Context: an optimization exercise on an open-source flow, tuned for small area and a short achievable clock period. The choices shown serve that exercise and are no tape-out recipe.
In this exercise RTL edits were held to simulation tests only and were not proved equivalent to the original.
Some runs may be left out. An edit can pass the tests and still lose a function that they never use.
The flow treats the clock pin as an ideal source, which a real chip does not have.

run_1/zoom.png
Scale bar: 10 um. Window x 21 to 51, y 94 to 124 um. Cells in grey, sequential cells in the stronger grey; small squares are vias.
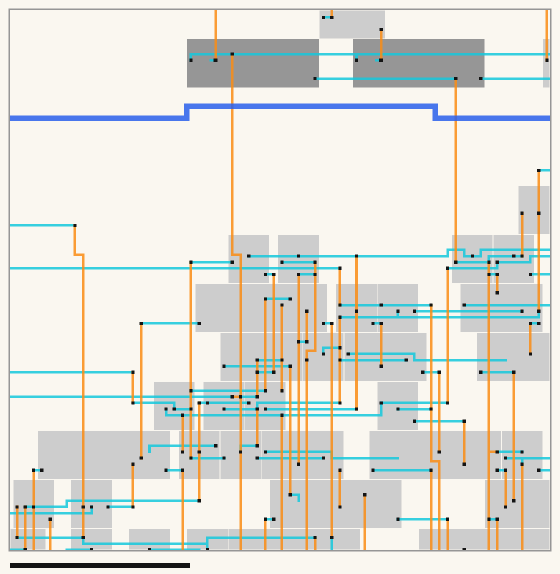
run_1/drive_strength.png
Scale bar: 50 um.
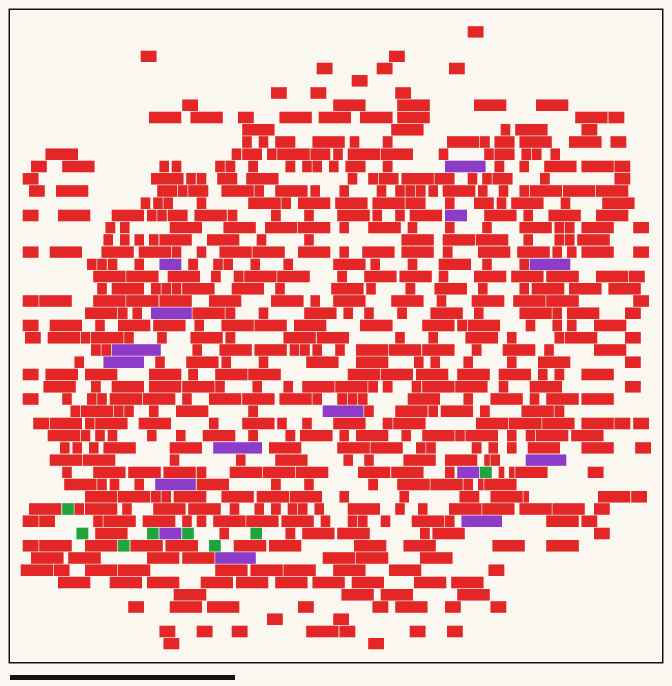
run_1/cts_layout.png
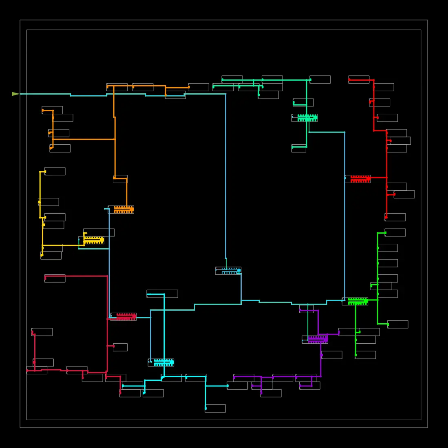
run_1/met3.png
Scale bar: 50 um.
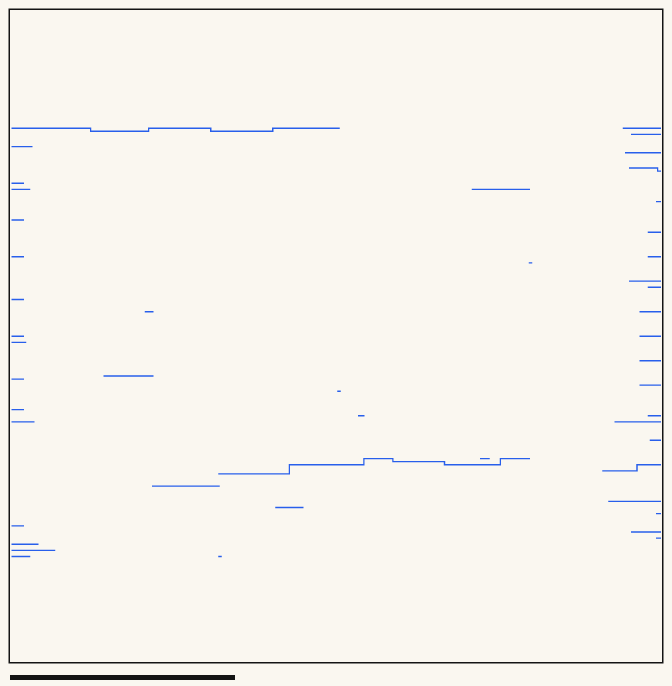
## design/flow/constraint.sdc

```tcl
create_clock -name core_clock -period 15.0 [get_ports {clk}]
set_input_delay 3.0000 -clock core_clock [delete_from_list [all_inputs] [get_ports {clk}]]
set_output_delay 3.0000 -clock core_clock [all_outputs]
set_load 0.01 [all_outputs]
```

## design/flow/config.mk

```make
export PLATFORM = sky130hd
export DESIGN_NAME = c6288_top
export DESIGN_NICKNAME = c6288_top
export VERILOG_FILES = /design/flow/design.v
export SDC_FILE = /design/flow/constraint.sdc
export NUM_CORES = 4
export LEC_CHECK = 0
export CAP_MARGIN = 20
export CORE_MARGIN = 2
export CORE_UTILIZATION = 40
export SLEW_MARGIN = 20
```

## design/flow/design.v

```verilog
module c6288(G1,G10,G11,G12,G13,G14,G15,G16,G17,G18,G19,G2,G20,G21,G22,G23,
  G24,G25,G26,G27,G28,G29,G3,G30,G31,G32,G4,G5,G6,G6257,G6258,G6259,G6260,
  G6261,G6262,G6263,G6264,G6265,G6266,G6267,G6268,G6269,G6270,G6271,G6272,
  G6273,G6274,G6275,G6276,G6277,G6278,G6279,G6280,G6281,G6282,G6283,G6284,
  G6285,G6286,G6287,G6288,G7,G8,G9);
input G1,G2,G3,G4,G5,G6,G7,G8,G9,G10,G11,G12,G13,G14,G15,G16,G17,G18,G19,G20,
  G21,G22,G23,G24,G25,G26,G27,G28,G29,G30,G31,G32;
output G6257,G6258,G6259,G6260,G6261,G6262,G6263,G6264,G6265,G6266,G6267,G6268,
  G6269,G6270,G6271,G6272,G6273,G6274,G6275,G6276,G6277,G6278,G6279,G6280,
  G6281,G6282,G6283,G6284,G6285,G6286,G6287,G6288;
  wire G545,G548,G551,G554,G557,G560,G563,G566,G569,G572,G575,G578,G581,G584,
    G587,G590,G593,G596,G599,G602,G605,G608,G611,G614,G617,G620,G623,G626,G629,
    G632,G635,G638,G641,G644,G647,G650,G653,G656,G659,G662,G665,G668,G671,G674,
    G677,G680,G683,G686,G689,G692,G695,G698,G701,G704,G707,G710,G713,G716,G719,
    G722,G725,G728,G731,G734,G737,G740,G743,G746,G749,G752,G755,G758,G761,G764,
    G767,G770,G773,G776,G779,G782,G785,G788,G791,G794,G797,G800,G803,G806,G809,
    G812,G815,G818,G821,G824,G827,G830,G833,G836,G839,G842,G845,G848,G851,G854,
    G857,G860,G863,G866,G869,G872,G875,G878,G881,G884,G887,G890,G893,G896,G899,
    G902,G905,G908,G911,G914,G917,G920,G923,G926,G929,G932,G935,G938,G941,G944,
    G947,G950,G953,G956,G959,G962,G965,G968,G971,G974,G977,G980,G983,G986,G989,
    G992,G995,G998,G1001,G1004,G1007,G1010,G1013,G1016,G1019,G1022,G1025,G1028,
    G1031,G1034,G1037,G1040,G1043,G1046,G1049,G1052,G1055,G1058,G1061,G1064,
    G1067,G1070,G1073,G1076,G1079,G1082,G1085,G1088,G1091,G1094,G1097,G1100,
    G1103,G1106,G1109,G1112,G1115,G1118,G1121,G1124,G1127,G1130,G1133,G1136,
    G1139,G1142,G1145,G1148,G1151,G1154,G1157,G1160,G1163,G1166,G1169,G1172,
    G1175,G1178,G1181,G1184,G1187,G1190,G1193,G1196,G1199,G1202,G1205,G1208,
    G1211,G1214,G1217,G1220,G1223,G1226,G1229,G1232,G1235,G1238,G1241,G1244,
    G1247,G1250,G1253,G1256,G1259,G1262,G1265,G1268,G1271,G1274,G1277,G1280,
    G1283,G1286,G1289,G1292,G1295,G1298,G1301,G1304,G1307,G1310,G1314,G1318,
    G1322,G1326,G1330,G1334,G1338,G1342,G1346,G1350,G1354,G1358,G1362,G1366,
    G1370,G1371,G1372,G1373,G1374,G1375,G1376,G1377,G1378,G1379,G1380,G1381,
    G1382,G1383,G1384,G1385,G1386,G1387,G1388,G1389,G1390,G1391,G1392,G1393,
    G1394,G1395,G1396,G1397,G1398,G1399,G1400,G1403,G1406,G1409,G1412,G1415,
    G1418,G1421,G1424,G1427,G1430,G1433,G1436,G1439,G1442,G1445,G1449,G1453,
    G1457,G1461,G1465,G1469,G1473,G1477,G1481,G1485,G1489,G1493,G1497,G1501,
    G1505,G1506,G1507,G1510,G1511,G1512,G1515,G1516,G1517,G1520,G1521,G1522,
    G1525,G1526,G1527,G1530,G1531,G1532,G1535,G1536,G1537,G1540,G1541,G1542,
    G1545,G1546,G1547,G1550,G1551,G1552,G1555,G1556,G1557,G1560,G1561,G1562,
    G1565,G1566,G1567,G1570,G1571,G1572,G1575,G1576,G1577,G1580,G1583,G1586,
    G1589,G1592,G1595,G1598,G1601,G1604,G1607,G1610,G1613,G1616,G1619,G1622,
    G1626,G1630,G1634,G1638,G1642,G1646,G1650,G1654,G1658,G1662,G1666,G1670,
    G1674,G1678,G1682,G1683,G1684,G1685,G1686,G1687,G1688,G1689,G1690,G1691,
    G1692,G1693,G1694,G1695,G1696,G1697,G1698,G1699,G1700,G1701,G1702,G1703,
    G1704,G1705,G1706,G1707,G1708,G1709,G1710,G1711,G1712,G1715,G1718,G1721,
    G1724,G1727,G1730,G1733,G1736,G1739,G1742,G1745,G1748,G1751,G1754,G1757,
    G1761,G1765,G1769,G1773,G1777,G1781,G1785,G1789,G1793,G1797,G1801,G1805,
    G1809,G1813,G1817,G1818,G1819,G1822,G1823,G1824,G1827,G1828,G1829,G1832,
    G1833,G1834,G1837,G1838,G1839,G1842,G1843,G1844,G1847,G1848,G1849,G1852,
    G1853,G1854,G1857,G1858,G1859,G1862,G1863,G1864,G1867,G1868,G1869,G1872,
    G1873,G1874,G1877,G1878,G1879,G1882,G1883,G1884,G1887,G1888,G1889,G1892,
    G1895,G1899,G1902,G1905,G1908,G1911,G1914,G1917,G1920,G1923,G1926,G1929,
    G1932,G1935,G1938,G1942,G1943,G1944,G1948,G1952,G1956,G1960,G1964,G1968,
    G1972,G1976,G1980,G1984,G1988,G1992,G1996,G1997,G1998,G2001,G2002,G2003,
    G2004,G2005,G2006,G2007,G2008,G2009,G2010,G2011,G2012,G2013,G2014,G2015,
    G2016,G2017,G2018,G2019,G2020,G2021,G2022,G2023,G2024,G2025,G2026,G2027,
    G2030,G2034,G2037,G2040,G2043,G2046,G2049,G2052,G2055,G2058,G2061,G2064,
    G2067,G2070,G2073,G2077,G2078,G2079,G2082,G2086,G2090,G2094,G2098,G2102,
    G2106,G2110,G2114,G2118,G2122,G2126,G2130,G2134,G2135,G2136,G2139,G2142,
    G2146,G2147,G2148,G2151,G2152,G2153,G2156,G2157,G2158,G2161,G2162,G2163,
    G2166,G2167,G2168,G2171,G2172,G2173,G2176,G2177,G2178,G2181,G2182,G2183,
    G2186,G2187,G2188,G2191,G2192,G2193,G2196,G2197,G2198,G2201,G2202,G2203,
    G2206,G2207,G2208,G2211,G2214,G2218,G2219,G2220,G2223,G2226,G2229,G2232,
    G2235,G2238,G2241,G2244,G2247,G2250,G2253,G2256,G2260,G2261,G2262,G2265,
    G2269,G2273,G2277,G2281,G2285,G2289,G2293,G2297,G2301,G2305,G2309,G2313,
    G2314,G2315,G2318,G2322,G2323,G2324,G2325,G2326,G2327,G2328,G2329,G2330,
    G2331,G2332,G2333,G2334,G2335,G2336,G2337,G2338,G2339,G2340,G2341,G2342,
    G2343,G2344,G2345,G2346,G2349,G2353,G2354,G2355,G2358,G2361,G2364,G2367,
    G2370,G2373,G2376,G2379,G2382,G2385,G2388,G2391,G2394,G2398,G2399,G2400,
    G2403,G2406,G2410,G2414,G2418,G2422,G2426,G2430,G2434,G2438,G2442,G2446,
    G2450,G2454,G2458,G2459,G2460,G2463,G2466,G2470,G2471,G2472,G2473,G2474,
    G2477,G2478,G2479,G2482,G2483,G2484,G2487,G2488,G2489,G2492,G2493,G2494,
    G2497,G2498,G2499,G2502,G2503,G2504,G2507,G2508,G2509,G2512,G2513,G2514,
    G2517,G2518,G2519,G2522,G2523,G2524,G2527,G2528,G2529,G2532,G2535,G2539,
    G2540,G2541,G2544,G2547,G2550,G2553,G2556,G2559,G2562,G2565,G2568,G2571,
    G2574,G2577,G2581,G2582,G2583,G2586,G2590,G2594,G2598,G2602,G2606,G2610,
    G2614,G2618,G2622,G2626,G2630,G2634,G2635,G2636,G2639,G2643,G2644,G2645,
    G2648,G2649,G2650,G2651,G2652,G2653,G2654,G2655,G2656,G2657,G2658,G2659,
    G2660,G2661,G2662,G2663,G2664,G2665,G2666,G2667,G2668,G2669,G2670,G2673,
    G2677,G2678,G2679,G2682,G2685,G2689,G2692,G2695,G2698,G2701,G2704,G2707,
    G2710,G2713,G2716,G2719,G2722,G2726,G2727,G2728,G2731,G2734,G2738,G2739,
    G2740,G2744,G2748,G2752,G2756,G2760,G2764,G2768,G2772,G2776,G2780,G2784,
    G2785,G2786,G2789,G2792,G2796,G2797,G2798,G2801,G2802,G2803,G2806,G2807,
    G2808,G2811,G2812,G2813,G2816,G2817,G2818,G2821,G2822,G2823,G2826,G2827,
    G2828,G2831,G2832,G2833,G2836,G2837,G2838,G2841,G2842,G2843,G2846,G2847,
    G2848,G2851,G2852,G2853,G2856,G2859,G2863,G2864,G2865,G2868,G2872,G2875,
    G2878,G2881,G2884,G2887,G2890,G2893,G2896,G2899,G2902,G2906,G2907,G2908,
    G2911,G2915,G2916,G2917,G2920,G2924,G2928,G2932,G2936,G2940,G2944,G2948,
    G2952,G2956,G2960,G2961,G2962,G2965,G2969,G2970,G2971,G2974,G2977,G2981,
    G2982,G2983,G2984,G2985,G2986,G2987,G2988,G2989,G2990,G2991,G2992,G2993,
    G2994,G2995,G2996,G2997,G2998,G2999,G3000,G3001,G3004,G3008,G3009,G3010,
    G3013,G3016,G3020,G3021,G3022,G3025,G3028,G3031,G3034,G3037,G3040,G3043,
    G3046,G3049,G3052,G3056,G3057,G3058,G3061,G3064,G3068,G3069,G3070,G3073,
    G3077,G3081,G3085,G3089,G3093,G3097,G3101,G3105,G3109,G3113,G3114,G3115,
    G3118,G3121,G3125,G3126,G3127,G3130,G3134,G3135,G3136,G3139,G3140,G3141,
    G3144,G3145,G3146,G3149,G3150,G3151,G3154,G3155,G3156,G3159,G3160,G3161,
    G3164,G3165,G3166,G3169,G3170,G3171,G3174,G3175,G3176,G3179,G3180,G3181,
    G3184,G3187,G3191,G3192,G3193,G3196,G3200,G3201,G3202,G3205,G3208,G3211,
    G3214,G3217,G3220,G3223,G3226,G3229,G3232,G3236,G3237,G3238,G3241,G3245,
    G3246,G3247,G3250,G3253,G3257,G3261,G3265,G3269,G3273,G3277,G3281,G3285,
    G3289,G3293,G3294,G3295,G3298,G3302,G3303,G3304,G3307,G3310,G3314,G3315,
    G3316,G3317,G3318,G3319,G3320,G3321,G3322,G3323,G3324,G3325,G3326,G3327,
    G3328,G3329,G3330,G3331,G3332,G3333,G3334,G3337,G3341,G3342,G3343,G3346,
    G3349,G3353,G3354,G3355,G3358,G3361,G3364,G3367,G3370,G3373,G3376,G3379,
    G3382,G3385,G3389,G3390,G3391,G3394,G3397,G3401,G3402,G3403,G3406,G3410,
    G3414,G3418,G3422,G3426,G3430,G3434,G3438,G3442,G3446,G3447,G3448,G3451,
    G3454,G3458,G3459,G3460,G3463,G3467,G3468,G3469,G3472,G3473,G3474,G3477,
    G3478,G3479,G3482,G3483,G3484,G3487,G3488,G3489,G3492,G3493,G3494,G3497,
    G3498,G3499,G3502,G3503,G3504,G3507,G3508,G3509,G3512,G3513,G3514,G3517,
    G3520,G3524,G3525,G3526,G3529,G3533,G3534,G3535,G3538,G3541,G3545,G3548,
    G3551,G3554,G3557,G3560,G3563,G3566,G3569,G3573,G3574,G3575,G3578,G3582,
    G3583,G3584,G3587,G3590,G3594,G3595,G3596,G3600,G3604,G3608,G3612,G3616,
    G3620,G3624,G3628,G3629,G3630,G3633,G3637,G3638,G3639,G3642,G3645,G3649,
    G3650,G3651,G3654,G3655,G3656,G3657,G3658,G3659,G3660,G3661,G3662,G3663,
    G3664,G3665,G3666,G3667,G3668,G3669,G3670,G3673,G3677,G3678,G3679,G3682,
    G3685,G3689,G3690,G3691,G3694,G3698,G3701,G3704,G3707,G3710,G3713,G3716,
    G3719,G3722,G3726,G3727,G3728,G3731,G3734,G3738,G3739,G3740,G3743,G3747,
    G3748,G3749,G3752,G3756,G3760,G3764,G3768,G3772,G3776,G3780,G3784,G3785,
    G3786,G3789,G3792,G3796,G3797,G3798,G3801,G3805,G3806,G3807,G3810,G3813,
    G3817,G3818,G3819,G3822,G3823,G3824,G3827,G3828,G3829,G3832,G3833,G3834,
    G3837,G3838,G3839,G3842,G3843,G3844,G3847,G3848,G3849,G3852,G3853,G3854,
    G3857,G3860,G3864,G3865,G3866,G3869,G3873,G3874,G3875,G3878,G3881,G3885,
    G3886,G3887,G3890,G3893,G3896,G3899,G3902,G3905,G3908,G3912,G3913,G3914,
    G3917,G3921,G3922,G3923,G3926,G3929,G3933,G3934,G3935,G3938,G3942,G3946,
    G3950,G3954,G3958,G3962,G3966,G3967,G3968,G3971,G3975,G3976,G3977,G3980,
    G3983,G3987,G3988,G3989,G3992,G3996,G3997,G3998,G3999,G4000,G4001,G4002,
    G4003,G4004,G4005,G4006,G4007,G4008,G4009,G4010,G4013,G4017,G4018,G4019,
    G4022,G4025,G4029,G4030,G4031,G4034,G4038,G4039,G4040,G4043,G4046,G4049,
    G4052,G4055,G4058,G4061,G4064,G4068,G4069,G4070,G4073,G4076,G4080,G4081,
    G4082,G4085,G4089,G4090,G4091,G4094,G4097,G4101,G4105,G4109,G4113,G4117,
    G4121,G4125,G4129,G4130,G4131,G4134,G4137,G4141,G4142,G4143,G4146,G4150,
    G4151,G4152,G4155,G4158,G4162,G4163,G4164,G4165,G4166,G4169,G4170,G4171,
    G4174,G4175,G4176,G4179,G4180,G4181,G4184,G4185,G4186,G4189,G4190,G4191,
    G4194,G4195,G4196,G4199,G4202,G4206,G4207,G4208,G4211,G4215,G4216,G4217,
    G4220,G4223,G4227,G4228,G4229,G4232,G4235,G4238,G4241,G4244,G4247,G4250,
    G4254,G4255,G4256,G4259,G4263,G4264,G4265,G4268,G4271,G4275,G4276,G4277,
    G4280,G4284,G4288,G4292,G4296,G4300,G4304,G4308,G4309,G4310,G4313,G4317,
    G4318,G4319,G4322,G4325,G4329,G4330,G4331,G4334,G4338,G4339,G4340,G4343,
    G4344,G4345,G4346,G4347,G4348,G4349,G4350,G4351,G4352,G4353,G4354,G4355,
    G4358,G4362,G4363,G4364,G4367,G4370,G4374,G4375,G4376,G4379,G4383,G4384,
    G4385,G4388,G4391,G4395,G4398,G4401,G4404,G4407,G4410,G4413,G4417,G4418,
    G4419,G4422,G4425,G4429,G4430,G4431,G4434,G4438,G4439,G4440,G4443,G4446,
    G4450,G4451,G4452,G4456,G4460,G4464,G4468,G4472,G4476,G4477,G4478,G4481,
    G4484,G4488,G4489,G4490,G4493,G4497,G4498,G4499,G4502,G4505,G4509,G4510,
    G4511,G4514,G4515,G4516,G4519,G4520,G4521,G4524,G4525,G4526,G4529,G4530,
    G4531,G4534,G4535,G4536,G4539,G4540,G4541,G4544,G4547,G4551,G4552,G4553,
    G4556,G4560,G4561,G4562,G4565,G4568,G4572,G4573,G4574,G4577,G4581,G4584,
    G4587,G4590,G4593,G4596,G4600,G4601,G4602,G4605,G4609,G4610,G4611,G4614,
    G4617,G4621,G4622,G4623,G4626,G4630,G4631,G4632,G4635,G4639,G4643,G4647,
    G4651,G4655,G4656,G4657,G4660,G4664,G4665,G4666,G4669,G4672,G4676,G4677,
    G4678,G4681,G4685,G4686,G4687,G4690,G4693,G4697,G4698,G4699,G4700,G4701,
    G4702,G4703,G4704,G4705,G4706,G4707,G4710,G4714,G4715,G4716,G4719,G4722,
    G4726,G4727,G4728,G4731,G4735,G4736,G4737,G4740,G4743,G4747,G4748,G4749,
    G4752,G4755,G4758,G4761,G4764,G4768,G4769,G4770,G4773,G4776,G4780,G4781,
    G4782,G4785,G4789,G4790,G4791,G4794,G4797,G4801,G4802,G4803,G4806,G4810,
    G4814,G4818,G4822,G4826,G4827,G4828,G4831,G4834,G4838,G4839,G4840,G4843,
    G4847,G4848,G4849,G4852,G4855,G4859,G4860,G4861,G4864,G4868,G4869,G4870,
    G4873,G4874,G4875,G4878,G4879,G4880,G4883,G4884,G4885,G4888,G4889,G4890,
    G4893,G4896,G4900,G4901,G4902,G4905,G4909,G4910,G4911,G4914,G4917,G4921,
    G4922,G4923,G4926,G4930,G4931,G4932,G4935,G4938,G4941,G4944,G4947,G4951,
    G4952,G4953,G4956,G4960,G4961,G4962,G4965,G4968,G4972,G4973,G4974,G4977,
    G4981,G4982,G4983,G4986,G4989,G4993,G4997,G5001,G5005,G5009,G5010,G5011,
    G5014,G5018,G5019,G5020,G5023,G5026,G5030,G5031,G5032,G5035,G5039,G5040,
    G5041,G5044,G5047,G5051,G5052,G5053,G5054,G5055,G5056,G5057,G5058,G5059,
    G5060,G5061,G5064,G5068,G5069,G5070,G5073,G5076,G5080,G5081,G5082,G5085,
    G5089,G5090,G5091,G5094,G5097,G5101,G5102,G5103,G5106,G5109,G5112,G5115,
    G5118,G5122,G5123,G5124,G5127,G5130,G5134,G5135,G5136,G5139,G5143,G5144,
    G5145,G5148,G5151,G5155,G5156,G5157,G5160,G5164,G5168,G5172,G5176,G5180,
    G5181,G5182,G5185,G5188,G5192,G5193,G5194,G5197,G5201,G5202,G5203,G5206,
    G5209,G5213,G5214,G5215,G5218,G5222,G5223,G5224,G5227,G5228,G5229,G5232,
    G5233,G5234,G5237,G5238,G5239,G5242,G5243,G5244,G5247,G5250,G5254,G5255,
    G5256,G5259,G5263,G5264,G5265,G5268,G5271,G5275,G5276,G5277,G5280,G5284,
    G5285,G5286,G5289,G5292,G5296,G5299,G5302,G5305,G5309,G5310,G5311,G5314,
    G5318,G5319,G5320,G5323,G5326,G5330,G5331,G5332,G5335,G5339,G5340,G5341,
    G5344,G5347,G5351,G5352,G5353,G5357,G5361,G5365,G5366,G5367,G5370,G5374,
    G5375,G5376,G5379,G5382,G5386,G5387,G5388,G5391,G5395,G5396,G5397,G5400,
    G5403,G5407,G5408,G5409,G5412,G5413,G5414,G5415,G5416,G5417,G5418,G5421,
    G5425,G5426,G5427,G5430,G5433,G5437,G5438,G5439,G5442,G5446,G5447,G5448,
    G5451,G5454,G5458,G5459,G5460,G5463,G5467,G5470,G5473,G5476,G5480,G5481,
    G5482,G5485,G5488,G5492,G5493,G5494,G5497,G5501,G5502,G5503,G5506,G5509,
    G5513,G5514,G5515,G5518,G5522,G5523,G5524,G5527,G5531,G5535,G5539,G5540,
    G5541,G5544,G5547,G5551,G5552,G5553,G5556,G5560,G5561,G5562,G5565,G5568,
    G5572,G5573,G5574,G5577,G5581,G5582,G5583,G5586,G5589,G5593,G5594,G5595,
    G5598,G5599,G5600,G5603,G5604,G5605,G5608,G5611,G5615,G5616,G5617,G5620,
    G5624,G5625,G5626,G5629,G5632,G5636,G5637,G5638,G5641,G5645,G5646,G5647,
    G5650,G5653,G5657,G5658,G5659,G5662,G5665,G5669,G5670,G5671,G5674,G5678,
    G5679,G5680,G5683,G5686,G5690,G5691,G5692,G5695,G5699,G5700,G5701,G5704,
    G5707,G5711,G5712,G5713,G5716,G5720,G5724,G5725,G5726,G5729,G5733,G5734,
    G5735,G5738,G5741,G5745,G5746,G5747,G5750,G5754,G5755,G5756,G5759,G5762,
    G5766,G5767,G5768,G5771,G5772,G5773,G5774,G5775,G5778,G5782,G5783,G5784,
    G5787,G5790,G5794,G5795,G5796,G5799,G5803,G5804,G5805,G5808,G5811,G5815,
    G5816,G5817,G5820,G5823,G5826,G5830,G5831,G5832,G5835,G5838,G5842,G5843,
    G5844,G5847,G5851,G5852,G5853,G5856,G5859,G5863,G5864,G5865,G5868,G5872,
    G5876,G5877,G5878,G5881,G5884,G5888,G5889,G5890,G5893,G5897,G5898,G5899,
    G5902,G5905,G5909,G5910,G5911,G5914,G5915,G5916,G5919,G5920,G5921,G5924,
    G5927,G5931,G5932,G5933,G5936,G5940,G5941,G5942,G5945,G5948,G5952,G5953,
    G5954,G5957,G5960,G5964,G5965,G5966,G5969,G5973,G5974,G5975,G5978,G5981,
    G5985,G5986,G5987,G5990,G5994,G5995,G5996,G5999,G6003,G6004,G6005,G6008,
    G6011,G6015,G6016,G6017,G6020,G6021,G6022,G6025,G6029,G6030,G6031,G6034,
    G6037,G6041,G6042,G6043,G6046,G6049,G6053,G6054,G6055,G6058,G6061,G6065,
    G6066,G6067,G6070,G6074,G6075,G6076,G6079,G6082,G6086,G6087,G6088,G6091,
    G6092,G6093,G6096,G6099,G6103,G6104,G6105,G6108,G6112,G6113,G6114,G6117,
    G6118,G6119,G6122,G6125,G6129,G6130,G6131,G6134,G6138,G6139,G6140,G6143,
    G6147,G6148,G6149,G6152,G6156,G6157,G6158,G6161,G6165,G6166,G6167,G6170,
    G6174,G6175,G6176,G6179,G6183,G6184,G6185,G6188,G6192,G6193,G6194,G6197,
    G6201,G6202,G6203,G6206,G6210,G6211,G6212,G6215,G6219,G6220,G6221,G6224,
    G6228,G6229,G6230,G6233,G6237,G6238,G6239,G6242,G6246,G6247,G6248,G6251,
    G6255,G6256;
  and AND2_0(G545,G1,G18);
  and AND2_1(G548,G1,G19);
  and AND2_2(G551,G1,G20);
  and AND2_3(G554,G1,G21);
  and AND2_4(G557,G1,G22);
  and AND2_5(G560,G1,G23);
  and AND2_6(G563,G1,G24);
  and AND2_7(G566,G1,G25);
  and AND2_8(G569,G1,G26);
  and AND2_9(G572,G1,G27);
  and AND2_10(G575,G1,G28);
  and AND2_11(G578,G1,G29);
  and AND2_12(G581,G1,G30);
  and AND2_13(G584,G1,G31);
  and AND2_14(G587,G1,G32);
  and AND2_15(G590,G2,G17);
  and AND2_16(G593,G2,G18);
  and AND2_17(G596,G2,G19);
  and AND2_18(G599,G2,G20);
  and AND2_19(G602,G2,G21);
  and AND2_20(G605,G2,G22);
  and AND2_21(G608,G2,G23);
  and AND2_22(G611,G2,G24);
  and AND2_23(G614,G2,G25);
  and AND2_24(G617,G2,G26);
  and AND2_25(G620,G2,G27);
  and AND2_26(G623,G2,G28);
  and AND2_27(G626,G2,G29);
  and AND2_28(G629,G2,G30);
  and AND2_29(G632,G2,G31);
  and AND2_30(G635,G2,G32);
  and AND2_31(G638,G3,G17);
  and AND2_32(G641,G3,G18);
  and AND2_33(G644,G3,G19);
  and AND2_34(G647,G3,G20);
  and AND2_35(G650,G3,G21);
  and AND2_36(G653,G3,G22);
  and AND2_37(G656,G3,G23);
  and AND2_38(G659,G3,G24);
  and AND2_39(G662,G3,G25);
  and AND2_40(G665,G3,G26);
  and AND2_41(G668,G3,G27);
  and AND2_42(G671,G3,G28);
  and AND2_43(G674,G3,G29);
  and AND2_44(G677,G3,G30);
  and AND2_45(G680,G3,G31);
  and AND2_46(G683,G3,G32);
  and AND2_47(G686,G4,G17);
  and AND2_48(G689,G4,G18);
  and AND2_49(G692,G4,G19);
  and AND2_50(G695,G4,G20);
  and AND2_51(G698,G4,G21);
  and AND2_52(G701,G4,G22);
  and AND2_53(G704,G4,G23);
  and AND2_54(G707,G4,G24);
  and AND2_55(G710,G4,G25);
  and AND2_56(G713,G4,G26);
  and AND2_57(G716,G4,G27);
  and AND2_58(G719,G4,G28);
  and AND2_59(G722,G4,G29);
  and AND2_60(G725,G4,G30);
  and AND2_61(G728,G4,G31);
  and AND2_62(G731,G4,G32);
  and AND2_63(G734,G5,G17);
  and AND2_64(G737,G5,G18);
  and AND2_65(G740,G5,G19);
  and AND2_66(G743,G5,G20);
  and AND2_67(G746,G5,G21);
  and AND2_68(G749,G5,G22);
  and AND2_69(G752,G5,G23);
  and AND2_70(G755,G5,G24);
  and AND2_71(G758,G5,G25);
  and AND2_72(G761,G5,G26);
  and AND2_73(G764,G5,G27);
  and AND2_74(G767,G5,G28);
  and AND2_75(G770,G5,G29);
  and AND2_76(G773,G5,G30);
  and AND2_77(G776,G5,G31);
  and AND2_78(G779,G5,G32);
  and AND2_79(G782,G6,G17);
  and AND2_80(G785,G6,G18);
  and AND2_81(G788,G6,G19);
  and AND2_82(G791,G6,G20);
  and AND2_83(G794,G6,G21);
  and AND2_84(G797,G6,G22);
  and AND2_85(G800,G6,G23);
  and AND2_86(G803,G6,G24);
  and AND2_87(G806,G6,G25);
  and AND2_88(G809,G6,G26);
  and AND2_89(G812,G6,G27);
  and AND2_90(G815,G6,G28);
  and AND2_91(G818,G6,G29);
  and AND2_92(G821,G6,G30);
  and AND2_93(G824,G6,G31);
  and AND2_94(G827,G6,G32);
  and AND2_95(G830,G7,G17);
  and AND2_96(G833,G7,G18);
  and AND2_97(G836,G7,G19);
  and AND2_98(G839,G7,G20);
  and AND2_99(G842,G7,G21);
  and AND2_100(G845,G7,G22);
  and AND2_101(G848,G7,G23);
  and AND2_102(G851,G7,G24);
  and AND2_103(G854,G7,G25);
  and AND2_104(G857,G7,G26);
  and AND2_105(G860,G7,G27);
  and AND2_106(G863,G7,G28);
  and AND2_107(G866,G7,G29);
  and AND2_108(G869,G7,G30);
  and AND2_109(G872,G7,G31);
  and AND2_110(G875,G7,G32);
  and AND2_111(G878,G8,G17);
  and AND2_112(G881,G8,G18);
  and AND2_113(G884,G8,G19);
  and AND2_114(G887,G8,G20);
  and AND2_115(G890,G8,G21);
  and AND2_116(G893,G8,G22);
  and AND2_117(G896,G8,G23);
  and AND2_118(G899,G8,G24);
  and AND2_119(G902,G8,G25);
  and AND2_120(G905,G8,G26);
  and AND2_121(G908,G8,G27);
  and AND2_122(G911,G8,G28);
  and AND2_123(G914,G8,G29);
  and AND2_124(G917,G8,G30);
  and AND2_125(G920,G8,G31);
  and AND2_126(G923,G8,G32);
  and AND2_127(G926,G9,G17);
  and AND2_128(G929,G9,G18);
  and AND2_129(G932,G9,G19);
  and AND2_130(G935,G9,G20);
  and AND2_131(G938,G9,G21);
  and AND2_132(G941,G9,G22);
  and AND2_133(G944,G9,G23);
  and AND2_134(G947,G9,G24);
  and AND2_135(G950,G9,G25);
  and AND2_136(G953,G9,G26);
  and AND2_137(G956,G9,G27);
  and AND2_138(G959,G9,G28);
  and AND2_139(G962,G9,G29);
  and AND2_140(G965,G9,G30);
  and AND2_141(G968,G9,G31);
  and AND2_142(G971,G9,G32);
  and AND2_143(G974,G10,G17);
  and AND2_144(G977,G10,G18);
  and AND2_145(G980,G10,G19);
  and AND2_146(G983,G10,G20);
  and AND2_147(G986,G10,G21);
  and AND2_148(G989,G10,G22);
  and AND2_149(G992,G10,G23);
  and AND2_150(G995,G10,G24);
  and AND2_151(G998,G10,G25);
  and AND2_152(G1001,G10,G26);
  and AND2_153(G1004,G10,G27);
  and AND2_154(G1007,G10,G28);
  and AND2_155(G1010,G10,G29);
  and AND2_156(G1013,G10,G30);
  and AND2_157(G1016,G10,G31);
  and AND2_158(G1019,G10,G32);
  and AND2_159(G1022,G11,G17);
  and AND2_160(G1025,G11,G18);
  and AND2_161(G1028,G11,G19);
  and AND2_162(G1031,G11,G20);
  and AND2_163(G1034,G11,G21);
  and AND2_164(G1037,G11,G22);
  and AND2_165(G1040,G11,G23);
  and AND2_166(G1043,G11,G24);
  and AND2_167(G1046,G11,G25);
  and AND2_168(G1049,G11,G26);
  and AND2_169(G1052,G11,G27);
  and AND2_170(G1055,G11,G28);
  and AND2_171(G1058,G11,G29);
  and AND2_172(G1061,G11,G30);
  and AND2_173(G1064,G11,G31);
  and AND2_174(G1067,G11,G32);
  and AND2_175(G1070,G12,G17);
  and AND2_176(G1073,G12,G18);
  and AND2_177(G1076,G12,G19);
  and AND2_178(G1079,G12,G20);
  and AND2_179(G1082,G12,G21);
  and AND2_180(G1085,G12,G22);
  and AND2_181(G1088,G12,G23);
  and AND2_182(G1091,G12,G24);
  and AND2_183(G1094,G12,G25);
  and AND2_184(G1097,G12,G26);
  and AND2_185(G1100,G12,G27);
  and AND2_186(G1103,G12,G28);
  and AND2_187(G1106,G12,G29);
  and AND2_188(G1109,G12,G30);
  and AND2_189(G1112,G12,G31);
  and AND2_190(G1115,G12,G32);
  and AND2_191(G1118,G13,G17);
  and AND2_192(G1121,G13,G18);
  and AND2_193(G1124,G13,G19);
  and AND2_194(G1127,G13,G20);
  and AND2_195(G1130,G13,G21);
  and AND2_196(G1133,G13,G22);
  and AND2_197(G1136,G13,G23);
  and AND2_198(G1139,G13,G24);
  and AND2_199(G1142,G13,G25);
  and AND2_200(G1145,G13,G26);
  and AND2_201(G1148,G13,G27);
  and AND2_202(G1151,G13,G28);
  and AND2_203(G1154,G13,G29);
  and AND2_204(G1157,G13,G30);
  and AND2_205(G1160,G13,G31);
  and AND2_206(G1163,G13,G32);
  and AND2_207(G1166,G14,G17);
  and AND2_208(G1169,G14,G18);
  and AND2_209(G1172,G14,G19);
  and AND2_210(G1175,G14,G20);
  and AND2_211(G1178,G14,G21);
  and AND2_212(G1181,G14,G22);
  and AND2_213(G1184,G14,G23);
  and AND2_214(G1187,G14,G24);
  and AND2_215(G1190,G14,G25);
  and AND2_216(G1193,G14,G26);
  and AND2_217(G1196,G14,G27);
  and AND2_218(G1199,G14,G28);
  and AND2_219(G1202,G14,G29);
  and AND2_220(G1205,G14,G30);
  and AND2_221(G1208,G14,G31);
  and AND2_222(G1211,G14,G32);
  and AND2_223(G1214,G15,G17);
  and AND2_224(G1217,G15,G18);
  and AND2_225(G1220,G15,G19);
  and AND2_226(G1223,G15,G20);
  and AND2_227(G1226,G15,G21);
  and AND2_228(G1229,G15,G22);
  and AND2_229(G1232,G15,G23);
  and AND2_230(G1235,G15,G24);
  and AND2_231(G1238,G15,G25);
  and AND2_232(G1241,G15,G26);
  and AND2_233(G1244,G15,G27);
  and AND2_234(G1247,G15,G28);
  and AND2_235(G1250,G15,G29);
  and AND2_236(G1253,G15,G30);
  and AND2_237(G1256,G15,G31);
  and AND2_238(G1259,G15,G32);
  and AND2_239(G1262,G16,G17);
  and AND2_240(G1265,G16,G18);
  and AND2_241(G1268,G16,G19);
  and AND2_242(G1271,G16,G20);
  and AND2_243(G1274,G16,G21);
  and AND2_244(G1277,G16,G22);
  and AND2_245(G1280,G16,G23);
  and AND2_246(G1283,G16,G24);
  and AND2_247(G1286,G16,G25);
  and AND2_248(G1289,G16,G26);
  and AND2_249(G1292,G16,G27);
  and AND2_250(G1295,G16,G28);
  and AND2_251(G1298,G16,G29);
  and AND2_252(G1301,G16,G30);
  and AND2_253(G1304,G16,G31);
  and AND2_254(G1307,G16,G32);
  not NOT_0(G1310,G590);
  not NOT_1(G1314,G638);
  not NOT_2(G1318,G686);
  not NOT_3(G1322,G734);
  not NOT_4(G1326,G782);
  not NOT_5(G1330,G830);
  not NOT_6(G1334,G878);
  not NOT_7(G1338,G926);
  not NOT_8(G1342,G974);
  not NOT_9(G1346,G1022);
  not NOT_10(G1350,G1070);
  not NOT_11(G1354,G1118);
  not NOT_12(G1358,G1166);
  not NOT_13(G1362,G1214);
  not NOT_14(G1366,G1262);
  nor NOR2_0(G1370,G590,G1310);
  not NOT_15(G1371,G1310);
  nor NOR2_1(G1372,G638,G1314);
  not NOT_16(G1373,G1314);
  nor NOR2_2(G1374,G686,G1318);
  not NOT_17(G1375,G1318);
  nor NOR2_3(G1376,G734,G1322);
  not NOT_18(G1377,G1322);
  nor NOR2_4(G1378,G782,G1326);
  not NOT_19(G1379,G1326);
  nor NOR2_5(G1380,G830,G1330);
  not NOT_20(G1381,G1330);
  nor NOR2_6(G1382,G878,G1334);
  not NOT_21(G1383,G1334);
  nor NOR2_7(G1384,G926,G1338);
  not NOT_22(G1385,G1338);
  nor NOR2_8(G1386,G974,G1342);
  not NOT_23(G1387,G1342);
  nor NOR2_9(G1388,G1022,G1346);
  not NOT_24(G1389,G1346);
  nor NOR2_10(G1390,G1070,G1350);
  not NOT_25(G1391,G1350);
  nor NOR2_11(G1392,G1118,G1354);
  not NOT_26(G1393,G1354);
  nor NOR2_12(G1394,G1166,G1358);
  not NOT_27(G1395,G1358);
  nor NOR2_13(G1396,G1214,G1362);
  not NOT_28(G1397,G1362);
  nor NOR2_14(G1398,G1262,G1366);
  not NOT_29(G1399,G1366);
  nor NOR2_15(G1400,G1370,G1371);
  nor NOR2_16(G1403,G1372,G1373);
  nor NOR2_17(G1406,G1374,G1375);
  nor NOR2_18(G1409,G1376,G1377);
  nor NOR2_19(G1412,G1378,G1379);
  nor NOR2_20(G1415,G1380,G1381);
  nor NOR2_21(G1418,G1382,G1383);
  nor NOR2_22(G1421,G1384,G1385);
  nor NOR2_23(G1424,G1386,G1387);
  nor NOR2_24(G1427,G1388,G1389);
  nor NOR2_25(G1430,G1390,G1391);
  nor NOR2_26(G1433,G1392,G1393);
  nor NOR2_27(G1436,G1394,G1395);
  nor NOR2_28(G1439,G1396,G1397);
  nor NOR2_29(G1442,G1398,G1399);
  nor NOR2_30(G1445,G1400,G545);
  nor NOR2_31(G1449,G1403,G593);
  nor NOR2_32(G1453,G1406,G641);
  nor NOR2_33(G1457,G1409,G689);
  nor NOR2_34(G1461,G1412,G737);
  nor NOR2_35(G1465,G1415,G785);
  nor NOR2_36(G1469,G1418,G833);
  nor NOR2_37(G1473,G1421,G881);
  nor NOR2_38(G1477,G1424,G929);
  nor NOR2_39(G1481,G1427,G977);
  nor NOR2_40(G1485,G1430,G1025);
  nor NOR2_41(G1489,G1433,G1073);
  nor NOR2_42(G1493,G1436,G1121);
  nor NOR2_43(G1497,G1439,G1169);
  nor NOR2_44(G1501,G1442,G1217);
  nor NOR2_45(G1505,G1400,G1445);
  nor NOR2_46(G1506,G1445,G545);
  nor NOR2_47(G1507,G1310,G1445);
  nor NOR2_48(G1510,G1403,G1449);
  nor NOR2_49(G1511,G1449,G593);
  nor NOR2_50(G1512,G1314,G1449);
  nor NOR2_51(G1515,G1406,G1453);
  nor NOR2_52(G1516,G1453,G641);
  nor NOR2_53(G1517,G1318,G1453);
  nor NOR2_54(G1520,G1409,G1457);
  nor NOR2_55(G1521,G1457,G689);
  nor NOR2_56(G1522,G1322,G1457);
  nor NOR2_57(G1525,G1412,G1461);
  nor NOR2_58(G1526,G1461,G737);
  nor NOR2_59(G1527,G1326,G1461);
  nor NOR2_60(G1530,G1415,G1465);
  nor NOR2_61(G1531,G1465,G785);
  nor NOR2_62(G1532,G1330,G1465);
  nor NOR2_63(G1535,G1418,G1469);
  nor NOR2_64(G1536,G1469,G833);
  nor NOR2_65(G1537,G1334,G1469);
  nor NOR2_66(G1540,G1421,G1473);
  nor NOR2_67(G1541,G1473,G881);
  nor NOR2_68(G1542,G1338,G1473);
  nor NOR2_69(G1545,G1424,G1477);
  nor NOR2_70(G1546,G1477,G929);
  nor NOR2_71(G1547,G1342,G1477);
  nor NOR2_72(G1550,G1427,G1481);
  nor NOR2_73(G1551,G1481,G977);
  nor NOR2_74(G1552,G1346,G1481);
  nor NOR2_75(G1555,G1430,G1485);
  nor NOR2_76(G1556,G1485,G1025);
  nor NOR2_77(G1557,G1350,G1485);
  nor NOR2_78(G1560,G1433,G1489);
  nor NOR2_79(G1561,G1489,G1073);
  nor NOR2_80(G1562,G1354,G1489);
  nor NOR2_81(G1565,G1436,G1493);
  nor NOR2_82(G1566,G1493,G1121);
  nor NOR2_83(G1567,G1358,G1493);
  nor NOR2_84(G1570,G1439,G1497);
  nor NOR2_85(G1571,G1497,G1169);
  nor NOR2_86(G1572,G1362,G1497);
  nor NOR2_87(G1575,G1442,G1501);
  nor NOR2_88(G1576,G1501,G1217);
  nor NOR2_89(G1577,G1366,G1501);
  nor NOR2_90(G1580,G1510,G1511);
  nor NOR2_91(G1583,G1515,G1516);
  nor NOR2_92(G1586,G1520,G1521);
  nor NOR2_93(G1589,G1525,G1526);
  nor NOR2_94(G1592,G1530,G1531);
  nor NOR2_95(G1595,G1535,G1536);
  nor NOR2_96(G1598,G1540,G1541);
  nor NOR2_97(G1601,G1545,G1546);
  nor NOR2_98(G1604,G1550,G1551);
  nor NOR2_99(G1607,G1555,G1556);
  nor NOR2_100(G1610,G1560,G1561);
  nor NOR2_101(G1613,G1565,G1566);
  nor NOR2_102(G1616,G1570,G1571);
  nor NOR2_103(G1619,G1575,G1576);
  nor NOR2_104(G1622,G1265,G1577);
  nor NOR2_105(G1626,G1580,G1507);
  nor NOR2_106(G1630,G1583,G1512);
  nor NOR2_107(G1634,G1586,G1517);
  nor NOR2_108(G1638,G1589,G1522);
  nor NOR2_109(G1642,G1592,G1527);
  nor NOR2_110(G1646,G1595,G1532);
  nor NOR2_111(G1650,G1598,G1537);
  nor NOR2_112(G1654,G1601,G1542);
  nor NOR2_113(G1658,G1604,G1547);
  nor NOR2_114(G1662,G1607,G1552);
  nor NOR2_115(G1666,G1610,G1557);
  nor NOR2_116(G1670,G1613,G1562);
  nor NOR2_117(G1674,G1616,G1567);
  nor NOR2_118(G1678,G1619,G1572);
  nor NOR2_119(G1682,G1265,G1622);
  nor NOR2_120(G1683,G1622,G1577);
  nor NOR2_121(G1684,G1580,G1626);
  nor NOR2_122(G1685,G1626,G1507);
  nor NOR2_123(G1686,G1583,G1630);
  nor NOR2_124(G1687,G1630,G1512);
  nor NOR2_125(G1688,G1586,G1634);
  nor NOR2_126(G1689,G1634,G1517);
  nor NOR2_127(G1690,G1589,G1638);
  nor NOR2_128(G1691,G1638,G1522);
  nor NOR2_129(G1692,G1592,G1642);
  nor NOR2_130(G1693,G1642,G1527);
  nor NOR2_131(G1694,G1595,G1646);
  nor NOR2_132(G1695,G1646,G1532);
  nor NOR2_133(G1696,G1598,G1650);
  nor NOR2_134(G1697,G1650,G1537);
  nor NOR2_135(G1698,G1601,G1654);
  nor NOR2_136(G1699,G1654,G1542);
  nor NOR2_137(G1700,G1604,G1658);
  nor NOR2_138(G1701,G1658,G1547);
  nor NOR2_139(G1702,G1607,G1662);
  nor NOR2_140(G1703,G1662,G1552);
  nor NOR2_141(G1704,G1610,G1666);
  nor NOR2_142(G1705,G1666,G1557);
  nor NOR2_143(G1706,G1613,G1670);
  nor NOR2_144(G1707,G1670,G1562);
  nor NOR2_145(G1708,G1616,G1674);
  nor NOR2_146(G1709,G1674,G1567);
  nor NOR2_147(G1710,G1619,G1678);
  nor NOR2_148(G1711,G1678,G1572);
  nor NOR2_149(G1712,G1682,G1683);
  nor NOR2_150(G1715,G1684,G1685);
  nor NOR2_151(G1718,G1686,G1687);
  nor NOR2_152(G1721,G1688,G1689);
  nor NOR2_153(G1724,G1690,G1691);
  nor NOR2_154(G1727,G1692,G1693);
  nor NOR2_155(G1730,G1694,G1695);
  nor NOR2_156(G1733,G1696,G1697);
  nor NOR2_157(G1736,G1698,G1699);
  nor NOR2_158(G1739,G1700,G1701);
  nor NOR2_159(G1742,G1702,G1703);
  nor NOR2_160(G1745,G1704,G1705);
  nor NOR2_161(G1748,G1706,G1707);
  nor NOR2_162(G1751,G1708,G1709);
  nor NOR2_163(G1754,G1710,G1711);
  nor NOR2_164(G1757,G1712,G1220);
  nor NOR2_165(G1761,G1715,G548);
  nor NOR2_166(G1765,G1718,G596);
  nor NOR2_167(G1769,G1721,G644);
  nor NOR2_168(G1773,G1724,G692);
  nor NOR2_169(G1777,G1727,G740);
  nor NOR2_170(G1781,G1730,G788);
  nor NOR2_171(G1785,G1733,G836);
  nor NOR2_172(G1789,G1736,G884);
  nor NOR2_173(G1793,G1739,G932);
  nor NOR2_174(G1797,G1742,G980);
  nor NOR2_175(G1801,G1745,G1028);
  nor NOR2_176(G1805,G1748,G1076);
  nor NOR2_177(G1809,G1751,G1124);
  nor NOR2_178(G1813,G1754,G1172);
  nor NOR2_179(G1817,G1712,G1757);
  nor NOR2_180(G1818,G1757,G1220);
  nor NOR2_181(G1819,G1622,G1757);
  nor NOR2_182(G1822,G1715,G1761);
  nor NOR2_183(G1823,G1761,G548);
  nor NOR2_184(G1824,G1626,G1761);
  nor NOR2_185(G1827,G1718,G1765);
  nor NOR2_186(G1828,G1765,G596);
  nor NOR2_187(G1829,G1630,G1765);
  nor NOR2_188(G1832,G1721,G1769);
  nor NOR2_189(G1833,G1769,G644);
  nor NOR2_190(G1834,G1634,G1769);
  nor NOR2_191(G1837,G1724,G1773);
  nor NOR2_192(G1838,G1773,G692);
  nor NOR2_193(G1839,G1638,G1773);
  nor NOR2_194(G1842,G1727,G1777);
  nor NOR2_195(G1843,G1777,G740);
  nor NOR2_196(G1844,G1642,G1777);
  nor NOR2_197(G1847,G1730,G1781);
  nor NOR2_198(G1848,G1781,G788);
  nor NOR2_199(G1849,G1646,G1781);
  nor NOR2_200(G1852,G1733,G1785);
  nor NOR2_201(G1853,G1785,G836);
  nor NOR2_202(G1854,G1650,G1785);
  nor NOR2_203(G1857,G1736,G1789);
  nor NOR2_204(G1858,G1789,G884);
  nor NOR2_205(G1859,G1654,G1789);
  nor NOR2_206(G1862,G1739,G1793);
  nor NOR2_207(G1863,G1793,G932);
  nor NOR2_208(G1864,G1658,G1793);
  nor NOR2_209(G1867,G1742,G1797);
  nor NOR2_210(G1868,G1797,G980);
  nor NOR2_211(G1869,G1662,G1797);
  nor NOR2_212(G1872,G1745,G1801);
  nor NOR2_213(G1873,G1801,G1028);
  nor NOR2_214(G1874,G1666,G1801);
  nor NOR2_215(G1877,G1748,G1805);
  nor NOR2_216(G1878,G1805,G1076);
  nor NOR2_217(G1879,G1670,G1805);
  nor NOR2_218(G1882,G1751,G1809);
  nor NOR2_219(G1883,G1809,G1124);
  nor NOR2_220(G1884,G1674,G1809);
  nor NOR2_221(G1887,G1754,G1813);
  nor NOR2_222(G1888,G1813,G1172);
  nor NOR2_223(G1889,G1678,G1813);
  nor NOR2_224(G1892,G1817,G1818);
  nor NOR2_225(G1895,G1268,G1819);
  nor NOR2_226(G1899,G1827,G1828);
  nor NOR2_227(G1902,G1832,G1833);
  nor NOR2_228(G1905,G1837,G1838);
  nor NOR2_229(G1908,G1842,G1843);
  nor NOR2_230(G1911,G1847,G1848);
  nor NOR2_231(G1914,G1852,G1853);
  nor NOR2_232(G1917,G1857,G1858);
  nor NOR2_233(G1920,G1862,G1863);
  nor NOR2_234(G1923,G1867,G1868);
  nor NOR2_235(G1926,G1872,G1873);
  nor NOR2_236(G1929,G1877,G1878);
  nor NOR2_237(G1932,G1882,G1883);
  nor NOR2_238(G1935,G1887,G1888);
  nor NOR2_239(G1938,G1892,G1889);
  nor NOR2_240(G1942,G1268,G1895);
  nor NOR2_241(G1943,G1895,G1819);
  nor NOR2_242(G1944,G1899,G1824);
  nor NOR2_243(G1948,G1902,G1829);
  nor NOR2_244(G1952,G1905,G1834);
  nor NOR2_245(G1956,G1908,G1839);
  nor NOR2_246(G1960,G1911,G1844);
  nor NOR2_247(G1964,G1914,G1849);
  nor NOR2_248(G1968,G1917,G1854);
  nor NOR2_249(G1972,G1920,G1859);
  nor NOR2_250(G1976,G1923,G1864);
  nor NOR2_251(G1980,G1926,G1869);
  nor NOR2_252(G1984,G1929,G1874);
  nor NOR2_253(G1988,G1932,G1879);
  nor NOR2_254(G1992,G1935,G1884);
  nor NOR2_255(G1996,G1892,G1938);
  nor NOR2_256(G1997,G1938,G1889);
  nor NOR2_257(G1998,G1942,G1943);
  nor NOR2_258(G2001,G1899,G1944);
  nor NOR2_259(G2002,G1944,G1824);
  nor NOR2_260(G2003,G1902,G1948);
  nor NOR2_261(G2004,G1948,G1829);
  nor NOR2_262(G2005,G1905,G1952);
  nor NOR2_263(G2006,G1952,G1834);
  nor NOR2_264(G2007,G1908,G1956);
  nor NOR2_265(G2008,G1956,G1839);
  nor NOR2_266(G2009,G1911,G1960);
  nor NOR2_267(G2010,G1960,G1844);
  nor NOR2_268(G2011,G1914,G1964);
  nor NOR2_269(G2012,G1964,G1849);
  nor NOR2_270(G2013,G1917,G1968);
  nor NOR2_271(G2014,G1968,G1854);
  nor NOR2_272(G2015,G1920,G1972);
  nor NOR2_273(G2016,G1972,G1859);
  nor NOR2_274(G2017,G1923,G1976);
  nor NOR2_275(G2018,G1976,G1864);
  nor NOR2_276(G2019,G1926,G1980);
  nor NOR2_277(G2020,G1980,G1869);
  nor NOR2_278(G2021,G1929,G1984);
  nor NOR2_279(G2022,G1984,G1874);
  nor NOR2_280(G2023,G1932,G1988);
  nor NOR2_281(G2024,G1988,G1879);
  nor NOR2_282(G2025,G1935,G1992);
  nor NOR2_283(G2026,G1992,G1884);
  nor NOR2_284(G2027,G1996,G1997);
  nor NOR2_285(G2030,G1998,G1223);
  nor NOR2_286(G2034,G2001,G2002);
  nor NOR2_287(G2037,G2003,G2004);
  nor NOR2_288(G2040,G2005,G2006);
  nor NOR2_289(G2043,G2007,G2008);
  nor NOR2_290(G2046,G2009,G2010);
  nor NOR2_291(G2049,G2011,G2012);
  nor NOR2_292(G2052,G2013,G2014);
  nor NOR2_293(G2055,G2015,G2016);
  nor NOR2_294(G2058,G2017,G2018);
  nor NOR2_295(G2061,G2019,G2020);
  nor NOR2_296(G2064,G2021,G2022);
  nor NOR2_297(G2067,G2023,G2024);
  nor NOR2_298(G2070,G2025,G2026);
  nor NOR2_299(G2073,G2027,G1175);
  nor NOR2_300(G2077,G1998,G2030);
  nor NOR2_301(G2078,G2030,G1223);
  nor NOR2_302(G2079,G1895,G2030);
  nor NOR2_303(G2082,G2034,G551);
  nor NOR2_304(G2086,G2037,G599);
  nor NOR2_305(G2090,G2040,G647);
  nor NOR2_306(G2094,G2043,G695);
  nor NOR2_307(G2098,G2046,G743);
  nor NOR2_308(G2102,G2049,G791);
  nor NOR2_309(G2106,G2052,G839);
  nor NOR2_310(G2110,G2055,G887);
  nor NOR2_311(G2114,G2058,G935);
  nor NOR2_312(G2118,G2061,G983);
  nor NOR2_313(G2122,G2064,G1031);
  nor NOR2_314(G2126,G2067,G1079);
  nor NOR2_315(G2130,G2070,G1127);
  nor NOR2_316(G2134,G2027,G2073);
  nor NOR2_317(G2135,G2073,G1175);
  nor NOR2_318(G2136,G1938,G2073);
  nor NOR2_319(G2139,G2077,G2078);
  nor NOR2_320(G2142,G1271,G2079);
  nor NOR2_321(G2146,G2034,G2082);
  nor NOR2_322(G2147,G2082,G551);
  nor NOR2_323(G2148,G1944,G2082);
  nor NOR2_324(G2151,G2037,G2086);
  nor NOR2_325(G2152,G2086,G599);
  nor NOR2_326(G2153,G1948,G2086);
  nor NOR2_327(G2156,G2040,G2090);
  nor NOR2_328(G2157,G2090,G647);
  nor NOR2_329(G2158,G1952,G2090);
  nor NOR2_330(G2161,G2043,G2094);
  nor NOR2_331(G2162,G2094,G695);
  nor NOR2_332(G2163,G1956,G2094);
  nor NOR2_333(G2166,G2046,G2098);
  nor NOR2_334(G2167,G2098,G743);
  nor NOR2_335(G2168,G1960,G2098);
  nor NOR2_336(G2171,G2049,G2102);
  nor NOR2_337(G2172,G2102,G791);
  nor NOR2_338(G2173,G1964,G2102);
  nor NOR2_339(G2176,G2052,G2106);
  nor NOR2_340(G2177,G2106,G839);
  nor NOR2_341(G2178,G1968,G2106);
  nor NOR2_342(G2181,G2055,G2110);
  nor NOR2_343(G2182,G2110,G887);
  nor NOR2_344(G2183,G1972,G2110);
  nor NOR2_345(G2186,G2058,G2114);
  nor NOR2_346(G2187,G2114,G935);
  nor NOR2_347(G2188,G1976,G2114);
  nor NOR2_348(G2191,G2061,G2118);
  nor NOR2_349(G2192,G2118,G983);
  nor NOR2_350(G2193,G1980,G2118);
  nor NOR2_351(G2196,G2064,G2122);
  nor NOR2_352(G2197,G2122,G1031);
  nor NOR2_353(G2198,G1984,G2122);
  nor NOR2_354(G2201,G2067,G2126);
  nor NOR2_355(G2202,G2126,G1079);
  nor NOR2_356(G2203,G1988,G2126);
  nor NOR2_357(G2206,G2070,G2130);
  nor NOR2_358(G2207,G2130,G1127);
  nor NOR2_359(G2208,G1992,G2130);
  nor NOR2_360(G2211,G2134,G2135);
  nor NOR2_361(G2214,G2139,G2136);
  nor NOR2_362(G2218,G1271,G2142);
  nor NOR2_363(G2219,G2142,G2079);
  nor NOR2_364(G2220,G2151,G2152);
  nor NOR2_365(G2223,G2156,G2157);
  nor NOR2_366(G2226,G2161,G2162);
  nor NOR2_367(G2229,G2166,G2167);
  nor NOR2_368(G2232,G2171,G2172);
  nor NOR2_369(G2235,G2176,G2177);
  nor NOR2_370(G2238,G2181,G2182);
  nor NOR2_371(G2241,G2186,G2187);
  nor NOR2_372(G2244,G2191,G2192);
  nor NOR2_373(G2247,G2196,G2197);
  nor NOR2_374(G2250,G2201,G2202);
  nor NOR2_375(G2253,G2206,G2207);
  nor NOR2_376(G2256,G2211,G2208);
  nor NOR2_377(G2260,G2139,G2214);
  nor NOR2_378(G2261,G2214,G2136);
  nor NOR2_379(G2262,G2218,G2219);
  nor NOR2_380(G2265,G2220,G2148);
  nor NOR2_381(G2269,G2223,G2153);
  nor NOR2_382(G2273,G2226,G2158);
  nor NOR2_383(G2277,G2229,G2163);
  nor NOR2_384(G2281,G2232,G2168);
  nor NOR2_385(G2285,G2235,G2173);
  nor NOR2_386(G2289,G2238,G2178);
  nor NOR2_387(G2293,G2241,G2183);
  nor NOR2_388(G2297,G2244,G2188);
  nor NOR2_389(G2301,G2247,G2193);
  nor NOR2_390(G2305,G2250,G2198);
  nor NOR2_391(G2309,G2253,G2203);
  nor NOR2_392(G2313,G2211,G2256);
  nor NOR2_393(G2314,G2256,G2208);
  nor NOR2_394(G2315,G2260,G2261);
  nor NOR2_395(G2318,G2262,G1226);
  nor NOR2_396(G2322,G2220,G2265);
  nor NOR2_397(G2323,G2265,G2148);
  nor NOR2_398(G2324,G2223,G2269);
  nor NOR2_399(G2325,G2269,G2153);
  nor NOR2_400(G2326,G2226,G2273);
  nor NOR2_401(G2327,G2273,G2158);
  nor NOR2_402(G2328,G2229,G2277);
  nor NOR2_403(G2329,G2277,G2163);
  nor NOR2_404(G2330,G2232,G2281);
  nor NOR2_405(G2331,G2281,G2168);
  nor NOR2_406(G2332,G2235,G2285);
  nor NOR2_407(G2333,G2285,G2173);
  nor NOR2_408(G2334,G2238,G2289);
  nor NOR2_409(G2335,G2289,G2178);
  nor NOR2_410(G2336,G2241,G2293);
  nor NOR2_411(G2337,G2293,G2183);
  nor NOR2_412(G2338,G2244,G2297);
  nor NOR2_413(G2339,G2297,G2188);
  nor NOR2_414(G2340,G2247,G2301);
  nor NOR2_415(G2341,G2301,G2193);
  nor NOR2_416(G2342,G2250,G2305);
  nor NOR2_417(G2343,G2305,G2198);
  nor NOR2_418(G2344,G2253,G2309);
  nor NOR2_419(G2345,G2309,G2203);
  nor NOR2_420(G2346,G2313,G2314);
  nor NOR2_421(G2349,G2315,G1178);
  nor NOR2_422(G2353,G2262,G2318);
  nor NOR2_423(G2354,G2318,G1226);
  nor NOR2_424(G2355,G2142,G2318);
  nor NOR2_425(G2358,G2322,G2323);
  nor NOR2_426(G2361,G2324,G2325);
  nor NOR2_427(G2364,G2326,G2327);
  nor NOR2_428(G2367,G2328,G2329);
  nor NOR2_429(G2370,G2330,G2331);
  nor NOR2_430(G2373,G2332,G2333);
  nor NOR2_431(G2376,G2334,G2335);
  nor NOR2_432(G2379,G2336,G2337);
  nor NOR2_433(G2382,G2338,G2339);
  nor NOR2_434(G2385,G2340,G2341);
  nor NOR2_435(G2388,G2342,G2343);
  nor NOR2_436(G2391,G2344,G2345);
  nor NOR2_437(G2394,G2346,G1130);
  nor NOR2_438(G2398,G2315,G2349);
  nor NOR2_439(G2399,G2349,G1178);
  nor NOR2_440(G2400,G2214,G2349);
  nor NOR2_441(G2403,G2353,G2354);
  nor NOR2_442(G2406,G1274,G2355);
  nor NOR2_443(G2410,G2358,G554);
  nor NOR2_444(G2414,G2361,G602);
  nor NOR2_445(G2418,G2364,G650);
  nor NOR2_446(G2422,G2367,G698);
  nor NOR2_447(G2426,G2370,G746);
  nor NOR2_448(G2430,G2373,G794);
  nor NOR2_449(G2434,G2376,G842);
  nor NOR2_450(G2438,G2379,G890);
  nor NOR2_451(G2442,G2382,G938);
  nor NOR2_452(G2446,G2385,G986);
  nor NOR2_453(G2450,G2388,G1034);
  nor NOR2_454(G2454,G2391,G1082);
  nor NOR2_455(G2458,G2346,G2394);
  nor NOR2_456(G2459,G2394,G1130);
  nor NOR2_457(G2460,G2256,G2394);
  nor NOR2_458(G2463,G2398,G2399);
  nor NOR2_459(G2466,G2403,G2400);
  nor NOR2_460(G2470,G1274,G2406);
  nor NOR2_461(G2471,G2406,G2355);
  nor NOR2_462(G2472,G2358,G2410);
  nor NOR2_463(G2473,G2410,G554);
  nor NOR2_464(G2474,G2265,G2410);
  nor NOR2_465(G2477,G2361,G2414);
  nor NOR2_466(G2478,G2414,G602);
  nor NOR2_467(G2479,G2269,G2414);
  nor NOR2_468(G2482,G2364,G2418);
  nor NOR2_469(G2483,G2418,G650);
  nor NOR2_470(G2484,G2273,G2418);
  nor NOR2_471(G2487,G2367,G2422);
  nor NOR2_472(G2488,G2422,G698);
  nor NOR2_473(G2489,G2277,G2422);
  nor NOR2_474(G2492,G2370,G2426);
  nor NOR2_475(G2493,G2426,G746);
  nor NOR2_476(G2494,G2281,G2426);
  nor NOR2_477(G2497,G2373,G2430);
  nor NOR2_478(G2498,G2430,G794);
  nor NOR2_479(G2499,G2285,G2430);
  nor NOR2_480(G2502,G2376,G2434);
  nor NOR2_481(G2503,G2434,G842);
  nor NOR2_482(G2504,G2289,G2434);
  nor NOR2_483(G2507,G2379,G2438);
  nor NOR2_484(G2508,G2438,G890);
  nor NOR2_485(G2509,G2293,G2438);
  nor NOR2_486(G2512,G2382,G2442);
  nor NOR2_487(G2513,G2442,G938);
  nor NOR2_488(G2514,G2297,G2442);
  nor NOR2_489(G2517,G2385,G2446);
  nor NOR2_490(G2518,G2446,G986);
  nor NOR2_491(G2519,G2301,G2446);
  nor NOR2_492(G2522,G2388,G2450);
  nor NOR2_493(G2523,G2450,G1034);
  nor NOR2_494(G2524,G2305,G2450);
  nor NOR2_495(G2527,G2391,G2454);
  nor NOR2_496(G2528,G2454,G1082);
  nor NOR2_497(G2529,G2309,G2454);
  nor NOR2_498(G2532,G2458,G2459);
  nor NOR2_499(G2535,G2463,G2460);
  nor NOR2_500(G2539,G2403,G2466);
  nor NOR2_501(G2540,G2466,G2400);
  nor NOR2_502(G2541,G2470,G2471);
  nor NOR2_503(G2544,G2477,G2478);
  nor NOR2_504(G2547,G2482,G2483);
  nor NOR2_505(G2550,G2487,G2488);
  nor NOR2_506(G2553,G2492,G2493);
  nor NOR2_507(G2556,G2497,G2498);
  nor NOR2_508(G2559,G2502,G2503);
  nor NOR2_509(G2562,G2507,G2508);
  nor NOR2_510(G2565,G2512,G2513);
  nor NOR2_511(G2568,G2517,G2518);
  nor NOR2_512(G2571,G2522,G2523);
  nor NOR2_513(G2574,G2527,G2528);
  nor NOR2_514(G2577,G2532,G2529);
  nor NOR2_515(G2581,G2463,G2535);
  nor NOR2_516(G2582,G2535,G2460);
  nor NOR2_517(G2583,G2539,G2540);
  nor NOR2_518(G2586,G2541,G1229);
  nor NOR2_519(G2590,G2544,G2474);
  nor NOR2_520(G2594,G2547,G2479);
  nor NOR2_521(G2598,G2550,G2484);
  nor NOR2_522(G2602,G2553,G2489);
  nor NOR2_523(G2606,G2556,G2494);
  nor NOR2_524(G2610,G2559,G2499);
  nor NOR2_525(G2614,G2562,G2504);
  nor NOR2_526(G2618,G2565,G2509);
  nor NOR2_527(G2622,G2568,G2514);
  nor NOR2_528(G2626,G2571,G2519);
  nor NOR2_529(G2630,G2574,G2524);
  nor NOR2_530(G2634,G2532,G2577);
  nor NOR2_531(G2635,G2577,G2529);
  nor NOR2_532(G2636,G2581,G2582);
  nor NOR2_533(G2639,G2583,G1181);
  nor NOR2_534(G2643,G2541,G2586);
  nor NOR2_535(G2644,G2586,G1229);
  nor NOR2_536(G2645,G2406,G2586);
  nor NOR2_537(G2648,G2544,G2590);
  nor NOR2_538(G2649,G2590,G2474);
  nor NOR2_539(G2650,G2547,G2594);
  nor NOR2_540(G2651,G2594,G2479);
  nor NOR2_541(G2652,G2550,G2598);
  nor NOR2_542(G2653,G2598,G2484);
  nor NOR2_543(G2654,G2553,G2602);
  nor NOR2_544(G2655,G2602,G2489);
  nor NOR2_545(G2656,G2556,G2606);
  nor NOR2_546(G2657,G2606,G2494);
  nor NOR2_547(G2658,G2559,G2610);
  nor NOR2_548(G2659,G2610,G2499);
  nor NOR2_549(G2660,G2562,G2614);
  nor NOR2_550(G2661,G2614,G2504);
  nor NOR2_551(G2662,G2565,G2618);
  nor NOR2_552(G2663,G2618,G2509);
  nor NOR2_553(G2664,G2568,G2622);
  nor NOR2_554(G2665,G2622,G2514);
  nor NOR2_555(G2666,G2571,G2626);
  nor NOR2_556(G2667,G2626,G2519);
  nor NOR2_557(G2668,G2574,G2630);
  nor NOR2_558(G2669,G2630,G2524);
  nor NOR2_559(G2670,G2634,G2635);
  nor NOR2_560(G2673,G2636,G1133);
  nor NOR2_561(G2677,G2583,G2639);
  nor NOR2_562(G2678,G2639,G1181);
  nor NOR2_563(G2679,G2466,G2639);
  nor NOR2_564(G2682,G2643,G2644);
  nor NOR2_565(G2685,G1277,G2645);
  nor NOR2_566(G2689,G2648,G2649);
  nor NOR2_567(G2692,G2650,G2651);
  nor NOR2_568(G2695,G2652,G2653);
  nor NOR2_569(G2698,G2654,G2655);
  nor NOR2_570(G2701,G2656,G2657);
  nor NOR2_571(G2704,G2658,G2659);
  nor NOR2_572(G2707,G2660,G2661);
  nor NOR2_573(G2710,G2662,G2663);
  nor NOR2_574(G2713,G2664,G2665);
  nor NOR2_575(G2716,G2666,G2667);
  nor NOR2_576(G2719,G2668,G2669);
  nor NOR2_577(G2722,G2670,G1085);
  nor NOR2_578(G2726,G2636,G2673);
  nor NOR2_579(G2727,G2673,G1133);
  nor NOR2_580(G2728,G2535,G2673);
  nor NOR2_581(G2731,G2677,G2678);
  nor NOR2_582(G2734,G2682,G2679);
  nor NOR2_583(G2738,G1277,G2685);
  nor NOR2_584(G2739,G2685,G2645);
  nor NOR2_585(G2740,G2689,G557);
  nor NOR2_586(G2744,G2692,G605);
  nor NOR2_587(G2748,G2695,G653);
  nor NOR2_588(G2752,G2698,G701);
  nor NOR2_589(G2756,G2701,G749);
  nor NOR2_590(G2760,G2704,G797);
  nor NOR2_591(G2764,G2707,G845);
  nor NOR2_592(G2768,G2710,G893);
  nor NOR2_593(G2772,G2713,G941);
  nor NOR2_594(G2776,G2716,G989);
  nor NOR2_595(G2780,G2719,G1037);
  nor NOR2_596(G2784,G2670,G2722);
  nor NOR2_597(G2785,G2722,G1085);
  nor NOR2_598(G2786,G2577,G2722);
  nor NOR2_599(G2789,G2726,G2727);
  nor NOR2_600(G2792,G2731,G2728);
  nor NOR2_601(G2796,G2682,G2734);
  nor NOR2_602(G2797,G2734,G2679);
  nor NOR2_603(G2798,G2738,G2739);
  nor NOR2_604(G2801,G2689,G2740);
  nor NOR2_605(G2802,G2740,G557);
  nor NOR2_606(G2803,G2590,G2740);
  nor NOR2_607(G2806,G2692,G2744);
  nor NOR2_608(G2807,G2744,G605);
  nor NOR2_609(G2808,G2594,G2744);
  nor NOR2_610(G2811,G2695,G2748);
  nor NOR2_611(G2812,G2748,G653);
  nor NOR2_612(G2813,G2598,G2748);
  nor NOR2_613(G2816,G2698,G2752);
  nor NOR2_614(G2817,G2752,G701);
  nor NOR2_615(G2818,G2602,G2752);
  nor NOR2_616(G2821,G2701,G2756);
  nor NOR2_617(G2822,G2756,G749);
  nor NOR2_618(G2823,G2606,G2756);
  nor NOR2_619(G2826,G2704,G2760);
  nor NOR2_620(G2827,G2760,G797);
  nor NOR2_621(G2828,G2610,G2760);
  nor NOR2_622(G2831,G2707,G2764);
  nor NOR2_623(G2832,G2764,G845);
  nor NOR2_624(G2833,G2614,G2764);
  nor NOR2_625(G2836,G2710,G2768);
  nor NOR2_626(G2837,G2768,G893);
  nor NOR2_627(G2838,G2618,G2768);
  nor NOR2_628(G2841,G2713,G2772);
  nor NOR2_629(G2842,G2772,G941);
  nor NOR2_630(G2843,G2622,G2772);
  nor NOR2_631(G2846,G2716,G2776);
  nor NOR2_632(G2847,G2776,G989);
  nor NOR2_633(G2848,G2626,G2776);
  nor NOR2_634(G2851,G2719,G2780);
  nor NOR2_635(G2852,G2780,G1037);
  nor NOR2_636(G2853,G2630,G2780);
  nor NOR2_637(G2856,G2784,G2785);
  nor NOR2_638(G2859,G2789,G2786);
  nor NOR2_639(G2863,G2731,G2792);
  nor NOR2_640(G2864,G2792,G2728);
  nor NOR2_641(G2865,G2796,G2797);
  nor NOR2_642(G2868,G2798,G1232);
  nor NOR2_643(G2872,G2806,G2807);
  nor NOR2_644(G2875,G2811,G2812);
  nor NOR2_645(G2878,G2816,G2817);
  nor NOR2_646(G2881,G2821,G2822);
  nor NOR2_647(G2884,G2826,G2827);
  nor NOR2_648(G2887,G2831,G2832);
  nor NOR2_649(G2890,G2836,G2837);
  nor NOR2_650(G2893,G2841,G2842);
  nor NOR2_651(G2896,G2846,G2847);
  nor NOR2_652(G2899,G2851,G2852);
  nor NOR2_653(G2902,G2856,G2853);
  nor NOR2_654(G2906,G2789,G2859);
  nor NOR2_655(G2907,G2859,G2786);
  nor NOR2_656(G2908,G2863,G2864);
  nor NOR2_657(G2911,G2865,G1184);
  nor NOR2_658(G2915,G2798,G2868);
  nor NOR2_659(G2916,G2868,G1232);
  nor NOR2_660(G2917,G2685,G2868);
  nor NOR2_661(G2920,G2872,G2803);
  nor NOR2_662(G2924,G2875,G2808);
  nor NOR2_663(G2928,G2878,G2813);
  nor NOR2_664(G2932,G2881,G2818);
  nor NOR2_665(G2936,G2884,G2823);
  nor NOR2_666(G2940,G2887,G2828);
  nor NOR2_667(G2944,G2890,G2833);
  nor NOR2_668(G2948,G2893,G2838);
  nor NOR2_669(G2952,G2896,G2843);
  nor NOR2_670(G2956,G2899,G2848);
  nor NOR2_671(G2960,G2856,G2902);
  nor NOR2_672(G2961,G2902,G2853);
  nor NOR2_673(G2962,G2906,G2907);
  nor NOR2_674(G2965,G2908,G1136);
  nor NOR2_675(G2969,G2865,G2911);
  nor NOR2_676(G2970,G2911,G1184);
  nor NOR2_677(G2971,G2734,G2911);
  nor NOR2_678(G2974,G2915,G2916);
  nor NOR2_679(G2977,G1280,G2917);
  nor NOR2_680(G2981,G2872,G2920);
  nor NOR2_681(G2982,G2920,G2803);
  nor NOR2_682(G2983,G2875,G2924);
  nor NOR2_683(G2984,G2924,G2808);
  nor NOR2_684(G2985,G2878,G2928);
  nor NOR2_685(G2986,G2928,G2813);
  nor NOR2_686(G2987,G2881,G2932);
  nor NOR2_687(G2988,G2932,G2818);
  nor NOR2_688(G2989,G2884,G2936);
  nor NOR2_689(G2990,G2936,G2823);
  nor NOR2_690(G2991,G2887,G2940);
  nor NOR2_691(G2992,G2940,G2828);
  nor NOR2_692(G2993,G2890,G2944);
  nor NOR2_693(G2994,G2944,G2833);
  nor NOR2_694(G2995,G2893,G2948);
  nor NOR2_695(G2996,G2948,G2838);
  nor NOR2_696(G2997,G2896,G2952);
  nor NOR2_697(G2998,G2952,G2843);
  nor NOR2_698(G2999,G2899,G2956);
  nor NOR2_699(G3000,G2956,G2848);
  nor NOR2_700(G3001,G2960,G2961);
  nor NOR2_701(G3004,G2962,G1088);
  nor NOR2_702(G3008,G2908,G2965);
  nor NOR2_703(G3009,G2965,G1136);
  nor NOR2_704(G3010,G2792,G2965);
  nor NOR2_705(G3013,G2969,G2970);
  nor NOR2_706(G3016,G2974,G2971);
  nor NOR2_707(G3020,G1280,G2977);
  nor NOR2_708(G3021,G2977,G2917);
  nor NOR2_709(G3022,G2981,G2982);
  nor NOR2_710(G3025,G2983,G2984);
  nor NOR2_711(G3028,G2985,G2986);
  nor NOR2_712(G3031,G2987,G2988);
  nor NOR2_713(G3034,G2989,G2990);
  nor NOR2_714(G3037,G2991,G2992);
  nor NOR2_715(G3040,G2993,G2994);
  nor NOR2_716(G3043,G2995,G2996);
  nor NOR2_717(G3046,G2997,G2998);
  nor NOR2_718(G3049,G2999,G3000);
  nor NOR2_719(G3052,G3001,G1040);
  nor NOR2_720(G3056,G2962,G3004);
  nor NOR2_721(G3057,G3004,G1088);
  nor NOR2_722(G3058,G2859,G3004);
  nor NOR2_723(G3061,G3008,G3009);
  nor NOR2_724(G3064,G3013,G3010);
  nor NOR2_725(G3068,G2974,G3016);
  nor NOR2_726(G3069,G3016,G2971);
  nor NOR2_727(G3070,G3020,G3021);
  nor NOR2_728(G3073,G3022,G560);
  nor NOR2_729(G3077,G3025,G608);
  nor NOR2_730(G3081,G3028,G656);
  nor NOR2_731(G3085,G3031,G704);
  nor NOR2_732(G3089,G3034,G752);
  nor NOR2_733(G3093,G3037,G800);
  nor NOR2_734(G3097,G3040,G848);
  nor NOR2_735(G3101,G3043,G896);
  nor NOR2_736(G3105,G3046,G944);
  nor NOR2_737(G3109,G3049,G992);
  nor NOR2_738(G3113,G3001,G3052);
  nor NOR2_739(G3114,G3052,G1040);
  nor NOR2_740(G3115,G2902,G3052);
  nor NOR2_741(G3118,G3056,G3057);
  nor NOR2_742(G3121,G3061,G3058);
  nor NOR2_743(G3125,G3013,G3064);
  nor NOR2_744(G3126,G3064,G3010);
  nor NOR2_745(G3127,G3068,G3069);
  nor NOR2_746(G3130,G3070,G1235);
  nor NOR2_747(G3134,G3022,G3073);
  nor NOR2_748(G3135,G3073,G560);
  nor NOR2_749(G3136,G2920,G3073);
  nor NOR2_750(G3139,G3025,G3077);
  nor NOR2_751(G3140,G3077,G608);
  nor NOR2_752(G3141,G2924,G3077);
  nor NOR2_753(G3144,G3028,G3081);
  nor NOR2_754(G3145,G3081,G656);
  nor NOR2_755(G3146,G2928,G3081);
  nor NOR2_756(G3149,G3031,G3085);
  nor NOR2_757(G3150,G3085,G704);
  nor NOR2_758(G3151,G2932,G3085);
  nor NOR2_759(G3154,G3034,G3089);
  nor NOR2_760(G3155,G3089,G752);
  nor NOR2_761(G3156,G2936,G3089);
  nor NOR2_762(G3159,G3037,G3093);
  nor NOR2_763(G3160,G3093,G800);
  nor NOR2_764(G3161,G2940,G3093);
  nor NOR2_765(G3164,G3040,G3097);
  nor NOR2_766(G3165,G3097,G848);
  nor NOR2_767(G3166,G2944,G3097);
  nor NOR2_768(G3169,G3043,G3101);
  nor NOR2_769(G3170,G3101,G896);
  nor NOR2_770(G3171,G2948,G3101);
  nor NOR2_771(G3174,G3046,G3105);
  nor NOR2_772(G3175,G3105,G944);
  nor NOR2_773(G3176,G2952,G3105);
  nor NOR2_774(G3179,G3049,G3109);
  nor NOR2_775(G3180,G3109,G992);
  nor NOR2_776(G3181,G2956,G3109);
  nor NOR2_777(G3184,G3113,G3114);
  nor NOR2_778(G3187,G3118,G3115);
  nor NOR2_779(G3191,G3061,G3121);
  nor NOR2_780(G3192,G3121,G3058);
  nor NOR2_781(G3193,G3125,G3126);
  nor NOR2_782(G3196,G3127,G1187);
  nor NOR2_783(G3200,G3070,G3130);
  nor NOR2_784(G3201,G3130,G1235);
  nor NOR2_785(G3202,G2977,G3130);
  nor NOR2_786(G3205,G3139,G3140);
  nor NOR2_787(G3208,G3144,G3145);
  nor NOR2_788(G3211,G3149,G3150);
  nor NOR2_789(G3214,G3154,G3155);
  nor NOR2_790(G3217,G3159,G3160);
  nor NOR2_791(G3220,G3164,G3165);
  nor NOR2_792(G3223,G3169,G3170);
  nor NOR2_793(G3226,G3174,G3175);
  nor NOR2_794(G3229,G3179,G3180);
  nor NOR2_795(G3232,G3184,G3181);
  nor NOR2_796(G3236,G3118,G3187);
  nor NOR2_797(G3237,G3187,G3115);
  nor NOR2_798(G3238,G3191,G3192);
  nor NOR2_799(G3241,G3193,G1139);
  nor NOR2_800(G3245,G3127,G3196);
  nor NOR2_801(G3246,G3196,G1187);
  nor NOR2_802(G3247,G3016,G3196);
  nor NOR2_803(G3250,G3200,G3201);
  nor NOR2_804(G3253,G1283,G3202);
  nor NOR2_805(G3257,G3205,G3136);
  nor NOR2_806(G3261,G3208,G3141);
  nor NOR2_807(G3265,G3211,G3146);
  nor NOR2_808(G3269,G3214,G3151);
  nor NOR2_809(G3273,G3217,G3156);
  nor NOR2_810(G3277,G3220,G3161);
  nor NOR2_811(G3281,G3223,G3166);
  nor NOR2_812(G3285,G3226,G3171);
  nor NOR2_813(G3289,G3229,G3176);
  nor NOR2_814(G3293,G3184,G3232);
  nor NOR2_815(G3294,G3232,G3181);
  nor NOR2_816(G3295,G3236,G3237);
  nor NOR2_817(G3298,G3238,G1091);
  nor NOR2_818(G3302,G3193,G3241);
  nor NOR2_819(G3303,G3241,G1139);
  nor NOR2_820(G3304,G3064,G3241);
  nor NOR2_821(G3307,G3245,G3246);
  nor NOR2_822(G3310,G3250,G3247);
  nor NOR2_823(G3314,G1283,G3253);
  nor NOR2_824(G3315,G3253,G3202);
  nor NOR2_825(G3316,G3205,G3257);
  nor NOR2_826(G3317,G3257,G3136);
  nor NOR2_827(G3318,G3208,G3261);
  nor NOR2_828(G3319,G3261,G3141);
  nor NOR2_829(G3320,G3211,G3265);
  nor NOR2_830(G3321,G3265,G3146);
  nor NOR2_831(G3322,G3214,G3269);
  nor NOR2_832(G3323,G3269,G3151);
  nor NOR2_833(G3324,G3217,G3273);
  nor NOR2_834(G3325,G3273,G3156);
  nor NOR2_835(G3326,G3220,G3277);
  nor NOR2_836(G3327,G3277,G3161);
  nor NOR2_837(G3328,G3223,G3281);
  nor NOR2_838(G3329,G3281,G3166);
  nor NOR2_839(G3330,G3226,G3285);
  nor NOR2_840(G3331,G3285,G3171);
  nor NOR2_841(G3332,G3229,G3289);
  nor NOR2_842(G3333,G3289,G3176);
  nor NOR2_843(G3334,G3293,G3294);
  nor NOR2_844(G3337,G3295,G1043);
  nor NOR2_845(G3341,G3238,G3298);
  nor NOR2_846(G3342,G3298,G1091);
  nor NOR2_847(G3343,G3121,G3298);
  nor NOR2_848(G3346,G3302,G3303);
  nor NOR2_849(G3349,G3307,G3304);
  nor NOR2_850(G3353,G3250,G3310);
  nor NOR2_851(G3354,G3310,G3247);
  nor NOR2_852(G3355,G3314,G3315);
  nor NOR2_853(G3358,G3316,G3317);
  nor NOR2_854(G3361,G3318,G3319);
  nor NOR2_855(G3364,G3320,G3321);
  nor NOR2_856(G3367,G3322,G3323);
  nor NOR2_857(G3370,G3324,G3325);
  nor NOR2_858(G3373,G3326,G3327);
  nor NOR2_859(G3376,G3328,G3329);
  nor NOR2_860(G3379,G3330,G3331);
  nor NOR2_861(G3382,G3332,G3333);
  nor NOR2_862(G3385,G3334,G995);
  nor NOR2_863(G3389,G3295,G3337);
  nor NOR2_864(G3390,G3337,G1043);
  nor NOR2_865(G3391,G3187,G3337);
  nor NOR2_866(G3394,G3341,G3342);
  nor NOR2_867(G3397,G3346,G3343);
  nor NOR2_868(G3401,G3307,G3349);
  nor NOR2_869(G3402,G3349,G3304);
  nor NOR2_870(G3403,G3353,G3354);
  nor NOR2_871(G3406,G3355,G1238);
  nor NOR2_872(G3410,G3358,G563);
  nor NOR2_873(G3414,G3361,G611);
  nor NOR2_874(G3418,G3364,G659);
  nor NOR2_875(G3422,G3367,G707);
  nor NOR2_876(G3426,G3370,G755);
  nor NOR2_877(G3430,G3373,G803);
  nor NOR2_878(G3434,G3376,G851);
  nor NOR2_879(G3438,G3379,G899);
  nor NOR2_880(G3442,G3382,G947);
  nor NOR2_881(G3446,G3334,G3385);
  nor NOR2_882(G3447,G3385,G995);
  nor NOR2_883(G3448,G3232,G3385);
  nor NOR2_884(G3451,G3389,G3390);
  nor NOR2_885(G3454,G3394,G3391);
  nor NOR2_886(G3458,G3346,G3397);
  nor NOR2_887(G3459,G3397,G3343);
  nor NOR2_888(G3460,G3401,G3402);
  nor NOR2_889(G3463,G3403,G1190);
  nor NOR2_890(G3467,G3355,G3406);
  nor NOR2_891(G3468,G3406,G1238);
  nor NOR2_892(G3469,G3253,G3406);
  nor NOR2_893(G3472,G3358,G3410);
  nor NOR2_894(G3473,G3410,G563);
  nor NOR2_895(G3474,G3257,G3410);
  nor NOR2_896(G3477,G3361,G3414);
  nor NOR2_897(G3478,G3414,G611);
  nor NOR2_898(G3479,G3261,G3414);
  nor NOR2_899(G3482,G3364,G3418);
  nor NOR2_900(G3483,G3418,G659);
  nor NOR2_901(G3484,G3265,G3418);
  nor NOR2_902(G3487,G3367,G3422);
  nor NOR2_903(G3488,G3422,G707);
  nor NOR2_904(G3489,G3269,G3422);
  nor NOR2_905(G3492,G3370,G3426);
  nor NOR2_906(G3493,G3426,G755);
  nor NOR2_907(G3494,G3273,G3426);
  nor NOR2_908(G3497,G3373,G3430);
  nor NOR2_909(G3498,G3430,G803);
  nor NOR2_910(G3499,G3277,G3430);
  nor NOR2_911(G3502,G3376,G3434);
  nor NOR2_912(G3503,G3434,G851);
  nor NOR2_913(G3504,G3281,G3434);
  nor NOR2_914(G3507,G3379,G3438);
  nor NOR2_915(G3508,G3438,G899);
  nor NOR2_916(G3509,G3285,G3438);
  nor NOR2_917(G3512,G3382,G3442);
  nor NOR2_918(G3513,G3442,G947);
  nor NOR2_919(G3514,G3289,G3442);
  nor NOR2_920(G3517,G3446,G3447);
  nor NOR2_921(G3520,G3451,G3448);
  nor NOR2_922(G3524,G3394,G3454);
  nor NOR2_923(G3525,G3454,G3391);
  nor NOR2_924(G3526,G3458,G3459);
  nor NOR2_925(G3529,G3460,G1142);
  nor NOR2_926(G3533,G3403,G3463);
  nor NOR2_927(G3534,G3463,G1190);
  nor NOR2_928(G3535,G3310,G3463);
  nor NOR2_929(G3538,G3467,G3468);
  nor NOR2_930(G3541,G1286,G3469);
  nor NOR2_931(G3545,G3477,G3478);
  nor NOR2_932(G3548,G3482,G3483);
  nor NOR2_933(G3551,G3487,G3488);
  nor NOR2_934(G3554,G3492,G3493);
  nor NOR2_935(G3557,G3497,G3498);
  nor NOR2_936(G3560,G3502,G3503);
  nor NOR2_937(G3563,G3507,G3508);
  nor NOR2_938(G3566,G3512,G3513);
  nor NOR2_939(G3569,G3517,G3514);
  nor NOR2_940(G3573,G3451,G3520);
  nor NOR2_941(G3574,G3520,G3448);
  nor NOR2_942(G3575,G3524,G3525);
  nor NOR2_943(G3578,G3526,G1094);
  nor NOR2_944(G3582,G3460,G3529);
  nor NOR2_945(G3583,G3529,G1142);
  nor NOR2_946(G3584,G3349,G3529);
  nor NOR2_947(G3587,G3533,G3534);
  nor NOR2_948(G3590,G3538,G3535);
  nor NOR2_949(G3594,G1286,G3541);
  nor NOR2_950(G3595,G3541,G3469);
  nor NOR2_951(G3596,G3545,G3474);
  nor NOR2_952(G3600,G3548,G3479);
  nor NOR2_953(G3604,G3551,G3484);
  nor NOR2_954(G3608,G3554,G3489);
  nor NOR2_955(G3612,G3557,G3494);
  nor NOR2_956(G3616,G3560,G3499);
  nor NOR2_957(G3620,G3563,G3504);
  nor NOR2_958(G3624,G3566,G3509);
  nor NOR2_959(G3628,G3517,G3569);
  nor NOR2_960(G3629,G3569,G3514);
  nor NOR2_961(G3630,G3573,G3574);
  nor NOR2_962(G3633,G3575,G1046);
  nor NOR2_963(G3637,G3526,G3578);
  nor NOR2_964(G3638,G3578,G1094);
  nor NOR2_965(G3639,G3397,G3578);
  nor NOR2_966(G3642,G3582,G3583);
  nor NOR2_967(G3645,G3587,G3584);
  nor NOR2_968(G3649,G3538,G3590);
  nor NOR2_969(G3650,G3590,G3535);
  nor NOR2_970(G3651,G3594,G3595);
  nor NOR2_971(G3654,G3545,G3596);
  nor NOR2_972(G3655,G3596,G3474);
  nor NOR2_973(G3656,G3548,G3600);
  nor NOR2_974(G3657,G3600,G3479);
  nor NOR2_975(G3658,G3551,G3604);
  nor NOR2_976(G3659,G3604,G3484);
  nor NOR2_977(G3660,G3554,G3608);
  nor NOR2_978(G3661,G3608,G3489);
  nor NOR2_979(G3662,G3557,G3612);
  nor NOR2_980(G3663,G3612,G3494);
  nor NOR2_981(G3664,G3560,G3616);
  nor NOR2_982(G3665,G3616,G3499);
  nor NOR2_983(G3666,G3563,G3620);
  nor NOR2_984(G3667,G3620,G3504);
  nor NOR2_985(G3668,G3566,G3624);
  nor NOR2_986(G3669,G3624,G3509);
  nor NOR2_987(G3670,G3628,G3629);
  nor NOR2_988(G3673,G3630,G998);
  nor NOR2_989(G3677,G3575,G3633);
  nor NOR2_990(G3678,G3633,G1046);
  nor NOR2_991(G3679,G3454,G3633);
  nor NOR2_992(G3682,G3637,G3638);
  nor NOR2_993(G3685,G3642,G3639);
  nor NOR2_994(G3689,G3587,G3645);
  nor NOR2_995(G3690,G3645,G3584);
  nor NOR2_996(G3691,G3649,G3650);
  nor NOR2_997(G3694,G3651,G1241);
  nor NOR2_998(G3698,G3654,G3655);
  nor NOR2_999(G3701,G3656,G3657);
  nor NOR2_1000(G3704,G3658,G3659);
  nor NOR2_1001(G3707,G3660,G3661);
  nor NOR2_1002(G3710,G3662,G3663);
  nor NOR2_1003(G3713,G3664,G3665);
  nor NOR2_1004(G3716,G3666,G3667);
  nor NOR2_1005(G3719,G3668,G3669);
  nor NOR2_1006(G3722,G3670,G950);
  nor NOR2_1007(G3726,G3630,G3673);
  nor NOR2_1008(G3727,G3673,G998);
  nor NOR2_1009(G3728,G3520,G3673);
  nor NOR2_1010(G3731,G3677,G3678);
  nor NOR2_1011(G3734,G3682,G3679);
  nor NOR2_1012(G3738,G3642,G3685);
  nor NOR2_1013(G3739,G3685,G3639);
  nor NOR2_1014(G3740,G3689,G3690);
  nor NOR2_1015(G3743,G3691,G1193);
  nor NOR2_1016(G3747,G3651,G3694);
  nor NOR2_1017(G3748,G3694,G1241);
  nor NOR2_1018(G3749,G3541,G3694);
  nor NOR2_1019(G3752,G3698,G566);
  nor NOR2_1020(G3756,G3701,G614);
  nor NOR2_1021(G3760,G3704,G662);
  nor NOR2_1022(G3764,G3707,G710);
  nor NOR2_1023(G3768,G3710,G758);
  nor NOR2_1024(G3772,G3713,G806);
  nor NOR2_1025(G3776,G3716,G854);
  nor NOR2_1026(G3780,G3719,G902);
  nor NOR2_1027(G3784,G3670,G3722);
  nor NOR2_1028(G3785,G3722,G950);
  nor NOR2_1029(G3786,G3569,G3722);
  nor NOR2_1030(G3789,G3726,G3727);
  nor NOR2_1031(G3792,G3731,G3728);
  nor NOR2_1032(G3796,G3682,G3734);
  nor NOR2_1033(G3797,G3734,G3679);
  nor NOR2_1034(G3798,G3738,G3739);
  nor NOR2_1035(G3801,G3740,G1145);
  nor NOR2_1036(G3805,G3691,G3743);
  nor NOR2_1037(G3806,G3743,G1193);
  nor NOR2_1038(G3807,G3590,G3743);
  nor NOR2_1039(G3810,G3747,G3748);
  nor NOR2_1040(G3813,G1289,G3749);
  nor NOR2_1041(G3817,G3698,G3752);
  nor NOR2_1042(G3818,G3752,G566);
  nor NOR2_1043(G3819,G3596,G3752);
  nor NOR2_1044(G3822,G3701,G3756);
  nor NOR2_1045(G3823,G3756,G614);
  nor NOR2_1046(G3824,G3600,G3756);
  nor NOR2_1047(G3827,G3704,G3760);
  nor NOR2_1048(G3828,G3760,G662);
  nor NOR2_1049(G3829,G3604,G3760);
  nor NOR2_1050(G3832,G3707,G3764);
  nor NOR2_1051(G3833,G3764,G710);
  nor NOR2_1052(G3834,G3608,G3764);
  nor NOR2_1053(G3837,G3710,G3768);
  nor NOR2_1054(G3838,G3768,G758);
  nor NOR2_1055(G3839,G3612,G3768);
  nor NOR2_1056(G3842,G3713,G3772);
  nor NOR2_1057(G3843,G3772,G806);
  nor NOR2_1058(G3844,G3616,G3772);
  nor NOR2_1059(G3847,G3716,G3776);
  nor NOR2_1060(G3848,G3776,G854);
  nor NOR2_1061(G3849,G3620,G3776);
  nor NOR2_1062(G3852,G3719,G3780);
  nor NOR2_1063(G3853,G3780,G902);
  nor NOR2_1064(G3854,G3624,G3780);
  nor NOR2_1065(G3857,G3784,G3785);
  nor NOR2_1066(G3860,G3789,G3786);
  nor NOR2_1067(G3864,G3731,G3792);
  nor NOR2_1068(G3865,G3792,G3728);
  nor NOR2_1069(G3866,G3796,G3797);
  nor NOR2_1070(G3869,G3798,G1097);
  nor NOR2_1071(G3873,G3740,G3801);
  nor NOR2_1072(G3874,G3801,G1145);
  nor NOR2_1073(G3875,G3645,G3801);
  nor NOR2_1074(G3878,G3805,G3806);
  nor NOR2_1075(G3881,G3810,G3807);
  nor NOR2_1076(G3885,G1289,G3813);
  nor NOR2_1077(G3886,G3813,G3749);
  nor NOR2_1078(G3887,G3822,G3823);
  nor NOR2_1079(G3890,G3827,G3828);
  nor NOR2_1080(G3893,G3832,G3833);
  nor NOR2_1081(G3896,G3837,G3838);
  nor NOR2_1082(G3899,G3842,G3843);
  nor NOR2_1083(G3902,G3847,G3848);
  nor NOR2_1084(G3905,G3852,G3853);
  nor NOR2_1085(G3908,G3857,G3854);
  nor NOR2_1086(G3912,G3789,G3860);
  nor NOR2_1087(G3913,G3860,G3786);
  nor NOR2_1088(G3914,G3864,G3865);
  nor NOR2_1089(G3917,G3866,G1049);
  nor NOR2_1090(G3921,G3798,G3869);
  nor NOR2_1091(G3922,G3869,G1097);
  nor NOR2_1092(G3923,G3685,G3869);
  nor NOR2_1093(G3926,G3873,G3874);
  nor NOR2_1094(G3929,G3878,G3875);
  nor NOR2_1095(G3933,G3810,G3881);
  nor NOR2_1096(G3934,G3881,G3807);
  nor NOR2_1097(G3935,G3885,G3886);
  nor NOR2_1098(G3938,G3887,G3819);
  nor NOR2_1099(G3942,G3890,G3824);
  nor NOR2_1100(G3946,G3893,G3829);
  nor NOR2_1101(G3950,G3896,G3834);
  nor NOR2_1102(G3954,G3899,G3839);
  nor NOR2_1103(G3958,G3902,G3844);
  nor NOR2_1104(G3962,G3905,G3849);
  nor NOR2_1105(G3966,G3857,G3908);
  nor NOR2_1106(G3967,G3908,G3854);
  nor NOR2_1107(G3968,G3912,G3913);
  nor NOR2_1108(G3971,G3914,G1001);
  nor NOR2_1109(G3975,G3866,G3917);
  nor NOR2_1110(G3976,G3917,G1049);
  nor NOR2_1111(G3977,G3734,G3917);
  nor NOR2_1112(G3980,G3921,G3922);
  nor NOR2_1113(G3983,G3926,G3923);
  nor NOR2_1114(G3987,G3878,G3929);
  nor NOR2_1115(G3988,G3929,G3875);
  nor NOR2_1116(G3989,G3933,G3934);
  nor NOR2_1117(G3992,G3935,G1244);
  nor NOR2_1118(G3996,G3887,G3938);
  nor NOR2_1119(G3997,G3938,G3819);
  nor NOR2_1120(G3998,G3890,G3942);
  nor NOR2_1121(G3999,G3942,G3824);
  nor NOR2_1122(G4000,G3893,G3946);
  nor NOR2_1123(G4001,G3946,G3829);
  nor NOR2_1124(G4002,G3896,G3950);
  nor NOR2_1125(G4003,G3950,G3834);
  nor NOR2_1126(G4004,G3899,G3954);
  nor NOR2_1127(G4005,G3954,G3839);
  nor NOR2_1128(G4006,G3902,G3958);
  nor NOR2_1129(G4007,G3958,G3844);
  nor NOR2_1130(G4008,G3905,G3962);
  nor NOR2_1131(G4009,G3962,G3849);
  nor NOR2_1132(G4010,G3966,G3967);
  nor NOR2_1133(G4013,G3968,G953);
  nor NOR2_1134(G4017,G3914,G3971);
  nor NOR2_1135(G4018,G3971,G1001);
  nor NOR2_1136(G4019,G3792,G3971);
  nor NOR2_1137(G4022,G3975,G3976);
  nor NOR2_1138(G4025,G3980,G3977);
  nor NOR2_1139(G4029,G3926,G3983);
  nor NOR2_1140(G4030,G3983,G3923);
  nor NOR2_1141(G4031,G3987,G3988);
  nor NOR2_1142(G4034,G3989,G1196);
  nor NOR2_1143(G4038,G3935,G3992);
  nor NOR2_1144(G4039,G3992,G1244);
  nor NOR2_1145(G4040,G3813,G3992);
  nor NOR2_1146(G4043,G3996,G3997);
  nor NOR2_1147(G4046,G3998,G3999);
  nor NOR2_1148(G4049,G4000,G4001);
  nor NOR2_1149(G4052,G4002,G4003);
  nor NOR2_1150(G4055,G4004,G4005);
  nor NOR2_1151(G4058,G4006,G4007);
  nor NOR2_1152(G4061,G4008,G4009);
  nor NOR2_1153(G4064,G4010,G905);
  nor NOR2_1154(G4068,G3968,G4013);
  nor NOR2_1155(G4069,G4013,G953);
  nor NOR2_1156(G4070,G3860,G4013);
  nor NOR2_1157(G4073,G4017,G4018);
  nor NOR2_1158(G4076,G4022,G4019);
  nor NOR2_1159(G4080,G3980,G4025);
  nor NOR2_1160(G4081,G4025,G3977);
  nor NOR2_1161(G4082,G4029,G4030);
  nor NOR2_1162(G4085,G4031,G1148);
  nor NOR2_1163(G4089,G3989,G4034);
  nor NOR2_1164(G4090,G4034,G1196);
  nor NOR2_1165(G4091,G3881,G4034);
  nor NOR2_1166(G4094,G4038,G4039);
  nor NOR2_1167(G4097,G1292,G4040);
  nor NOR2_1168(G4101,G4043,G569);
  nor NOR2_1169(G4105,G4046,G617);
  nor NOR2_1170(G4109,G4049,G665);
  nor NOR2_1171(G4113,G4052,G713);
  nor NOR2_1172(G4117,G4055,G761);
  nor NOR2_1173(G4121,G4058,G809);
  nor NOR2_1174(G4125,G4061,G857);
  nor NOR2_1175(G4129,G4010,G4064);
  nor NOR2_1176(G4130,G4064,G905);
  nor NOR2_1177(G4131,G3908,G4064);
  nor NOR2_1178(G4134,G4068,G4069);
  nor NOR2_1179(G4137,G4073,G4070);
  nor NOR2_1180(G4141,G4022,G4076);
  nor NOR2_1181(G4142,G4076,G4019);
  nor NOR2_1182(G4143,G4080,G4081);
  nor NOR2_1183(G4146,G4082,G1100);
  nor NOR2_1184(G4150,G4031,G4085);
  nor NOR2_1185(G4151,G4085,G1148);
  nor NOR2_1186(G4152,G3929,G4085);
  nor NOR2_1187(G4155,G4089,G4090);
  nor NOR2_1188(G4158,G4094,G4091);
  nor NOR2_1189(G4162,G1292,G4097);
  nor NOR2_1190(G4163,G4097,G4040);
  nor NOR2_1191(G4164,G4043,G4101);
  nor NOR2_1192(G4165,G4101,G569);
  nor NOR2_1193(G4166,G3938,G4101);
  nor NOR2_1194(G4169,G4046,G4105);
  nor NOR2_1195(G4170,G4105,G617);
  nor NOR2_1196(G4171,G3942,G4105);
  nor NOR2_1197(G4174,G4049,G4109);
  nor NOR2_1198(G4175,G4109,G665);
  nor NOR2_1199(G4176,G3946,G4109);
  nor NOR2_1200(G4179,G4052,G4113);
  nor NOR2_1201(G4180,G4113,G713);
  nor NOR2_1202(G4181,G3950,G4113);
  nor NOR2_1203(G4184,G4055,G4117);
  nor NOR2_1204(G4185,G4117,G761);
  nor NOR2_1205(G4186,G3954,G4117);
  nor NOR2_1206(G4189,G4058,G4121);
  nor NOR2_1207(G4190,G4121,G809);
  nor NOR2_1208(G4191,G3958,G4121);
  nor NOR2_1209(G4194,G4061,G4125);
  nor NOR2_1210(G4195,G4125,G857);
  nor NOR2_1211(G4196,G3962,G4125);
  nor NOR2_1212(G4199,G4129,G4130);
  nor NOR2_1213(G4202,G4134,G4131);
  nor NOR2_1214(G4206,G4073,G4137);
  nor NOR2_1215(G4207,G4137,G4070);
  nor NOR2_1216(G4208,G4141,G4142);
  nor NOR2_1217(G4211,G4143,G1052);
  nor NOR2_1218(G4215,G4082,G4146);
  nor NOR2_1219(G4216,G4146,G1100);
  nor NOR2_1220(G4217,G3983,G4146);
  nor NOR2_1221(G4220,G4150,G4151);
  nor NOR2_1222(G4223,G4155,G4152);
  nor NOR2_1223(G4227,G4094,G4158);
  nor NOR2_1224(G4228,G4158,G4091);
  nor NOR2_1225(G4229,G4162,G4163);
  nor NOR2_1226(G4232,G4169,G4170);
  nor NOR2_1227(G4235,G4174,G4175);
  nor NOR2_1228(G4238,G4179,G4180);
  nor NOR2_1229(G4241,G4184,G4185);
  nor NOR2_1230(G4244,G4189,G4190);
  nor NOR2_1231(G4247,G4194,G4195);
  nor NOR2_1232(G4250,G4199,G4196);
  nor NOR2_1233(G4254,G4134,G4202);
  nor NOR2_1234(G4255,G4202,G4131);
  nor NOR2_1235(G4256,G4206,G4207);
  nor NOR2_1236(G4259,G4208,G1004);
  nor NOR2_1237(G4263,G4143,G4211);
  nor NOR2_1238(G4264,G4211,G1052);
  nor NOR2_1239(G4265,G4025,G4211);
  nor NOR2_1240(G4268,G4215,G4216);
  nor NOR2_1241(G4271,G4220,G4217);
  nor NOR2_1242(G4275,G4155,G4223);
  nor NOR2_1243(G4276,G4223,G4152);
  nor NOR2_1244(G4277,G4227,G4228);
  nor NOR2_1245(G4280,G4229,G1247);
  nor NOR2_1246(G4284,G4232,G4166);
  nor NOR2_1247(G4288,G4235,G4171);
  nor NOR2_1248(G4292,G4238,G4176);
  nor NOR2_1249(G4296,G4241,G4181);
  nor NOR2_1250(G4300,G4244,G4186);
  nor NOR2_1251(G4304,G4247,G4191);
  nor NOR2_1252(G4308,G4199,G4250);
  nor NOR2_1253(G4309,G4250,G4196);
  nor NOR2_1254(G4310,G4254,G4255);
  nor NOR2_1255(G4313,G4256,G956);
  nor NOR2_1256(G4317,G4208,G4259);
  nor NOR2_1257(G4318,G4259,G1004);
  nor NOR2_1258(G4319,G4076,G4259);
  nor NOR2_1259(G4322,G4263,G4264);
  nor NOR2_1260(G4325,G4268,G4265);
  nor NOR2_1261(G4329,G4220,G4271);
  nor NOR2_1262(G4330,G4271,G4217);
  nor NOR2_1263(G4331,G4275,G4276);
  nor NOR2_1264(G4334,G4277,G1199);
  nor NOR2_1265(G4338,G4229,G4280);
  nor NOR2_1266(G4339,G4280,G1247);
  nor NOR2_1267(G4340,G4097,G4280);
  nor NOR2_1268(G4343,G4232,G4284);
  nor NOR2_1269(G4344,G4284,G4166);
  nor NOR2_1270(G4345,G4235,G4288);
  nor NOR2_1271(G4346,G4288,G4171);
  nor NOR2_1272(G4347,G4238,G4292);
  nor NOR2_1273(G4348,G4292,G4176);
  nor NOR2_1274(G4349,G4241,G4296);
  nor NOR2_1275(G4350,G4296,G4181);
  nor NOR2_1276(G4351,G4244,G4300);
  nor NOR2_1277(G4352,G4300,G4186);
  nor NOR2_1278(G4353,G4247,G4304);
  nor NOR2_1279(G4354,G4304,G4191);
  nor NOR2_1280(G4355,G4308,G4309);
  nor NOR2_1281(G4358,G4310,G908);
  nor NOR2_1282(G4362,G4256,G4313);
  nor NOR2_1283(G4363,G4313,G956);
  nor NOR2_1284(G4364,G4137,G4313);
  nor NOR2_1285(G4367,G4317,G4318);
  nor NOR2_1286(G4370,G4322,G4319);
  nor NOR2_1287(G4374,G4268,G4325);
  nor NOR2_1288(G4375,G4325,G4265);
  nor NOR2_1289(G4376,G4329,G4330);
  nor NOR2_1290(G4379,G4331,G1151);
  nor NOR2_1291(G4383,G4277,G4334);
  nor NOR2_1292(G4384,G4334,G1199);
  nor NOR2_1293(G4385,G4158,G4334);
  nor NOR2_1294(G4388,G4338,G4339);
  nor NOR2_1295(G4391,G1295,G4340);
  nor NOR2_1296(G4395,G4343,G4344);
  nor NOR2_1297(G4398,G4345,G4346);
  nor NOR2_1298(G4401,G4347,G4348);
  nor NOR2_1299(G4404,G4349,G4350);
  nor NOR2_1300(G4407,G4351,G4352);
  nor NOR2_1301(G4410,G4353,G4354);
  nor NOR2_1302(G4413,G4355,G860);
  nor NOR2_1303(G4417,G4310,G4358);
  nor NOR2_1304(G4418,G4358,G908);
  nor NOR2_1305(G4419,G4202,G4358);
  nor NOR2_1306(G4422,G4362,G4363);
  nor NOR2_1307(G4425,G4367,G4364);
  nor NOR2_1308(G4429,G4322,G4370);
  nor NOR2_1309(G4430,G4370,G4319);
  nor NOR2_1310(G4431,G4374,G4375);
  nor NOR2_1311(G4434,G4376,G1103);
  nor NOR2_1312(G4438,G4331,G4379);
  nor NOR2_1313(G4439,G4379,G1151);
  nor NOR2_1314(G4440,G4223,G4379);
  nor NOR2_1315(G4443,G4383,G4384);
  nor NOR2_1316(G4446,G4388,G4385);
  nor NOR2_1317(G4450,G1295,G4391);
  nor NOR2_1318(G4451,G4391,G4340);
  nor NOR2_1319(G4452,G4395,G572);
  nor NOR2_1320(G4456,G4398,G620);
  nor NOR2_1321(G4460,G4401,G668);
  nor NOR2_1322(G4464,G4404,G716);
  nor NOR2_1323(G4468,G4407,G764);
  nor NOR2_1324(G4472,G4410,G812);
  nor NOR2_1325(G4476,G4355,G4413);
  nor NOR2_1326(G4477,G4413,G860);
  nor NOR2_1327(G4478,G4250,G4413);
  nor NOR2_1328(G4481,G4417,G4418);
  nor NOR2_1329(G4484,G4422,G4419);
  nor NOR2_1330(G4488,G4367,G4425);
  nor NOR2_1331(G4489,G4425,G4364);
  nor NOR2_1332(G4490,G4429,G4430);
  nor NOR2_1333(G4493,G4431,G1055);
  nor NOR2_1334(G4497,G4376,G4434);
  nor NOR2_1335(G4498,G4434,G1103);
  nor NOR2_1336(G4499,G4271,G4434);
  nor NOR2_1337(G4502,G4438,G4439);
  nor NOR2_1338(G4505,G4443,G4440);
  nor NOR2_1339(G4509,G4388,G4446);
  nor NOR2_1340(G4510,G4446,G4385);
  nor NOR2_1341(G4511,G4450,G4451);
  nor NOR2_1342(G4514,G4395,G4452);
  nor NOR2_1343(G4515,G4452,G572);
  nor NOR2_1344(G4516,G4284,G4452);
  nor NOR2_1345(G4519,G4398,G4456);
  nor NOR2_1346(G4520,G4456,G620);
  nor NOR2_1347(G4521,G4288,G4456);
  nor NOR2_1348(G4524,G4401,G4460);
  nor NOR2_1349(G4525,G4460,G668);
  nor NOR2_1350(G4526,G4292,G4460);
  nor NOR2_1351(G4529,G4404,G4464);
  nor NOR2_1352(G4530,G4464,G716);
  nor NOR2_1353(G4531,G4296,G4464);
  nor NOR2_1354(G4534,G4407,G4468);
  nor NOR2_1355(G4535,G4468,G764);
  nor NOR2_1356(G4536,G4300,G4468);
  nor NOR2_1357(G4539,G4410,G4472);
  nor NOR2_1358(G4540,G4472,G812);
  nor NOR2_1359(G4541,G4304,G4472);
  nor NOR2_1360(G4544,G4476,G4477);
  nor NOR2_1361(G4547,G4481,G4478);
  nor NOR2_1362(G4551,G4422,G4484);
  nor NOR2_1363(G4552,G4484,G4419);
  nor NOR2_1364(G4553,G4488,G4489);
  nor NOR2_1365(G4556,G4490,G1007);
  nor NOR2_1366(G4560,G4431,G4493);
  nor NOR2_1367(G4561,G4493,G1055);
  nor NOR2_1368(G4562,G4325,G4493);
  nor NOR2_1369(G4565,G4497,G4498);
  nor NOR2_1370(G4568,G4502,G4499);
  nor NOR2_1371(G4572,G4443,G4505);
  nor NOR2_1372(G4573,G4505,G4440);
  nor NOR2_1373(G4574,G4509,G4510);
  nor NOR2_1374(G4577,G4511,G1250);
  nor NOR2_1375(G4581,G4519,G4520);
  nor NOR2_1376(G4584,G4524,G4525);
  nor NOR2_1377(G4587,G4529,G4530);
  nor NOR2_1378(G4590,G4534,G4535);
  nor NOR2_1379(G4593,G4539,G4540);
  nor NOR2_1380(G4596,G4544,G4541);
  nor NOR2_1381(G4600,G4481,G4547);
  nor NOR2_1382(G4601,G4547,G4478);
  nor NOR2_1383(G4602,G4551,G4552);
  nor NOR2_1384(G4605,G4553,G959);
  nor NOR2_1385(G4609,G4490,G4556);
  nor NOR2_1386(G4610,G4556,G1007);
  nor NOR2_1387(G4611,G4370,G4556);
  nor NOR2_1388(G4614,G4560,G4561);
  nor NOR2_1389(G4617,G4565,G4562);
  nor NOR2_1390(G4621,G4502,G4568);
  nor NOR2_1391(G4622,G4568,G4499);
  nor NOR2_1392(G4623,G4572,G4573);
  nor NOR2_1393(G4626,G4574,G1202);
  nor NOR2_1394(G4630,G4511,G4577);
  nor NOR2_1395(G4631,G4577,G1250);
  nor NOR2_1396(G4632,G4391,G4577);
  nor NOR2_1397(G4635,G4581,G4516);
  nor NOR2_1398(G4639,G4584,G4521);
  nor NOR2_1399(G4643,G4587,G4526);
  nor NOR2_1400(G4647,G4590,G4531);
  nor NOR2_1401(G4651,G4593,G4536);
  nor NOR2_1402(G4655,G4544,G4596);
  nor NOR2_1403(G4656,G4596,G4541);
  nor NOR2_1404(G4657,G4600,G4601);
  nor NOR2_1405(G4660,G4602,G911);
  nor NOR2_1406(G4664,G4553,G4605);
  nor NOR2_1407(G4665,G4605,G959);
  nor NOR2_1408(G4666,G4425,G4605);
  nor NOR2_1409(G4669,G4609,G4610);
  nor NOR2_1410(G4672,G4614,G4611);
  nor NOR2_1411(G4676,G4565,G4617);
  nor NOR2_1412(G4677,G4617,G4562);
  nor NOR2_1413(G4678,G4621,G4622);
  nor NOR2_1414(G4681,G4623,G1154);
  nor NOR2_1415(G4685,G4574,G4626);
  nor NOR2_1416(G4686,G4626,G1202);
  nor NOR2_1417(G4687,G4446,G4626);
  nor NOR2_1418(G4690,G4630,G4631);
  nor NOR2_1419(G4693,G1298,G4632);
  nor NOR2_1420(G4697,G4581,G4635);
  nor NOR2_1421(G4698,G4635,G4516);
  nor NOR2_1422(G4699,G4584,G4639);
  nor NOR2_1423(G4700,G4639,G4521);
  nor NOR2_1424(G4701,G4587,G4643);
  nor NOR2_1425(G4702,G4643,G4526);
  nor NOR2_1426(G4703,G4590,G4647);
  nor NOR2_1427(G4704,G4647,G4531);
  nor NOR2_1428(G4705,G4593,G4651);
  nor NOR2_1429(G4706,G4651,G4536);
  nor NOR2_1430(G4707,G4655,G4656);
  nor NOR2_1431(G4710,G4657,G863);
  nor NOR2_1432(G4714,G4602,G4660);
  nor NOR2_1433(G4715,G4660,G911);
  nor NOR2_1434(G4716,G4484,G4660);
  nor NOR2_1435(G4719,G4664,G4665);
  nor NOR2_1436(G4722,G4669,G4666);
  nor NOR2_1437(G4726,G4614,G4672);
  nor NOR2_1438(G4727,G4672,G4611);
  nor NOR2_1439(G4728,G4676,G4677);
  nor NOR2_1440(G4731,G4678,G1106);
  nor NOR2_1441(G4735,G4623,G4681);
  nor NOR2_1442(G4736,G4681,G1154);
  nor NOR2_1443(G4737,G4505,G4681);
  nor NOR2_1444(G4740,G4685,G4686);
  nor NOR2_1445(G4743,G4690,G4687);
  nor NOR2_1446(G4747,G1298,G4693);
  nor NOR2_1447(G4748,G4693,G4632);
  nor NOR2_1448(G4749,G4697,G4698);
  nor NOR2_1449(G4752,G4699,G4700);
  nor NOR2_1450(G4755,G4701,G4702);
  nor NOR2_1451(G4758,G4703,G4704);
  nor NOR2_1452(G4761,G4705,G4706);
  nor NOR2_1453(G4764,G4707,G815);
  nor NOR2_1454(G4768,G4657,G4710);
  nor NOR2_1455(G4769,G4710,G863);
  nor NOR2_1456(G4770,G4547,G4710);
  nor NOR2_1457(G4773,G4714,G4715);
  nor NOR2_1458(G4776,G4719,G4716);
  nor NOR2_1459(G4780,G4669,G4722);
  nor NOR2_1460(G4781,G4722,G4666);
  nor NOR2_1461(G4782,G4726,G4727);
  nor NOR2_1462(G4785,G4728,G1058);
  nor NOR2_1463(G4789,G4678,G4731);
  nor NOR2_1464(G4790,G4731,G1106);
  nor NOR2_1465(G4791,G4568,G4731);
  nor NOR2_1466(G4794,G4735,G4736);
  nor NOR2_1467(G4797,G4740,G4737);
  nor NOR2_1468(G4801,G4690,G4743);
  nor NOR2_1469(G4802,G4743,G4687);
  nor NOR2_1470(G4803,G4747,G4748);
  nor NOR2_1471(G4806,G4749,G575);
  nor NOR2_1472(G4810,G4752,G623);
  nor NOR2_1473(G4814,G4755,G671);
  nor NOR2_1474(G4818,G4758,G719);
  nor NOR2_1475(G4822,G4761,G767);
  nor NOR2_1476(G4826,G4707,G4764);
  nor NOR2_1477(G4827,G4764,G815);
  nor NOR2_1478(G4828,G4596,G4764);
  nor NOR2_1479(G4831,G4768,G4769);
  nor NOR2_1480(G4834,G4773,G4770);
  nor NOR2_1481(G4838,G4719,G4776);
  nor NOR2_1482(G4839,G4776,G4716);
  nor NOR2_1483(G4840,G4780,G4781);
  nor NOR2_1484(G4843,G4782,G1010);
  nor NOR2_1485(G4847,G4728,G4785);
  nor NOR2_1486(G4848,G4785,G1058);
  nor NOR2_1487(G4849,G4617,G4785);
  nor NOR2_1488(G4852,G4789,G4790);
  nor NOR2_1489(G4855,G4794,G4791);
  nor NOR2_1490(G4859,G4740,G4797);
  nor NOR2_1491(G4860,G4797,G4737);
  nor NOR2_1492(G4861,G4801,G4802);
  nor NOR2_1493(G4864,G4803,G1253);
  nor NOR2_1494(G4868,G4749,G4806);
  nor NOR2_1495(G4869,G4806,G575);
  nor NOR2_1496(G4870,G4635,G4806);
  nor NOR2_1497(G4873,G4752,G4810);
  nor NOR2_1498(G4874,G4810,G623);
  nor NOR2_1499(G4875,G4639,G4810);
  nor NOR2_1500(G4878,G4755,G4814);
  nor NOR2_1501(G4879,G4814,G671);
  nor NOR2_1502(G4880,G4643,G4814);
  nor NOR2_1503(G4883,G4758,G4818);
  nor NOR2_1504(G4884,G4818,G719);
  nor NOR2_1505(G4885,G4647,G4818);
  nor NOR2_1506(G4888,G4761,G4822);
  nor NOR2_1507(G4889,G4822,G767);
  nor NOR2_1508(G4890,G4651,G4822);
  nor NOR2_1509(G4893,G4826,G4827);
  nor NOR2_1510(G4896,G4831,G4828);
  nor NOR2_1511(G4900,G4773,G4834);
  nor NOR2_1512(G4901,G4834,G4770);
  nor NOR2_1513(G4902,G4838,G4839);
  nor NOR2_1514(G4905,G4840,G962);
  nor NOR2_1515(G4909,G4782,G4843);
  nor NOR2_1516(G4910,G4843,G1010);
  nor NOR2_1517(G4911,G4672,G4843);
  nor NOR2_1518(G4914,G4847,G4848);
  nor NOR2_1519(G4917,G4852,G4849);
  nor NOR2_1520(G4921,G4794,G4855);
  nor NOR2_1521(G4922,G4855,G4791);
  nor NOR2_1522(G4923,G4859,G4860);
  nor NOR2_1523(G4926,G4861,G1205);
  nor NOR2_1524(G4930,G4803,G4864);
  nor NOR2_1525(G4931,G4864,G1253);
  nor NOR2_1526(G4932,G4693,G4864);
  nor NOR2_1527(G4935,G4873,G4874);
  nor NOR2_1528(G4938,G4878,G4879);
  nor NOR2_1529(G4941,G4883,G4884);
  nor NOR2_1530(G4944,G4888,G4889);
  nor NOR2_1531(G4947,G4893,G4890);
  nor NOR2_1532(G4951,G4831,G4896);
  nor NOR2_1533(G4952,G4896,G4828);
  nor NOR2_1534(G4953,G4900,G4901);
  nor NOR2_1535(G4956,G4902,G914);
  nor NOR2_1536(G4960,G4840,G4905);
  nor NOR2_1537(G4961,G4905,G962);
  nor NOR2_1538(G4962,G4722,G4905);
  nor NOR2_1539(G4965,G4909,G4910);
  nor NOR2_1540(G4968,G4914,G4911);
  nor NOR2_1541(G4972,G4852,G4917);
  nor NOR2_1542(G4973,G4917,G4849);
  nor NOR2_1543(G4974,G4921,G4922);
  nor NOR2_1544(G4977,G4923,G1157);
  nor NOR2_1545(G4981,G4861,G4926);
  nor NOR2_1546(G4982,G4926,G1205);
  nor NOR2_1547(G4983,G4743,G4926);
  nor NOR2_1548(G4986,G4930,G4931);
  nor NOR2_1549(G4989,G1301,G4932);
  nor NOR2_1550(G4993,G4935,G4870);
  nor NOR2_1551(G4997,G4938,G4875);
  nor NOR2_1552(G5001,G4941,G4880);
  nor NOR2_1553(G5005,G4944,G4885);
  nor NOR2_1554(G5009,G4893,G4947);
  nor NOR2_1555(G5010,G4947,G4890);
  nor NOR2_1556(G5011,G4951,G4952);
  nor NOR2_1557(G5014,G4953,G866);
  nor NOR2_1558(G5018,G4902,G4956);
  nor NOR2_1559(G5019,G4956,G914);
  nor NOR2_1560(G5020,G4776,G4956);
  nor NOR2_1561(G5023,G4960,G4961);
  nor NOR2_1562(G5026,G4965,G4962);
  nor NOR2_1563(G5030,G4914,G4968);
  nor NOR2_1564(G5031,G4968,G4911);
  nor NOR2_1565(G5032,G4972,G4973);
  nor NOR2_1566(G5035,G4974,G1109);
  nor NOR2_1567(G5039,G4923,G4977);
  nor NOR2_1568(G5040,G4977,G1157);
  nor NOR2_1569(G5041,G4797,G4977);
  nor NOR2_1570(G5044,G4981,G4982);
  nor NOR2_1571(G5047,G4986,G4983);
  nor NOR2_1572(G5051,G1301,G4989);
  nor NOR2_1573(G5052,G4989,G4932);
  nor NOR2_1574(G5053,G4935,G4993);
  nor NOR2_1575(G5054,G4993,G4870);
  nor NOR2_1576(G5055,G4938,G4997);
  nor NOR2_1577(G5056,G4997,G4875);
  nor NOR2_1578(G5057,G4941,G5001);
  nor NOR2_1579(G5058,G5001,G4880);
  nor NOR2_1580(G5059,G4944,G5005);
  nor NOR2_1581(G5060,G5005,G4885);
  nor NOR2_1582(G5061,G5009,G5010);
  nor NOR2_1583(G5064,G5011,G818);
  nor NOR2_1584(G5068,G4953,G5014);
  nor NOR2_1585(G5069,G5014,G866);
  nor NOR2_1586(G5070,G4834,G5014);
  nor NOR2_1587(G5073,G5018,G5019);
  nor NOR2_1588(G5076,G5023,G5020);
  nor NOR2_1589(G5080,G4965,G5026);
  nor NOR2_1590(G5081,G5026,G4962);
  nor NOR2_1591(G5082,G5030,G5031);
  nor NOR2_1592(G5085,G5032,G1061);
  nor NOR2_1593(G5089,G4974,G5035);
  nor NOR2_1594(G5090,G5035,G1109);
  nor NOR2_1595(G5091,G4855,G5035);
  nor NOR2_1596(G5094,G5039,G5040);
  nor NOR2_1597(G5097,G5044,G5041);
  nor NOR2_1598(G5101,G4986,G5047);
  nor NOR2_1599(G5102,G5047,G4983);
  nor NOR2_1600(G5103,G5051,G5052);
  nor NOR2_1601(G5106,G5053,G5054);
  nor NOR2_1602(G5109,G5055,G5056);
  nor NOR2_1603(G5112,G5057,G5058);
  nor NOR2_1604(G5115,G5059,G5060);
  nor NOR2_1605(G5118,G5061,G770);
  nor NOR2_1606(G5122,G5011,G5064);
  nor NOR2_1607(G5123,G5064,G818);
  nor NOR2_1608(G5124,G4896,G5064);
  nor NOR2_1609(G5127,G5068,G5069);
  nor NOR2_1610(G5130,G5073,G5070);
  nor NOR2_1611(G5134,G5023,G5076);
  nor NOR2_1612(G5135,G5076,G5020);
  nor NOR2_1613(G5136,G5080,G5081);
  nor NOR2_1614(G5139,G5082,G1013);
  nor NOR2_1615(G5143,G5032,G5085);
  nor NOR2_1616(G5144,G5085,G1061);
  nor NOR2_1617(G5145,G4917,G5085);
  nor NOR2_1618(G5148,G5089,G5090);
  nor NOR2_1619(G5151,G5094,G5091);
  nor NOR2_1620(G5155,G5044,G5097);
  nor NOR2_1621(G5156,G5097,G5041);
  nor NOR2_1622(G5157,G5101,G5102);
  nor NOR2_1623(G5160,G5103,G1256);
  nor NOR2_1624(G5164,G5106,G578);
  nor NOR2_1625(G5168,G5109,G626);
  nor NOR2_1626(G5172,G5112,G674);
  nor NOR2_1627(G5176,G5115,G722);
  nor NOR2_1628(G5180,G5061,G5118);
  nor NOR2_1629(G5181,G5118,G770);
  nor NOR2_1630(G5182,G4947,G5118);
  nor NOR2_1631(G5185,G5122,G5123);
  nor NOR2_1632(G5188,G5127,G5124);
  nor NOR2_1633(G5192,G5073,G5130);
  nor NOR2_1634(G5193,G5130,G5070);
  nor NOR2_1635(G5194,G5134,G5135);
  nor NOR2_1636(G5197,G5136,G965);
  nor NOR2_1637(G5201,G5082,G5139);
  nor NOR2_1638(G5202,G5139,G1013);
  nor NOR2_1639(G5203,G4968,G5139);
  nor NOR2_1640(G5206,G5143,G5144);
  nor NOR2_1641(G5209,G5148,G5145);
  nor NOR2_1642(G5213,G5094,G5151);
  nor NOR2_1643(G5214,G5151,G5091);
  nor NOR2_1644(G5215,G5155,G5156);
  nor NOR2_1645(G5218,G5157,G1208);
  nor NOR2_1646(G5222,G5103,G5160);
  nor NOR2_1647(G5223,G5160,G1256);
  nor NOR2_1648(G5224,G4989,G5160);
  nor NOR2_1649(G5227,G5106,G5164);
  nor NOR2_1650(G5228,G5164,G578);
  nor NOR2_1651(G5229,G4993,G5164);
  nor NOR2_1652(G5232,G5109,G5168);
  nor NOR2_1653(G5233,G5168,G626);
  nor NOR2_1654(G5234,G4997,G5168);
  nor NOR2_1655(G5237,G5112,G5172);
  nor NOR2_1656(G5238,G5172,G674);
  nor NOR2_1657(G5239,G5001,G5172);
  nor NOR2_1658(G5242,G5115,G5176);
  nor NOR2_1659(G5243,G5176,G722);
  nor NOR2_1660(G5244,G5005,G5176);
  nor NOR2_1661(G5247,G5180,G5181);
  nor NOR2_1662(G5250,G5185,G5182);
  nor NOR2_1663(G5254,G5127,G5188);
  nor NOR2_1664(G5255,G5188,G5124);
  nor NOR2_1665(G5256,G5192,G5193);
  nor NOR2_1666(G5259,G5194,G917);
  nor NOR2_1667(G5263,G5136,G5197);
  nor NOR2_1668(G5264,G5197,G965);
  nor NOR2_1669(G5265,G5026,G5197);
  nor NOR2_1670(G5268,G5201,G5202);
  nor NOR2_1671(G5271,G5206,G5203);
  nor NOR2_1672(G5275,G5148,G5209);
  nor NOR2_1673(G5276,G5209,G5145);
  nor NOR2_1674(G5277,G5213,G5214);
  nor NOR2_1675(G5280,G5215,G1160);
  nor NOR2_1676(G5284,G5157,G5218);
  nor NOR2_1677(G5285,G5218,G1208);
  nor NOR2_1678(G5286,G5047,G5218);
  nor NOR2_1679(G5289,G5222,G5223);
  nor NOR2_1680(G5292,G1304,G5224);
  nor NOR2_1681(G5296,G5232,G5233);
  nor NOR2_1682(G5299,G5237,G5238);
  nor NOR2_1683(G5302,G5242,G5243);
  nor NOR2_1684(G5305,G5247,G5244);
  nor NOR2_1685(G5309,G5185,G5250);
  nor NOR2_1686(G5310,G5250,G5182);
  nor NOR2_1687(G5311,G5254,G5255);
  nor NOR2_1688(G5314,G5256,G869);
  nor NOR2_1689(G5318,G5194,G5259);
  nor NOR2_1690(G5319,G5259,G917);
  nor NOR2_1691(G5320,G5076,G5259);
  nor NOR2_1692(G5323,G5263,G5264);
  nor NOR2_1693(G5326,G5268,G5265);
  nor NOR2_1694(G5330,G5206,G5271);
  nor NOR2_1695(G5331,G5271,G5203);
  nor NOR2_1696(G5332,G5275,G5276);
  nor NOR2_1697(G5335,G5277,G1112);
  nor NOR2_1698(G5339,G5215,G5280);
  nor NOR2_1699(G5340,G5280,G1160);
  nor NOR2_1700(G5341,G5097,G5280);
  nor NOR2_1701(G5344,G5284,G5285);
  nor NOR2_1702(G5347,G5289,G5286);
  nor NOR2_1703(G5351,G1304,G5292);
  nor NOR2_1704(G5352,G5292,G5224);
  nor NOR2_1705(G5353,G5296,G5229);
  nor NOR2_1706(G5357,G5299,G5234);
  nor NOR2_1707(G5361,G5302,G5239);
  nor NOR2_1708(G5365,G5247,G5305);
  nor NOR2_1709(G5366,G5305,G5244);
  nor NOR2_1710(G5367,G5309,G5310);
  nor NOR2_1711(G5370,G5311,G821);
  nor NOR2_1712(G5374,G5256,G5314);
  nor NOR2_1713(G5375,G5314,G869);
  nor NOR2_1714(G5376,G5130,G5314);
  nor NOR2_1715(G5379,G5318,G5319);
  nor NOR2_1716(G5382,G5323,G5320);
  nor NOR2_1717(G5386,G5268,G5326);
  nor NOR2_1718(G5387,G5326,G5265);
  nor NOR2_1719(G5388,G5330,G5331);
  nor NOR2_1720(G5391,G5332,G1064);
  nor NOR2_1721(G5395,G5277,G5335);
  nor NOR2_1722(G5396,G5335,G1112);
  nor NOR2_1723(G5397,G5151,G5335);
  nor NOR2_1724(G5400,G5339,G5340);
  nor NOR2_1725(G5403,G5344,G5341);
  nor NOR2_1726(G5407,G5289,G5347);
  nor NOR2_1727(G5408,G5347,G5286);
  nor NOR2_1728(G5409,G5351,G5352);
  nor NOR2_1729(G5412,G5296,G5353);
  nor NOR2_1730(G5413,G5353,G5229);
  nor NOR2_1731(G5414,G5299,G5357);
  nor NOR2_1732(G5415,G5357,G5234);
  nor NOR2_1733(G5416,G5302,G5361);
  nor NOR2_1734(G5417,G5361,G5239);
  nor NOR2_1735(G5418,G5365,G5366);
  nor NOR2_1736(G5421,G5367,G773);
  nor NOR2_1737(G5425,G5311,G5370);
  nor NOR2_1738(G5426,G5370,G821);
  nor NOR2_1739(G5427,G5188,G5370);
  nor NOR2_1740(G5430,G5374,G5375);
  nor NOR2_1741(G5433,G5379,G5376);
  nor NOR2_1742(G5437,G5323,G5382);
  nor NOR2_1743(G5438,G5382,G5320);
  nor NOR2_1744(G5439,G5386,G5387);
  nor NOR2_1745(G5442,G5388,G1016);
  nor NOR2_1746(G5446,G5332,G5391);
  nor NOR2_1747(G5447,G5391,G1064);
  nor NOR2_1748(G5448,G5209,G5391);
  nor NOR2_1749(G5451,G5395,G5396);
  nor NOR2_1750(G5454,G5400,G5397);
  nor NOR2_1751(G5458,G5344,G5403);
  nor NOR2_1752(G5459,G5403,G5341);
  nor NOR2_1753(G5460,G5407,G5408);
  nor NOR2_1754(G5463,G5409,G1259);
  nor NOR2_1755(G5467,G5412,G5413);
  nor NOR2_1756(G5470,G5414,G5415);
  nor NOR2_1757(G5473,G5416,G5417);
  nor NOR2_1758(G5476,G5418,G725);
  nor NOR2_1759(G5480,G5367,G5421);
  nor NOR2_1760(G5481,G5421,G773);
  nor NOR2_1761(G5482,G5250,G5421);
  nor NOR2_1762(G5485,G5425,G5426);
  nor NOR2_1763(G5488,G5430,G5427);
  nor NOR2_1764(G5492,G5379,G5433);
  nor NOR2_1765(G5493,G5433,G5376);
  nor NOR2_1766(G5494,G5437,G5438);
  nor NOR2_1767(G5497,G5439,G968);
  nor NOR2_1768(G5501,G5388,G5442);
  nor NOR2_1769(G5502,G5442,G1016);
  nor NOR2_1770(G5503,G5271,G5442);
  nor NOR2_1771(G5506,G5446,G5447);
  nor NOR2_1772(G5509,G5451,G5448);
  nor NOR2_1773(G5513,G5400,G5454);
  nor NOR2_1774(G5514,G5454,G5397);
  nor NOR2_1775(G5515,G5458,G5459);
  nor NOR2_1776(G5518,G5460,G1211);
  nor NOR2_1777(G5522,G5409,G5463);
  nor NOR2_1778(G5523,G5463,G1259);
  nor NOR2_1779(G5524,G5292,G5463);
  nor NOR2_1780(G5527,G5467,G581);
  nor NOR2_1781(G5531,G5470,G629);
  nor NOR2_1782(G5535,G5473,G677);
  nor NOR2_1783(G5539,G5418,G5476);
  nor NOR2_1784(G5540,G5476,G725);
  nor NOR2_1785(G5541,G5305,G5476);
  nor NOR2_1786(G5544,G5480,G5481);
  nor NOR2_1787(G5547,G5485,G5482);
  nor NOR2_1788(G5551,G5430,G5488);
  nor NOR2_1789(G5552,G5488,G5427);
  nor NOR2_1790(G5553,G5492,G5493);
  nor NOR2_1791(G5556,G5494,G920);
  nor NOR2_1792(G5560,G5439,G5497);
  nor NOR2_1793(G5561,G5497,G968);
  nor NOR2_1794(G5562,G5326,G5497);
  nor NOR2_1795(G5565,G5501,G5502);
  nor NOR2_1796(G5568,G5506,G5503);
  nor NOR2_1797(G5572,G5451,G5509);
  nor NOR2_1798(G5573,G5509,G5448);
  nor NOR2_1799(G5574,G5513,G5514);
  nor NOR2_1800(G5577,G5515,G1163);
  nor NOR2_1801(G5581,G5460,G5518);
  nor NOR2_1802(G5582,G5518,G1211);
  nor NOR2_1803(G5583,G5347,G5518);
  nor NOR2_1804(G5586,G5522,G5523);
  nor NOR2_1805(G5589,G1307,G5524);
  nor NOR2_1806(G5593,G5467,G5527);
  nor NOR2_1807(G5594,G5527,G581);
  nor NOR2_1808(G5595,G5353,G5527);
  nor NOR2_1809(G5598,G5470,G5531);
  nor NOR2_1810(G5599,G5531,G629);
  nor NOR2_1811(G5600,G5357,G5531);
  nor NOR2_1812(G5603,G5473,G5535);
  nor NOR2_1813(G5604,G5535,G677);
  nor NOR2_1814(G5605,G5361,G5535);
  nor NOR2_1815(G5608,G5539,G5540);
  nor NOR2_1816(G5611,G5544,G5541);
  nor NOR2_1817(G5615,G5485,G5547);
  nor NOR2_1818(G5616,G5547,G5482);
  nor NOR2_1819(G5617,G5551,G5552);
  nor NOR2_1820(G5620,G5553,G872);
  nor NOR2_1821(G5624,G5494,G5556);
  nor NOR2_1822(G5625,G5556,G920);
  nor NOR2_1823(G5626,G5382,G5556);
  nor NOR2_1824(G5629,G5560,G5561);
  nor NOR2_1825(G5632,G5565,G5562);
  nor NOR2_1826(G5636,G5506,G5568);
  nor NOR2_1827(G5637,G5568,G5503);
  nor NOR2_1828(G5638,G5572,G5573);
  nor NOR2_1829(G5641,G5574,G1115);
  nor NOR2_1830(G5645,G5515,G5577);
  nor NOR2_1831(G5646,G5577,G1163);
  nor NOR2_1832(G5647,G5403,G5577);
  nor NOR2_1833(G5650,G5581,G5582);
  nor NOR2_1834(G5653,G5586,G5583);
  nor NOR2_1835(G5657,G1307,G5589);
  nor NOR2_1836(G5658,G5589,G5524);
  nor NOR2_1837(G5659,G5598,G5599);
  nor NOR2_1838(G5662,G5603,G5604);
  nor NOR2_1839(G5665,G5608,G5605);
  nor NOR2_1840(G5669,G5544,G5611);
  nor NOR2_1841(G5670,G5611,G5541);
  nor NOR2_1842(G5671,G5615,G5616);
  nor NOR2_1843(G5674,G5617,G824);
  nor NOR2_1844(G5678,G5553,G5620);
  nor NOR2_1845(G5679,G5620,G872);
  nor NOR2_1846(G5680,G5433,G5620);
  nor NOR2_1847(G5683,G5624,G5625);
  nor NOR2_1848(G5686,G5629,G5626);
  nor NOR2_1849(G5690,G5565,G5632);
  nor NOR2_1850(G5691,G5632,G5562);
  nor NOR2_1851(G5692,G5636,G5637);
  nor NOR2_1852(G5695,G5638,G1067);
  nor NOR2_1853(G5699,G5574,G5641);
  nor NOR2_1854(G5700,G5641,G1115);
  nor NOR2_1855(G5701,G5454,G5641);
  nor NOR2_1856(G5704,G5645,G5646);
  nor NOR2_1857(G5707,G5650,G5647);
  nor NOR2_1858(G5711,G5586,G5653);
  nor NOR2_1859(G5712,G5653,G5583);
  nor NOR2_1860(G5713,G5657,G5658);
  nor NOR2_1861(G5716,G5659,G5595);
  nor NOR2_1862(G5720,G5662,G5600);
  nor NOR2_1863(G5724,G5608,G5665);
  nor NOR2_1864(G5725,G5665,G5605);
  nor NOR2_1865(G5726,G5669,G5670);
  nor NOR2_1866(G5729,G5671,G776);
  nor NOR2_1867(G5733,G5617,G5674);
  nor NOR2_1868(G5734,G5674,G824);
  nor NOR2_1869(G5735,G5488,G5674);
  nor NOR2_1870(G5738,G5678,G5679);
  nor NOR2_1871(G5741,G5683,G5680);
  nor NOR2_1872(G5745,G5629,G5686);
  nor NOR2_1873(G5746,G5686,G5626);
  nor NOR2_1874(G5747,G5690,G5691);
  nor NOR2_1875(G5750,G5692,G1019);
  nor NOR2_1876(G5754,G5638,G5695);
  nor NOR2_1877(G5755,G5695,G1067);
  nor NOR2_1878(G5756,G5509,G5695);
  nor NOR2_1879(G5759,G5699,G5700);
  nor NOR2_1880(G5762,G5704,G5701);
  nor NOR2_1881(G5766,G5650,G5707);
  nor NOR2_1882(G5767,G5707,G5647);
  nor NOR2_1883(G5768,G5711,G5712);
  nor NOR2_1884(G5771,G5659,G5716);
  nor NOR2_1885(G5772,G5716,G5595);
  nor NOR2_1886(G5773,G5662,G5720);
  nor NOR2_1887(G5774,G5720,G5600);
  nor NOR2_1888(G5775,G5724,G5725);
  nor NOR2_1889(G5778,G5726,G728);
  nor NOR2_1890(G5782,G5671,G5729);
  nor NOR2_1891(G5783,G5729,G776);
  nor NOR2_1892(G5784,G5547,G5729);
  nor NOR2_1893(G5787,G5733,G5734);
  nor NOR2_1894(G5790,G5738,G5735);
  nor NOR2_1895(G5794,G5683,G5741);
  nor NOR2_1896(G5795,G5741,G5680);
  nor NOR2_1897(G5796,G5745,G5746);
  nor NOR2_1898(G5799,G5747,G971);
  nor NOR2_1899(G5803,G5692,G5750);
  nor NOR2_1900(G5804,G5750,G1019);
  nor NOR2_1901(G5805,G5568,G5750);
  nor NOR2_1902(G5808,G5754,G5755);
  nor NOR2_1903(G5811,G5759,G5756);
  nor NOR2_1904(G5815,G5704,G5762);
  nor NOR2_1905(G5816,G5762,G5701);
  nor NOR2_1906(G5817,G5766,G5767);
  nor NOR2_1907(G5820,G5771,G5772);
  nor NOR2_1908(G5823,G5773,G5774);
  nor NOR2_1909(G5826,G5775,G680);
  nor NOR2_1910(G5830,G5726,G5778);
  nor NOR2_1911(G5831,G5778,G728);
  nor NOR2_1912(G5832,G5611,G5778);
  nor NOR2_1913(G5835,G5782,G5783);
  nor NOR2_1914(G5838,G5787,G5784);
  nor NOR2_1915(G5842,G5738,G5790);
  nor NOR2_1916(G5843,G5790,G5735);
  nor NOR2_1917(G5844,G5794,G5795);
  nor NOR2_1918(G5847,G5796,G923);
  nor NOR2_1919(G5851,G5747,G5799);
  nor NOR2_1920(G5852,G5799,G971);
  nor NOR2_1921(G5853,G5632,G5799);
  nor NOR2_1922(G5856,G5803,G5804);
  nor NOR2_1923(G5859,G5808,G5805);
  nor NOR2_1924(G5863,G5759,G5811);
  nor NOR2_1925(G5864,G5811,G5756);
  nor NOR2_1926(G5865,G5815,G5816);
  nor NOR2_1927(G5868,G5820,G584);
  nor NOR2_1928(G5872,G5823,G632);
  nor NOR2_1929(G5876,G5775,G5826);
  nor NOR2_1930(G5877,G5826,G680);
  nor NOR2_1931(G5878,G5665,G5826);
  nor NOR2_1932(G5881,G5830,G5831);
  nor NOR2_1933(G5884,G5835,G5832);
  nor NOR2_1934(G5888,G5787,G5838);
  nor NOR2_1935(G5889,G5838,G5784);
  nor NOR2_1936(G5890,G5842,G5843);
  nor NOR2_1937(G5893,G5844,G875);
  nor NOR2_1938(G5897,G5796,G5847);
  nor NOR2_1939(G5898,G5847,G923);
  nor NOR2_1940(G5899,G5686,G5847);
  nor NOR2_1941(G5902,G5851,G5852);
  nor NOR2_1942(G5905,G5856,G5853);
  nor NOR2_1943(G5909,G5808,G5859);
  nor NOR2_1944(G5910,G5859,G5805);
  nor NOR2_1945(G5911,G5863,G5864);
  nor NOR2_1946(G5914,G5820,G5868);
  nor NOR2_1947(G5915,G5868,G584);
  nor NOR2_1948(G5916,G5716,G5868);
  nor NOR2_1949(G5919,G5823,G5872);
  nor NOR2_1950(G5920,G5872,G632);
  nor NOR2_1951(G5921,G5720,G5872);
  nor NOR2_1952(G5924,G5876,G5877);
  nor NOR2_1953(G5927,G5881,G5878);
  nor NOR2_1954(G5931,G5835,G5884);
  nor NOR2_1955(G5932,G5884,G5832);
  nor NOR2_1956(G5933,G5888,G5889);
  nor NOR2_1957(G5936,G5890,G827);
  nor NOR2_1958(G5940,G5844,G5893);
  nor NOR2_1959(G5941,G5893,G875);
  nor NOR2_1960(G5942,G5741,G5893);
  nor NOR2_1961(G5945,G5897,G5898);
  nor NOR2_1962(G5948,G5902,G5899);
  nor NOR2_1963(G5952,G5856,G5905);
  nor NOR2_1964(G5953,G5905,G5853);
  nor NOR2_1965(G5954,G5909,G5910);
  nor NOR2_1966(G5957,G5919,G5920);
  nor NOR2_1967(G5960,G5924,G5921);
  nor NOR2_1968(G5964,G5881,G5927);
  nor NOR2_1969(G5965,G5927,G5878);
  nor NOR2_1970(G5966,G5931,G5932);
  nor NOR2_1971(G5969,G5933,G779);
  nor NOR2_1972(G5973,G5890,G5936);
  nor NOR2_1973(G5974,G5936,G827);
  nor NOR2_1974(G5975,G5790,G5936);
  nor NOR2_1975(G5978,G5940,G5941);
  nor NOR2_1976(G5981,G5945,G5942);
  nor NOR2_1977(G5985,G5902,G5948);
  nor NOR2_1978(G5986,G5948,G5899);
  nor NOR2_1979(G5987,G5952,G5953);
  nor NOR2_1980(G5990,G5957,G5916);
  nor NOR2_1981(G5994,G5924,G5960);
  nor NOR2_1982(G5995,G5960,G5921);
  nor NOR2_1983(G5996,G5964,G5965);
  nor NOR2_1984(G5999,G5966,G731);
  nor NOR2_1985(G6003,G5933,G5969);
  nor NOR2_1986(G6004,G5969,G779);
  nor NOR2_1987(G6005,G5838,G5969);
  nor NOR2_1988(G6008,G5973,G5974);
  nor NOR2_1989(G6011,G5978,G5975);
  nor NOR2_1990(G6015,G5945,G5981);
  nor NOR2_1991(G6016,G5981,G5942);
  nor NOR2_1992(G6017,G5985,G5986);
  nor NOR2_1993(G6020,G5957,G5990);
  nor NOR2_1994(G6021,G5990,G5916);
  nor NOR2_1995(G6022,G5994,G5995);
  nor NOR2_1996(G6025,G5996,G683);
  nor NOR2_1997(G6029,G5966,G5999);
  nor NOR2_1998(G6030,G5999,G731);
  nor NOR2_1999(G6031,G5884,G5999);
  nor NOR2_2000(G6034,G6003,G6004);
  nor NOR2_2001(G6037,G6008,G6005);
  nor NOR2_2002(G6041,G5978,G6011);
  nor NOR2_2003(G6042,G6011,G5975);
  nor NOR2_2004(G6043,G6015,G6016);
  nor NOR2_2005(G6046,G6020,G6021);
  nor NOR2_2006(G6049,G6022,G635);
  nor NOR2_2007(G6053,G5996,G6025);
  nor NOR2_2008(G6054,G6025,G683);
  nor NOR2_2009(G6055,G5927,G6025);
  nor NOR2_2010(G6058,G6029,G6030);
  nor NOR2_2011(G6061,G6034,G6031);
  nor NOR2_2012(G6065,G6008,G6037);
  nor NOR2_2013(G6066,G6037,G6005);
  nor NOR2_2014(G6067,G6041,G6042);
  nor NOR2_2015(G6070,G6046,G587);
  nor NOR2_2016(G6074,G6022,G6049);
  nor NOR2_2017(G6075,G6049,G635);
  nor NOR2_2018(G6076,G5960,G6049);
  nor NOR2_2019(G6079,G6053,G6054);
  nor NOR2_2020(G6082,G6058,G6055);
  nor NOR2_2021(G6086,G6034,G6061);
  nor NOR2_2022(G6087,G6061,G6031);
  nor NOR2_2023(G6088,G6065,G6066);
  nor NOR2_2024(G6091,G6046,G6070);
  nor NOR2_2025(G6092,G6070,G587);
  nor NOR2_2026(G6093,G5990,G6070);
  nor NOR2_2027(G6096,G6074,G6075);
  nor NOR2_2028(G6099,G6079,G6076);
  nor NOR2_2029(G6103,G6058,G6082);
  nor NOR2_2030(G6104,G6082,G6055);
  nor NOR2_2031(G6105,G6086,G6087);
  nor NOR2_2032(G6108,G6096,G6093);
  nor NOR2_2033(G6112,G6079,G6099);
  nor NOR2_2034(G6113,G6099,G6076);
  nor NOR2_2035(G6114,G6103,G6104);
  nor NOR2_2036(G6117,G6096,G6108);
  nor NOR2_2037(G6118,G6108,G6093);
  nor NOR2_2038(G6119,G6112,G6113);
  nor NOR2_2039(G6122,G6117,G6118);
  not NOT_30(G6125,G6122);
  nor NOR2_2040(G6129,G6122,G6125);
  not NOT_31(G6130,G6125);
  nor NOR2_2041(G6131,G6108,G6125);
  nor NOR2_2042(G6134,G6119,G6131);
  nor NOR2_2043(G6138,G6119,G6134);
  nor NOR2_2044(G6139,G6134,G6131);
  nor NOR2_2045(G6140,G6099,G6134);
  nor NOR2_2046(G6143,G6114,G6140);
  nor NOR2_2047(G6147,G6114,G6143);
  nor NOR2_2048(G6148,G6143,G6140);
  nor NOR2_2049(G6149,G6082,G6143);
  nor NOR2_2050(G6152,G6105,G6149);
  nor NOR2_2051(G6156,G6105,G6152);
  nor NOR2_2052(G6157,G6152,G6149);
  nor NOR2_2053(G6158,G6061,G6152);
  nor NOR2_2054(G6161,G6088,G6158);
  nor NOR2_2055(G6165,G6088,G6161);
  nor NOR2_2056(G6166,G6161,G6158);
  nor NOR2_2057(G6167,G6037,G6161);
  nor NOR2_2058(G6170,G6067,G6167);
  nor NOR2_2059(G6174,G6067,G6170);
  nor NOR2_2060(G6175,G6170,G6167);
  nor NOR2_2061(G6176,G6011,G6170);
  nor NOR2_2062(G6179,G6043,G6176);
  nor NOR2_2063(G6183,G6043,G6179);
  nor NOR2_2064(G6184,G6179,G6176);
  nor NOR2_2065(G6185,G5981,G6179);
  nor NOR2_2066(G6188,G6017,G6185);
  nor NOR2_2067(G6192,G6017,G6188);
  nor NOR2_2068(G6193,G6188,G6185);
  nor NOR2_2069(G6194,G5948,G6188);
  nor NOR2_2070(G6197,G5987,G6194);
  nor NOR2_2071(G6201,G5987,G6197);
  nor NOR2_2072(G6202,G6197,G6194);
  nor NOR2_2073(G6203,G5905,G6197);
  nor NOR2_2074(G6206,G5954,G6203);
  nor NOR2_2075(G6210,G5954,G6206);
  nor NOR2_2076(G6211,G6206,G6203);
  nor NOR2_2077(G6212,G5859,G6206);
  nor NOR2_2078(G6215,G5911,G6212);
  nor NOR2_2079(G6219,G5911,G6215);
  nor NOR2_2080(G6220,G6215,G6212);
  nor NOR2_2081(G6221,G5811,G6215);
  nor NOR2_2082(G6224,G5865,G6221);
  nor NOR2_2083(G6228,G5865,G6224);
  nor NOR2_2084(G6229,G6224,G6221);
  nor NOR2_2085(G6230,G5762,G6224);
  nor NOR2_2086(G6233,G5817,G6230);
  nor NOR2_2087(G6237,G5817,G6233);
  nor NOR2_2088(G6238,G6233,G6230);
  nor NOR2_2089(G6239,G5707,G6233);
  nor NOR2_2090(G6242,G5768,G6239);
  nor NOR2_2091(G6246,G5768,G6242);
  nor NOR2_2092(G6247,G6242,G6239);
  nor NOR2_2093(G6248,G5653,G6242);
  nor NOR2_2094(G6251,G5713,G6248);
  nor NOR2_2095(G6255,G5713,G6251);
  nor NOR2_2096(G6256,G6251,G6248);
  and AND2_255(G6257,G1,G17);
  nor NOR2_2097(G6258,G1505,G1506);
  nor NOR2_2098(G6259,G1822,G1823);
  nor NOR2_2099(G6260,G2146,G2147);
  nor NOR2_2100(G6261,G2472,G2473);
  nor NOR2_2101(G6262,G2801,G2802);
  nor NOR2_2102(G6263,G3134,G3135);
  nor NOR2_2103(G6264,G3472,G3473);
  nor NOR2_2104(G6265,G3817,G3818);
  nor NOR2_2105(G6266,G4164,G4165);
  nor NOR2_2106(G6267,G4514,G4515);
  nor NOR2_2107(G6268,G4868,G4869);
  nor NOR2_2108(G6269,G5227,G5228);
  nor NOR2_2109(G6270,G5593,G5594);
  nor NOR2_2110(G6271,G5914,G5915);
  nor NOR2_2111(G6272,G6091,G6092);
  nor NOR2_2112(G6273,G6129,G6130);
  nor NOR2_2113(G6274,G6138,G6139);
  nor NOR2_2114(G6275,G6147,G6148);
  nor NOR2_2115(G6276,G6156,G6157);
  nor NOR2_2116(G6277,G6165,G6166);
  nor NOR2_2117(G6278,G6174,G6175);
  nor NOR2_2118(G6279,G6183,G6184);
  nor NOR2_2119(G6280,G6192,G6193);
  nor NOR2_2120(G6281,G6201,G6202);
  nor NOR2_2121(G6282,G6210,G6211);
  nor NOR2_2122(G6283,G6219,G6220);
  nor NOR2_2123(G6284,G6228,G6229);
  nor NOR2_2124(G6285,G6237,G6238);
  nor NOR2_2125(G6286,G6246,G6247);
  nor NOR2_2126(G6287,G5589,G6251);
  nor NOR2_2127(G6288,G6255,G6256);
endmodule
module c6288_top (
  input         clk,
  input  [15:0] a,
  input  [15:0] b,
  output [31:0] p
);
  reg  [15:0] a_q;
  reg  [15:0] b_q;
  reg  [31:0] p_q;
  wire [31:0] prod;
  always @(posedge clk) begin
    a_q <= a;
    b_q <= b;
    p_q <= prod;
  end
  assign p = p_q;
  c6288 u_mul (
    .G1 (a_q[0]),  .G2 (a_q[1]),  .G3 (a_q[2]),  .G4 (a_q[3]),
    .G5 (a_q[4]),  .G6 (a_q[5]),  .G7 (a_q[6]),  .G8 (a_q[7]),
    .G9 (a_q[8]),  .G10(a_q[9]),  .G11(a_q[10]), .G12(a_q[11]),
    .G13(a_q[12]), .G14(a_q[13]), .G15(a_q[14]), .G16(a_q[15]),
    .G17(b_q[0]),  .G18(b_q[1]),  .G19(b_q[2]),  .G20(b_q[3]),
    .G21(b_q[4]),  .G22(b_q[5]),  .G23(b_q[6]),  .G24(b_q[7]),
    .G25(b_q[8]),  .G26(b_q[9]),  .G27(b_q[10]), .G28(b_q[11]),
    .G29(b_q[12]), .G30(b_q[13]), .G31(b_q[14]), .G32(b_q[15]),
    .G6257(prod[0]),  .G6258(prod[1]),  .G6259(prod[2]),  .G6260(prod[3]),
    .G6261(prod[4]),  .G6262(prod[5]),  .G6263(prod[6]),  .G6264(prod[7]),
    .G6265(prod[8]),  .G6266(prod[9]),  .G6267(prod[10]), .G6268(prod[11]),
    .G6269(prod[12]), .G6270(prod[13]), .G6271(prod[14]), .G6272(prod[15]),
    .G6273(prod[16]), .G6274(prod[17]), .G6275(prod[18]), .G6276(prod[19]),
    .G6277(prod[20]), .G6278(prod[21]), .G6279(prod[22]), .G6280(prod[23]),
    .G6281(prod[24]), .G6282(prod[25]), .G6283(prod[26]), .G6284(prod[27]),
    .G6285(prod[28]), .G6286(prod[29]), .G6287(prod[31]), .G6288(prod[30])
  );
endmodule
```

## design/flow/run.sh

```bash
#!/bin/bash
# synth_recipe.tcl (not shown) runs the flow's synth.tcl, then flattens the netlist and writes it again
# the make line also repeats each setting of config.mk as NAME=value (left out here)
make -C /OpenROAD-flow-scripts/flow DESIGN_CONFIG=/design/flow/config.mk WORK_HOME=/design/flow/orfs CLKGATE_MAP_FILE= SYNTH_SCRIPT=/design/flow/synth_recipe.tcl finish
```

==> impl_metrics.yaml, run 1 <==
global_route:
  antenna_found_initial: 0
  met2_usage: 0.2395
  grt_max_degree: 17
  grt_pass1_wl_um: 21340
  grt_pass1_vias: 4940
final_layout:
  multi_input_cells: 496
  layout_common_cells: "and2_1 (247), fa_1 (224), dfxtp_1 (64), clkdlybuf4s50_1 (64), ha_1 (16)"
  buffers: 64
  drive_gt1_frac: 0.03577
  syn_to_final_growth_pct: 12.03
  reg.largest.list: "p_q (32), a_q (16), b_q (16)"
  stdcell_area_um2: 8902
  fill_cells: 1799
  layout.nets: 912
  fin_cells: 908
  layout_commonest_cell: "and2_1"
  diodes: 0
  inv_count: 4
detailed_routing:
  dr_wl_met3_um: 366
  wire_per_inst_um: 12.91
  num_vias: 4201
  ant_nets: 0
  dr.pass1.iters: 4
  initialDrtViolationCount: 55
  top_layer_used: "met4"
  met1Wirelength_um: 4548
worst_setup_path:
  critPathTopFamily: "adder cells"
  crit_fanout: 16
  cp.depth: 31
  crit_slowest_cell: "dfxtp_1"
  cp-startpoint: "b_q[0]$_DFF_P_"
  worstPathArrival_ns: 14.27
  startpoint_type: "register"
  r2r_end: "p_q[30]$_DFF_P_"
  endpoint_kind: "register"
  r2r-start: "b_q[0]$_DFF_P_"
  crit_top_cell: "fa_1"
  r2r_slack_ns: 0.95
  worstSetupPathType: "reg -> reg"
  slowest_delay_ns: 0.59
  critPathBufInv: 0
  ff2ff_path_depth: 31
  crit_path_end: "p_q[30]$_DFF_P_"
die:
  tap_cells: 265
  chipHeight_um: 144.9
  start_util: 0.4083
  io_pins: 65
  die_area_um2: 21010
hold_path:
  hp-class: "reg -> reg"
  whs_path_depth: 1
  min_from: "a_q[0]$_DFF_P_"
  worst_hold_path.endpoint: "p_q[0]$_DFF_P_"
sta:
  finalSetupTns_ns: 0
  setup_ws_ns: 0.9481
  setup_viol: 0
  rsz0062_at_grt: "false"
  slew_viol_final: 0
  max_clock_freq_mhz: 71.16
  period_needed_ns: 14.05
synth:
  synthAdderAreaFrac: 0.5895
  synth_async_sr_flop_share: 0
  yosys_register_bits: 64
  yosys.area_share.simple: 0.2025
  syn_area_um2: 7946
  synth_xor_area_frac: 0
  yosys.area.top_type: "fa_1"
  synth.most_common_cell: "and2_1"
  avgSynthCellArea_um2: 13.33
  synthMuxAreaShare: 0
  ys_seq_area_frac: 0.1612
  synth.area.top_cells: "fa_1 (56%), and2_1 (19%), dfxtp_1 (16%)"
  yosys_most_used_dff: "dfxtp_1"
  synth_top_family_by_area: "adder cells"
cts:
  cts_resized: 0
  cts_tree: "built"
  clock_latency_ns: 0.35
  cts_buffers: 9
  hold_buffers: 0
placed_design:
  dp_slack_ns: 0.8166
  place_area_um2: 8562
job:
  cap_violations: 0
run_status:
  outcome: "complete, no violations"
-- zoom.png (at the start) --
| layer | colour |
|---|---|
| met3 | blue |
| met1 | cyan |
| met2 | orange |
sequential cells in the window: 2
most frequent: and2_1 (17), fa_1 (5), ha_1 (4)
netlist names of flops here include: `a_q` (2)
cells with their middle in the window: 29

-- drive_strength.png (at the start) --
| size | colour | cells |
|---|---|---|
| drive 2 | green | 8 |
| drive 1 or less | red | 620 |
| drive 6 and up | purple | 15 |

-- cts_layout.png (at the start) --
CTS Root Cell: clkbuf_16
seq_cells: 64

-- met3.png (at the start) --
main direction: horizontal
nets with wire on the layer: 40
longest straight run: 17.5 um
share of all routed wire: 3.1%
wire length on this layer: 367 um

--- run 2 (changed files replaced; the others as in run 1) ---
removed: design/flow/run.sh
==> design/flow/design.v <==
module c6288 (
  input  [15:0] a,
  input  [15:0] b,
  output [31:0] p
);
  wire pp1;
  wire pp2;
  wire pp3;
  wire pp4;
  wire pp5;
  wire pp6;
  wire pp7;
  wire pp8;
  wire pp9;
  wire pp10;
  wire pp11;
  wire pp12;
  wire pp13;
  wire pp14;
  wire pp15;
  wire pp16;
  wire pp17;
  wire pp18;
  wire pp19;
  wire pp20;
  wire pp21;
  wire pp22;
  wire pp23;
  wire pp24;
  wire pp25;
  wire pp26;
  wire pp27;
  wire pp28;
  wire pp29;
  wire pp30;
  wire pp31;
  wire pp32;
  wire pp33;
  wire pp34;
  wire pp35;
  wire pp36;
  wire pp37;
  wire pp38;
  wire pp39;
  wire pp40;
  wire pp41;
  wire pp42;
  wire pp43;
  wire pp44;
  wire pp45;
  wire pp46;
  wire pp47;
  wire pp48;
  wire pp49;
  wire pp50;
  wire pp51;
  wire pp52;
  wire pp53;
  wire pp54;
  wire pp55;
  wire pp56;
  wire pp57;
  wire pp58;
  wire pp59;
  wire pp60;
  wire pp61;
  wire pp62;
  wire pp63;
  wire pp64;
  wire pp65;
  wire pp66;
  wire pp67;
  wire pp68;
  wire pp69;
  wire pp70;
  wire pp71;
  wire pp72;
  wire pp73;
  wire pp74;
  wire pp75;
  wire pp76;
  wire pp77;
  wire pp78;
  wire pp79;
  wire pp80;
  wire pp81;
  wire pp82;
  wire pp83;
  wire pp84;
  wire pp85;
  wire pp86;
  wire pp87;
  wire pp88;
  wire pp89;
  wire pp90;
  wire pp91;
  wire pp92;
  wire pp93;
  wire pp94;
  wire pp95;
  wire pp96;
  wire pp97;
  wire pp98;
  wire pp99;
  wire pp100;
  wire pp101;
  wire pp102;
  wire pp103;
  wire pp104;
  wire pp105;
  wire pp106;
  wire pp107;
  wire pp108;
  wire pp109;
  wire pp110;
  wire pp111;
  wire pp112;
  wire pp113;
  wire pp114;
  wire pp115;
  wire pp116;
  wire pp117;
  wire pp118;
  wire pp119;
  wire pp120;
  wire pp121;
  wire pp122;
  wire pp123;
  wire pp124;
  wire pp125;
  wire pp126;
  wire pp127;
  wire pp128;
  wire pp129;
  wire pp130;
  wire pp131;
  wire pp132;
  wire pp133;
  wire pp134;
  wire pp135;
  wire pp136;
  wire pp137;
  wire pp138;
  wire pp139;
  wire pp140;
  wire pp141;
  wire pp142;
  wire pp143;
  wire pp144;
  wire pp145;
  wire pp146;
  wire pp147;
  wire pp148;
  wire pp149;
  wire pp150;
  wire pp151;
  wire pp152;
  wire pp153;
  wire pp154;
  wire pp155;
  wire pp156;
  wire pp157;
  wire pp158;
  wire pp159;
  wire pp160;
  wire pp161;
  wire pp162;
  wire pp163;
  wire pp164;
  wire pp165;
  wire pp166;
  wire pp167;
  wire pp168;
  wire pp169;
  wire pp170;
  wire pp171;
  wire pp172;
  wire pp173;
  wire pp174;
  wire pp175;
  wire pp176;
  wire pp177;
  wire pp178;
  wire pp179;
  wire pp180;
  wire pp181;
  wire pp182;
  wire pp183;
  wire pp184;
  wire pp185;
  wire pp186;
  wire pp187;
  wire pp188;
  wire pp189;
  wire pp190;
  wire pp191;
  wire pp192;
  wire pp193;
  wire pp194;
  wire pp195;
  wire pp196;
  wire pp197;
  wire pp198;
  wire pp199;
  wire pp200;
  wire pp201;
  wire pp202;
  wire pp203;
  wire pp204;
  wire pp205;
  wire pp206;
  wire pp207;
  wire pp208;
  wire pp209;
  wire pp210;
  wire pp211;
  wire pp212;
  wire pp213;
  wire pp214;
  wire pp215;
  wire pp216;
  wire pp217;
  wire pp218;
  wire pp219;
  wire pp220;
  wire pp221;
  wire pp222;
  wire pp223;
  wire pp224;
  wire pp225;
  wire pp226;
  wire pp227;
  wire pp228;
  wire pp229;
  wire pp230;
  wire pp231;
  wire pp232;
  wire pp233;
  wire pp234;
  wire pp235;
  wire pp236;
  wire pp237;
  wire pp238;
  wire pp239;
  wire pp240;
  wire pp241;
  wire pp242;
  wire pp243;
  wire pp244;
  wire pp245;
  wire pp246;
  wire pp247;
  wire pp248;
  wire pp249;
  wire pp250;
  wire pp251;
  wire pp252;
  wire pp253;
  wire pp254;
  wire pp255;
  wire pp256;
  wire s257;
  wire c258;
  wire s259;
  wire c260;
  wire s261;
  wire c262;
  wire s263;
  wire c264;
  wire s265;
  wire c266;
  wire s267;
  wire c268;
  wire s269;
  wire c270;
  wire s271;
  wire c272;
  wire s273;
  wire c274;
  wire s275;
  wire c276;
  wire s277;
  wire c278;
  wire s279;
  wire c280;
  wire s281;
  wire c282;
  wire s283;
  wire c284;
  wire s285;
  wire c286;
  wire s287;
  wire c288;
  wire s289;
  wire c290;
  wire s291;
  wire c292;
  wire s293;
  wire c294;
  wire s295;
  wire c296;
  wire s297;
  wire c298;
  wire s299;
  wire c300;
  wire s301;
  wire c302;
  wire s303;
  wire c304;
  wire s305;
  wire c306;
  wire s307;
  wire c308;
  wire s309;
  wire c310;
  wire s311;
  wire c312;
  wire s313;
  wire c314;
  wire s315;
  wire c316;
  wire s317;
  wire c318;
  wire s319;
  wire c320;
  wire s321;
  wire c322;
  wire s323;
  wire c324;
  wire s325;
  wire c326;
  wire s327;
  wire c328;
  wire s329;
  wire c330;
  wire s331;
  wire c332;
  wire s333;
  wire c334;
  wire s335;
  wire c336;
  wire s337;
  wire c338;
  wire s339;
  wire c340;
  wire s341;
  wire c342;
  wire s343;
  wire c344;
  wire s345;
  wire c346;
  wire s347;
  wire c348;
  wire s349;
  wire c350;
  wire s351;
  wire c352;
  wire s353;
  wire c354;
  wire s355;
  wire c356;
  wire s357;
  wire c358;
  wire s359;
  wire c360;
  wire s361;
  wire c362;
  wire s363;
  wire c364;
  wire s365;
  wire c366;
  wire s367;
  wire c368;
  wire s369;
  wire c370;
  wire s371;
  wire c372;
  wire s373;
  wire c374;
  wire s375;
  wire c376;
  wire s377;
  wire c378;
  wire s379;
  wire c380;
  wire s381;
  wire c382;
  wire s383;
  wire c384;
  wire s385;
  wire c386;
  wire s387;
  wire c388;
  wire s389;
  wire c390;
  wire s391;
  wire c392;
  wire s393;
  wire c394;
  wire s395;
  wire c396;
  wire s397;
  wire c398;
  wire s399;
  wire c400;
  wire s401;
  wire c402;
  wire s403;
  wire c404;
  wire s405;
  wire c406;
  wire s407;
  wire c408;
  wire s409;
  wire c410;
  wire s411;
  wire c412;
  wire s413;
  wire c414;
  wire s415;
  wire c416;
  wire s417;
  wire c418;
  wire s419;
  wire c420;
  wire s421;
  wire c422;
  wire s423;
  wire c424;
  wire s425;
  wire c426;
  wire s427;
  wire c428;
  wire s429;
  wire c430;
  wire s431;
  wire c432;
  wire s433;
  wire c434;
  wire s435;
  wire c436;
  wire s437;
  wire c438;
  wire s439;
  wire c440;
  wire s441;
  wire c442;
  wire s443;
  wire c444;
  wire s445;
  wire c446;
  wire s447;
  wire c448;
  wire s449;
  wire c450;
  wire s451;
  wire c452;
  wire s453;
  wire c454;
  wire s455;
  wire c456;
  wire s457;
  wire c458;
  wire s459;
  wire c460;
  wire s461;
  wire c462;
  wire s463;
  wire c464;
  wire s465;
  wire c466;
  wire s467;
  wire c468;
  wire s469;
  wire c470;
  wire s471;
  wire c472;
  wire s473;
  wire c474;
  wire s475;
  wire c476;
  wire s477;
  wire c478;
  wire s479;
  wire c480;
  wire s481;
  wire c482;
  wire s483;
  wire c484;
  wire s485;
  wire c486;
  wire s487;
  wire c488;
  wire s489;
  wire c490;
  wire s491;
  wire c492;
  wire s493;
  wire c494;
  wire s495;
  wire c496;
  wire s497;
  wire c498;
  wire s499;
  wire c500;
  wire s501;
  wire c502;
  wire s503;
  wire c504;
  wire s505;
  wire c506;
  wire s507;
  wire c508;
  wire s509;
  wire c510;
  wire s511;
  wire c512;
  wire s513;
  wire c514;
  wire s515;
  wire c516;
  wire s517;
  wire c518;
  wire s519;
  wire c520;
  wire s521;
  wire c522;
  wire s523;
  wire c524;
  wire s525;
  wire c526;
  wire s527;
  wire c528;
  wire s529;
  wire c530;
  wire s531;
  wire c532;
  wire s533;
  wire c534;
  wire s535;
  wire c536;
  wire s537;
  wire c538;
  wire s539;
  wire c540;
  wire s541;
  wire c542;
  wire s543;
  wire c544;
  wire s545;
  wire c546;
  wire s547;
  wire c548;
  wire s549;
  wire c550;
  wire s551;
  wire c552;
  wire s553;
  wire c554;
  wire s555;
  wire c556;
  wire s557;
  wire c558;
  wire s559;
  wire c560;
  wire s561;
  wire c562;
  wire s563;
  wire c564;
  wire s565;
  wire c566;
  wire s567;
  wire c568;
  wire s569;
  wire c570;
  wire s571;
  wire c572;
  wire s573;
  wire c574;
  wire s575;
  wire c576;
  wire s577;
  wire c578;
  wire s579;
  wire c580;
  wire s581;
  wire c582;
  wire s583;
  wire c584;
  wire s585;
  wire c586;
  wire s587;
  wire c588;
  wire s589;
  wire c590;
  wire s591;
  wire c592;
  wire s593;
  wire c594;
  wire s595;
  wire c596;
  wire s597;
  wire c598;
  wire s599;
  wire c600;
  wire s601;
  wire c602;
  wire s603;
  wire c604;
  wire s605;
  wire c606;
  wire s607;
  wire c608;
  wire s609;
  wire c610;
  wire s611;
  wire c612;
  wire s613;
  wire c614;
  wire s615;
  wire c616;
  wire s617;
  wire c618;
  wire s619;
  wire c620;
  wire s621;
  wire c622;
  wire s623;
  wire c624;
  wire s625;
  wire c626;
  wire s627;
  wire c628;
  wire s629;
  wire c630;
  wire s631;
  wire c632;
  wire s633;
  wire c634;
  wire s635;
  wire c636;
  wire s637;
  wire c638;
  wire s639;
  wire c640;
  wire s641;
  wire c642;
  wire s643;
  wire c644;
  wire s645;
  wire c646;
  wire s647;
  wire c648;
  wire s649;
  wire c650;
  wire s651;
  wire c652;
  wire s653;
  wire c654;
  wire s655;
  wire c656;
  wire s657;
  wire c658;
  wire s659;
  wire c660;
  wire s661;
  wire c662;
  wire s663;
  wire c664;
  wire s665;
  wire c666;
  wire s667;
  wire c668;
  wire s669;
  wire c670;
  wire s671;
  wire c672;
  wire s673;
  wire c674;
  wire s675;
  wire c676;
  assign pp1 = ~(a[0] & b[0]);
  assign pp2 = ~(a[1] & b[0]);
  assign pp3 = ~(a[2] & b[0]);
  assign pp4 = ~(a[3] & b[0]);
  assign pp5 = ~(a[4] & b[0]);
  assign pp6 = ~(a[5] & b[0]);
  assign pp7 = ~(a[6] & b[0]);
  assign pp8 = ~(a[7] & b[0]);
  assign pp9 = ~(a[8] & b[0]);
  assign pp10 = ~(a[9] & b[0]);
  assign pp11 = ~(a[10] & b[0]);
  assign pp12 = ~(a[11] & b[0]);
  assign pp13 = ~(a[12] & b[0]);
  assign pp14 = ~(a[13] & b[0]);
  assign pp15 = ~(a[14] & b[0]);
  assign pp16 = ~(a[15] & b[0]);
  assign pp17 = ~(a[0] & b[1]);
  assign pp18 = ~(a[1] & b[1]);
  assign pp19 = ~(a[2] & b[1]);
  assign pp20 = ~(a[3] & b[1]);
  assign pp21 = ~(a[4] & b[1]);
  assign pp22 = ~(a[5] & b[1]);
  assign pp23 = ~(a[6] & b[1]);
  assign pp24 = ~(a[7] & b[1]);
  assign pp25 = ~(a[8] & b[1]);
  assign pp26 = ~(a[9] & b[1]);
  assign pp27 = ~(a[10] & b[1]);
  assign pp28 = ~(a[11] & b[1]);
  assign pp29 = ~(a[12] & b[1]);
  assign pp30 = ~(a[13] & b[1]);
  assign pp31 = ~(a[14] & b[1]);
  assign pp32 = ~(a[15] & b[1]);
  assign pp33 = ~(a[0] & b[2]);
  assign pp34 = ~(a[1] & b[2]);
  assign pp35 = ~(a[2] & b[2]);
  assign pp36 = ~(a[3] & b[2]);
  assign pp37 = ~(a[4] & b[2]);
  assign pp38 = ~(a[5] & b[2]);
  assign pp39 = ~(a[6] & b[2]);
  assign pp40 = ~(a[7] & b[2]);
  assign pp41 = ~(a[8] & b[2]);
  assign pp42 = ~(a[9] & b[2]);
  assign pp43 = ~(a[10] & b[2]);
  assign pp44 = ~(a[11] & b[2]);
  assign pp45 = ~(a[12] & b[2]);
  assign pp46 = ~(a[13] & b[2]);
  assign pp47 = ~(a[14] & b[2]);
  assign pp48 = ~(a[15] & b[2]);
  assign pp49 = ~(a[0] & b[3]);
  assign pp50 = ~(a[1] & b[3]);
  assign pp51 = ~(a[2] & b[3]);
  assign pp52 = ~(a[3] & b[3]);
  assign pp53 = ~(a[4] & b[3]);
  assign pp54 = ~(a[5] & b[3]);
  assign pp55 = ~(a[6] & b[3]);
  assign pp56 = ~(a[7] & b[3]);
  assign pp57 = ~(a[8] & b[3]);
  assign pp58 = ~(a[9] & b[3]);
  assign pp59 = ~(a[10] & b[3]);
  assign pp60 = ~(a[11] & b[3]);
  assign pp61 = ~(a[12] & b[3]);
  assign pp62 = ~(a[13] & b[3]);
  assign pp63 = ~(a[14] & b[3]);
  assign pp64 = ~(a[15] & b[3]);
  assign pp65 = ~(a[0] & b[4]);
  assign pp66 = ~(a[1] & b[4]);
  assign pp67 = ~(a[2] & b[4]);
  assign pp68 = ~(a[3] & b[4]);
  assign pp69 = ~(a[4] & b[4]);
  assign pp70 = ~(a[5] & b[4]);
  assign pp71 = ~(a[6] & b[4]);
  assign pp72 = ~(a[7] & b[4]);
  assign pp73 = ~(a[8] & b[4]);
  assign pp74 = ~(a[9] & b[4]);
  assign pp75 = ~(a[10] & b[4]);
  assign pp76 = ~(a[11] & b[4]);
  assign pp77 = ~(a[12] & b[4]);
  assign pp78 = ~(a[13] & b[4]);
  assign pp79 = ~(a[14] & b[4]);
  assign pp80 = ~(a[15] & b[4]);
  assign pp81 = ~(a[0] & b[5]);
  assign pp82 = ~(a[1] & b[5]);
  assign pp83 = ~(a[2] & b[5]);
  assign pp84 = ~(a[3] & b[5]);
  assign pp85 = ~(a[4] & b[5]);
  assign pp86 = ~(a[5] & b[5]);
  assign pp87 = ~(a[6] & b[5]);
  assign pp88 = ~(a[7] & b[5]);
  assign pp89 = ~(a[8] & b[5]);
  assign pp90 = ~(a[9] & b[5]);
  assign pp91 = ~(a[10] & b[5]);
  assign pp92 = ~(a[11] & b[5]);
  assign pp93 = ~(a[12] & b[5]);
  assign pp94 = ~(a[13] & b[5]);
  assign pp95 = ~(a[14] & b[5]);
  assign pp96 = ~(a[15] & b[5]);
  assign pp97 = ~(a[0] & b[6]);
  assign pp98 = ~(a[1] & b[6]);
  assign pp99 = ~(a[2] & b[6]);
  assign pp100 = ~(a[3] & b[6]);
  assign pp101 = ~(a[4] & b[6]);
  assign pp102 = ~(a[5] & b[6]);
  assign pp103 = ~(a[6] & b[6]);
  assign pp104 = ~(a[7] & b[6]);
  assign pp105 = ~(a[8] & b[6]);
  assign pp106 = ~(a[9] & b[6]);
  assign pp107 = ~(a[10] & b[6]);
  assign pp108 = ~(a[11] & b[6]);
  assign pp109 = ~(a[12] & b[6]);
  assign pp110 = ~(a[13] & b[6]);
  assign pp111 = ~(a[14] & b[6]);
  assign pp112 = ~(a[15] & b[6]);
  assign pp113 = ~(a[0] & b[7]);
  assign pp114 = ~(a[1] & b[7]);
  assign pp115 = ~(a[2] & b[7]);
  assign pp116 = ~(a[3] & b[7]);
  assign pp117 = ~(a[4] & b[7]);
  assign pp118 = ~(a[5] & b[7]);
  assign pp119 = ~(a[6] & b[7]);
  assign pp120 = ~(a[7] & b[7]);
  assign pp121 = ~(a[8] & b[7]);
  assign pp122 = ~(a[9] & b[7]);
  assign pp123 = ~(a[10] & b[7]);
  assign pp124 = ~(a[11] & b[7]);
  assign pp125 = ~(a[12] & b[7]);
  assign pp126 = ~(a[13] & b[7]);
  assign pp127 = ~(a[14] & b[7]);
  assign pp128 = ~(a[15] & b[7]);
  assign pp129 = ~(a[0] & b[8]);
  assign pp130 = ~(a[1] & b[8]);
  assign pp131 = ~(a[2] & b[8]);
  assign pp132 = ~(a[3] & b[8]);
  assign pp133 = ~(a[4] & b[8]);
  assign pp134 = ~(a[5] & b[8]);
  assign pp135 = ~(a[6] & b[8]);
  assign pp136 = ~(a[7] & b[8]);
  assign pp137 = ~(a[8] & b[8]);
  assign pp138 = ~(a[9] & b[8]);
  assign pp139 = ~(a[10] & b[8]);
  assign pp140 = ~(a[11] & b[8]);
  assign pp141 = ~(a[12] & b[8]);
  assign pp142 = ~(a[13] & b[8]);
  assign pp143 = ~(a[14] & b[8]);
  assign pp144 = ~(a[15] & b[8]);
  assign pp145 = ~(a[0] & b[9]);
  assign pp146 = ~(a[1] & b[9]);
  assign pp147 = ~(a[2] & b[9]);
  assign pp148 = ~(a[3] & b[9]);
  assign pp149 = ~(a[4] & b[9]);
  assign pp150 = ~(a[5] & b[9]);
  assign pp151 = ~(a[6] & b[9]);
  assign pp152 = ~(a[7] & b[9]);
  assign pp153 = ~(a[8] & b[9]);
  assign pp154 = ~(a[9] & b[9]);
  assign pp155 = ~(a[10] & b[9]);
  assign pp156 = ~(a[11] & b[9]);
  assign pp157 = ~(a[12] & b[9]);
  assign pp158 = ~(a[13] & b[9]);
  assign pp159 = ~(a[14] & b[9]);
  assign pp160 = ~(a[15] & b[9]);
  assign pp161 = ~(a[0] & b[10]);
  assign pp162 = ~(a[1] & b[10]);
  assign pp163 = ~(a[2] & b[10]);
  assign pp164 = ~(a[3] & b[10]);
  assign pp165 = ~(a[4] & b[10]);
  assign pp166 = ~(a[5] & b[10]);
  assign pp167 = ~(a[6] & b[10]);
  assign pp168 = ~(a[7] & b[10]);
  assign pp169 = ~(a[8] & b[10]);
  assign pp170 = ~(a[9] & b[10]);
  assign pp171 = ~(a[10] & b[10]);
  assign pp172 = ~(a[11] & b[10]);
  assign pp173 = ~(a[12] & b[10]);
  assign pp174 = ~(a[13] & b[10]);
  assign pp175 = ~(a[14] & b[10]);
  assign pp176 = ~(a[15] & b[10]);
  assign pp177 = ~(a[0] & b[11]);
  assign pp178 = ~(a[1] & b[11]);
  assign pp179 = ~(a[2] & b[11]);
  assign pp180 = ~(a[3] & b[11]);
  assign pp181 = ~(a[4] & b[11]);
  assign pp182 = ~(a[5] & b[11]);
  assign pp183 = ~(a[6] & b[11]);
  assign pp184 = ~(a[7] & b[11]);
  assign pp185 = ~(a[8] & b[11]);
  assign pp186 = ~(a[9] & b[11]);
  assign pp187 = ~(a[10] & b[11]);
  assign pp188 = ~(a[11] & b[11]);
  assign pp189 = ~(a[12] & b[11]);
  assign pp190 = ~(a[13] & b[11]);
  assign pp191 = ~(a[14] & b[11]);
  assign pp192 = ~(a[15] & b[11]);
  assign pp193 = ~(a[0] & b[12]);
  assign pp194 = ~(a[1] & b[12]);
  assign pp195 = ~(a[2] & b[12]);
  assign pp196 = ~(a[3] & b[12]);
  assign pp197 = ~(a[4] & b[12]);
  assign pp198 = ~(a[5] & b[12]);
  assign pp199 = ~(a[6] & b[12]);
  assign pp200 = ~(a[7] & b[12]);
  assign pp201 = ~(a[8] & b[12]);
  assign pp202 = ~(a[9] & b[12]);
  assign pp203 = ~(a[10] & b[12]);
  assign pp204 = ~(a[11] & b[12]);
  assign pp205 = ~(a[12] & b[12]);
  assign pp206 = ~(a[13] & b[12]);
  assign pp207 = ~(a[14] & b[12]);
  assign pp208 = ~(a[15] & b[12]);
  assign pp209 = ~(a[0] & b[13]);
  assign pp210 = ~(a[1] & b[13]);
  assign pp211 = ~(a[2] & b[13]);
  assign pp212 = ~(a[3] & b[13]);
  assign pp213 = ~(a[4] & b[13]);
  assign pp214 = ~(a[5] & b[13]);
  assign pp215 = ~(a[6] & b[13]);
  assign pp216 = ~(a[7] & b[13]);
  assign pp217 = ~(a[8] & b[13]);
  assign pp218 = ~(a[9] & b[13]);
  assign pp219 = ~(a[10] & b[13]);
  assign pp220 = ~(a[11] & b[13]);
  assign pp221 = ~(a[12] & b[13]);
  assign pp222 = ~(a[13] & b[13]);
  assign pp223 = ~(a[14] & b[13]);
  assign pp224 = ~(a[15] & b[13]);
  assign pp225 = ~(a[0] & b[14]);
  assign pp226 = ~(a[1] & b[14]);
  assign pp227 = ~(a[2] & b[14]);
  assign pp228 = ~(a[3] & b[14]);
  assign pp229 = ~(a[4] & b[14]);
  assign pp230 = ~(a[5] & b[14]);
  assign pp231 = ~(a[6] & b[14]);
  assign pp232 = ~(a[7] & b[14]);
  assign pp233 = ~(a[8] & b[14]);
  assign pp234 = ~(a[9] & b[14]);
  assign pp235 = ~(a[10] & b[14]);
  assign pp236 = ~(a[11] & b[14]);
  assign pp237 = ~(a[12] & b[14]);
  assign pp238 = ~(a[13] & b[14]);
  assign pp239 = ~(a[14] & b[14]);
  assign pp240 = ~(a[15] & b[14]);
  assign pp241 = ~(a[0] & b[15]);
  assign pp242 = ~(a[1] & b[15]);
  assign pp243 = ~(a[2] & b[15]);
  assign pp244 = ~(a[3] & b[15]);
  assign pp245 = ~(a[4] & b[15]);
  assign pp246 = ~(a[5] & b[15]);
  assign pp247 = ~(a[6] & b[15]);
  assign pp248 = ~(a[7] & b[15]);
  assign pp249 = ~(a[8] & b[15]);
  assign pp250 = ~(a[9] & b[15]);
  assign pp251 = ~(a[10] & b[15]);
  assign pp252 = ~(a[11] & b[15]);
  assign pp253 = ~(a[12] & b[15]);
  assign pp254 = ~(a[13] & b[15]);
  assign pp255 = ~(a[14] & b[15]);
  assign pp256 = ~(a[15] & b[15]);
  assign s257 = ~(pp104 ^ pp119);
  assign c258 = pp104 | pp119;
  mul_fa us259 (.a(pp105), .b(pp120), .c(pp135), .s(s259), .co(c260));
  assign s261 = ~(pp15 ^ pp150);
  assign c262 = pp15 | pp150;
  mul_fa us263 (.a(pp106), .b(pp121), .c(pp136), .s(s263), .co(c264));
  mul_fa us265 (.a(pp151), .b(pp16), .c(pp166), .s(s265), .co(c266));
  assign s267 = ~(pp181 ^ pp196);
  assign c268 = pp181 | pp196;
  mul_fa us269 (.a(pp107), .b(pp122), .c(pp137), .s(s269), .co(c270));
  mul_fa us271 (.a(pp152), .b(pp167), .c(pp182), .s(s271), .co(c272));
  assign s273 = ~(pp197 ^ pp212);
  assign c274 = pp197 | pp212;
  mul_fa us275 (.a(pp108), .b(pp123), .c(pp138), .s(s275), .co(c276));
  mul_fa us277 (.a(pp153), .b(pp168), .c(pp183), .s(s277), .co(c278));
  mul_fa us279 (.a(pp109), .b(pp124), .c(pp139), .s(s279), .co(c280));
  assign s281 = ~(pp10 ^ pp100);
  assign c282 = pp10 | pp100;
  mul_fa us283 (.a(pp101), .b(pp11), .c(pp116), .s(s283), .co(c284));
  assign s285 = ~(pp131 ^ pp146);
  assign c286 = pp131 | pp146;
  mul_fa us287 (.a(pp102), .b(pp117), .c(pp12), .s(s287), .co(c288));
  mul_fa us289 (.a(pp132), .b(pp147), .c(pp162), .s(s289), .co(c290));
  assign s291 = ~(pp177 ^ pp27);
  assign c292 = pp177 | pp27;
  mul_fa us293 (.a(pp103), .b(pp118), .c(pp13), .s(s293), .co(c294));
  mul_fa us295 (.a(pp133), .b(pp148), .c(pp163), .s(s295), .co(c296));
  mul_fa us297 (.a(pp178), .b(pp193), .c(pp28), .s(s297), .co(c298));
  assign s299 = ~(pp43 ^ pp58);
  assign c300 = pp43 | pp58;
  mul_fa us301 (.a(pp134), .b(pp14), .c(pp149), .s(s301), .co(c302));
  mul_fa us303 (.a(pp164), .b(pp179), .c(pp194), .s(s303), .co(c304));
  mul_fa us305 (.a(pp209), .b(pp29), .c(pp44), .s(s305), .co(c306));
  mul_fa us307 (.a(pp59), .b(pp74), .c(pp89), .s(s307), .co(c308));
  mul_fa us309 (.a(pp165), .b(pp180), .c(pp195), .s(s309), .co(c310));
  mul_fa us311 (.a(pp210), .b(pp225), .c(pp30), .s(s311), .co(c312));
  mul_fa us313 (.a(pp45), .b(pp60), .c(pp75), .s(s313), .co(c314));
  mul_fa us315 (.a(pp90), .b(c258), .c(s261), .s(s315), .co(c316));
  mul_fa us317 (.a(pp211), .b(pp226), .c(pp241), .s(s317), .co(c318));
  mul_fa us319 (.a(pp31), .b(pp46), .c(pp61), .s(s319), .co(c320));
  mul_fa us321 (.a(pp76), .b(pp91), .c(c262), .s(s321), .co(c322));
  mul_fa us323 (.a(s267), .b(c260), .c(s263), .s(s323), .co(c324));
  mul_fa us325 (.a(pp227), .b(pp242), .c(pp32), .s(s325), .co(c326));
  mul_fa us327 (.a(pp47), .b(pp62), .c(pp77), .s(s327), .co(c328));
  mul_fa us329 (.a(pp92), .b(c268), .c(s273), .s(s329), .co(c330));
  mul_fa us331 (.a(c264), .b(c266), .c(s269), .s(s331), .co(c332));
  mul_fa us333 (.a(pp198), .b(pp213), .c(pp228), .s(s333), .co(c334));
  mul_fa us335 (.a(pp243), .b(pp48), .c(pp63), .s(s335), .co(c336));
  mul_fa us337 (.a(pp78), .b(pp93), .c(c274), .s(s337), .co(c338));
  mul_fa us339 (.a(c270), .b(c272), .c(s275), .s(s339), .co(c340));
  mul_fa us341 (.a(pp154), .b(pp169), .c(pp184), .s(s341), .co(c342));
  mul_fa us343 (.a(pp199), .b(pp214), .c(pp229), .s(s343), .co(c344));
  mul_fa us345 (.a(pp244), .b(pp64), .c(pp79), .s(s345), .co(c346));
  mul_fa us347 (.a(pp94), .b(c276), .c(c278), .s(s347), .co(c348));
  mul_fa us349 (.a(pp110), .b(pp125), .c(pp140), .s(s349), .co(c350));
  mul_fa us351 (.a(pp155), .b(pp170), .c(pp185), .s(s351), .co(c352));
  mul_fa us353 (.a(pp200), .b(pp215), .c(pp230), .s(s353), .co(c354));
  mul_fa us355 (.a(pp245), .b(pp80), .c(pp95), .s(s355), .co(c356));
  mul_fa us357 (.a(pp111), .b(pp126), .c(pp141), .s(s357), .co(c358));
  mul_fa us359 (.a(pp156), .b(pp171), .c(pp186), .s(s359), .co(c360));
  mul_fa us361 (.a(pp201), .b(pp216), .c(pp231), .s(s361), .co(c362));
  mul_fa us363 (.a(pp112), .b(pp127), .c(pp142), .s(s363), .co(c364));
  mul_fa us365 (.a(pp157), .b(pp172), .c(pp187), .s(s365), .co(c366));
  mul_fa us367 (.a(pp128), .b(pp143), .c(pp158), .s(s367), .co(c368));
  assign s369 = ~(pp22 ^ pp37);
  assign c370 = pp22 | pp37;
  mul_fa us371 (.a(pp113), .b(pp23), .c(pp38), .s(s371), .co(c372));
  assign s373 = ~(pp53 ^ pp68);
  assign c374 = pp53 | pp68;
  mul_fa us375 (.a(pp114), .b(pp129), .c(pp24), .s(s375), .co(c376));
  mul_fa us377 (.a(pp39), .b(pp54), .c(pp69), .s(s377), .co(c378));
  assign s379 = ~(pp84 ^ pp9);
  assign c380 = pp84 | pp9;
  mul_fa us381 (.a(pp115), .b(pp130), .c(pp145), .s(s381), .co(c382));
  mul_fa us383 (.a(pp25), .b(pp40), .c(pp55), .s(s383), .co(c384));
  mul_fa us385 (.a(pp70), .b(pp85), .c(s281), .s(s385), .co(c386));
  mul_fa us387 (.a(pp161), .b(pp26), .c(pp41), .s(s387), .co(c388));
  mul_fa us389 (.a(pp56), .b(pp71), .c(pp86), .s(s389), .co(c390));
  mul_fa us391 (.a(c282), .b(s285), .c(s283), .s(s391), .co(c392));
  mul_fa us393 (.a(pp42), .b(pp57), .c(pp72), .s(s393), .co(c394));
  mul_fa us395 (.a(pp87), .b(c286), .c(s291), .s(s395), .co(c396));
  mul_fa us397 (.a(c284), .b(s287), .c(s289), .s(s397), .co(c398));
  mul_fa us399 (.a(pp73), .b(pp88), .c(c292), .s(s399), .co(c400));
  mul_fa us401 (.a(s299), .b(c288), .c(c290), .s(s401), .co(c402));
  mul_fa us403 (.a(s293), .b(s295), .c(s297), .s(s403), .co(c404));
  mul_fa us405 (.a(c300), .b(s257), .c(c294), .s(s405), .co(c406));
  mul_fa us407 (.a(c296), .b(c298), .c(s301), .s(s407), .co(c408));
  mul_fa us409 (.a(s303), .b(s305), .c(s307), .s(s409), .co(c410));
  mul_fa us411 (.a(c302), .b(c304), .c(c306), .s(s411), .co(c412));
  mul_fa us413 (.a(c308), .b(s259), .c(s309), .s(s413), .co(c414));
  mul_fa us415 (.a(s311), .b(s313), .c(s315), .s(s415), .co(c416));
  mul_fa us417 (.a(c310), .b(c312), .c(c314), .s(s417), .co(c418));
  mul_fa us419 (.a(s265), .b(s317), .c(s319), .s(s419), .co(c420));
  mul_fa us421 (.a(c316), .b(s321), .c(s323), .s(s421), .co(c422));
  mul_fa us423 (.a(c318), .b(c320), .c(s271), .s(s423), .co(c424));
  mul_fa us425 (.a(s325), .b(s327), .c(c322), .s(s425), .co(c426));
  mul_fa us427 (.a(s329), .b(c324), .c(s331), .s(s427), .co(c428));
  mul_fa us429 (.a(c326), .b(c328), .c(s277), .s(s429), .co(c430));
  mul_fa us431 (.a(s333), .b(s335), .c(c330), .s(s431), .co(c432));
  mul_fa us433 (.a(s337), .b(c332), .c(s339), .s(s433), .co(c434));
  mul_fa us435 (.a(c334), .b(c336), .c(s279), .s(s435), .co(c436));
  mul_fa us437 (.a(s341), .b(s343), .c(s345), .s(s437), .co(c438));
  mul_fa us439 (.a(c338), .b(c340), .c(s347), .s(s439), .co(c440));
  mul_fa us441 (.a(c280), .b(c342), .c(c344), .s(s441), .co(c442));
  mul_fa us443 (.a(c346), .b(s349), .c(s351), .s(s443), .co(c444));
  mul_fa us445 (.a(s353), .b(s355), .c(c348), .s(s445), .co(c446));
  mul_fa us447 (.a(pp246), .b(pp96), .c(c350), .s(s447), .co(c448));
  mul_fa us449 (.a(c352), .b(c354), .c(c356), .s(s449), .co(c450));
  mul_fa us451 (.a(s357), .b(s359), .c(s361), .s(s451), .co(c452));
  mul_fa us453 (.a(pp202), .b(pp217), .c(pp232), .s(s453), .co(c454));
  mul_fa us455 (.a(pp247), .b(c358), .c(c360), .s(s455), .co(c456));
  mul_fa us457 (.a(c362), .b(s363), .c(s365), .s(s457), .co(c458));
  mul_fa us459 (.a(pp173), .b(pp188), .c(pp203), .s(s459), .co(c460));
  mul_fa us461 (.a(pp218), .b(pp233), .c(pp248), .s(s461), .co(c462));
  mul_fa us463 (.a(c364), .b(c366), .c(s367), .s(s463), .co(c464));
  mul_fa us465 (.a(pp144), .b(pp159), .c(pp174), .s(s465), .co(c466));
  mul_fa us467 (.a(pp189), .b(pp204), .c(pp219), .s(s467), .co(c468));
  mul_fa us469 (.a(pp234), .b(pp249), .c(c368), .s(s469), .co(c470));
  mul_fa us471 (.a(pp160), .b(pp175), .c(pp190), .s(s471), .co(c472));
  mul_fa us473 (.a(pp205), .b(pp220), .c(pp235), .s(s473), .co(c474));
  mul_fa us475 (.a(pp176), .b(pp191), .c(pp206), .s(s475), .co(c476));
  assign s477 = ~(pp20 ^ pp35);
  assign c478 = pp20 | pp35;
  mul_fa us479 (.a(pp21), .b(pp36), .c(pp51), .s(s479), .co(c480));
  assign s481 = ~(pp6 ^ pp66);
  assign c482 = pp6 | pp66;
  mul_fa us483 (.a(pp52), .b(pp67), .c(pp7), .s(s483), .co(c484));
  mul_fa us485 (.a(pp82), .b(pp97), .c(s369), .s(s485), .co(c486));
  mul_fa us487 (.a(pp8), .b(pp83), .c(pp98), .s(s487), .co(c488));
  mul_fa us489 (.a(c370), .b(s373), .c(s371), .s(s489), .co(c490));
  mul_fa us491 (.a(pp99), .b(c374), .c(s379), .s(s491), .co(c492));
  mul_fa us493 (.a(c372), .b(s375), .c(s377), .s(s493), .co(c494));
  mul_fa us495 (.a(c380), .b(c376), .c(c378), .s(s495), .co(c496));
  mul_fa us497 (.a(s381), .b(s383), .c(s385), .s(s497), .co(c498));
  mul_fa us499 (.a(c382), .b(c384), .c(s387), .s(s499), .co(c500));
  mul_fa us501 (.a(s389), .b(c386), .c(s391), .s(s501), .co(c502));
  mul_fa us503 (.a(c388), .b(c390), .c(s393), .s(s503), .co(c504));
  mul_fa us505 (.a(s395), .b(c392), .c(s397), .s(s505), .co(c506));
  mul_fa us507 (.a(c394), .b(c396), .c(s399), .s(s507), .co(c508));
  mul_fa us509 (.a(c398), .b(s401), .c(s403), .s(s509), .co(c510));
  mul_fa us511 (.a(c400), .b(c402), .c(c404), .s(s511), .co(c512));
  mul_fa us513 (.a(s405), .b(s407), .c(s409), .s(s513), .co(c514));
  mul_fa us515 (.a(c406), .b(c408), .c(c410), .s(s515), .co(c516));
  mul_fa us517 (.a(s411), .b(s413), .c(s415), .s(s517), .co(c518));
  mul_fa us519 (.a(c412), .b(c414), .c(s417), .s(s519), .co(c520));
  mul_fa us521 (.a(s419), .b(c416), .c(s421), .s(s521), .co(c522));
  mul_fa us523 (.a(c418), .b(c420), .c(s423), .s(s523), .co(c524));
  mul_fa us525 (.a(s425), .b(c422), .c(s427), .s(s525), .co(c526));
  mul_fa us527 (.a(c424), .b(s429), .c(c426), .s(s527), .co(c528));
  mul_fa us529 (.a(s431), .b(c428), .c(s433), .s(s529), .co(c530));
  mul_fa us531 (.a(c430), .b(s435), .c(s437), .s(s531), .co(c532));
  mul_fa us533 (.a(c432), .b(c434), .c(s439), .s(s533), .co(c534));
  mul_fa us535 (.a(c436), .b(c438), .c(s441), .s(s535), .co(c536));
  mul_fa us537 (.a(s443), .b(c440), .c(s445), .s(s537), .co(c538));
  mul_fa us539 (.a(c442), .b(c444), .c(s447), .s(s539), .co(c540));
  mul_fa us541 (.a(s449), .b(s451), .c(c446), .s(s541), .co(c542));
  mul_fa us543 (.a(s453), .b(c448), .c(c450), .s(s543), .co(c544));
  mul_fa us545 (.a(c452), .b(s455), .c(s457), .s(s545), .co(c546));
  mul_fa us547 (.a(c454), .b(s459), .c(s461), .s(s547), .co(c548));
  mul_fa us549 (.a(c456), .b(c458), .c(s463), .s(s549), .co(c550));
  mul_fa us551 (.a(c460), .b(c462), .c(s465), .s(s551), .co(c552));
  mul_fa us553 (.a(s467), .b(c464), .c(s469), .s(s553), .co(c554));
  mul_fa us555 (.a(pp250), .b(c466), .c(c468), .s(s555), .co(c556));
  mul_fa us557 (.a(s471), .b(s473), .c(c470), .s(s557), .co(c558));
  mul_fa us559 (.a(pp221), .b(pp236), .c(pp251), .s(s559), .co(c560));
  mul_fa us561 (.a(c472), .b(c474), .c(s475), .s(s561), .co(c562));
  mul_fa us563 (.a(pp192), .b(pp207), .c(pp222), .s(s563), .co(c564));
  mul_fa us565 (.a(pp237), .b(pp252), .c(c476), .s(s565), .co(c566));
  mul_fa us567 (.a(pp208), .b(pp223), .c(pp238), .s(s567), .co(c568));
  assign s569 = ~(pp19 ^ pp34);
  assign c570 = pp19 | pp34;
  mul_fa us571 (.a(pp5), .b(pp50), .c(pp65), .s(s571), .co(c572));
  mul_fa us573 (.a(pp81), .b(c478), .c(s481), .s(s573), .co(c574));
  mul_fa us575 (.a(c482), .b(c480), .c(s483), .s(s575), .co(c576));
  mul_fa us577 (.a(c484), .b(s487), .c(c486), .s(s577), .co(c578));
  mul_fa us579 (.a(c488), .b(s491), .c(c490), .s(s579), .co(c580));
  mul_fa us581 (.a(c492), .b(c494), .c(s495), .s(s581), .co(c582));
  mul_fa us583 (.a(c496), .b(s499), .c(c498), .s(s583), .co(c584));
  mul_fa us585 (.a(c500), .b(s503), .c(c502), .s(s585), .co(c586));
  mul_fa us587 (.a(c504), .b(s507), .c(c506), .s(s587), .co(c588));
  mul_fa us589 (.a(c508), .b(c510), .c(s511), .s(s589), .co(c590));
  mul_fa us591 (.a(c512), .b(c514), .c(s515), .s(s591), .co(c592));
  mul_fa us593 (.a(c516), .b(s519), .c(c518), .s(s593), .co(c594));
  mul_fa us595 (.a(c520), .b(s523), .c(c522), .s(s595), .co(c596));
  mul_fa us597 (.a(c524), .b(s527), .c(c526), .s(s597), .co(c598));
  mul_fa us599 (.a(c528), .b(s531), .c(c530), .s(s599), .co(c600));
  mul_fa us601 (.a(c532), .b(s535), .c(c534), .s(s601), .co(c602));
  mul_fa us603 (.a(c536), .b(s539), .c(c538), .s(s603), .co(c604));
  mul_fa us605 (.a(c540), .b(s543), .c(s545), .s(s605), .co(c606));
  mul_fa us607 (.a(s547), .b(c544), .c(c546), .s(s607), .co(c608));
  mul_fa us609 (.a(c548), .b(s551), .c(c550), .s(s609), .co(c610));
  mul_fa us611 (.a(c552), .b(s555), .c(c554), .s(s611), .co(c612));
  mul_fa us613 (.a(s559), .b(c556), .c(s561), .s(s613), .co(c614));
  mul_fa us615 (.a(c560), .b(s563), .c(c562), .s(s615), .co(c616));
  mul_fa us617 (.a(pp253), .b(c564), .c(s567), .s(s617), .co(c618));
  mul_fa us619 (.a(pp224), .b(pp239), .c(pp254), .s(s619), .co(c620));
  assign s621 = ~(pp18 ^ pp3);
  assign c622 = pp18 | pp3;
  mul_fa us623 (.a(pp4), .b(pp49), .c(s569), .s(s623), .co(c624));
  mul_fa us625 (.a(c570), .b(s477), .c(s571), .s(s625), .co(c626));
  mul_fa us627 (.a(c572), .b(s479), .c(s573), .s(s627), .co(c628));
  mul_fa us629 (.a(c574), .b(s485), .c(s575), .s(s629), .co(c630));
  mul_fa us631 (.a(c576), .b(s489), .c(s577), .s(s631), .co(c632));
  mul_fa us633 (.a(s493), .b(c578), .c(s579), .s(s633), .co(c634));
  mul_fa us635 (.a(s497), .b(c580), .c(s581), .s(s635), .co(c636));
  mul_fa us637 (.a(c582), .b(s501), .c(s583), .s(s637), .co(c638));
  mul_fa us639 (.a(s505), .b(c584), .c(s585), .s(s639), .co(c640));
  mul_fa us641 (.a(s509), .b(c586), .c(s587), .s(s641), .co(c642));
  mul_fa us643 (.a(s513), .b(c588), .c(s589), .s(s643), .co(c644));
  mul_fa us645 (.a(s517), .b(c590), .c(s591), .s(s645), .co(c646));
  mul_fa us647 (.a(c592), .b(s521), .c(s593), .s(s647), .co(c648));
  mul_fa us649 (.a(s525), .b(c594), .c(s595), .s(s649), .co(c650));
  mul_fa us651 (.a(s529), .b(c596), .c(s597), .s(s651), .co(c652));
  mul_fa us653 (.a(s533), .b(c598), .c(s599), .s(s653), .co(c654));
  mul_fa us655 (.a(s537), .b(c600), .c(s601), .s(s655), .co(c656));
  mul_fa us657 (.a(s541), .b(c602), .c(s603), .s(s657), .co(c658));
  mul_fa us659 (.a(c542), .b(s605), .c(c604), .s(s659), .co(c660));
  mul_fa us661 (.a(s549), .b(c606), .c(s607), .s(s661), .co(c662));
  mul_fa us663 (.a(s553), .b(c608), .c(s609), .s(s663), .co(c664));
  mul_fa us665 (.a(s557), .b(c610), .c(s611), .s(s665), .co(c666));
  mul_fa us667 (.a(c558), .b(s613), .c(c612), .s(s667), .co(c668));
  mul_fa us669 (.a(s565), .b(c614), .c(s615), .s(s669), .co(c670));
  mul_fa us671 (.a(c566), .b(s617), .c(c616), .s(s671), .co(c672));
  mul_fa us673 (.a(c568), .b(s619), .c(c618), .s(s673), .co(c674));
  mul_fa us675 (.a(pp240), .b(pp255), .c(c620), .s(s675), .co(c676));
  wire [31:0] x = {1'b1, pp256, s675, s673, c670, s669, c666, c664, c662, s661, c658, c656, c654, c652, c650, c648, c646, c644, c642, c640, c638, c636, c634, c632, c630, c628, c626, c624, c622, pp33, pp17, pp1};
  wire [31:0] y = {1'b1, c676, c674, c672, s671, c668, s667, s665, s663, c660, s659, s657, s655, s653, s651, s649, s647, s645, s643, s641, s639, s637, s635, s633, s631, s629, s627, s625, s623, s621, pp2, 1'b1};
  wire [31:0] g0 = x & y;
  wire [31:0] p0 = x ^ y;
  wire nc0 = g0[0] | p0[0];
  wire G0_1 = g0[1] | (p0[1] & nc0);
  wire P0_1 = p0[1] & p0[0];
  wire G0_3 = g0[3] | (p0[3] & g0[2]);
  wire P0_3 = p0[3] & p0[2];
  wire G0_5 = g0[5] | (p0[5] & g0[4]);
  wire P0_5 = p0[5] & p0[4];
  wire G0_7 = g0[7] | (p0[7] & g0[6]);
  wire P0_7 = p0[7] & p0[6];
  wire G0_9 = g0[9] | (p0[9] & g0[8]);
  wire P0_9 = p0[9] & p0[8];
  wire G0_11 = g0[11] | (p0[11] & g0[10]);
  wire P0_11 = p0[11] & p0[10];
  wire G0_13 = g0[13] | (p0[13] & g0[12]);
  wire P0_13 = p0[13] & p0[12];
  wire G0_15 = g0[15] | (p0[15] & g0[14]);
  wire P0_15 = p0[15] & p0[14];
  wire G0_17 = g0[17] | (p0[17] & g0[16]);
  wire P0_17 = p0[17] & p0[16];
  wire G0_19 = g0[19] | (p0[19] & g0[18]);
  wire P0_19 = p0[19] & p0[18];
  wire G0_21 = g0[21] | (p0[21] & g0[20]);
  wire P0_21 = p0[21] & p0[20];
  wire G0_23 = g0[23] | (p0[23] & g0[22]);
  wire P0_23 = p0[23] & p0[22];
  wire G0_25 = g0[25] | (p0[25] & g0[24]);
  wire P0_25 = p0[25] & p0[24];
  wire G0_27 = g0[27] | (p0[27] & g0[26]);
  wire P0_27 = p0[27] & p0[26];
  wire G0_29 = g0[29] | (p0[29] & g0[28]);
  wire P0_29 = p0[29] & p0[28];
  wire G0_31 = g0[31] | (p0[31] & g0[30]);
  wire P0_31 = p0[31] & p0[30];
  wire G1_2 = g0[2] | (p0[2] & G0_1);
  wire P1_2 = p0[2] & P0_1;
  wire G1_3 = G0_3 | (P0_3 & G0_1);
  wire P1_3 = P0_3 & P0_1;
  wire G1_6 = g0[6] | (p0[6] & G0_5);
  wire P1_6 = p0[6] & P0_5;
  wire G1_7 = G0_7 | (P0_7 & G0_5);
  wire P1_7 = P0_7 & P0_5;
  wire G1_10 = g0[10] | (p0[10] & G0_9);
  wire P1_10 = p0[10] & P0_9;
  wire G1_11 = G0_11 | (P0_11 & G0_9);
  wire P1_11 = P0_11 & P0_9;
  wire G1_14 = g0[14] | (p0[14] & G0_13);
  wire P1_14 = p0[14] & P0_13;
  wire G1_15 = G0_15 | (P0_15 & G0_13);
  wire P1_15 = P0_15 & P0_13;
  wire G1_18 = g0[18] | (p0[18] & G0_17);
  wire P1_18 = p0[18] & P0_17;
  wire G1_19 = G0_19 | (P0_19 & G0_17);
  wire P1_19 = P0_19 & P0_17;
  wire G1_22 = g0[22] | (p0[22] & G0_21);
  wire P1_22 = p0[22] & P0_21;
  wire G1_23 = G0_23 | (P0_23 & G0_21);
  wire P1_23 = P0_23 & P0_21;
  wire G1_26 = g0[26] | (p0[26] & G0_25);
  wire P1_26 = p0[26] & P0_25;
  wire G1_27 = G0_27 | (P0_27 & G0_25);
  wire P1_27 = P0_27 & P0_25;
  wire G1_30 = g0[30] | (p0[30] & G0_29);
  wire P1_30 = p0[30] & P0_29;
  wire G1_31 = G0_31 | (P0_31 & G0_29);
  wire P1_31 = P0_31 & P0_29;
  wire G2_4 = g0[4] | (p0[4] & G1_3);
  wire P2_4 = p0[4] & P1_3;
  wire G2_5 = G0_5 | (P0_5 & G1_3);
  wire P2_5 = P0_5 & P1_3;
  wire G2_6 = G1_6 | (P1_6 & G1_3);
  wire P2_6 = P1_6 & P1_3;
  wire G2_7 = G1_7 | (P1_7 & G1_3);
  wire P2_7 = P1_7 & P1_3;
  wire G2_12 = g0[12] | (p0[12] & G1_11);
  wire P2_12 = p0[12] & P1_11;
  wire G2_13 = G0_13 | (P0_13 & G1_11);
  wire P2_13 = P0_13 & P1_11;
  wire G2_14 = G1_14 | (P1_14 & G1_11);
  wire P2_14 = P1_14 & P1_11;
  wire G2_15 = G1_15 | (P1_15 & G1_11);
  wire P2_15 = P1_15 & P1_11;
  wire G2_20 = g0[20] | (p0[20] & G1_19);
  wire P2_20 = p0[20] & P1_19;
  wire G2_21 = G0_21 | (P0_21 & G1_19);
  wire P2_21 = P0_21 & P1_19;
  wire G2_22 = G1_22 | (P1_22 & G1_19);
  wire P2_22 = P1_22 & P1_19;
  wire G2_23 = G1_23 | (P1_23 & G1_19);
  wire P2_23 = P1_23 & P1_19;
  wire G2_28 = g0[28] | (p0[28] & G1_27);
  wire P2_28 = p0[28] & P1_27;
  wire G2_29 = G0_29 | (P0_29 & G1_27);
  wire P2_29 = P0_29 & P1_27;
  wire G2_30 = G1_30 | (P1_30 & G1_27);
  wire P2_30 = P1_30 & P1_27;
  wire G2_31 = G1_31 | (P1_31 & G1_27);
  wire P2_31 = P1_31 & P1_27;
  wire G3_8 = g0[8] | (p0[8] & G2_7);
  wire P3_8 = p0[8] & P2_7;
  wire G3_9 = G0_9 | (P0_9 & G2_7);
  wire P3_9 = P0_9 & P2_7;
  wire G3_10 = G1_10 | (P1_10 & G2_7);
  wire P3_10 = P1_10 & P2_7;
  wire G3_11 = G1_11 | (P1_11 & G2_7);
  wire P3_11 = P1_11 & P2_7;
  wire G3_12 = G2_12 | (P2_12 & G2_7);
  wire P3_12 = P2_12 & P2_7;
  wire G3_13 = G2_13 | (P2_13 & G2_7);
  wire P3_13 = P2_13 & P2_7;
  wire G3_14 = G2_14 | (P2_14 & G2_7);
  wire P3_14 = P2_14 & P2_7;
  wire G3_15 = G2_15 | (P2_15 & G2_7);
  wire P3_15 = P2_15 & P2_7;
  wire G3_24 = g0[24] | (p0[24] & G2_23);
  wire P3_24 = p0[24] & P2_23;
  wire G3_25 = G0_25 | (P0_25 & G2_23);
  wire P3_25 = P0_25 & P2_23;
  wire G3_26 = G1_26 | (P1_26 & G2_23);
  wire P3_26 = P1_26 & P2_23;
  wire G3_27 = G1_27 | (P1_27 & G2_23);
  wire P3_27 = P1_27 & P2_23;
  wire G3_28 = G2_28 | (P2_28 & G2_23);
  wire P3_28 = P2_28 & P2_23;
  wire G3_29 = G2_29 | (P2_29 & G2_23);
  wire P3_29 = P2_29 & P2_23;
  wire G3_30 = G2_30 | (P2_30 & G2_23);
  wire P3_30 = P2_30 & P2_23;
  wire G3_31 = G2_31 | (P2_31 & G2_23);
  wire P3_31 = P2_31 & P2_23;
  wire G4_16 = g0[16] | (p0[16] & G3_15);
  wire P4_16 = p0[16] & P3_15;
  wire G4_17 = G0_17 | (P0_17 & G3_15);
  wire P4_17 = P0_17 & P3_15;
  wire G4_18 = G1_18 | (P1_18 & G3_15);
  wire P4_18 = P1_18 & P3_15;
  wire G4_19 = G1_19 | (P1_19 & G3_15);
  wire P4_19 = P1_19 & P3_15;
  wire G4_20 = G2_20 | (P2_20 & G3_15);
  wire P4_20 = P2_20 & P3_15;
  wire G4_21 = G2_21 | (P2_21 & G3_15);
  wire P4_21 = P2_21 & P3_15;
  wire G4_22 = G2_22 | (P2_22 & G3_15);
  wire P4_22 = P2_22 & P3_15;
  wire G4_23 = G2_23 | (P2_23 & G3_15);
  wire P4_23 = P2_23 & P3_15;
  wire G4_24 = G3_24 | (P3_24 & G3_15);
  wire P4_24 = P3_24 & P3_15;
  wire G4_25 = G3_25 | (P3_25 & G3_15);
  wire P4_25 = P3_25 & P3_15;
  wire G4_26 = G3_26 | (P3_26 & G3_15);
  wire P4_26 = P3_26 & P3_15;
  wire G4_27 = G3_27 | (P3_27 & G3_15);
  wire P4_27 = P3_27 & P3_15;
  wire G4_28 = G3_28 | (P3_28 & G3_15);
  wire P4_28 = P3_28 & P3_15;
  wire G4_29 = G3_29 | (P3_29 & G3_15);
  wire P4_29 = P3_29 & P3_15;
  wire G4_30 = G3_30 | (P3_30 & G3_15);
  wire P4_30 = P3_30 & P3_15;
  wire G4_31 = G3_31 | (P3_31 & G3_15);
  wire P4_31 = P3_31 & P3_15;
  assign p[0] = p0[0];
  assign p[1] = ~(p0[1] ^ nc0);
  assign p[2] = ~(p0[2] ^ G0_1);
  assign p[3] = ~(p0[3] ^ G1_2);
  assign p[4] = ~(p0[4] ^ G1_3);
  assign p[5] = ~(p0[5] ^ G2_4);
  assign p[6] = ~(p0[6] ^ G2_5);
  assign p[7] = ~(p0[7] ^ G2_6);
  assign p[8] = ~(p0[8] ^ G2_7);
  assign p[9] = ~(p0[9] ^ G3_8);
  assign p[10] = ~(p0[10] ^ G3_9);
  assign p[11] = ~(p0[11] ^ G3_10);
  assign p[12] = ~(p0[12] ^ G3_11);
  assign p[13] = ~(p0[13] ^ G3_12);
  assign p[14] = ~(p0[14] ^ G3_13);
  assign p[15] = ~(p0[15] ^ G3_14);
  assign p[16] = ~(p0[16] ^ G3_15);
  assign p[17] = ~(p0[17] ^ G4_16);
  assign p[18] = ~(p0[18] ^ G4_17);
  assign p[19] = ~(p0[19] ^ G4_18);
  assign p[20] = ~(p0[20] ^ G4_19);
  assign p[21] = ~(p0[21] ^ G4_20);
  assign p[22] = ~(p0[22] ^ G4_21);
  assign p[23] = ~(p0[23] ^ G4_22);
  assign p[24] = ~(p0[24] ^ G4_23);
  assign p[25] = ~(p0[25] ^ G4_24);
  assign p[26] = ~(p0[26] ^ G4_25);
  assign p[27] = ~(p0[27] ^ G4_26);
  assign p[28] = ~(p0[28] ^ G4_27);
  assign p[29] = ~(p0[29] ^ G4_28);
  assign p[30] = ~(p0[30] ^ G4_29);
  assign p[31] = ~(p0[31] ^ G4_30);
endmodule
module mul_fa (input a, input b, input c, output s, output co);
  assign s  = a ^ b ^ c;
  assign co = (a & b) | (a & c) | (b & c);
endmodule
module mul_ha (input a, input b, output s, output co);
  assign s  = a ^ b;
  assign co = a & b;
endmodule
module c6288_top (
  input         clk,
  input  [15:0] a,
  input  [15:0] b,
  output [31:0] p
);
  reg  [15:0] a_q;
  reg  [15:0] b_q;
  reg  [31:0] p_q;
  wire [31:0] prod;
  always @(posedge clk) begin
    a_q <= a;
    b_q <= b;
    p_q <= prod;
  end
  assign p = p_q;
  c6288 u_mul (.a(a_q), .b(b_q), .p(prod));
endmodule
==> design/flow/flow/run.sh <==
#!/bin/bash
# Layout flow: the standard flow (standard synthesis unchanged), with
# small port buffers and timing repair aimed at a tighter setup target than
# the clock period needs. The clock period and constraints are unchanged.
set -uo pipefail
source flow/params.sh
bash standard.sh \
  SETUP_SLACK_MARGIN=$SETUP_MARGIN \
  MATCH_CELL_FOOTPRINT=0 \
  "BUFFER_PORTS_ARGS=-buffer_cell $PORT_BUF" \
  $EXTRA finish > standard.log 2>&1
st=$?
cp orfs/logs/sky130hd/c6288_top/base/*.log . 2>/dev/null
exit $st
==> design/flow/flow/params.sh <==
SETUP_MARGIN=0
PORT_BUF=sky130_fd_sc_hd__buf_1
EXTRA=""
==> design/flow/standard.sh <==
#!/bin/bash
# synth_recipe.tcl (not shown) runs the flow's synth.tcl, then flattens the netlist and writes it again
# the make line also repeats each setting of config.mk as NAME=value (left out here)
make -C /OpenROAD-flow-scripts/flow DESIGN_CONFIG=/design/flow/config.mk WORK_HOME=/design/flow/orfs CLKGATE_MAP_FILE= SYNTH_SCRIPT=/design/flow/synth_recipe.tcl "${@:-finish}"
==> design/flow/config.mk <==
export PLATFORM = sky130hd
export DESIGN_NAME = c6288_top
export DESIGN_NICKNAME = c6288_top
export VERILOG_FILES = /design/flow/design.v
export SDC_FILE = /design/flow/constraint.sdc
export NUM_CORES = 4
export LEC_CHECK = 0
export CAP_MARGIN = 20
export CORE_MARGIN = 2
export CORE_UTILIZATION = 40
export SLEW_MARGIN = 20
export SYNTH_HIERARCHICAL = 1
export SYNTH_MINIMUM_KEEP_SIZE = 0
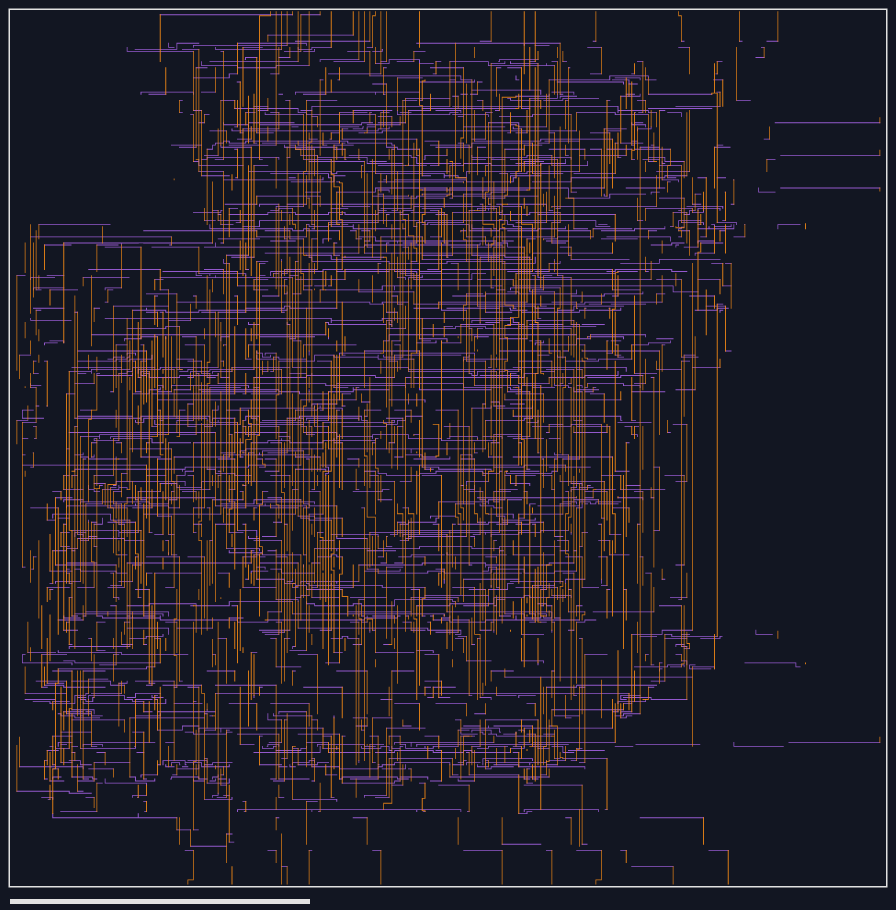
run_2/metal_stack.png
Scale bar: 50 um. Two of the layers only.
| layer | colour | wire length |
|---|---|---|
| met2 | orange | 9760 um |
| met1 | purple | 8740 um |
DR WL/cell: 18.32 um
wirelength, routed: 19870 um
via count of the routed design: 5613

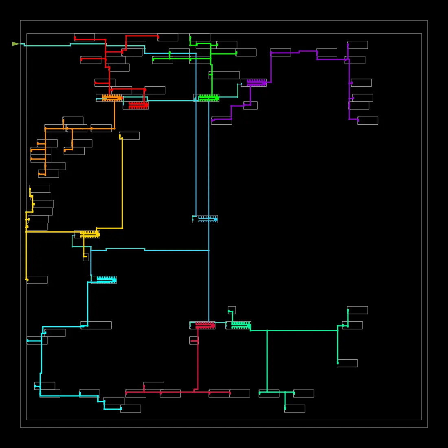
run_2/cts_layout.png
TritonCTS Buffers: 9
Clock H-tree levels: 3
clk sinks: 64

==> run 2 against run 1 <==
Compared with the run above: count of clock-buffer cells in the layout is 3 lower; area after synthesis up 1.7%; worst setup slack improved by 8.4 ns; register-to-register slack gained 8.4 ns; clock skew down 0.0028 ns; fmax rose by 150%; global-route usage is 7.3 points higher; final area is 0.80% lower.
==> impl_metrics.yaml, run 2 <==
run_status:
  outcome: "complete, no violations"
worst_setup_path:
  r2r-start: "b_q[6]$_DFF_P_"
  crit_path_end: "p_q[31]$_DFF_P_"
  cp.depth: 15
  crit_slowest_cell: "dfxtp_1"
  startpoint_type: "register"
  cp-startpoint: "b_q[6]$_DFF_P_"
  r2r_slack_ns: 9.36
  worstPathArrival_ns: 5.87
  endpoint_kind: "register"
  crit_fanout: 16
  r2r_end: "p_q[31]$_DFF_P_"
  worstSetupPathType: "reg -> reg"
  critPathTopFamily: "adder cells"
  slowest_delay_ns: 0.76
  crit_top_cell: "fa_1"
final_layout:
  layout_common_cells: "nand2_1 (234), fa_1 (199), dfxtp_1 (64), buf_1 (64), ha_1 (45)"
  layout_commonest_cell: "nand2_1"
  inv_count: 42
  layout.nets: 1093
  reg.largest.list: "p_q (32), a_q (16), b_q (16)"
  drive_gt1_frac: 0.04390
  nClkBuffers: 10
  multi_input_area_share: 0.7343
  largestClassByArea: "multi-input gates"
  largest_reg_flops: 32
  diodes: 0
  top_register: "p_q"
  fin_cells: 1085
  syn_to_final_growth_pct: 9.274
  fill_cells: 1900
  multi_input_cells: 633
  stdcell_area_um2: 8831
  buffers: 66
  seq_cell_count: 64
hold_path:
  whs_path_depth: 2
  min_from: "a_q[0]$_DFF_P_"
  worst_hold_path.endpoint: "p_q[0]$_DFF_P_"
  hp-class: "reg -> reg"
die:
  io_pins: 65
  die_area_um2: 21360
  chipHeight_um: 146.1
  start_util: 0.4112
  tap_cells: 265
  rows: 51
global_route:
  met2_usage: 0.3250
  antenna_found_initial: 0
  grt_pass1_wl_um: 32590
  grt_max_degree: 17
  grt_use_met1: 0.2693
  grtUsageTotal: 0.1968
  grt_pass1_vias: 6076
synth:
  synthAdderAreaFrac: 0.5626
  syn_area_um2: 8082
  avgSynthCellArea_um2: 10.37
  yosys.area.top_type: "fa_1"
  synthMuxAreaShare: 0.002477
  yosys.area_share.simple: 0.1640
  synth_top_family_by_area: "adder cells"
  ys_seq_area_frac: 0.1585
  synth.most_common_cell: "nand2_1"
  yosys_most_used_dff: "dfxtp_1"
  syn_inst: 779
  synth_xor_area_frac: 0.02059
  synth.area.top_cells: "fa_1 (49%), dfxtp_1 (16%), nand2_1 (11%)"
  synth_async_sr_flop_share: 0
detailed_routing:
  met1Wirelength_um: 8737
  dr.pass1.iters: 6
  ant_nets: 0
  dr_wl_met3_um: 981
  initialDrtViolationCount: 316
  top_layer_used: "met4"
cts:
  clock_latency_ns: 0.34
  cts-root-buf: "clkbuf_16"
  cts_tree: "built"
  hold_buffers: 0
sta:
  rsz0062_at_grt: "false"
  setup_viol: 0
  slew_viol_final: 0
  max_clock_freq_mhz: 177.2
  whs_ns: 0.7134
  finalSetupTns_ns: 0
  setup_ws_ns: 9.357
job:
  cap_violations: 0
placed_design:
  place_area_um2: 8511
  dp_slack_ns: 9.404
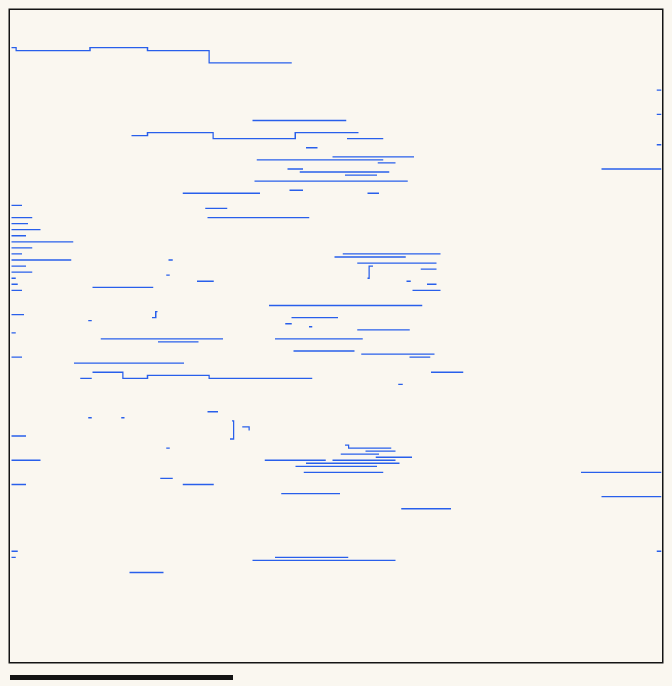
run_2/met3.png
Scale bar: 50 um.
nets with wire on the layer: 79
wire length on this layer: 981 um
longest straight run: 34.0 um
main direction: horizontal
share of all routed wire: 4.9%

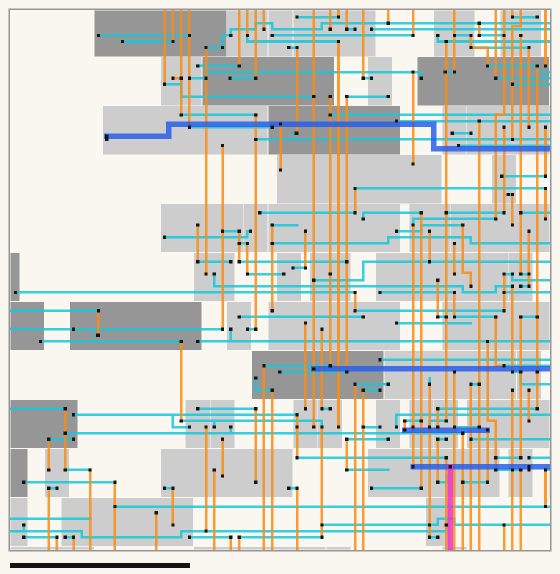
run_2/zoom.png
Scale bar: 10 um. Window x 22 to 52, y 95 to 125 um. Cells in grey, sequential cells in the stronger grey; small squares are vias.
| layer | colour |
|---|---|
| met3 | blue |
| met1 | cyan |
| met4 | magenta |
| met2 | orange |
most frequent: nand2_1 (14), fa_1 (10)
cells with their middle in the window: 49
netlist names of flops here include: `a_q` (3), `b_q` (3)
sequential cells in the window: 7

run_2/drive_strength.png
Scale bar: 50 um.
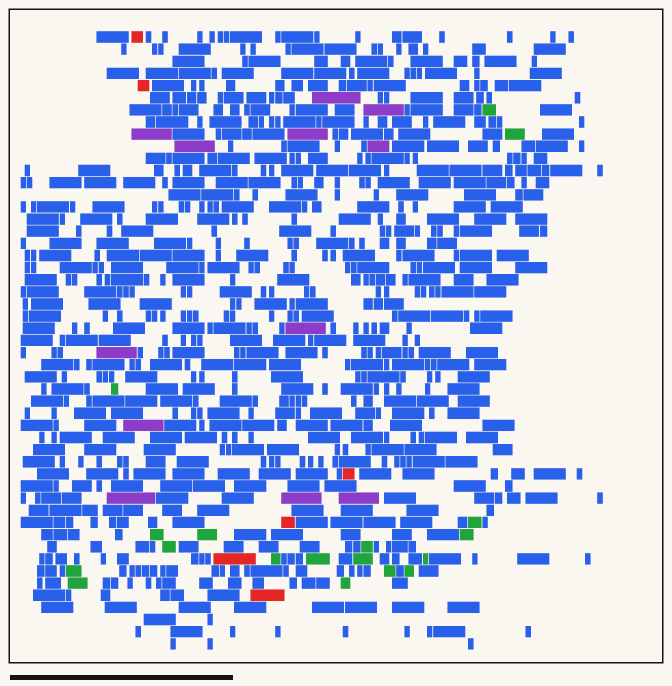

==> run 3, diff against run 2 <==
==> design/flow/flow/params.sh (replaced) <==
SETUP_MARGIN=10.5
PORT_BUF=sky130_fd_sc_hd__buf_1
EXTRA=""
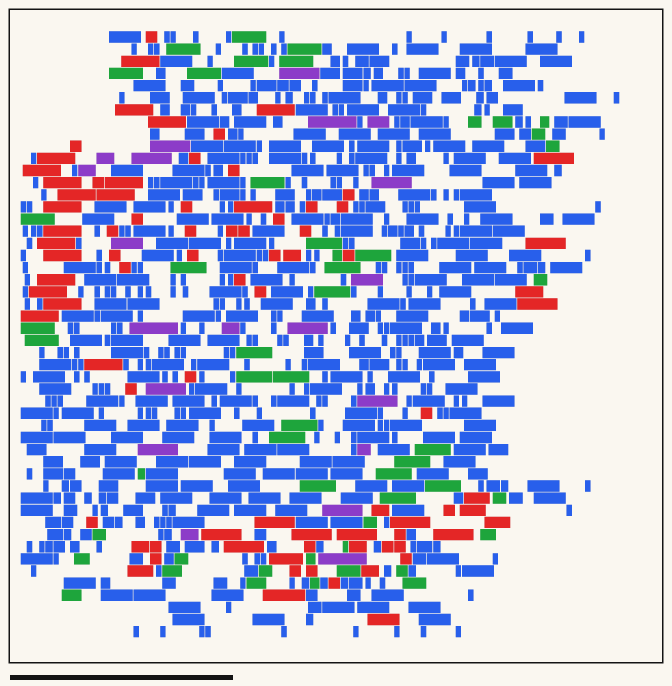
run_3/drive_strength.png
Scale bar: 50 um.
| size | colour | cells |
|---|---|---|
| drive 3 to 4 | red | 82 |
| drive 1 or less | blue | 710 |
| drive 6 and up | purple | 20 |
| drive 2 | green | 51 |

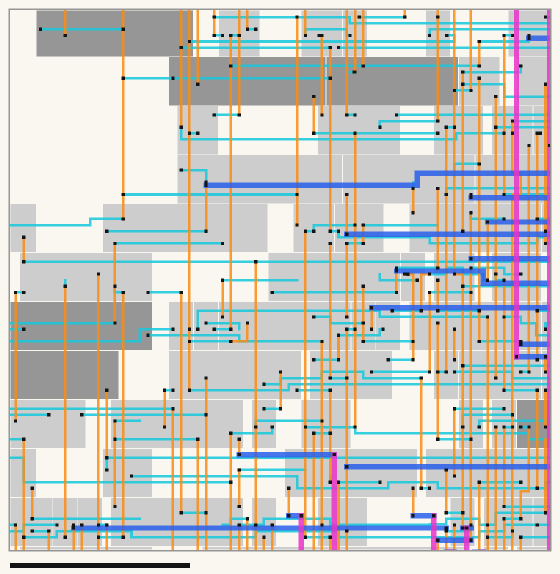
run_3/zoom.png
Scale bar: 10 um. Window x 22 to 52, y 95 to 125 um. Cells in grey, sequential cells in the stronger grey; small squares are vias.
| layer | colour |
|---|---|
| met1 | cyan |
| met2 | orange |
| met3 | blue |
| met4 | magenta |
netlist names of flops here include: `a_q` (4), `p_q` (1)
cells with their middle in the window: 55
sequential cells in the window: 5
most frequent: fa_1 (13), nand2_1 (12), buf_4 (8)

==> run 3 against run 2 <==
Compared with the run above: still clean on timing, DRC and antenna; area after synthesis is the same; count of clock-buffer cells in the layout did not move; first-iteration DRC count rose by 22%; die area stayed put; sequential cell count stayed put; sequential share of layout area is 0.24 points lower; non-clock buffer count increased by 43; via count is 4.8% higher; critical path depth is 1 higher; fmax is 13% higher; critical path type unchanged; largest cell class unchanged; highest routed layer unchanged.
==> impl_metrics.yaml, run 3 <==
die:
  rows: 51
  start_util: 0.4112
  die_area_um2: 21360
  tap_cells: 265
  io_pins: 65
final_layout:
  multi_input_area_share: 0.7063
  largest_reg_flops: 32
  top_register: "p_q"
  clock_area_frac: 0.03570
  layout_commonest_cell: "nand2_1"
  syn_to_final_growth_pct: 18.81
  buffers: 109
  inv_count: 42
  drive_gt1_frac: 0.1773
  ff_latch_area_um2: 1370
  fill_cells: 1902
  layout_common_cells: "nand2_1 (231), fa_1 (183), buf_1 (64)"
  diodes: 0
  fin_cells: 1128
  stdcell_area_um2: 9602
  reg.largest.list: "p_q (32), a_q (16), b_q (16)"
  layout.nets: 1136
  seq_cell_count: 64
  nClkBuffers: 10
worst_setup_path:
  crit_fanout: 6
  critPathTopFamily: "adder cells"
  critPathBufInv: 1
  r2r_slack_ns: 10.02
  cp-startpoint: "b_q[6]$_DFF_P_"
  startpoint_type: "register"
  crit_slowest_cell: "fa_1"
  slowest_delay_ns: 0.57
  crit_path_end: "p_q[28]$_DFF_P_"
  worstSetupPathType: "reg -> reg"
  ff2ff_path_depth: 16
  r2r_end: "p_q[28]$_DFF_P_"
  cp.depth: 16
  endpoint_kind: "register"
  crit_top_cell: "fa_2"
  r2r-start: "b_q[6]$_DFF_P_"
global_route:
  grt_max_degree: 17
  antenna_found_initial: 0
  met2_usage: 0.3337
  grt_pass1_wl_um: 34200
  grtUsageTotal: 0.2077
  grt_pass1_vias: 6360
  top_usage_layer: "met2"
cts:
  cts_buffers: 9
  clock_latency_ns: 0.35
  clkSinkCount: 64
  cts-root-buf: "clkbuf_16"
  cts_tree: "built"
  hold_buffers: 0
  cts_resized: 71
  cts_max_level: 3
hold_path:
  hp-class: "reg -> reg"
  whs_path_depth: 1
  worst_hold_path.endpoint: "p_q[0]$_DFF_P_"
  min_from: "b_q[0]$_DFF_P_"
synth:
  syn_inst: 779
  synthMuxAreaShare: 0.002477
  yosys.area.top_type: "fa_1"
  syn_area_um2: 8082
  yosys.area_share.simple: 0.1640
  synth.area.top_cells: "fa_1 (49%), dfxtp_1 (16%), nand2_1 (11%)"
  synth_xor_area_frac: 0.02059
  synth_async_sr_flop_share: 0
  avgSynthCellArea_um2: 10.37
  synth_top_family_by_area: "adder cells"
  ys_seq_area_frac: 0.1585
  yosys_most_used_dff: "dfxtp_1"
  synthAdderAreaFrac: 0.5626
placed_design:
  dp_slack_ns: 9.499
  place_area_um2: 8559
detailed_routing:
  wire_per_inst_um: 19.04
  dr.pass1.iters: 5
  drc: 0
  top_layer_used: "met4"
  initialDrtViolationCount: 386
  dr_wl_met3_um: 1429
  met1Wirelength_um: 8768
sta:
  finalSetupTns_ns: 0
  max_clock_freq_mhz: 200.7
  finalHoldViolCount: 0
  whs_ns: 0.6211
  slew_viol_final: 0
  setup_ws_ns: 10.02
  setup_viol: 0
  period_needed_ns: 4.982
run_status:
  outcome: "complete, no violations"
job:
  cap_violations: 0
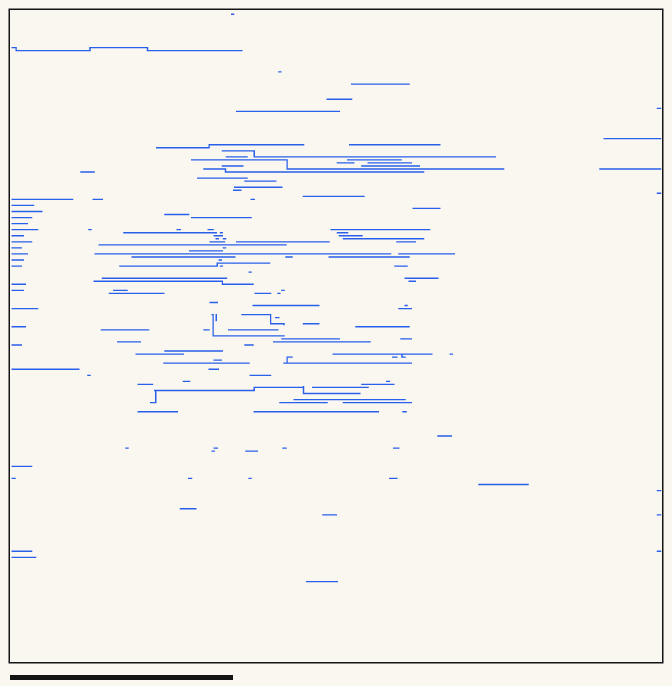
run_3/met3.png
Scale bar: 50 um.
wire length on this layer: 1430 um
longest straight run: 66.2 um
via count of the routed design: 5883
wirelength, routed: 21480 um
met3 Track Usage GR: 0.04469

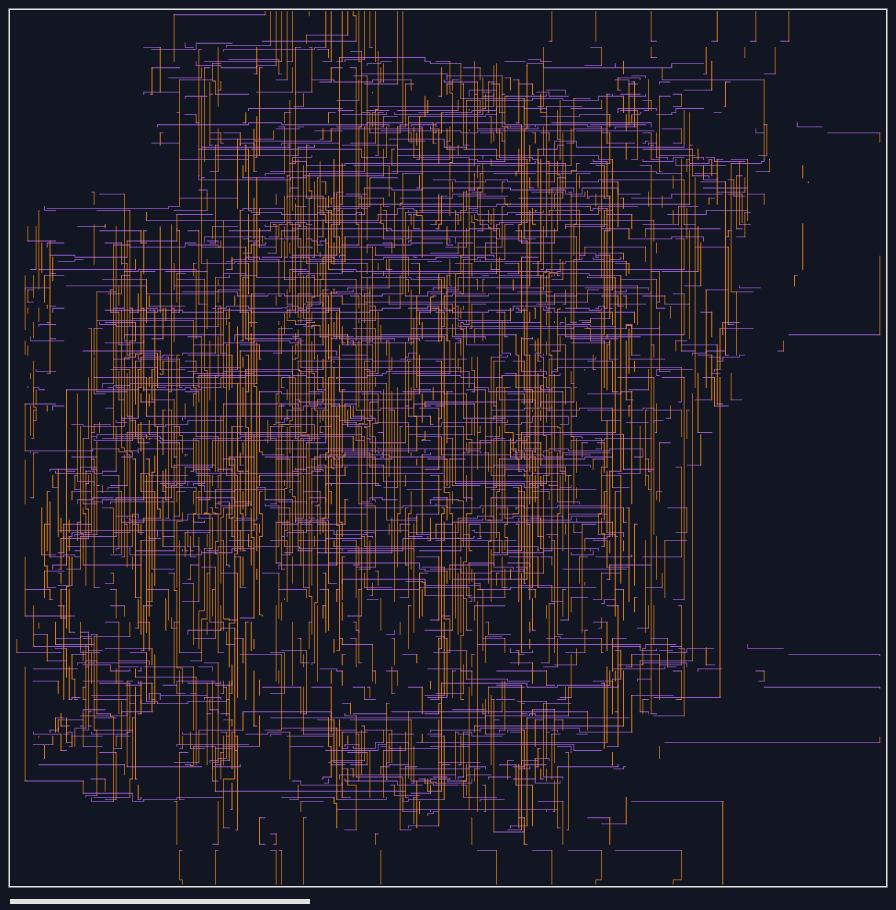
run_3/metal_stack.png
Scale bar: 50 um. Two of the layers only.
| layer | colour | wire length |
|---|---|---|
| met1 | purple | 8770 um |
| met2 | orange | 10500 um |

==> run 4, diff against run 3 <==
==> design/flow/run.sh (new file) <==
#!/bin/bash
# synth_recipe.tcl (not shown) runs the flow's synth.tcl, then flattens the netlist and writes it again
# the make line also repeats each setting of config.mk as NAME=value (left out here)
make -C /OpenROAD-flow-scripts/flow DESIGN_CONFIG=/design/flow/config.mk WORK_HOME=/design/flow/orfs CLKGATE_MAP_FILE= SYNTH_SCRIPT=/design/flow/synth_recipe.tcl finish
removed: design/flow/flow/run.sh
removed: design/flow/flow/params.sh
removed: design/flow/standard.sh
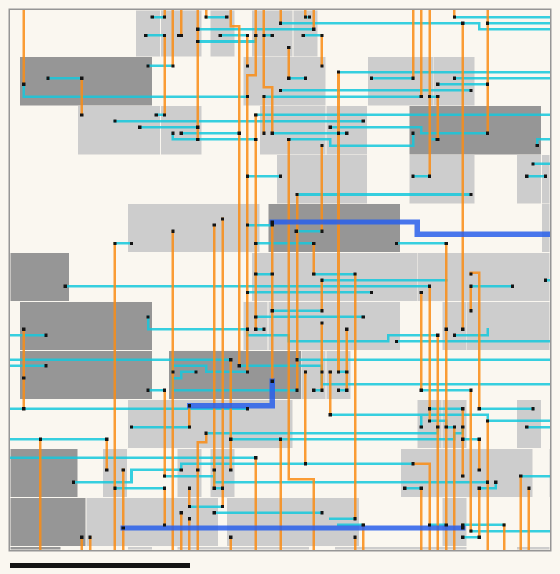
run_4/zoom.png
Scale bar: 10 um. Window x 22 to 52, y 95 to 125 um. Cells in grey, sequential cells in the stronger grey; small squares are vias.
| layer | colour |
|---|---|
| met1 | cyan |
| met3 | blue |
| met2 | orange |
most frequent: nand2_1 (10), dfxtp_1 (8), fa_1 (7)
netlist names of flops here include: `a_q` (4), `b_q` (3)
sequential cells in the window: 8
cells with their middle in the window: 43

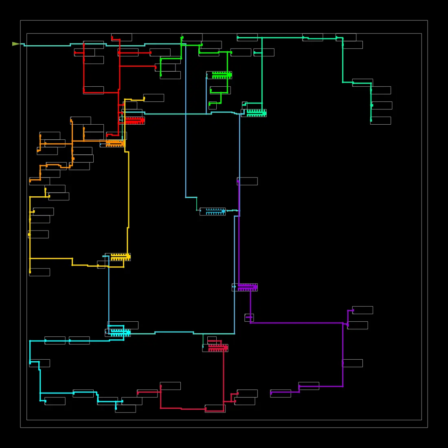
run_4/cts_layout.png

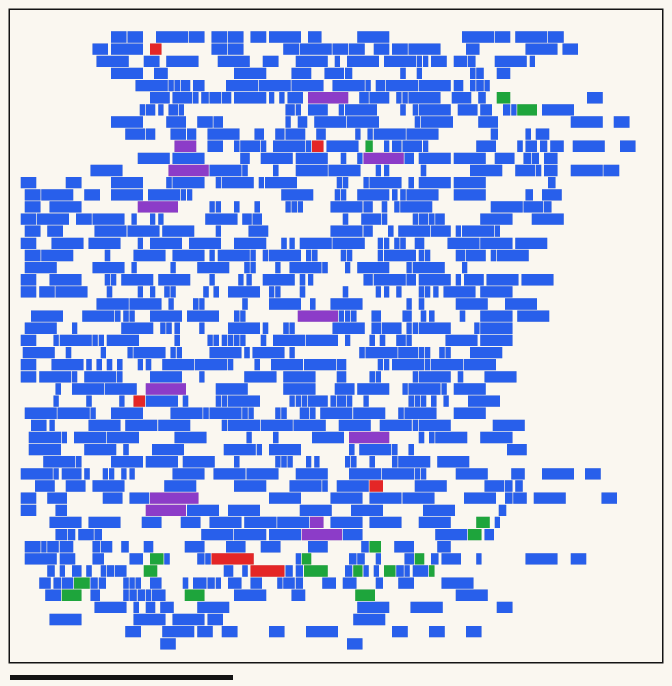
run_4/drive_strength.png
Scale bar: 50 um.
| size | colour | cells |
|---|---|---|
| drive 2 | green | 18 |
| drive 1 or less | blue | 784 |
| drive 6 and up | purple | 12 |
| drive 3 to 4 | red | 6 |
post-route cell area: 9210 um2
Area Growth Syn to Fin: 13.96%

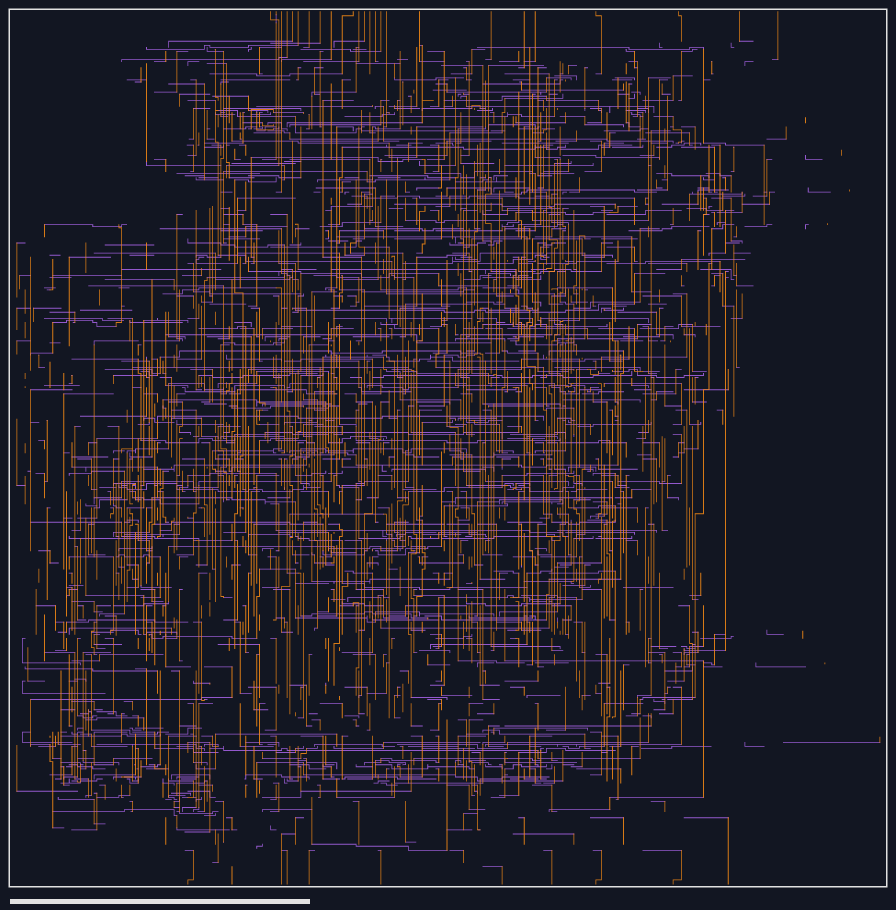
run_4/metal_stack.png
Scale bar: 50 um. Two of the layers only.
| layer | colour | wire length |
|---|---|---|
| met1 | purple | 8580 um |
| met2 | orange | 9690 um |
wirelength, routed: 19720 um
Total GRT Usage: 0.1912
via count of the routed design: 5587
DR WL/cell: 18.18 um

==> run 4 against run 3 <==
Compared with the run above: critical path depth down 1; register-to-register slack worse by 0.67 ns; area after synthesis unchanged; die area unchanged; routed wire length down 8.2%; count of clock-buffer cells in the layout unchanged; sequential share of layout area down 0.36 points; final cell count down 3.8%; first-iteration DRC count down 29%; critical path type unchanged; final area down 4.1%.
==> impl_metrics.yaml, run 4 <==
synth:
  ys_seq_area_frac: 0.1585
  synth_async_sr_flop_share: 0
  yosys.area.top_type: "fa_1"
  synth_top_family_by_area: "adder cells"
  syn_area_um2: 8082
  yosys.area_share.simple: 0.1640
  syn_inst: 779
  synth_xor_area_frac: 0.02059
  avgSynthCellArea_um2: 10.37
  synthAdderAreaFrac: 0.5626
  synth.most_common_cell: "nand2_1"
hold_path:
  min_from: "b_q[0]$_DFF_P_"
  hp-class: "reg -> reg"
  worst_hold_path.endpoint: "p_q[0]$_DFF_P_"
  whs_path_depth: 1
cts:
  cts_setup_buffers: 0
  cts_tree: "built"
  cts_max_level: 3
  cts_resized: 0
  clock_latency_ns: 0.35
  cts_buffers: 9
  hold_buffers: 0
  clkSinkCount: 64
placed_design:
  dp_slack_ns: 9.414
  place_area_um2: 8904
  dpl.hpwl_um: 14960
sta:
  maxSlewHeadroom: 0.4506
  whs_ns: 0.8036
  setup_viol: 0
  rsz0062_at_grt: "false"
  period_needed_ns: 5.653
  slew_viol_final: 0
  setup_ws_ns: 9.347
  finalHoldViolCount: 0
detailed_routing:
  dr_wl_met3_um: 1038
  met1Wirelength_um: 8576
  vias_per_cell: 5.149
  initialDrtViolationCount: 274
  drc: 0
  ant_nets: 0
final_layout:
  nClkBuffers: 10
  top_register: "p_q"
  layout_commonest_cell: "nand2_1"
  largest_reg_flops: 32
  diodes: 0
  fill_cells: 1891
  buffers: 65
  inv_count: 42
  ff_latch_area_um2: 1281
  fin_cells: 1085
  multi_input_area_share: 0.7041
  multi_input_cells: 633
  clock_area_frac: 0.03328
  seq_cell_count: 64
  layout_common_cells: "nand2_1 (234), fa_1 (199), dfxtp_1 (64), clkdlybuf4s50_1 (64), ha_1 (45)"
  reg.largest.list: "p_q (32), a_q (16), b_q (16)"
die:
  rows: 51
  start_util: 0.4112
  chipHeight_um: 146.1
  io_pins: 65
  tap_cells: 265
global_route:
  grt_pass1_wl_um: 31630
  grt_pass1_vias: 5904
  grt-ovfl-total: 0
  antenna_found_initial: 0
  grt_use_met1: 0.2615
  met3_usage: 0.03344
  met2_usage: 0.3101
  top_usage_layer: "met2"
worst_setup_path:
  worstPathArrival_ns: 5.89
  slowest_delay_ns: 0.78
  cp-startpoint: "a_q[11]$_DFF_P_"
  crit_slowest_cell: "dfxtp_1"
  crit_fanout: 16
  critPathBufInv: 0
  ff2ff_path_depth: 15
  r2r_end: "p_q[31]$_DFF_P_"
  critPathTopFamily: "adder cells"
  endpoint_kind: "register"
  r2r-start: "a_q[11]$_DFF_P_"
  crit_top_cell: "fa_1"
  crit_path_end: "p_q[31]$_DFF_P_"
  worstSetupPathType: "reg -> reg"
  r2r_slack_ns: 9.35
  startpoint_type: "register"
run_status:
  outcome: "complete, no violations"
job:
  cap_violations: 0
## Run 5: large edit since run 4, in outline
design/flow/design.v: 1386 -> 1393 lines; modules unchanged: 3
  c6288: edited, 1360 -> 1345 lines
  mul_fx: new, 6 lines
  mul_x2: new, 3 lines
  mul_maj: new, 3 lines
  mul_han: new, 4 lines
  mul_xn2: new, 3 lines
  mul_or2: new, 3 lines
==> module mul_x2 as of run 5 <==
module mul_x2 (input a, input b, output y);
  assign y = a ^ b;
endmodule
==> module mul_han as of run 5 <==
module mul_han (input a, input b, output s, output co);
  mul_xn2 u_x (.a(a), .b(b), .y(s));
  mul_or2 u_o (.a(a), .b(b), .y(co));
endmodule
==> module mul_xn2 as of run 5 <==
module mul_xn2 (input a, input b, output y);
  assign y = ~(a ^ b);
endmodule
==> module mul_fx as of run 5 <==
module mul_fx (input a, input b, input c, output s, output co);
  wire t;
  mul_x2  u_x1 (.a(a), .b(b), .y(t));
  mul_x2  u_x2 (.a(t), .b(c), .y(s));
  mul_maj u_mj (.a(a), .b(b), .c(c), .y(co));
endmodule
==> module mul_maj as of run 5 <==
module mul_maj (input a, input b, input c, output y);
  assign y = (a & b) | (a & c) | (b & c);
endmodule
==> module mul_or2 as of run 5 <==
module mul_or2 (input a, input b, output y);
  assign y = a | b;
endmodule
==> design/flow/flow/run.sh (new file) <==
#!/bin/bash
# Layout flow: the standard flow (standard synthesis unchanged), with
# small port buffers and timing repair aimed at a tighter setup target than
# the clock period needs. The clock period and constraints are unchanged.
set -uo pipefail
source flow/params.sh
bash standard.sh \
  SETUP_SLACK_MARGIN=$SETUP_MARGIN \
  MATCH_CELL_FOOTPRINT=0 \
  "BUFFER_PORTS_ARGS=-buffer_cell $PORT_BUF" \
  $EXTRA finish > standard.log 2>&1
st=$?
cp orfs/logs/sky130hd/c6288_top/base/*.log . 2>/dev/null
exit $st
==> design/flow/flow/params.sh (new file) <==
SETUP_MARGIN=10.6
PORT_BUF=sky130_fd_sc_hd__buf_1
EXTRA=""
==> design/flow/standard.sh (new file) <==
#!/bin/bash
# synth_recipe.tcl (not shown) runs the flow's synth.tcl, then flattens the netlist and writes it again
# the make line also repeats each setting of config.mk as NAME=value (left out here)
make -C /OpenROAD-flow-scripts/flow DESIGN_CONFIG=/design/flow/config.mk WORK_HOME=/design/flow/orfs CLKGATE_MAP_FILE= SYNTH_SCRIPT=/design/flow/synth_recipe.tcl "${@:-finish}"
removed: design/flow/run.sh
==> run 5 against run 4 <==
Compared with the run above: count of clock-buffer cells in the layout is 1 lower; global-route usage increased by 1.9 points; worst setup slack improved by 0.82 ns; synthesized cell count is 1.5% higher; highest routed layer unchanged.
==> impl_metrics.yaml, run 5 <==
run_status:
  outcome: "complete, no violations"
worst_setup_path:
  ff2ff_path_depth: 14
die:
  die_area_um2: 21250
global_route:
  met2_usage: 0.3618
  met3_usage: 0.03386
  top_usage_layer: "met2"
  grt_pass1_vias: 6373
  grt_pass1_wl_um: 34280
  grt-ovfl-total: 0
cts:
  cts_setup_buffers: 51
  hold_buffers: 0
  clkSinkCount: 64
  cts_resized: 99
  clock_latency_ns: 0.35
final_layout:
  largestClassByArea: "multi-input gates"
  ff_latch_area_um2: 1401
  seq_cell_count: 64
  layout.nets: 1130
  buffers: 130
  diodes: 0
  fill_cells: 1846
  stdcell_area_um2: 9643
  multi_input_cells: 654
  multi_input_area_share: 0.7040
detailed_routing:
  top_layer_used: "met4"
  dr.pass1.iters: 5
  drc: 0
synth:
  synth.most_common_cell: "nand2_1"
  yosys.area_share.simple: 0.1720
  synth_top_family_by_area: "adder cells"
  synthMuxAreaShare: 0.002490
  syn_area_um2: 8040
  ys_seq_area_frac: 0.1594
sta:
  max_clock_freq_mhz: 207.1
  setup_ws_ns: 10.17
  whs_ns: 0.6234
hold_path:
  min_from: "a_q[0]$_DFF_P_"
  worst_hold_path.endpoint: "p_q[0]$_DFF_P_"
  hp-class: "reg -> reg"
placed_design:
  place_area_um2: 8446
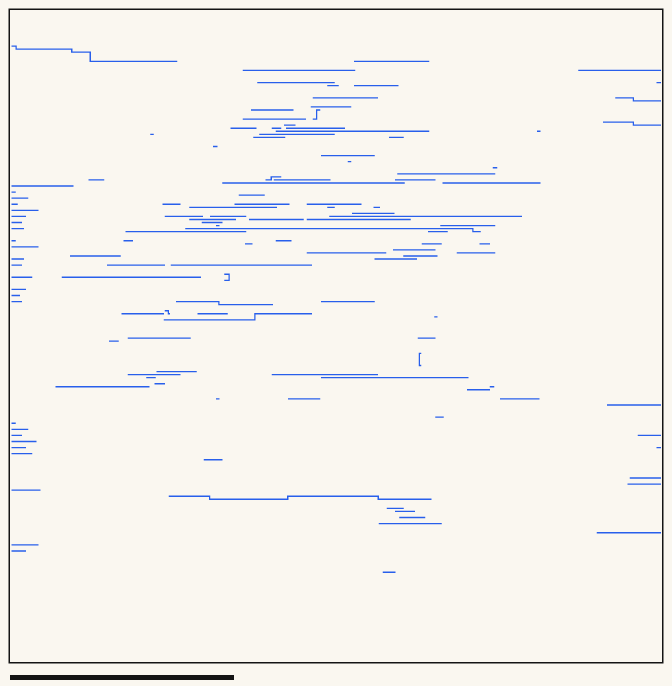
run_5/met3.png
Scale bar: 50 um.
nets with wire on the layer: 99
share of all routed wire: 5.9%
wire length on this layer: 1310 um
main direction: horizontal

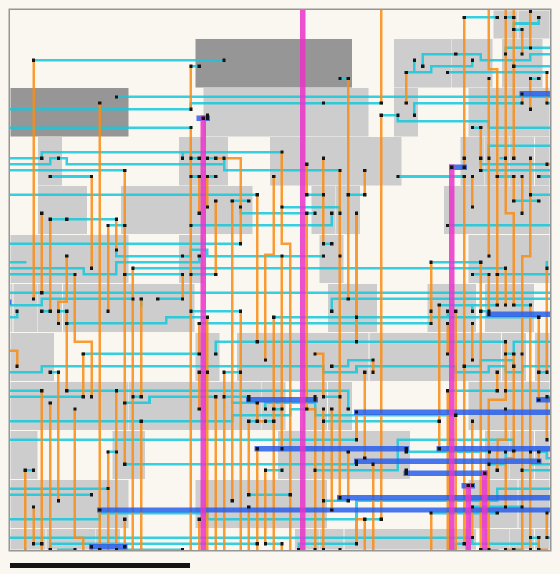
run_5/zoom.png
Scale bar: 10 um. Window x 21 to 51, y 94 to 124 um. Cells in grey, sequential cells in the stronger grey; small squares are vias.
| layer | colour |
|---|---|
| met2 | orange |
| met3 | blue |
| met1 | cyan |
| met4 | magenta |
cells with their middle in the window: 52
netlist names of flops here include: `a_q` (1), `b_q` (1)
most frequent: nand2_1 (23), fa_1 (15), buf_4 (5)
sequential cells in the window: 2

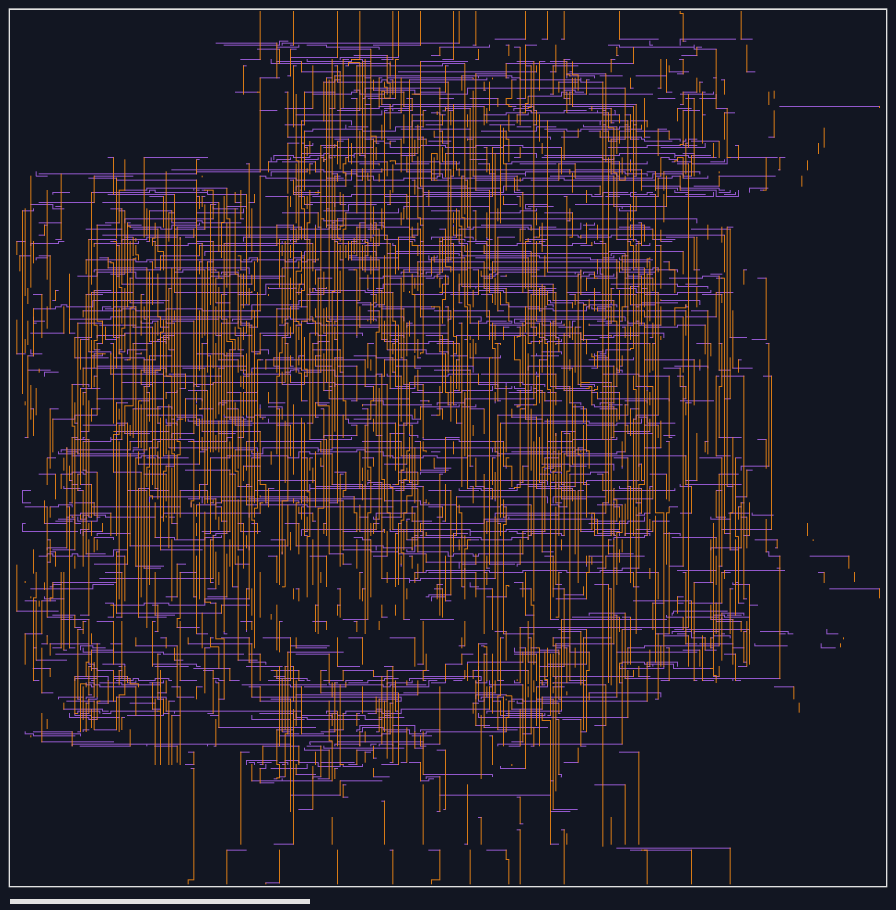
run_5/metal_stack.png
Scale bar: 50 um. Two of the layers only.
| layer | colour | wire length |
|---|---|---|
| met1 | purple | 8860 um |
| met2 | orange | 11200 um |

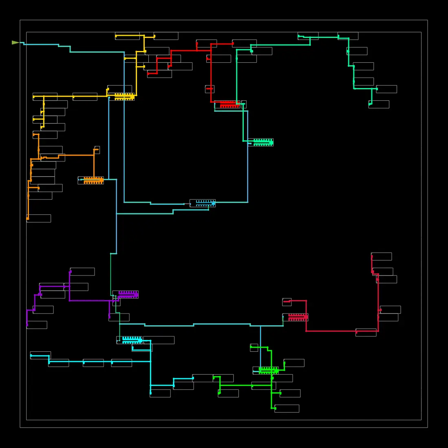
run_5/cts_layout.png

run_5/drive_strength.png
Scale bar: 50 um.
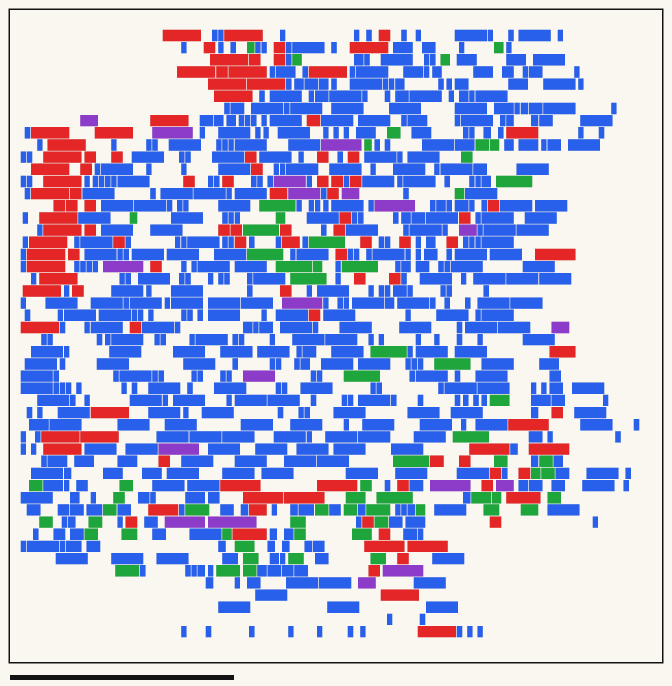

==> run 6, diff against run 5 <==
==> design/flow/flow/params.sh (replaced) <==
SETUP_MARGIN=0
PORT_BUF=sky130_fd_sc_hd__buf_1
EXTRA=""
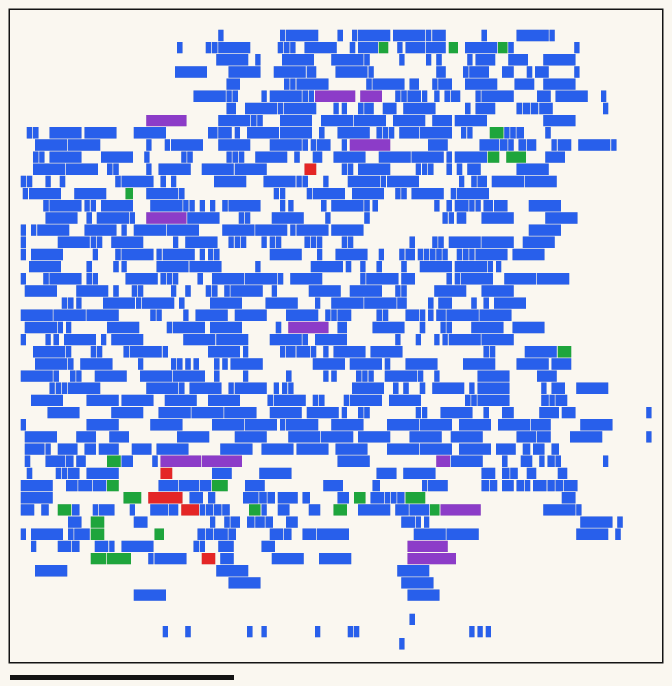
run_6/drive_strength.png
Scale bar: 50 um.
| size | colour | cells |
|---|---|---|
| drive 3 to 4 | red | 5 |
| drive 2 | green | 23 |
| drive 1 or less | blue | 766 |
| drive 6 and up | purple | 12 |
Area Growth Syn to Fin: 7.703%
post-route cell area: 8660 um2
setup ws final: 9.296 ns
count of non-CTS buffers in the layout: 64

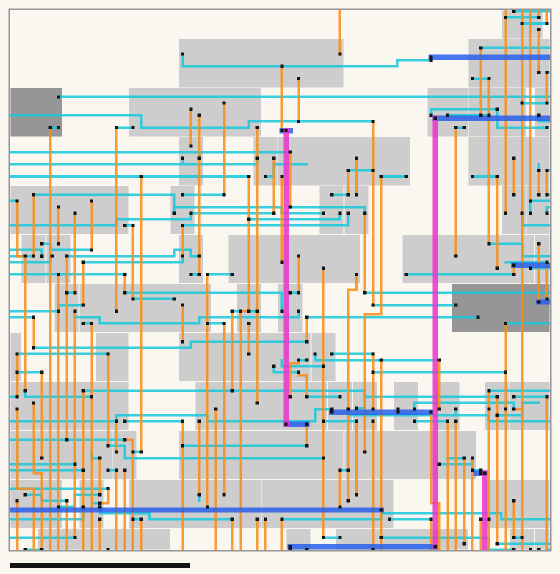
run_6/zoom.png
Scale bar: 10 um. Window x 21 to 51, y 94 to 124 um. Cells in grey, sequential cells in the stronger grey; small squares are vias.
| layer | colour |
|---|---|
| met2 | orange |
| met4 | magenta |
| met3 | blue |
| met1 | cyan |
netlist names of flops here include: `a_q` (1)
cells with their middle in the window: 44
most frequent: nand2_1 (22), fa_1 (15)
sequential cells in the window: 1

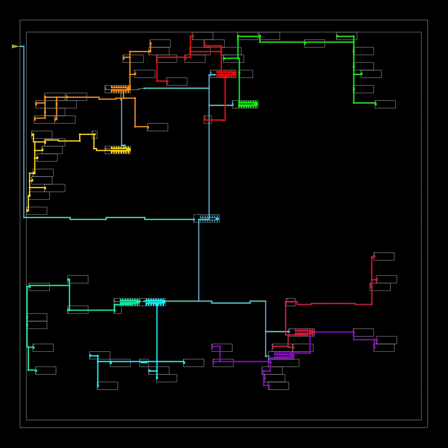
run_6/cts_layout.png

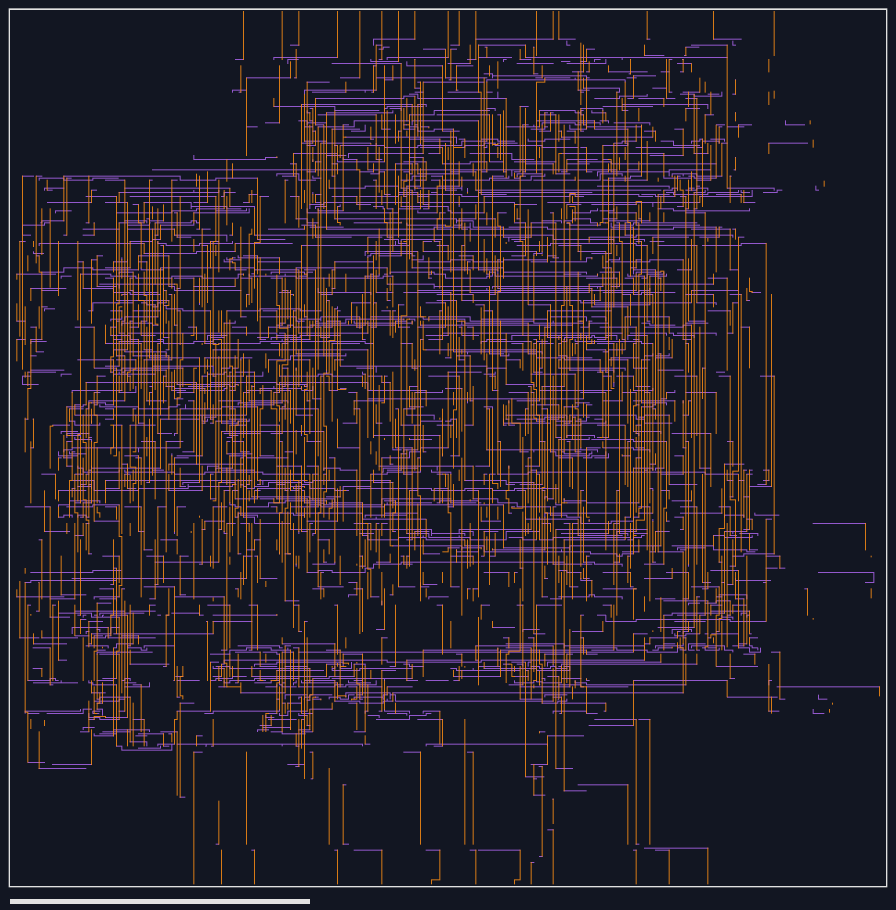
run_6/metal_stack.png
Scale bar: 50 um. Two of the layers only.
| layer | colour | wire length |
|---|---|---|
| met2 | orange | 9850 um |
| met1 | purple | 8100 um |

==> run 6 against run 5 <==
Compared with the run above: still clean on timing, DRC and antenna; worst setup slack got worse by 0.87 ns; die area stayed put; fmax decreased by 15%; global-route usage shrank 1.6 points.
==> impl_metrics.yaml, run 6 <==
run_status:
  outcome: "complete, no violations"
final_layout:
  clock_area_frac: 0.03540
  multi_input_cells: 654
  largestClassByArea: "multi-input gates"
  nClkBuffers: 10
  inv_count: 8
  diodes: 0
  top_register: "p_q"
  layout_common_cells: "nand2_1 (266), fa_1 (195), dfxtp_1 (64), buf_1 (64), ha_1 (35)"
  reg.largest.list: "p_q (32), a_q (16), b_q (16)"
  drive_gt1_frac: 0.04963
  fill_cells: 1901
  fin_cells: 1071
  layout_commonest_cell: "nand2_1"
  ff_latch_area_um2: 1281
  seq_cell_count: 64
detailed_routing:
  wire_per_inst_um: 18.47
  top_layer_used: "met4"
  drt-total-wl_um: 19780
  ant_nets: 0
  met1Wirelength_um: 8097
  vias_per_cell: 5.240
  dr_wl_met3_um: 1150
  num_vias: 5612
  dr.pass1.iters: 4
sta:
  slew_viol_final: 0
  finalSetupTns_ns: 0
  maxSlewHeadroom: 0.4157
  rsz0062_at_grt: "false"
  whs_ns: 0.7969
  finalHoldViolCount: 0
  max_clock_freq_mhz: 175.3
  setup_viol: 0
synth:
  synth_async_sr_flop_share: 0
  syn_inst: 791
  yosys_register_bits: 64
  yosys_most_used_dff: "dfxtp_1"
  synth.area.top_cells: "fa_1 (49%), dfxtp_1 (16%), nand2_1 (12%)"
  synth_xor_area_frac: 0.03813
  ys_seq_area_frac: 0.1594
  yosys.area.top_type: "fa_1"
  syn_area_um2: 8040
  synthMuxAreaShare: 0.002490
  synthAdderAreaFrac: 0.5400
worst_setup_path:
  r2r_slack_ns: 9.30
  crit_fanout: 16
  slowest_delay_ns: 0.77
  cp.depth: 14
  critPathBufInv: 0
  worstSetupPathType: "reg -> reg"
  cp-startpoint: "b_q[13]$_DFF_P_"
  r2r_end: "p_q[28]$_DFF_P_"
  crit_slowest_cell: "dfxtp_1"
  ff2ff_path_depth: 14
  crit_path_end: "p_q[28]$_DFF_P_"
  endpoint_kind: "register"
  worstPathArrival_ns: 5.96
  r2r-start: "b_q[13]$_DFF_P_"
  crit_top_cell: "fa_1"
  critPathTopFamily: "adder cells"
cts:
  cts_tree: "built"
  cts-root-buf: "clkbuf_16"
  clock_latency_ns: 0.34
  cts_max_level: 3
  clkSinkCount: 64
  cts_buffers: 9
  cts_resized: 0
  cts_setup_buffers: 0
global_route:
  grt_use_met1: 0.2510
  grtUsageTotal: 0.1943
  grt-ovfl-total: 0
  grt_max_degree: 17
hold_path:
  whs_path_depth: 1
  min_from: "b_q[0]$_DFF_P_"
  hp-class: "reg -> reg"
  worst_hold_path.endpoint: "p_q[0]$_DFF_P_"
placed_design:
  dpl.hpwl_um: 15200
  place_area_um2: 8353
  dp_slack_ns: 9.346
die:
  io_pins: 65
  tap_cells: 265
  rows: 51
  chipHeight_um: 145.8
  start_util: 0.4104
  die_area_um2: 21250
job:
  cap_violations: 0
==> run 7, diff against run 6 <==
==> design/flow/flow/run.sh (replaced) <==
#!/bin/bash
set -uo pipefail
source flow/params.sh
export RES=orfs/results/sky130hd/c6288_top/base
ARGS=(MATCH_CELL_FOOTPRINT=0 "BUFFER_PORTS_ARGS=-buffer_cell $PORT_BUF" SETUP_SLACK_MARGIN=$SETUP_MARGIN $EXTRA)
bash standard.sh "${ARGS[@]}" floorplan > std_floorplan.log 2>&1 || exit 1
if [ -n "$IN_FF" ]; then
  IN_FF=$IN_FF openroad -no_init -exit flow/upsize.tcl > upsize.log 2>&1 || exit 1
fi
bash standard.sh "${ARGS[@]}" cts > std_cts.log 2>&1 || exit 1
if [ -n "$SKEW_CELLS" ]; then
  SKEW_CELLS="$SKEW_CELLS" openroad -no_init -exit flow/skew.tcl > skew.log 2>&1 || exit 1
fi
bash standard.sh "${ARGS[@]}" finish > std_finish.log 2>&1
st=$?
cp orfs/logs/sky130hd/c6288_top/base/*.log . 2>/dev/null
exit $st
==> design/flow/flow/params.sh (replaced) <==
SETUP_MARGIN=0
PORT_BUF=sky130_fd_sc_hd__buf_1
IN_FF=sky130_fd_sc_hd__dfxtp_4
SKEW_CELLS="sky130_fd_sc_hd__clkdlybuf4s50_1 sky130_fd_sc_hd__clkbuf_4"
EXTRA=""
==> design/flow/flow/skew.tcl (new file) <==
read_db $::env(RES)/4_cts.odb
set block [ord::get_db_block]
set db [ord::get_db]
array set groups {}
foreach inst [$block getInsts] {
  if {[string match {p_q*} [$inst getName]]} {
    set it [$inst findITerm CLK]
    lappend groups([[$it getNet] getName]) $it
  }
}
set k 0
foreach netname [lsort [array names groups]] {
  set src [$block findNet $netname]
  set sx 0; set sy 0; set c 0
  foreach it $groups($netname) {
    set bb [[$it getInst] getBBox]
    incr sx [$bb xMin]; incr sy [$bb yMin]; incr c
  }
  set x [expr {$sx / $c}]; set y [expr {$sy / $c}]
  foreach cell $::env(SKEW_CELLS) {
    set buf [odb::dbInst_create $block [$db findMaster $cell] "skew_buf_$k"]
    set dst [odb::dbNet_create $block "skew_clk_$k"]
    $dst setSigType CLOCK
    [$buf findITerm A] connect $src
    [$buf findITerm X] connect $dst
    $buf setLocation $x $y
    $buf setPlacementStatus PLACED
    set src $dst
    incr k
  }
  foreach it $groups($netname) {
    $it disconnect
    $it connect $src
  }
  puts "leaf $netname: $c product registers behind $::env(SKEW_CELLS)"
}
global_connect
detailed_placement
check_placement
write_db $::env(RES)/4_cts.odb
==> design/flow/flow/upsize.tcl (new file) <==
# Give the operand registers a stronger flip-flop of the same type.
read_db $::env(RES)/2_floorplan.odb
set block [ord::get_db_block]
set m [[ord::get_db] findMaster $::env(IN_FF)]
set n 0
foreach inst [$block getInsts] {
  set name [$inst getName]
  if {[string match {a_q*} $name] || [string match {b_q*} $name]} {
    $inst swapMaster $m
    incr n
  }
}
puts "upsized $n registers to $::env(IN_FF)"
write_db $::env(RES)/2_floorplan.odb
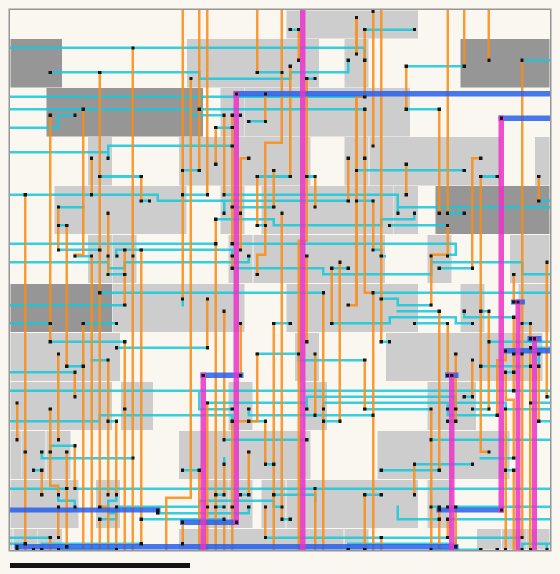
run_7/zoom.png
Scale bar: 10 um. Window x 21 to 51, y 94 to 124 um. Cells in grey, sequential cells in the stronger grey; small squares are vias.
| layer | colour |
|---|---|
| met1 | cyan |
| met3 | blue |
| met2 | orange |
| met4 | magenta |
sequential cells in the window: 4
netlist names of flops here include: `a_q` (4)
most frequent: nand2_1 (24), fa_1 (16), dfxtp_4 (4)
cells with their middle in the window: 46

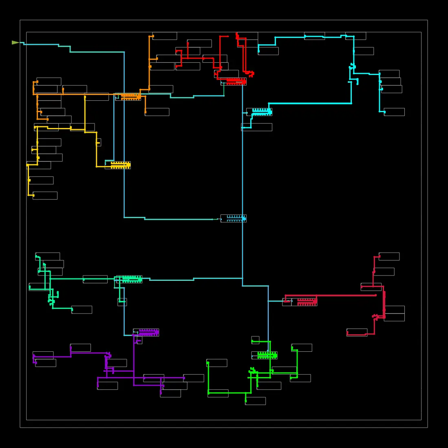
run_7/cts_layout.png

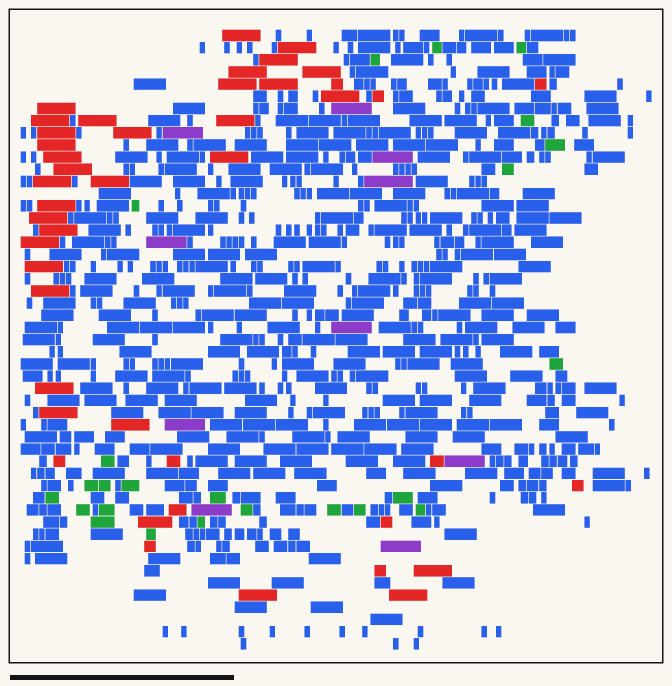
run_7/drive_strength.png
Scale bar: 50 um.
| size | colour | cells |
|---|---|---|
| drive 6 and up | purple | 10 |
| drive 1 or less | blue | 740 |
| drive 3 to 4 | red | 44 |
| drive 2 | green | 24 |

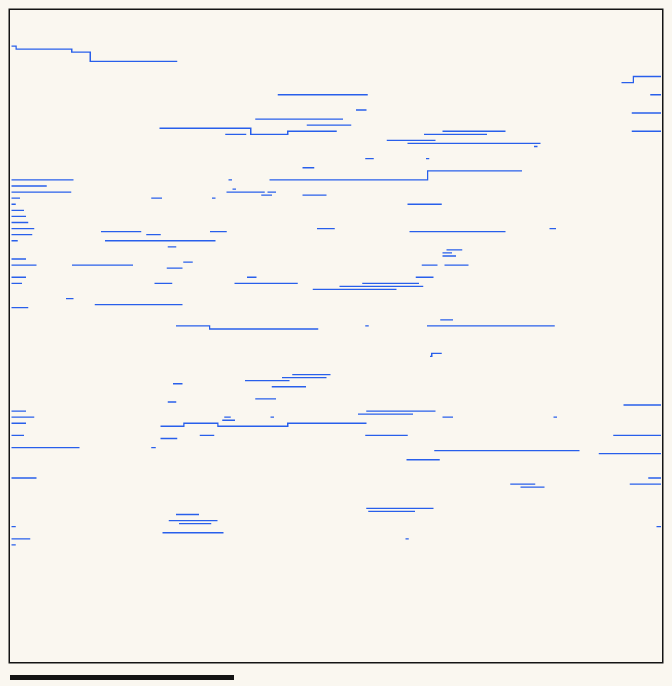
run_7/met3.png
Scale bar: 50 um.
nets with wire on the layer: 88
main direction: horizontal

==> run 7 against run 6 <==
Compared with the run above: highest routed layer unchanged; clock skew rose by 0.64 ns; routed wire length rose by 1.9%; die area did not move; utilization rose by 1.1 points.
==> impl_metrics.yaml, run 7 <==
run_status:
  outcome: "complete, no violations"
cts:
  cts_buffers: 9
  cts_tree: "built"
  cts_setup_buffers: 0
  cts-root-buf: "clkbuf_16"
  cts_resized: 0
  cts_max_level: 3
  clkSinkCount: 64
  clock_latency_ns: 0.97
detailed_routing:
  drt-total-wl_um: 20150
  met1Wirelength_um: 8272
  dr_wl_met3_um: 983
  drc: 0
  top_layer_used: "met4"
  vias_per_cell: 5.263
  ant_nets: 0
  num_vias: 5700
  initialDrtViolationCount: 295
  dr.pass1.iters: 5
  wire_per_inst_um: 18.61
sta:
  whs_ns: 0.005859
  finalHoldViolCount: 0
  rsz0062_at_grt: "false"
  finalSetupTns_ns: 0
  setup_ws_ns: 10.37
  period_needed_ns: 4.628
  max_clock_freq_mhz: 216.1
  setup_viol: 0
synth:
  synth_edf_count: 0
  yosys.area_share.simple: 0.1720
  yosys_register_bits: 64
  ys_seq_area_frac: 0.1594
  synth_xor_area_frac: 0.03813
  synth_top_area_share: 0.4855
  synthMuxAreaShare: 0.002490
  synth.most_common_cell: "nand2_1"
  yosys.area.top_type: "fa_1"
  synth_top_family_by_area: "adder cells"
  synth_async_sr_flop_share: 0
  avgSynthCellArea_um2: 10.16
  yosys_most_used_dff: "dfxtp_1"
  syn_area_um2: 8040
  synthAdderAreaFrac: 0.5400
  synth.area.top_cells: "fa_1 (49%), dfxtp_1 (16%), nand2_1 (12%)"
  syn_inst: 791
worst_setup_path:
  slowest_delay_ns: 0.57
  crit_path_end: "p_q[26]$_DFF_P_"
  crit_fanout: 16
  cp-startpoint: "b_q[10]$_DFF_P_"
  r2r_end: "p_q[26]$_DFF_P_"
  worstSetupPathType: "reg -> reg"
  worstPathArrival_ns: 5.50
  startpoint_type: "register"
  cp.depth: 14
  r2r_slack_ns: 10.37
  crit_top_cell: "fa_1"
  ff2ff_path_depth: 14
  critPathTopFamily: "adder cells"
  endpoint_kind: "register"
  r2r-start: "b_q[10]$_DFF_P_"
  critPathBufInv: 0
global_route:
  met2_usage: 0.3333
  antenna_found_initial: 0
  grt_pass1_wl_um: 32720
  met3_usage: 0.03730
  top_usage_layer: "met2"
  grt_pass1_vias: 6121
  grtUsageTotal: 0.2007
  grt_use_met1: 0.2576
final_layout:
  multi_input_cells: 654
  top_register: "p_q"
  seq_cell_count: 64
  stdcell_area_um2: 8876
  layout_common_cells: "nand2_1 (266), fa_1 (195), buf_1 (64)"
  nClkBuffers: 9
  largestClassByArea: "multi-input gates"
  buffers: 76
  syn_to_final_growth_pct: 10.40
  layout_commonest_cell: "nand2_1"
  drive_gt1_frac: 0.09535
  fin_cells: 1083
  largest_reg_flops: 32
  clock_area_frac: 0.03355
  fill_cells: 1879
  inv_count: 8
die:
  die_area_um2: 21250
  tap_cells: 265
  start_util: 0.4104
  chipHeight_um: 145.8
  rows: 51
placed_design:
  dpl.hpwl_um: 15390
  dp_slack_ns: 9.765
hold_path:
  hp-class: "reg -> reg"
  whs_path_depth: 1
  min_from: "b_q[0]$_DFF_P_"
  worst_hold_path.endpoint: "p_q[0]$_DFF_P_"
job:
  cap_violations: 0

-- static timing again, ports no longer ideal --
How much do the figures lean on ideal ports? The routed layouts below were timed once more, with nothing changed but the port constraints.
Step 1 assumes that a clkbuf_16 drives the clock port and a buf_2 every other input.
Step 2, shift: input delay + t, output delay - t, t = (earliest + latest rising clock arrival at the registers) / 2. This alone moves slack from input paths to output paths.
a / b / c = ideal / step 1 / step 2; a / b = the first two.
run	shift t [ns]	setup slack, ns	hold WS [ns]	worst setup path at the end	clock arrival spread, ns
run 1	0.386	0.948 / 0.948 / 0.948	0.697 / 0.697 / 0.697	register to register	0.010 / 0.009
run 2	0.382	9.357 / 9.357 / 9.357	0.713 / 0.713 / 0.713	register to register	0.007 / 0.007
run 3	0.391	10.018 / 10.018 / 10.018	0.621 / 0.621 / 0.621	register to register	0.015 / 0.015
run 4	0.389	9.347 / 9.347 / 9.347	0.804 / 0.804 / 0.804	register to register	0.010 / 0.010
run 5	0.391	10.170 / 10.170 / 10.170	0.623 / 0.623 / 0.623	register to register	0.008 / 0.008
run 6	0.383	9.296 / 9.296 / 9.296	0.797 / 0.797 / 0.797	register to register	0.007 / 0.006
run 7	0.694	10.372 / 10.372 / 10.372	0.006 / 0.006 / 0.006	register to register	0.641 / 0.641
Clock arrivals are far apart in run 7, so t is only a midpoint there and step 2 fits no single register.
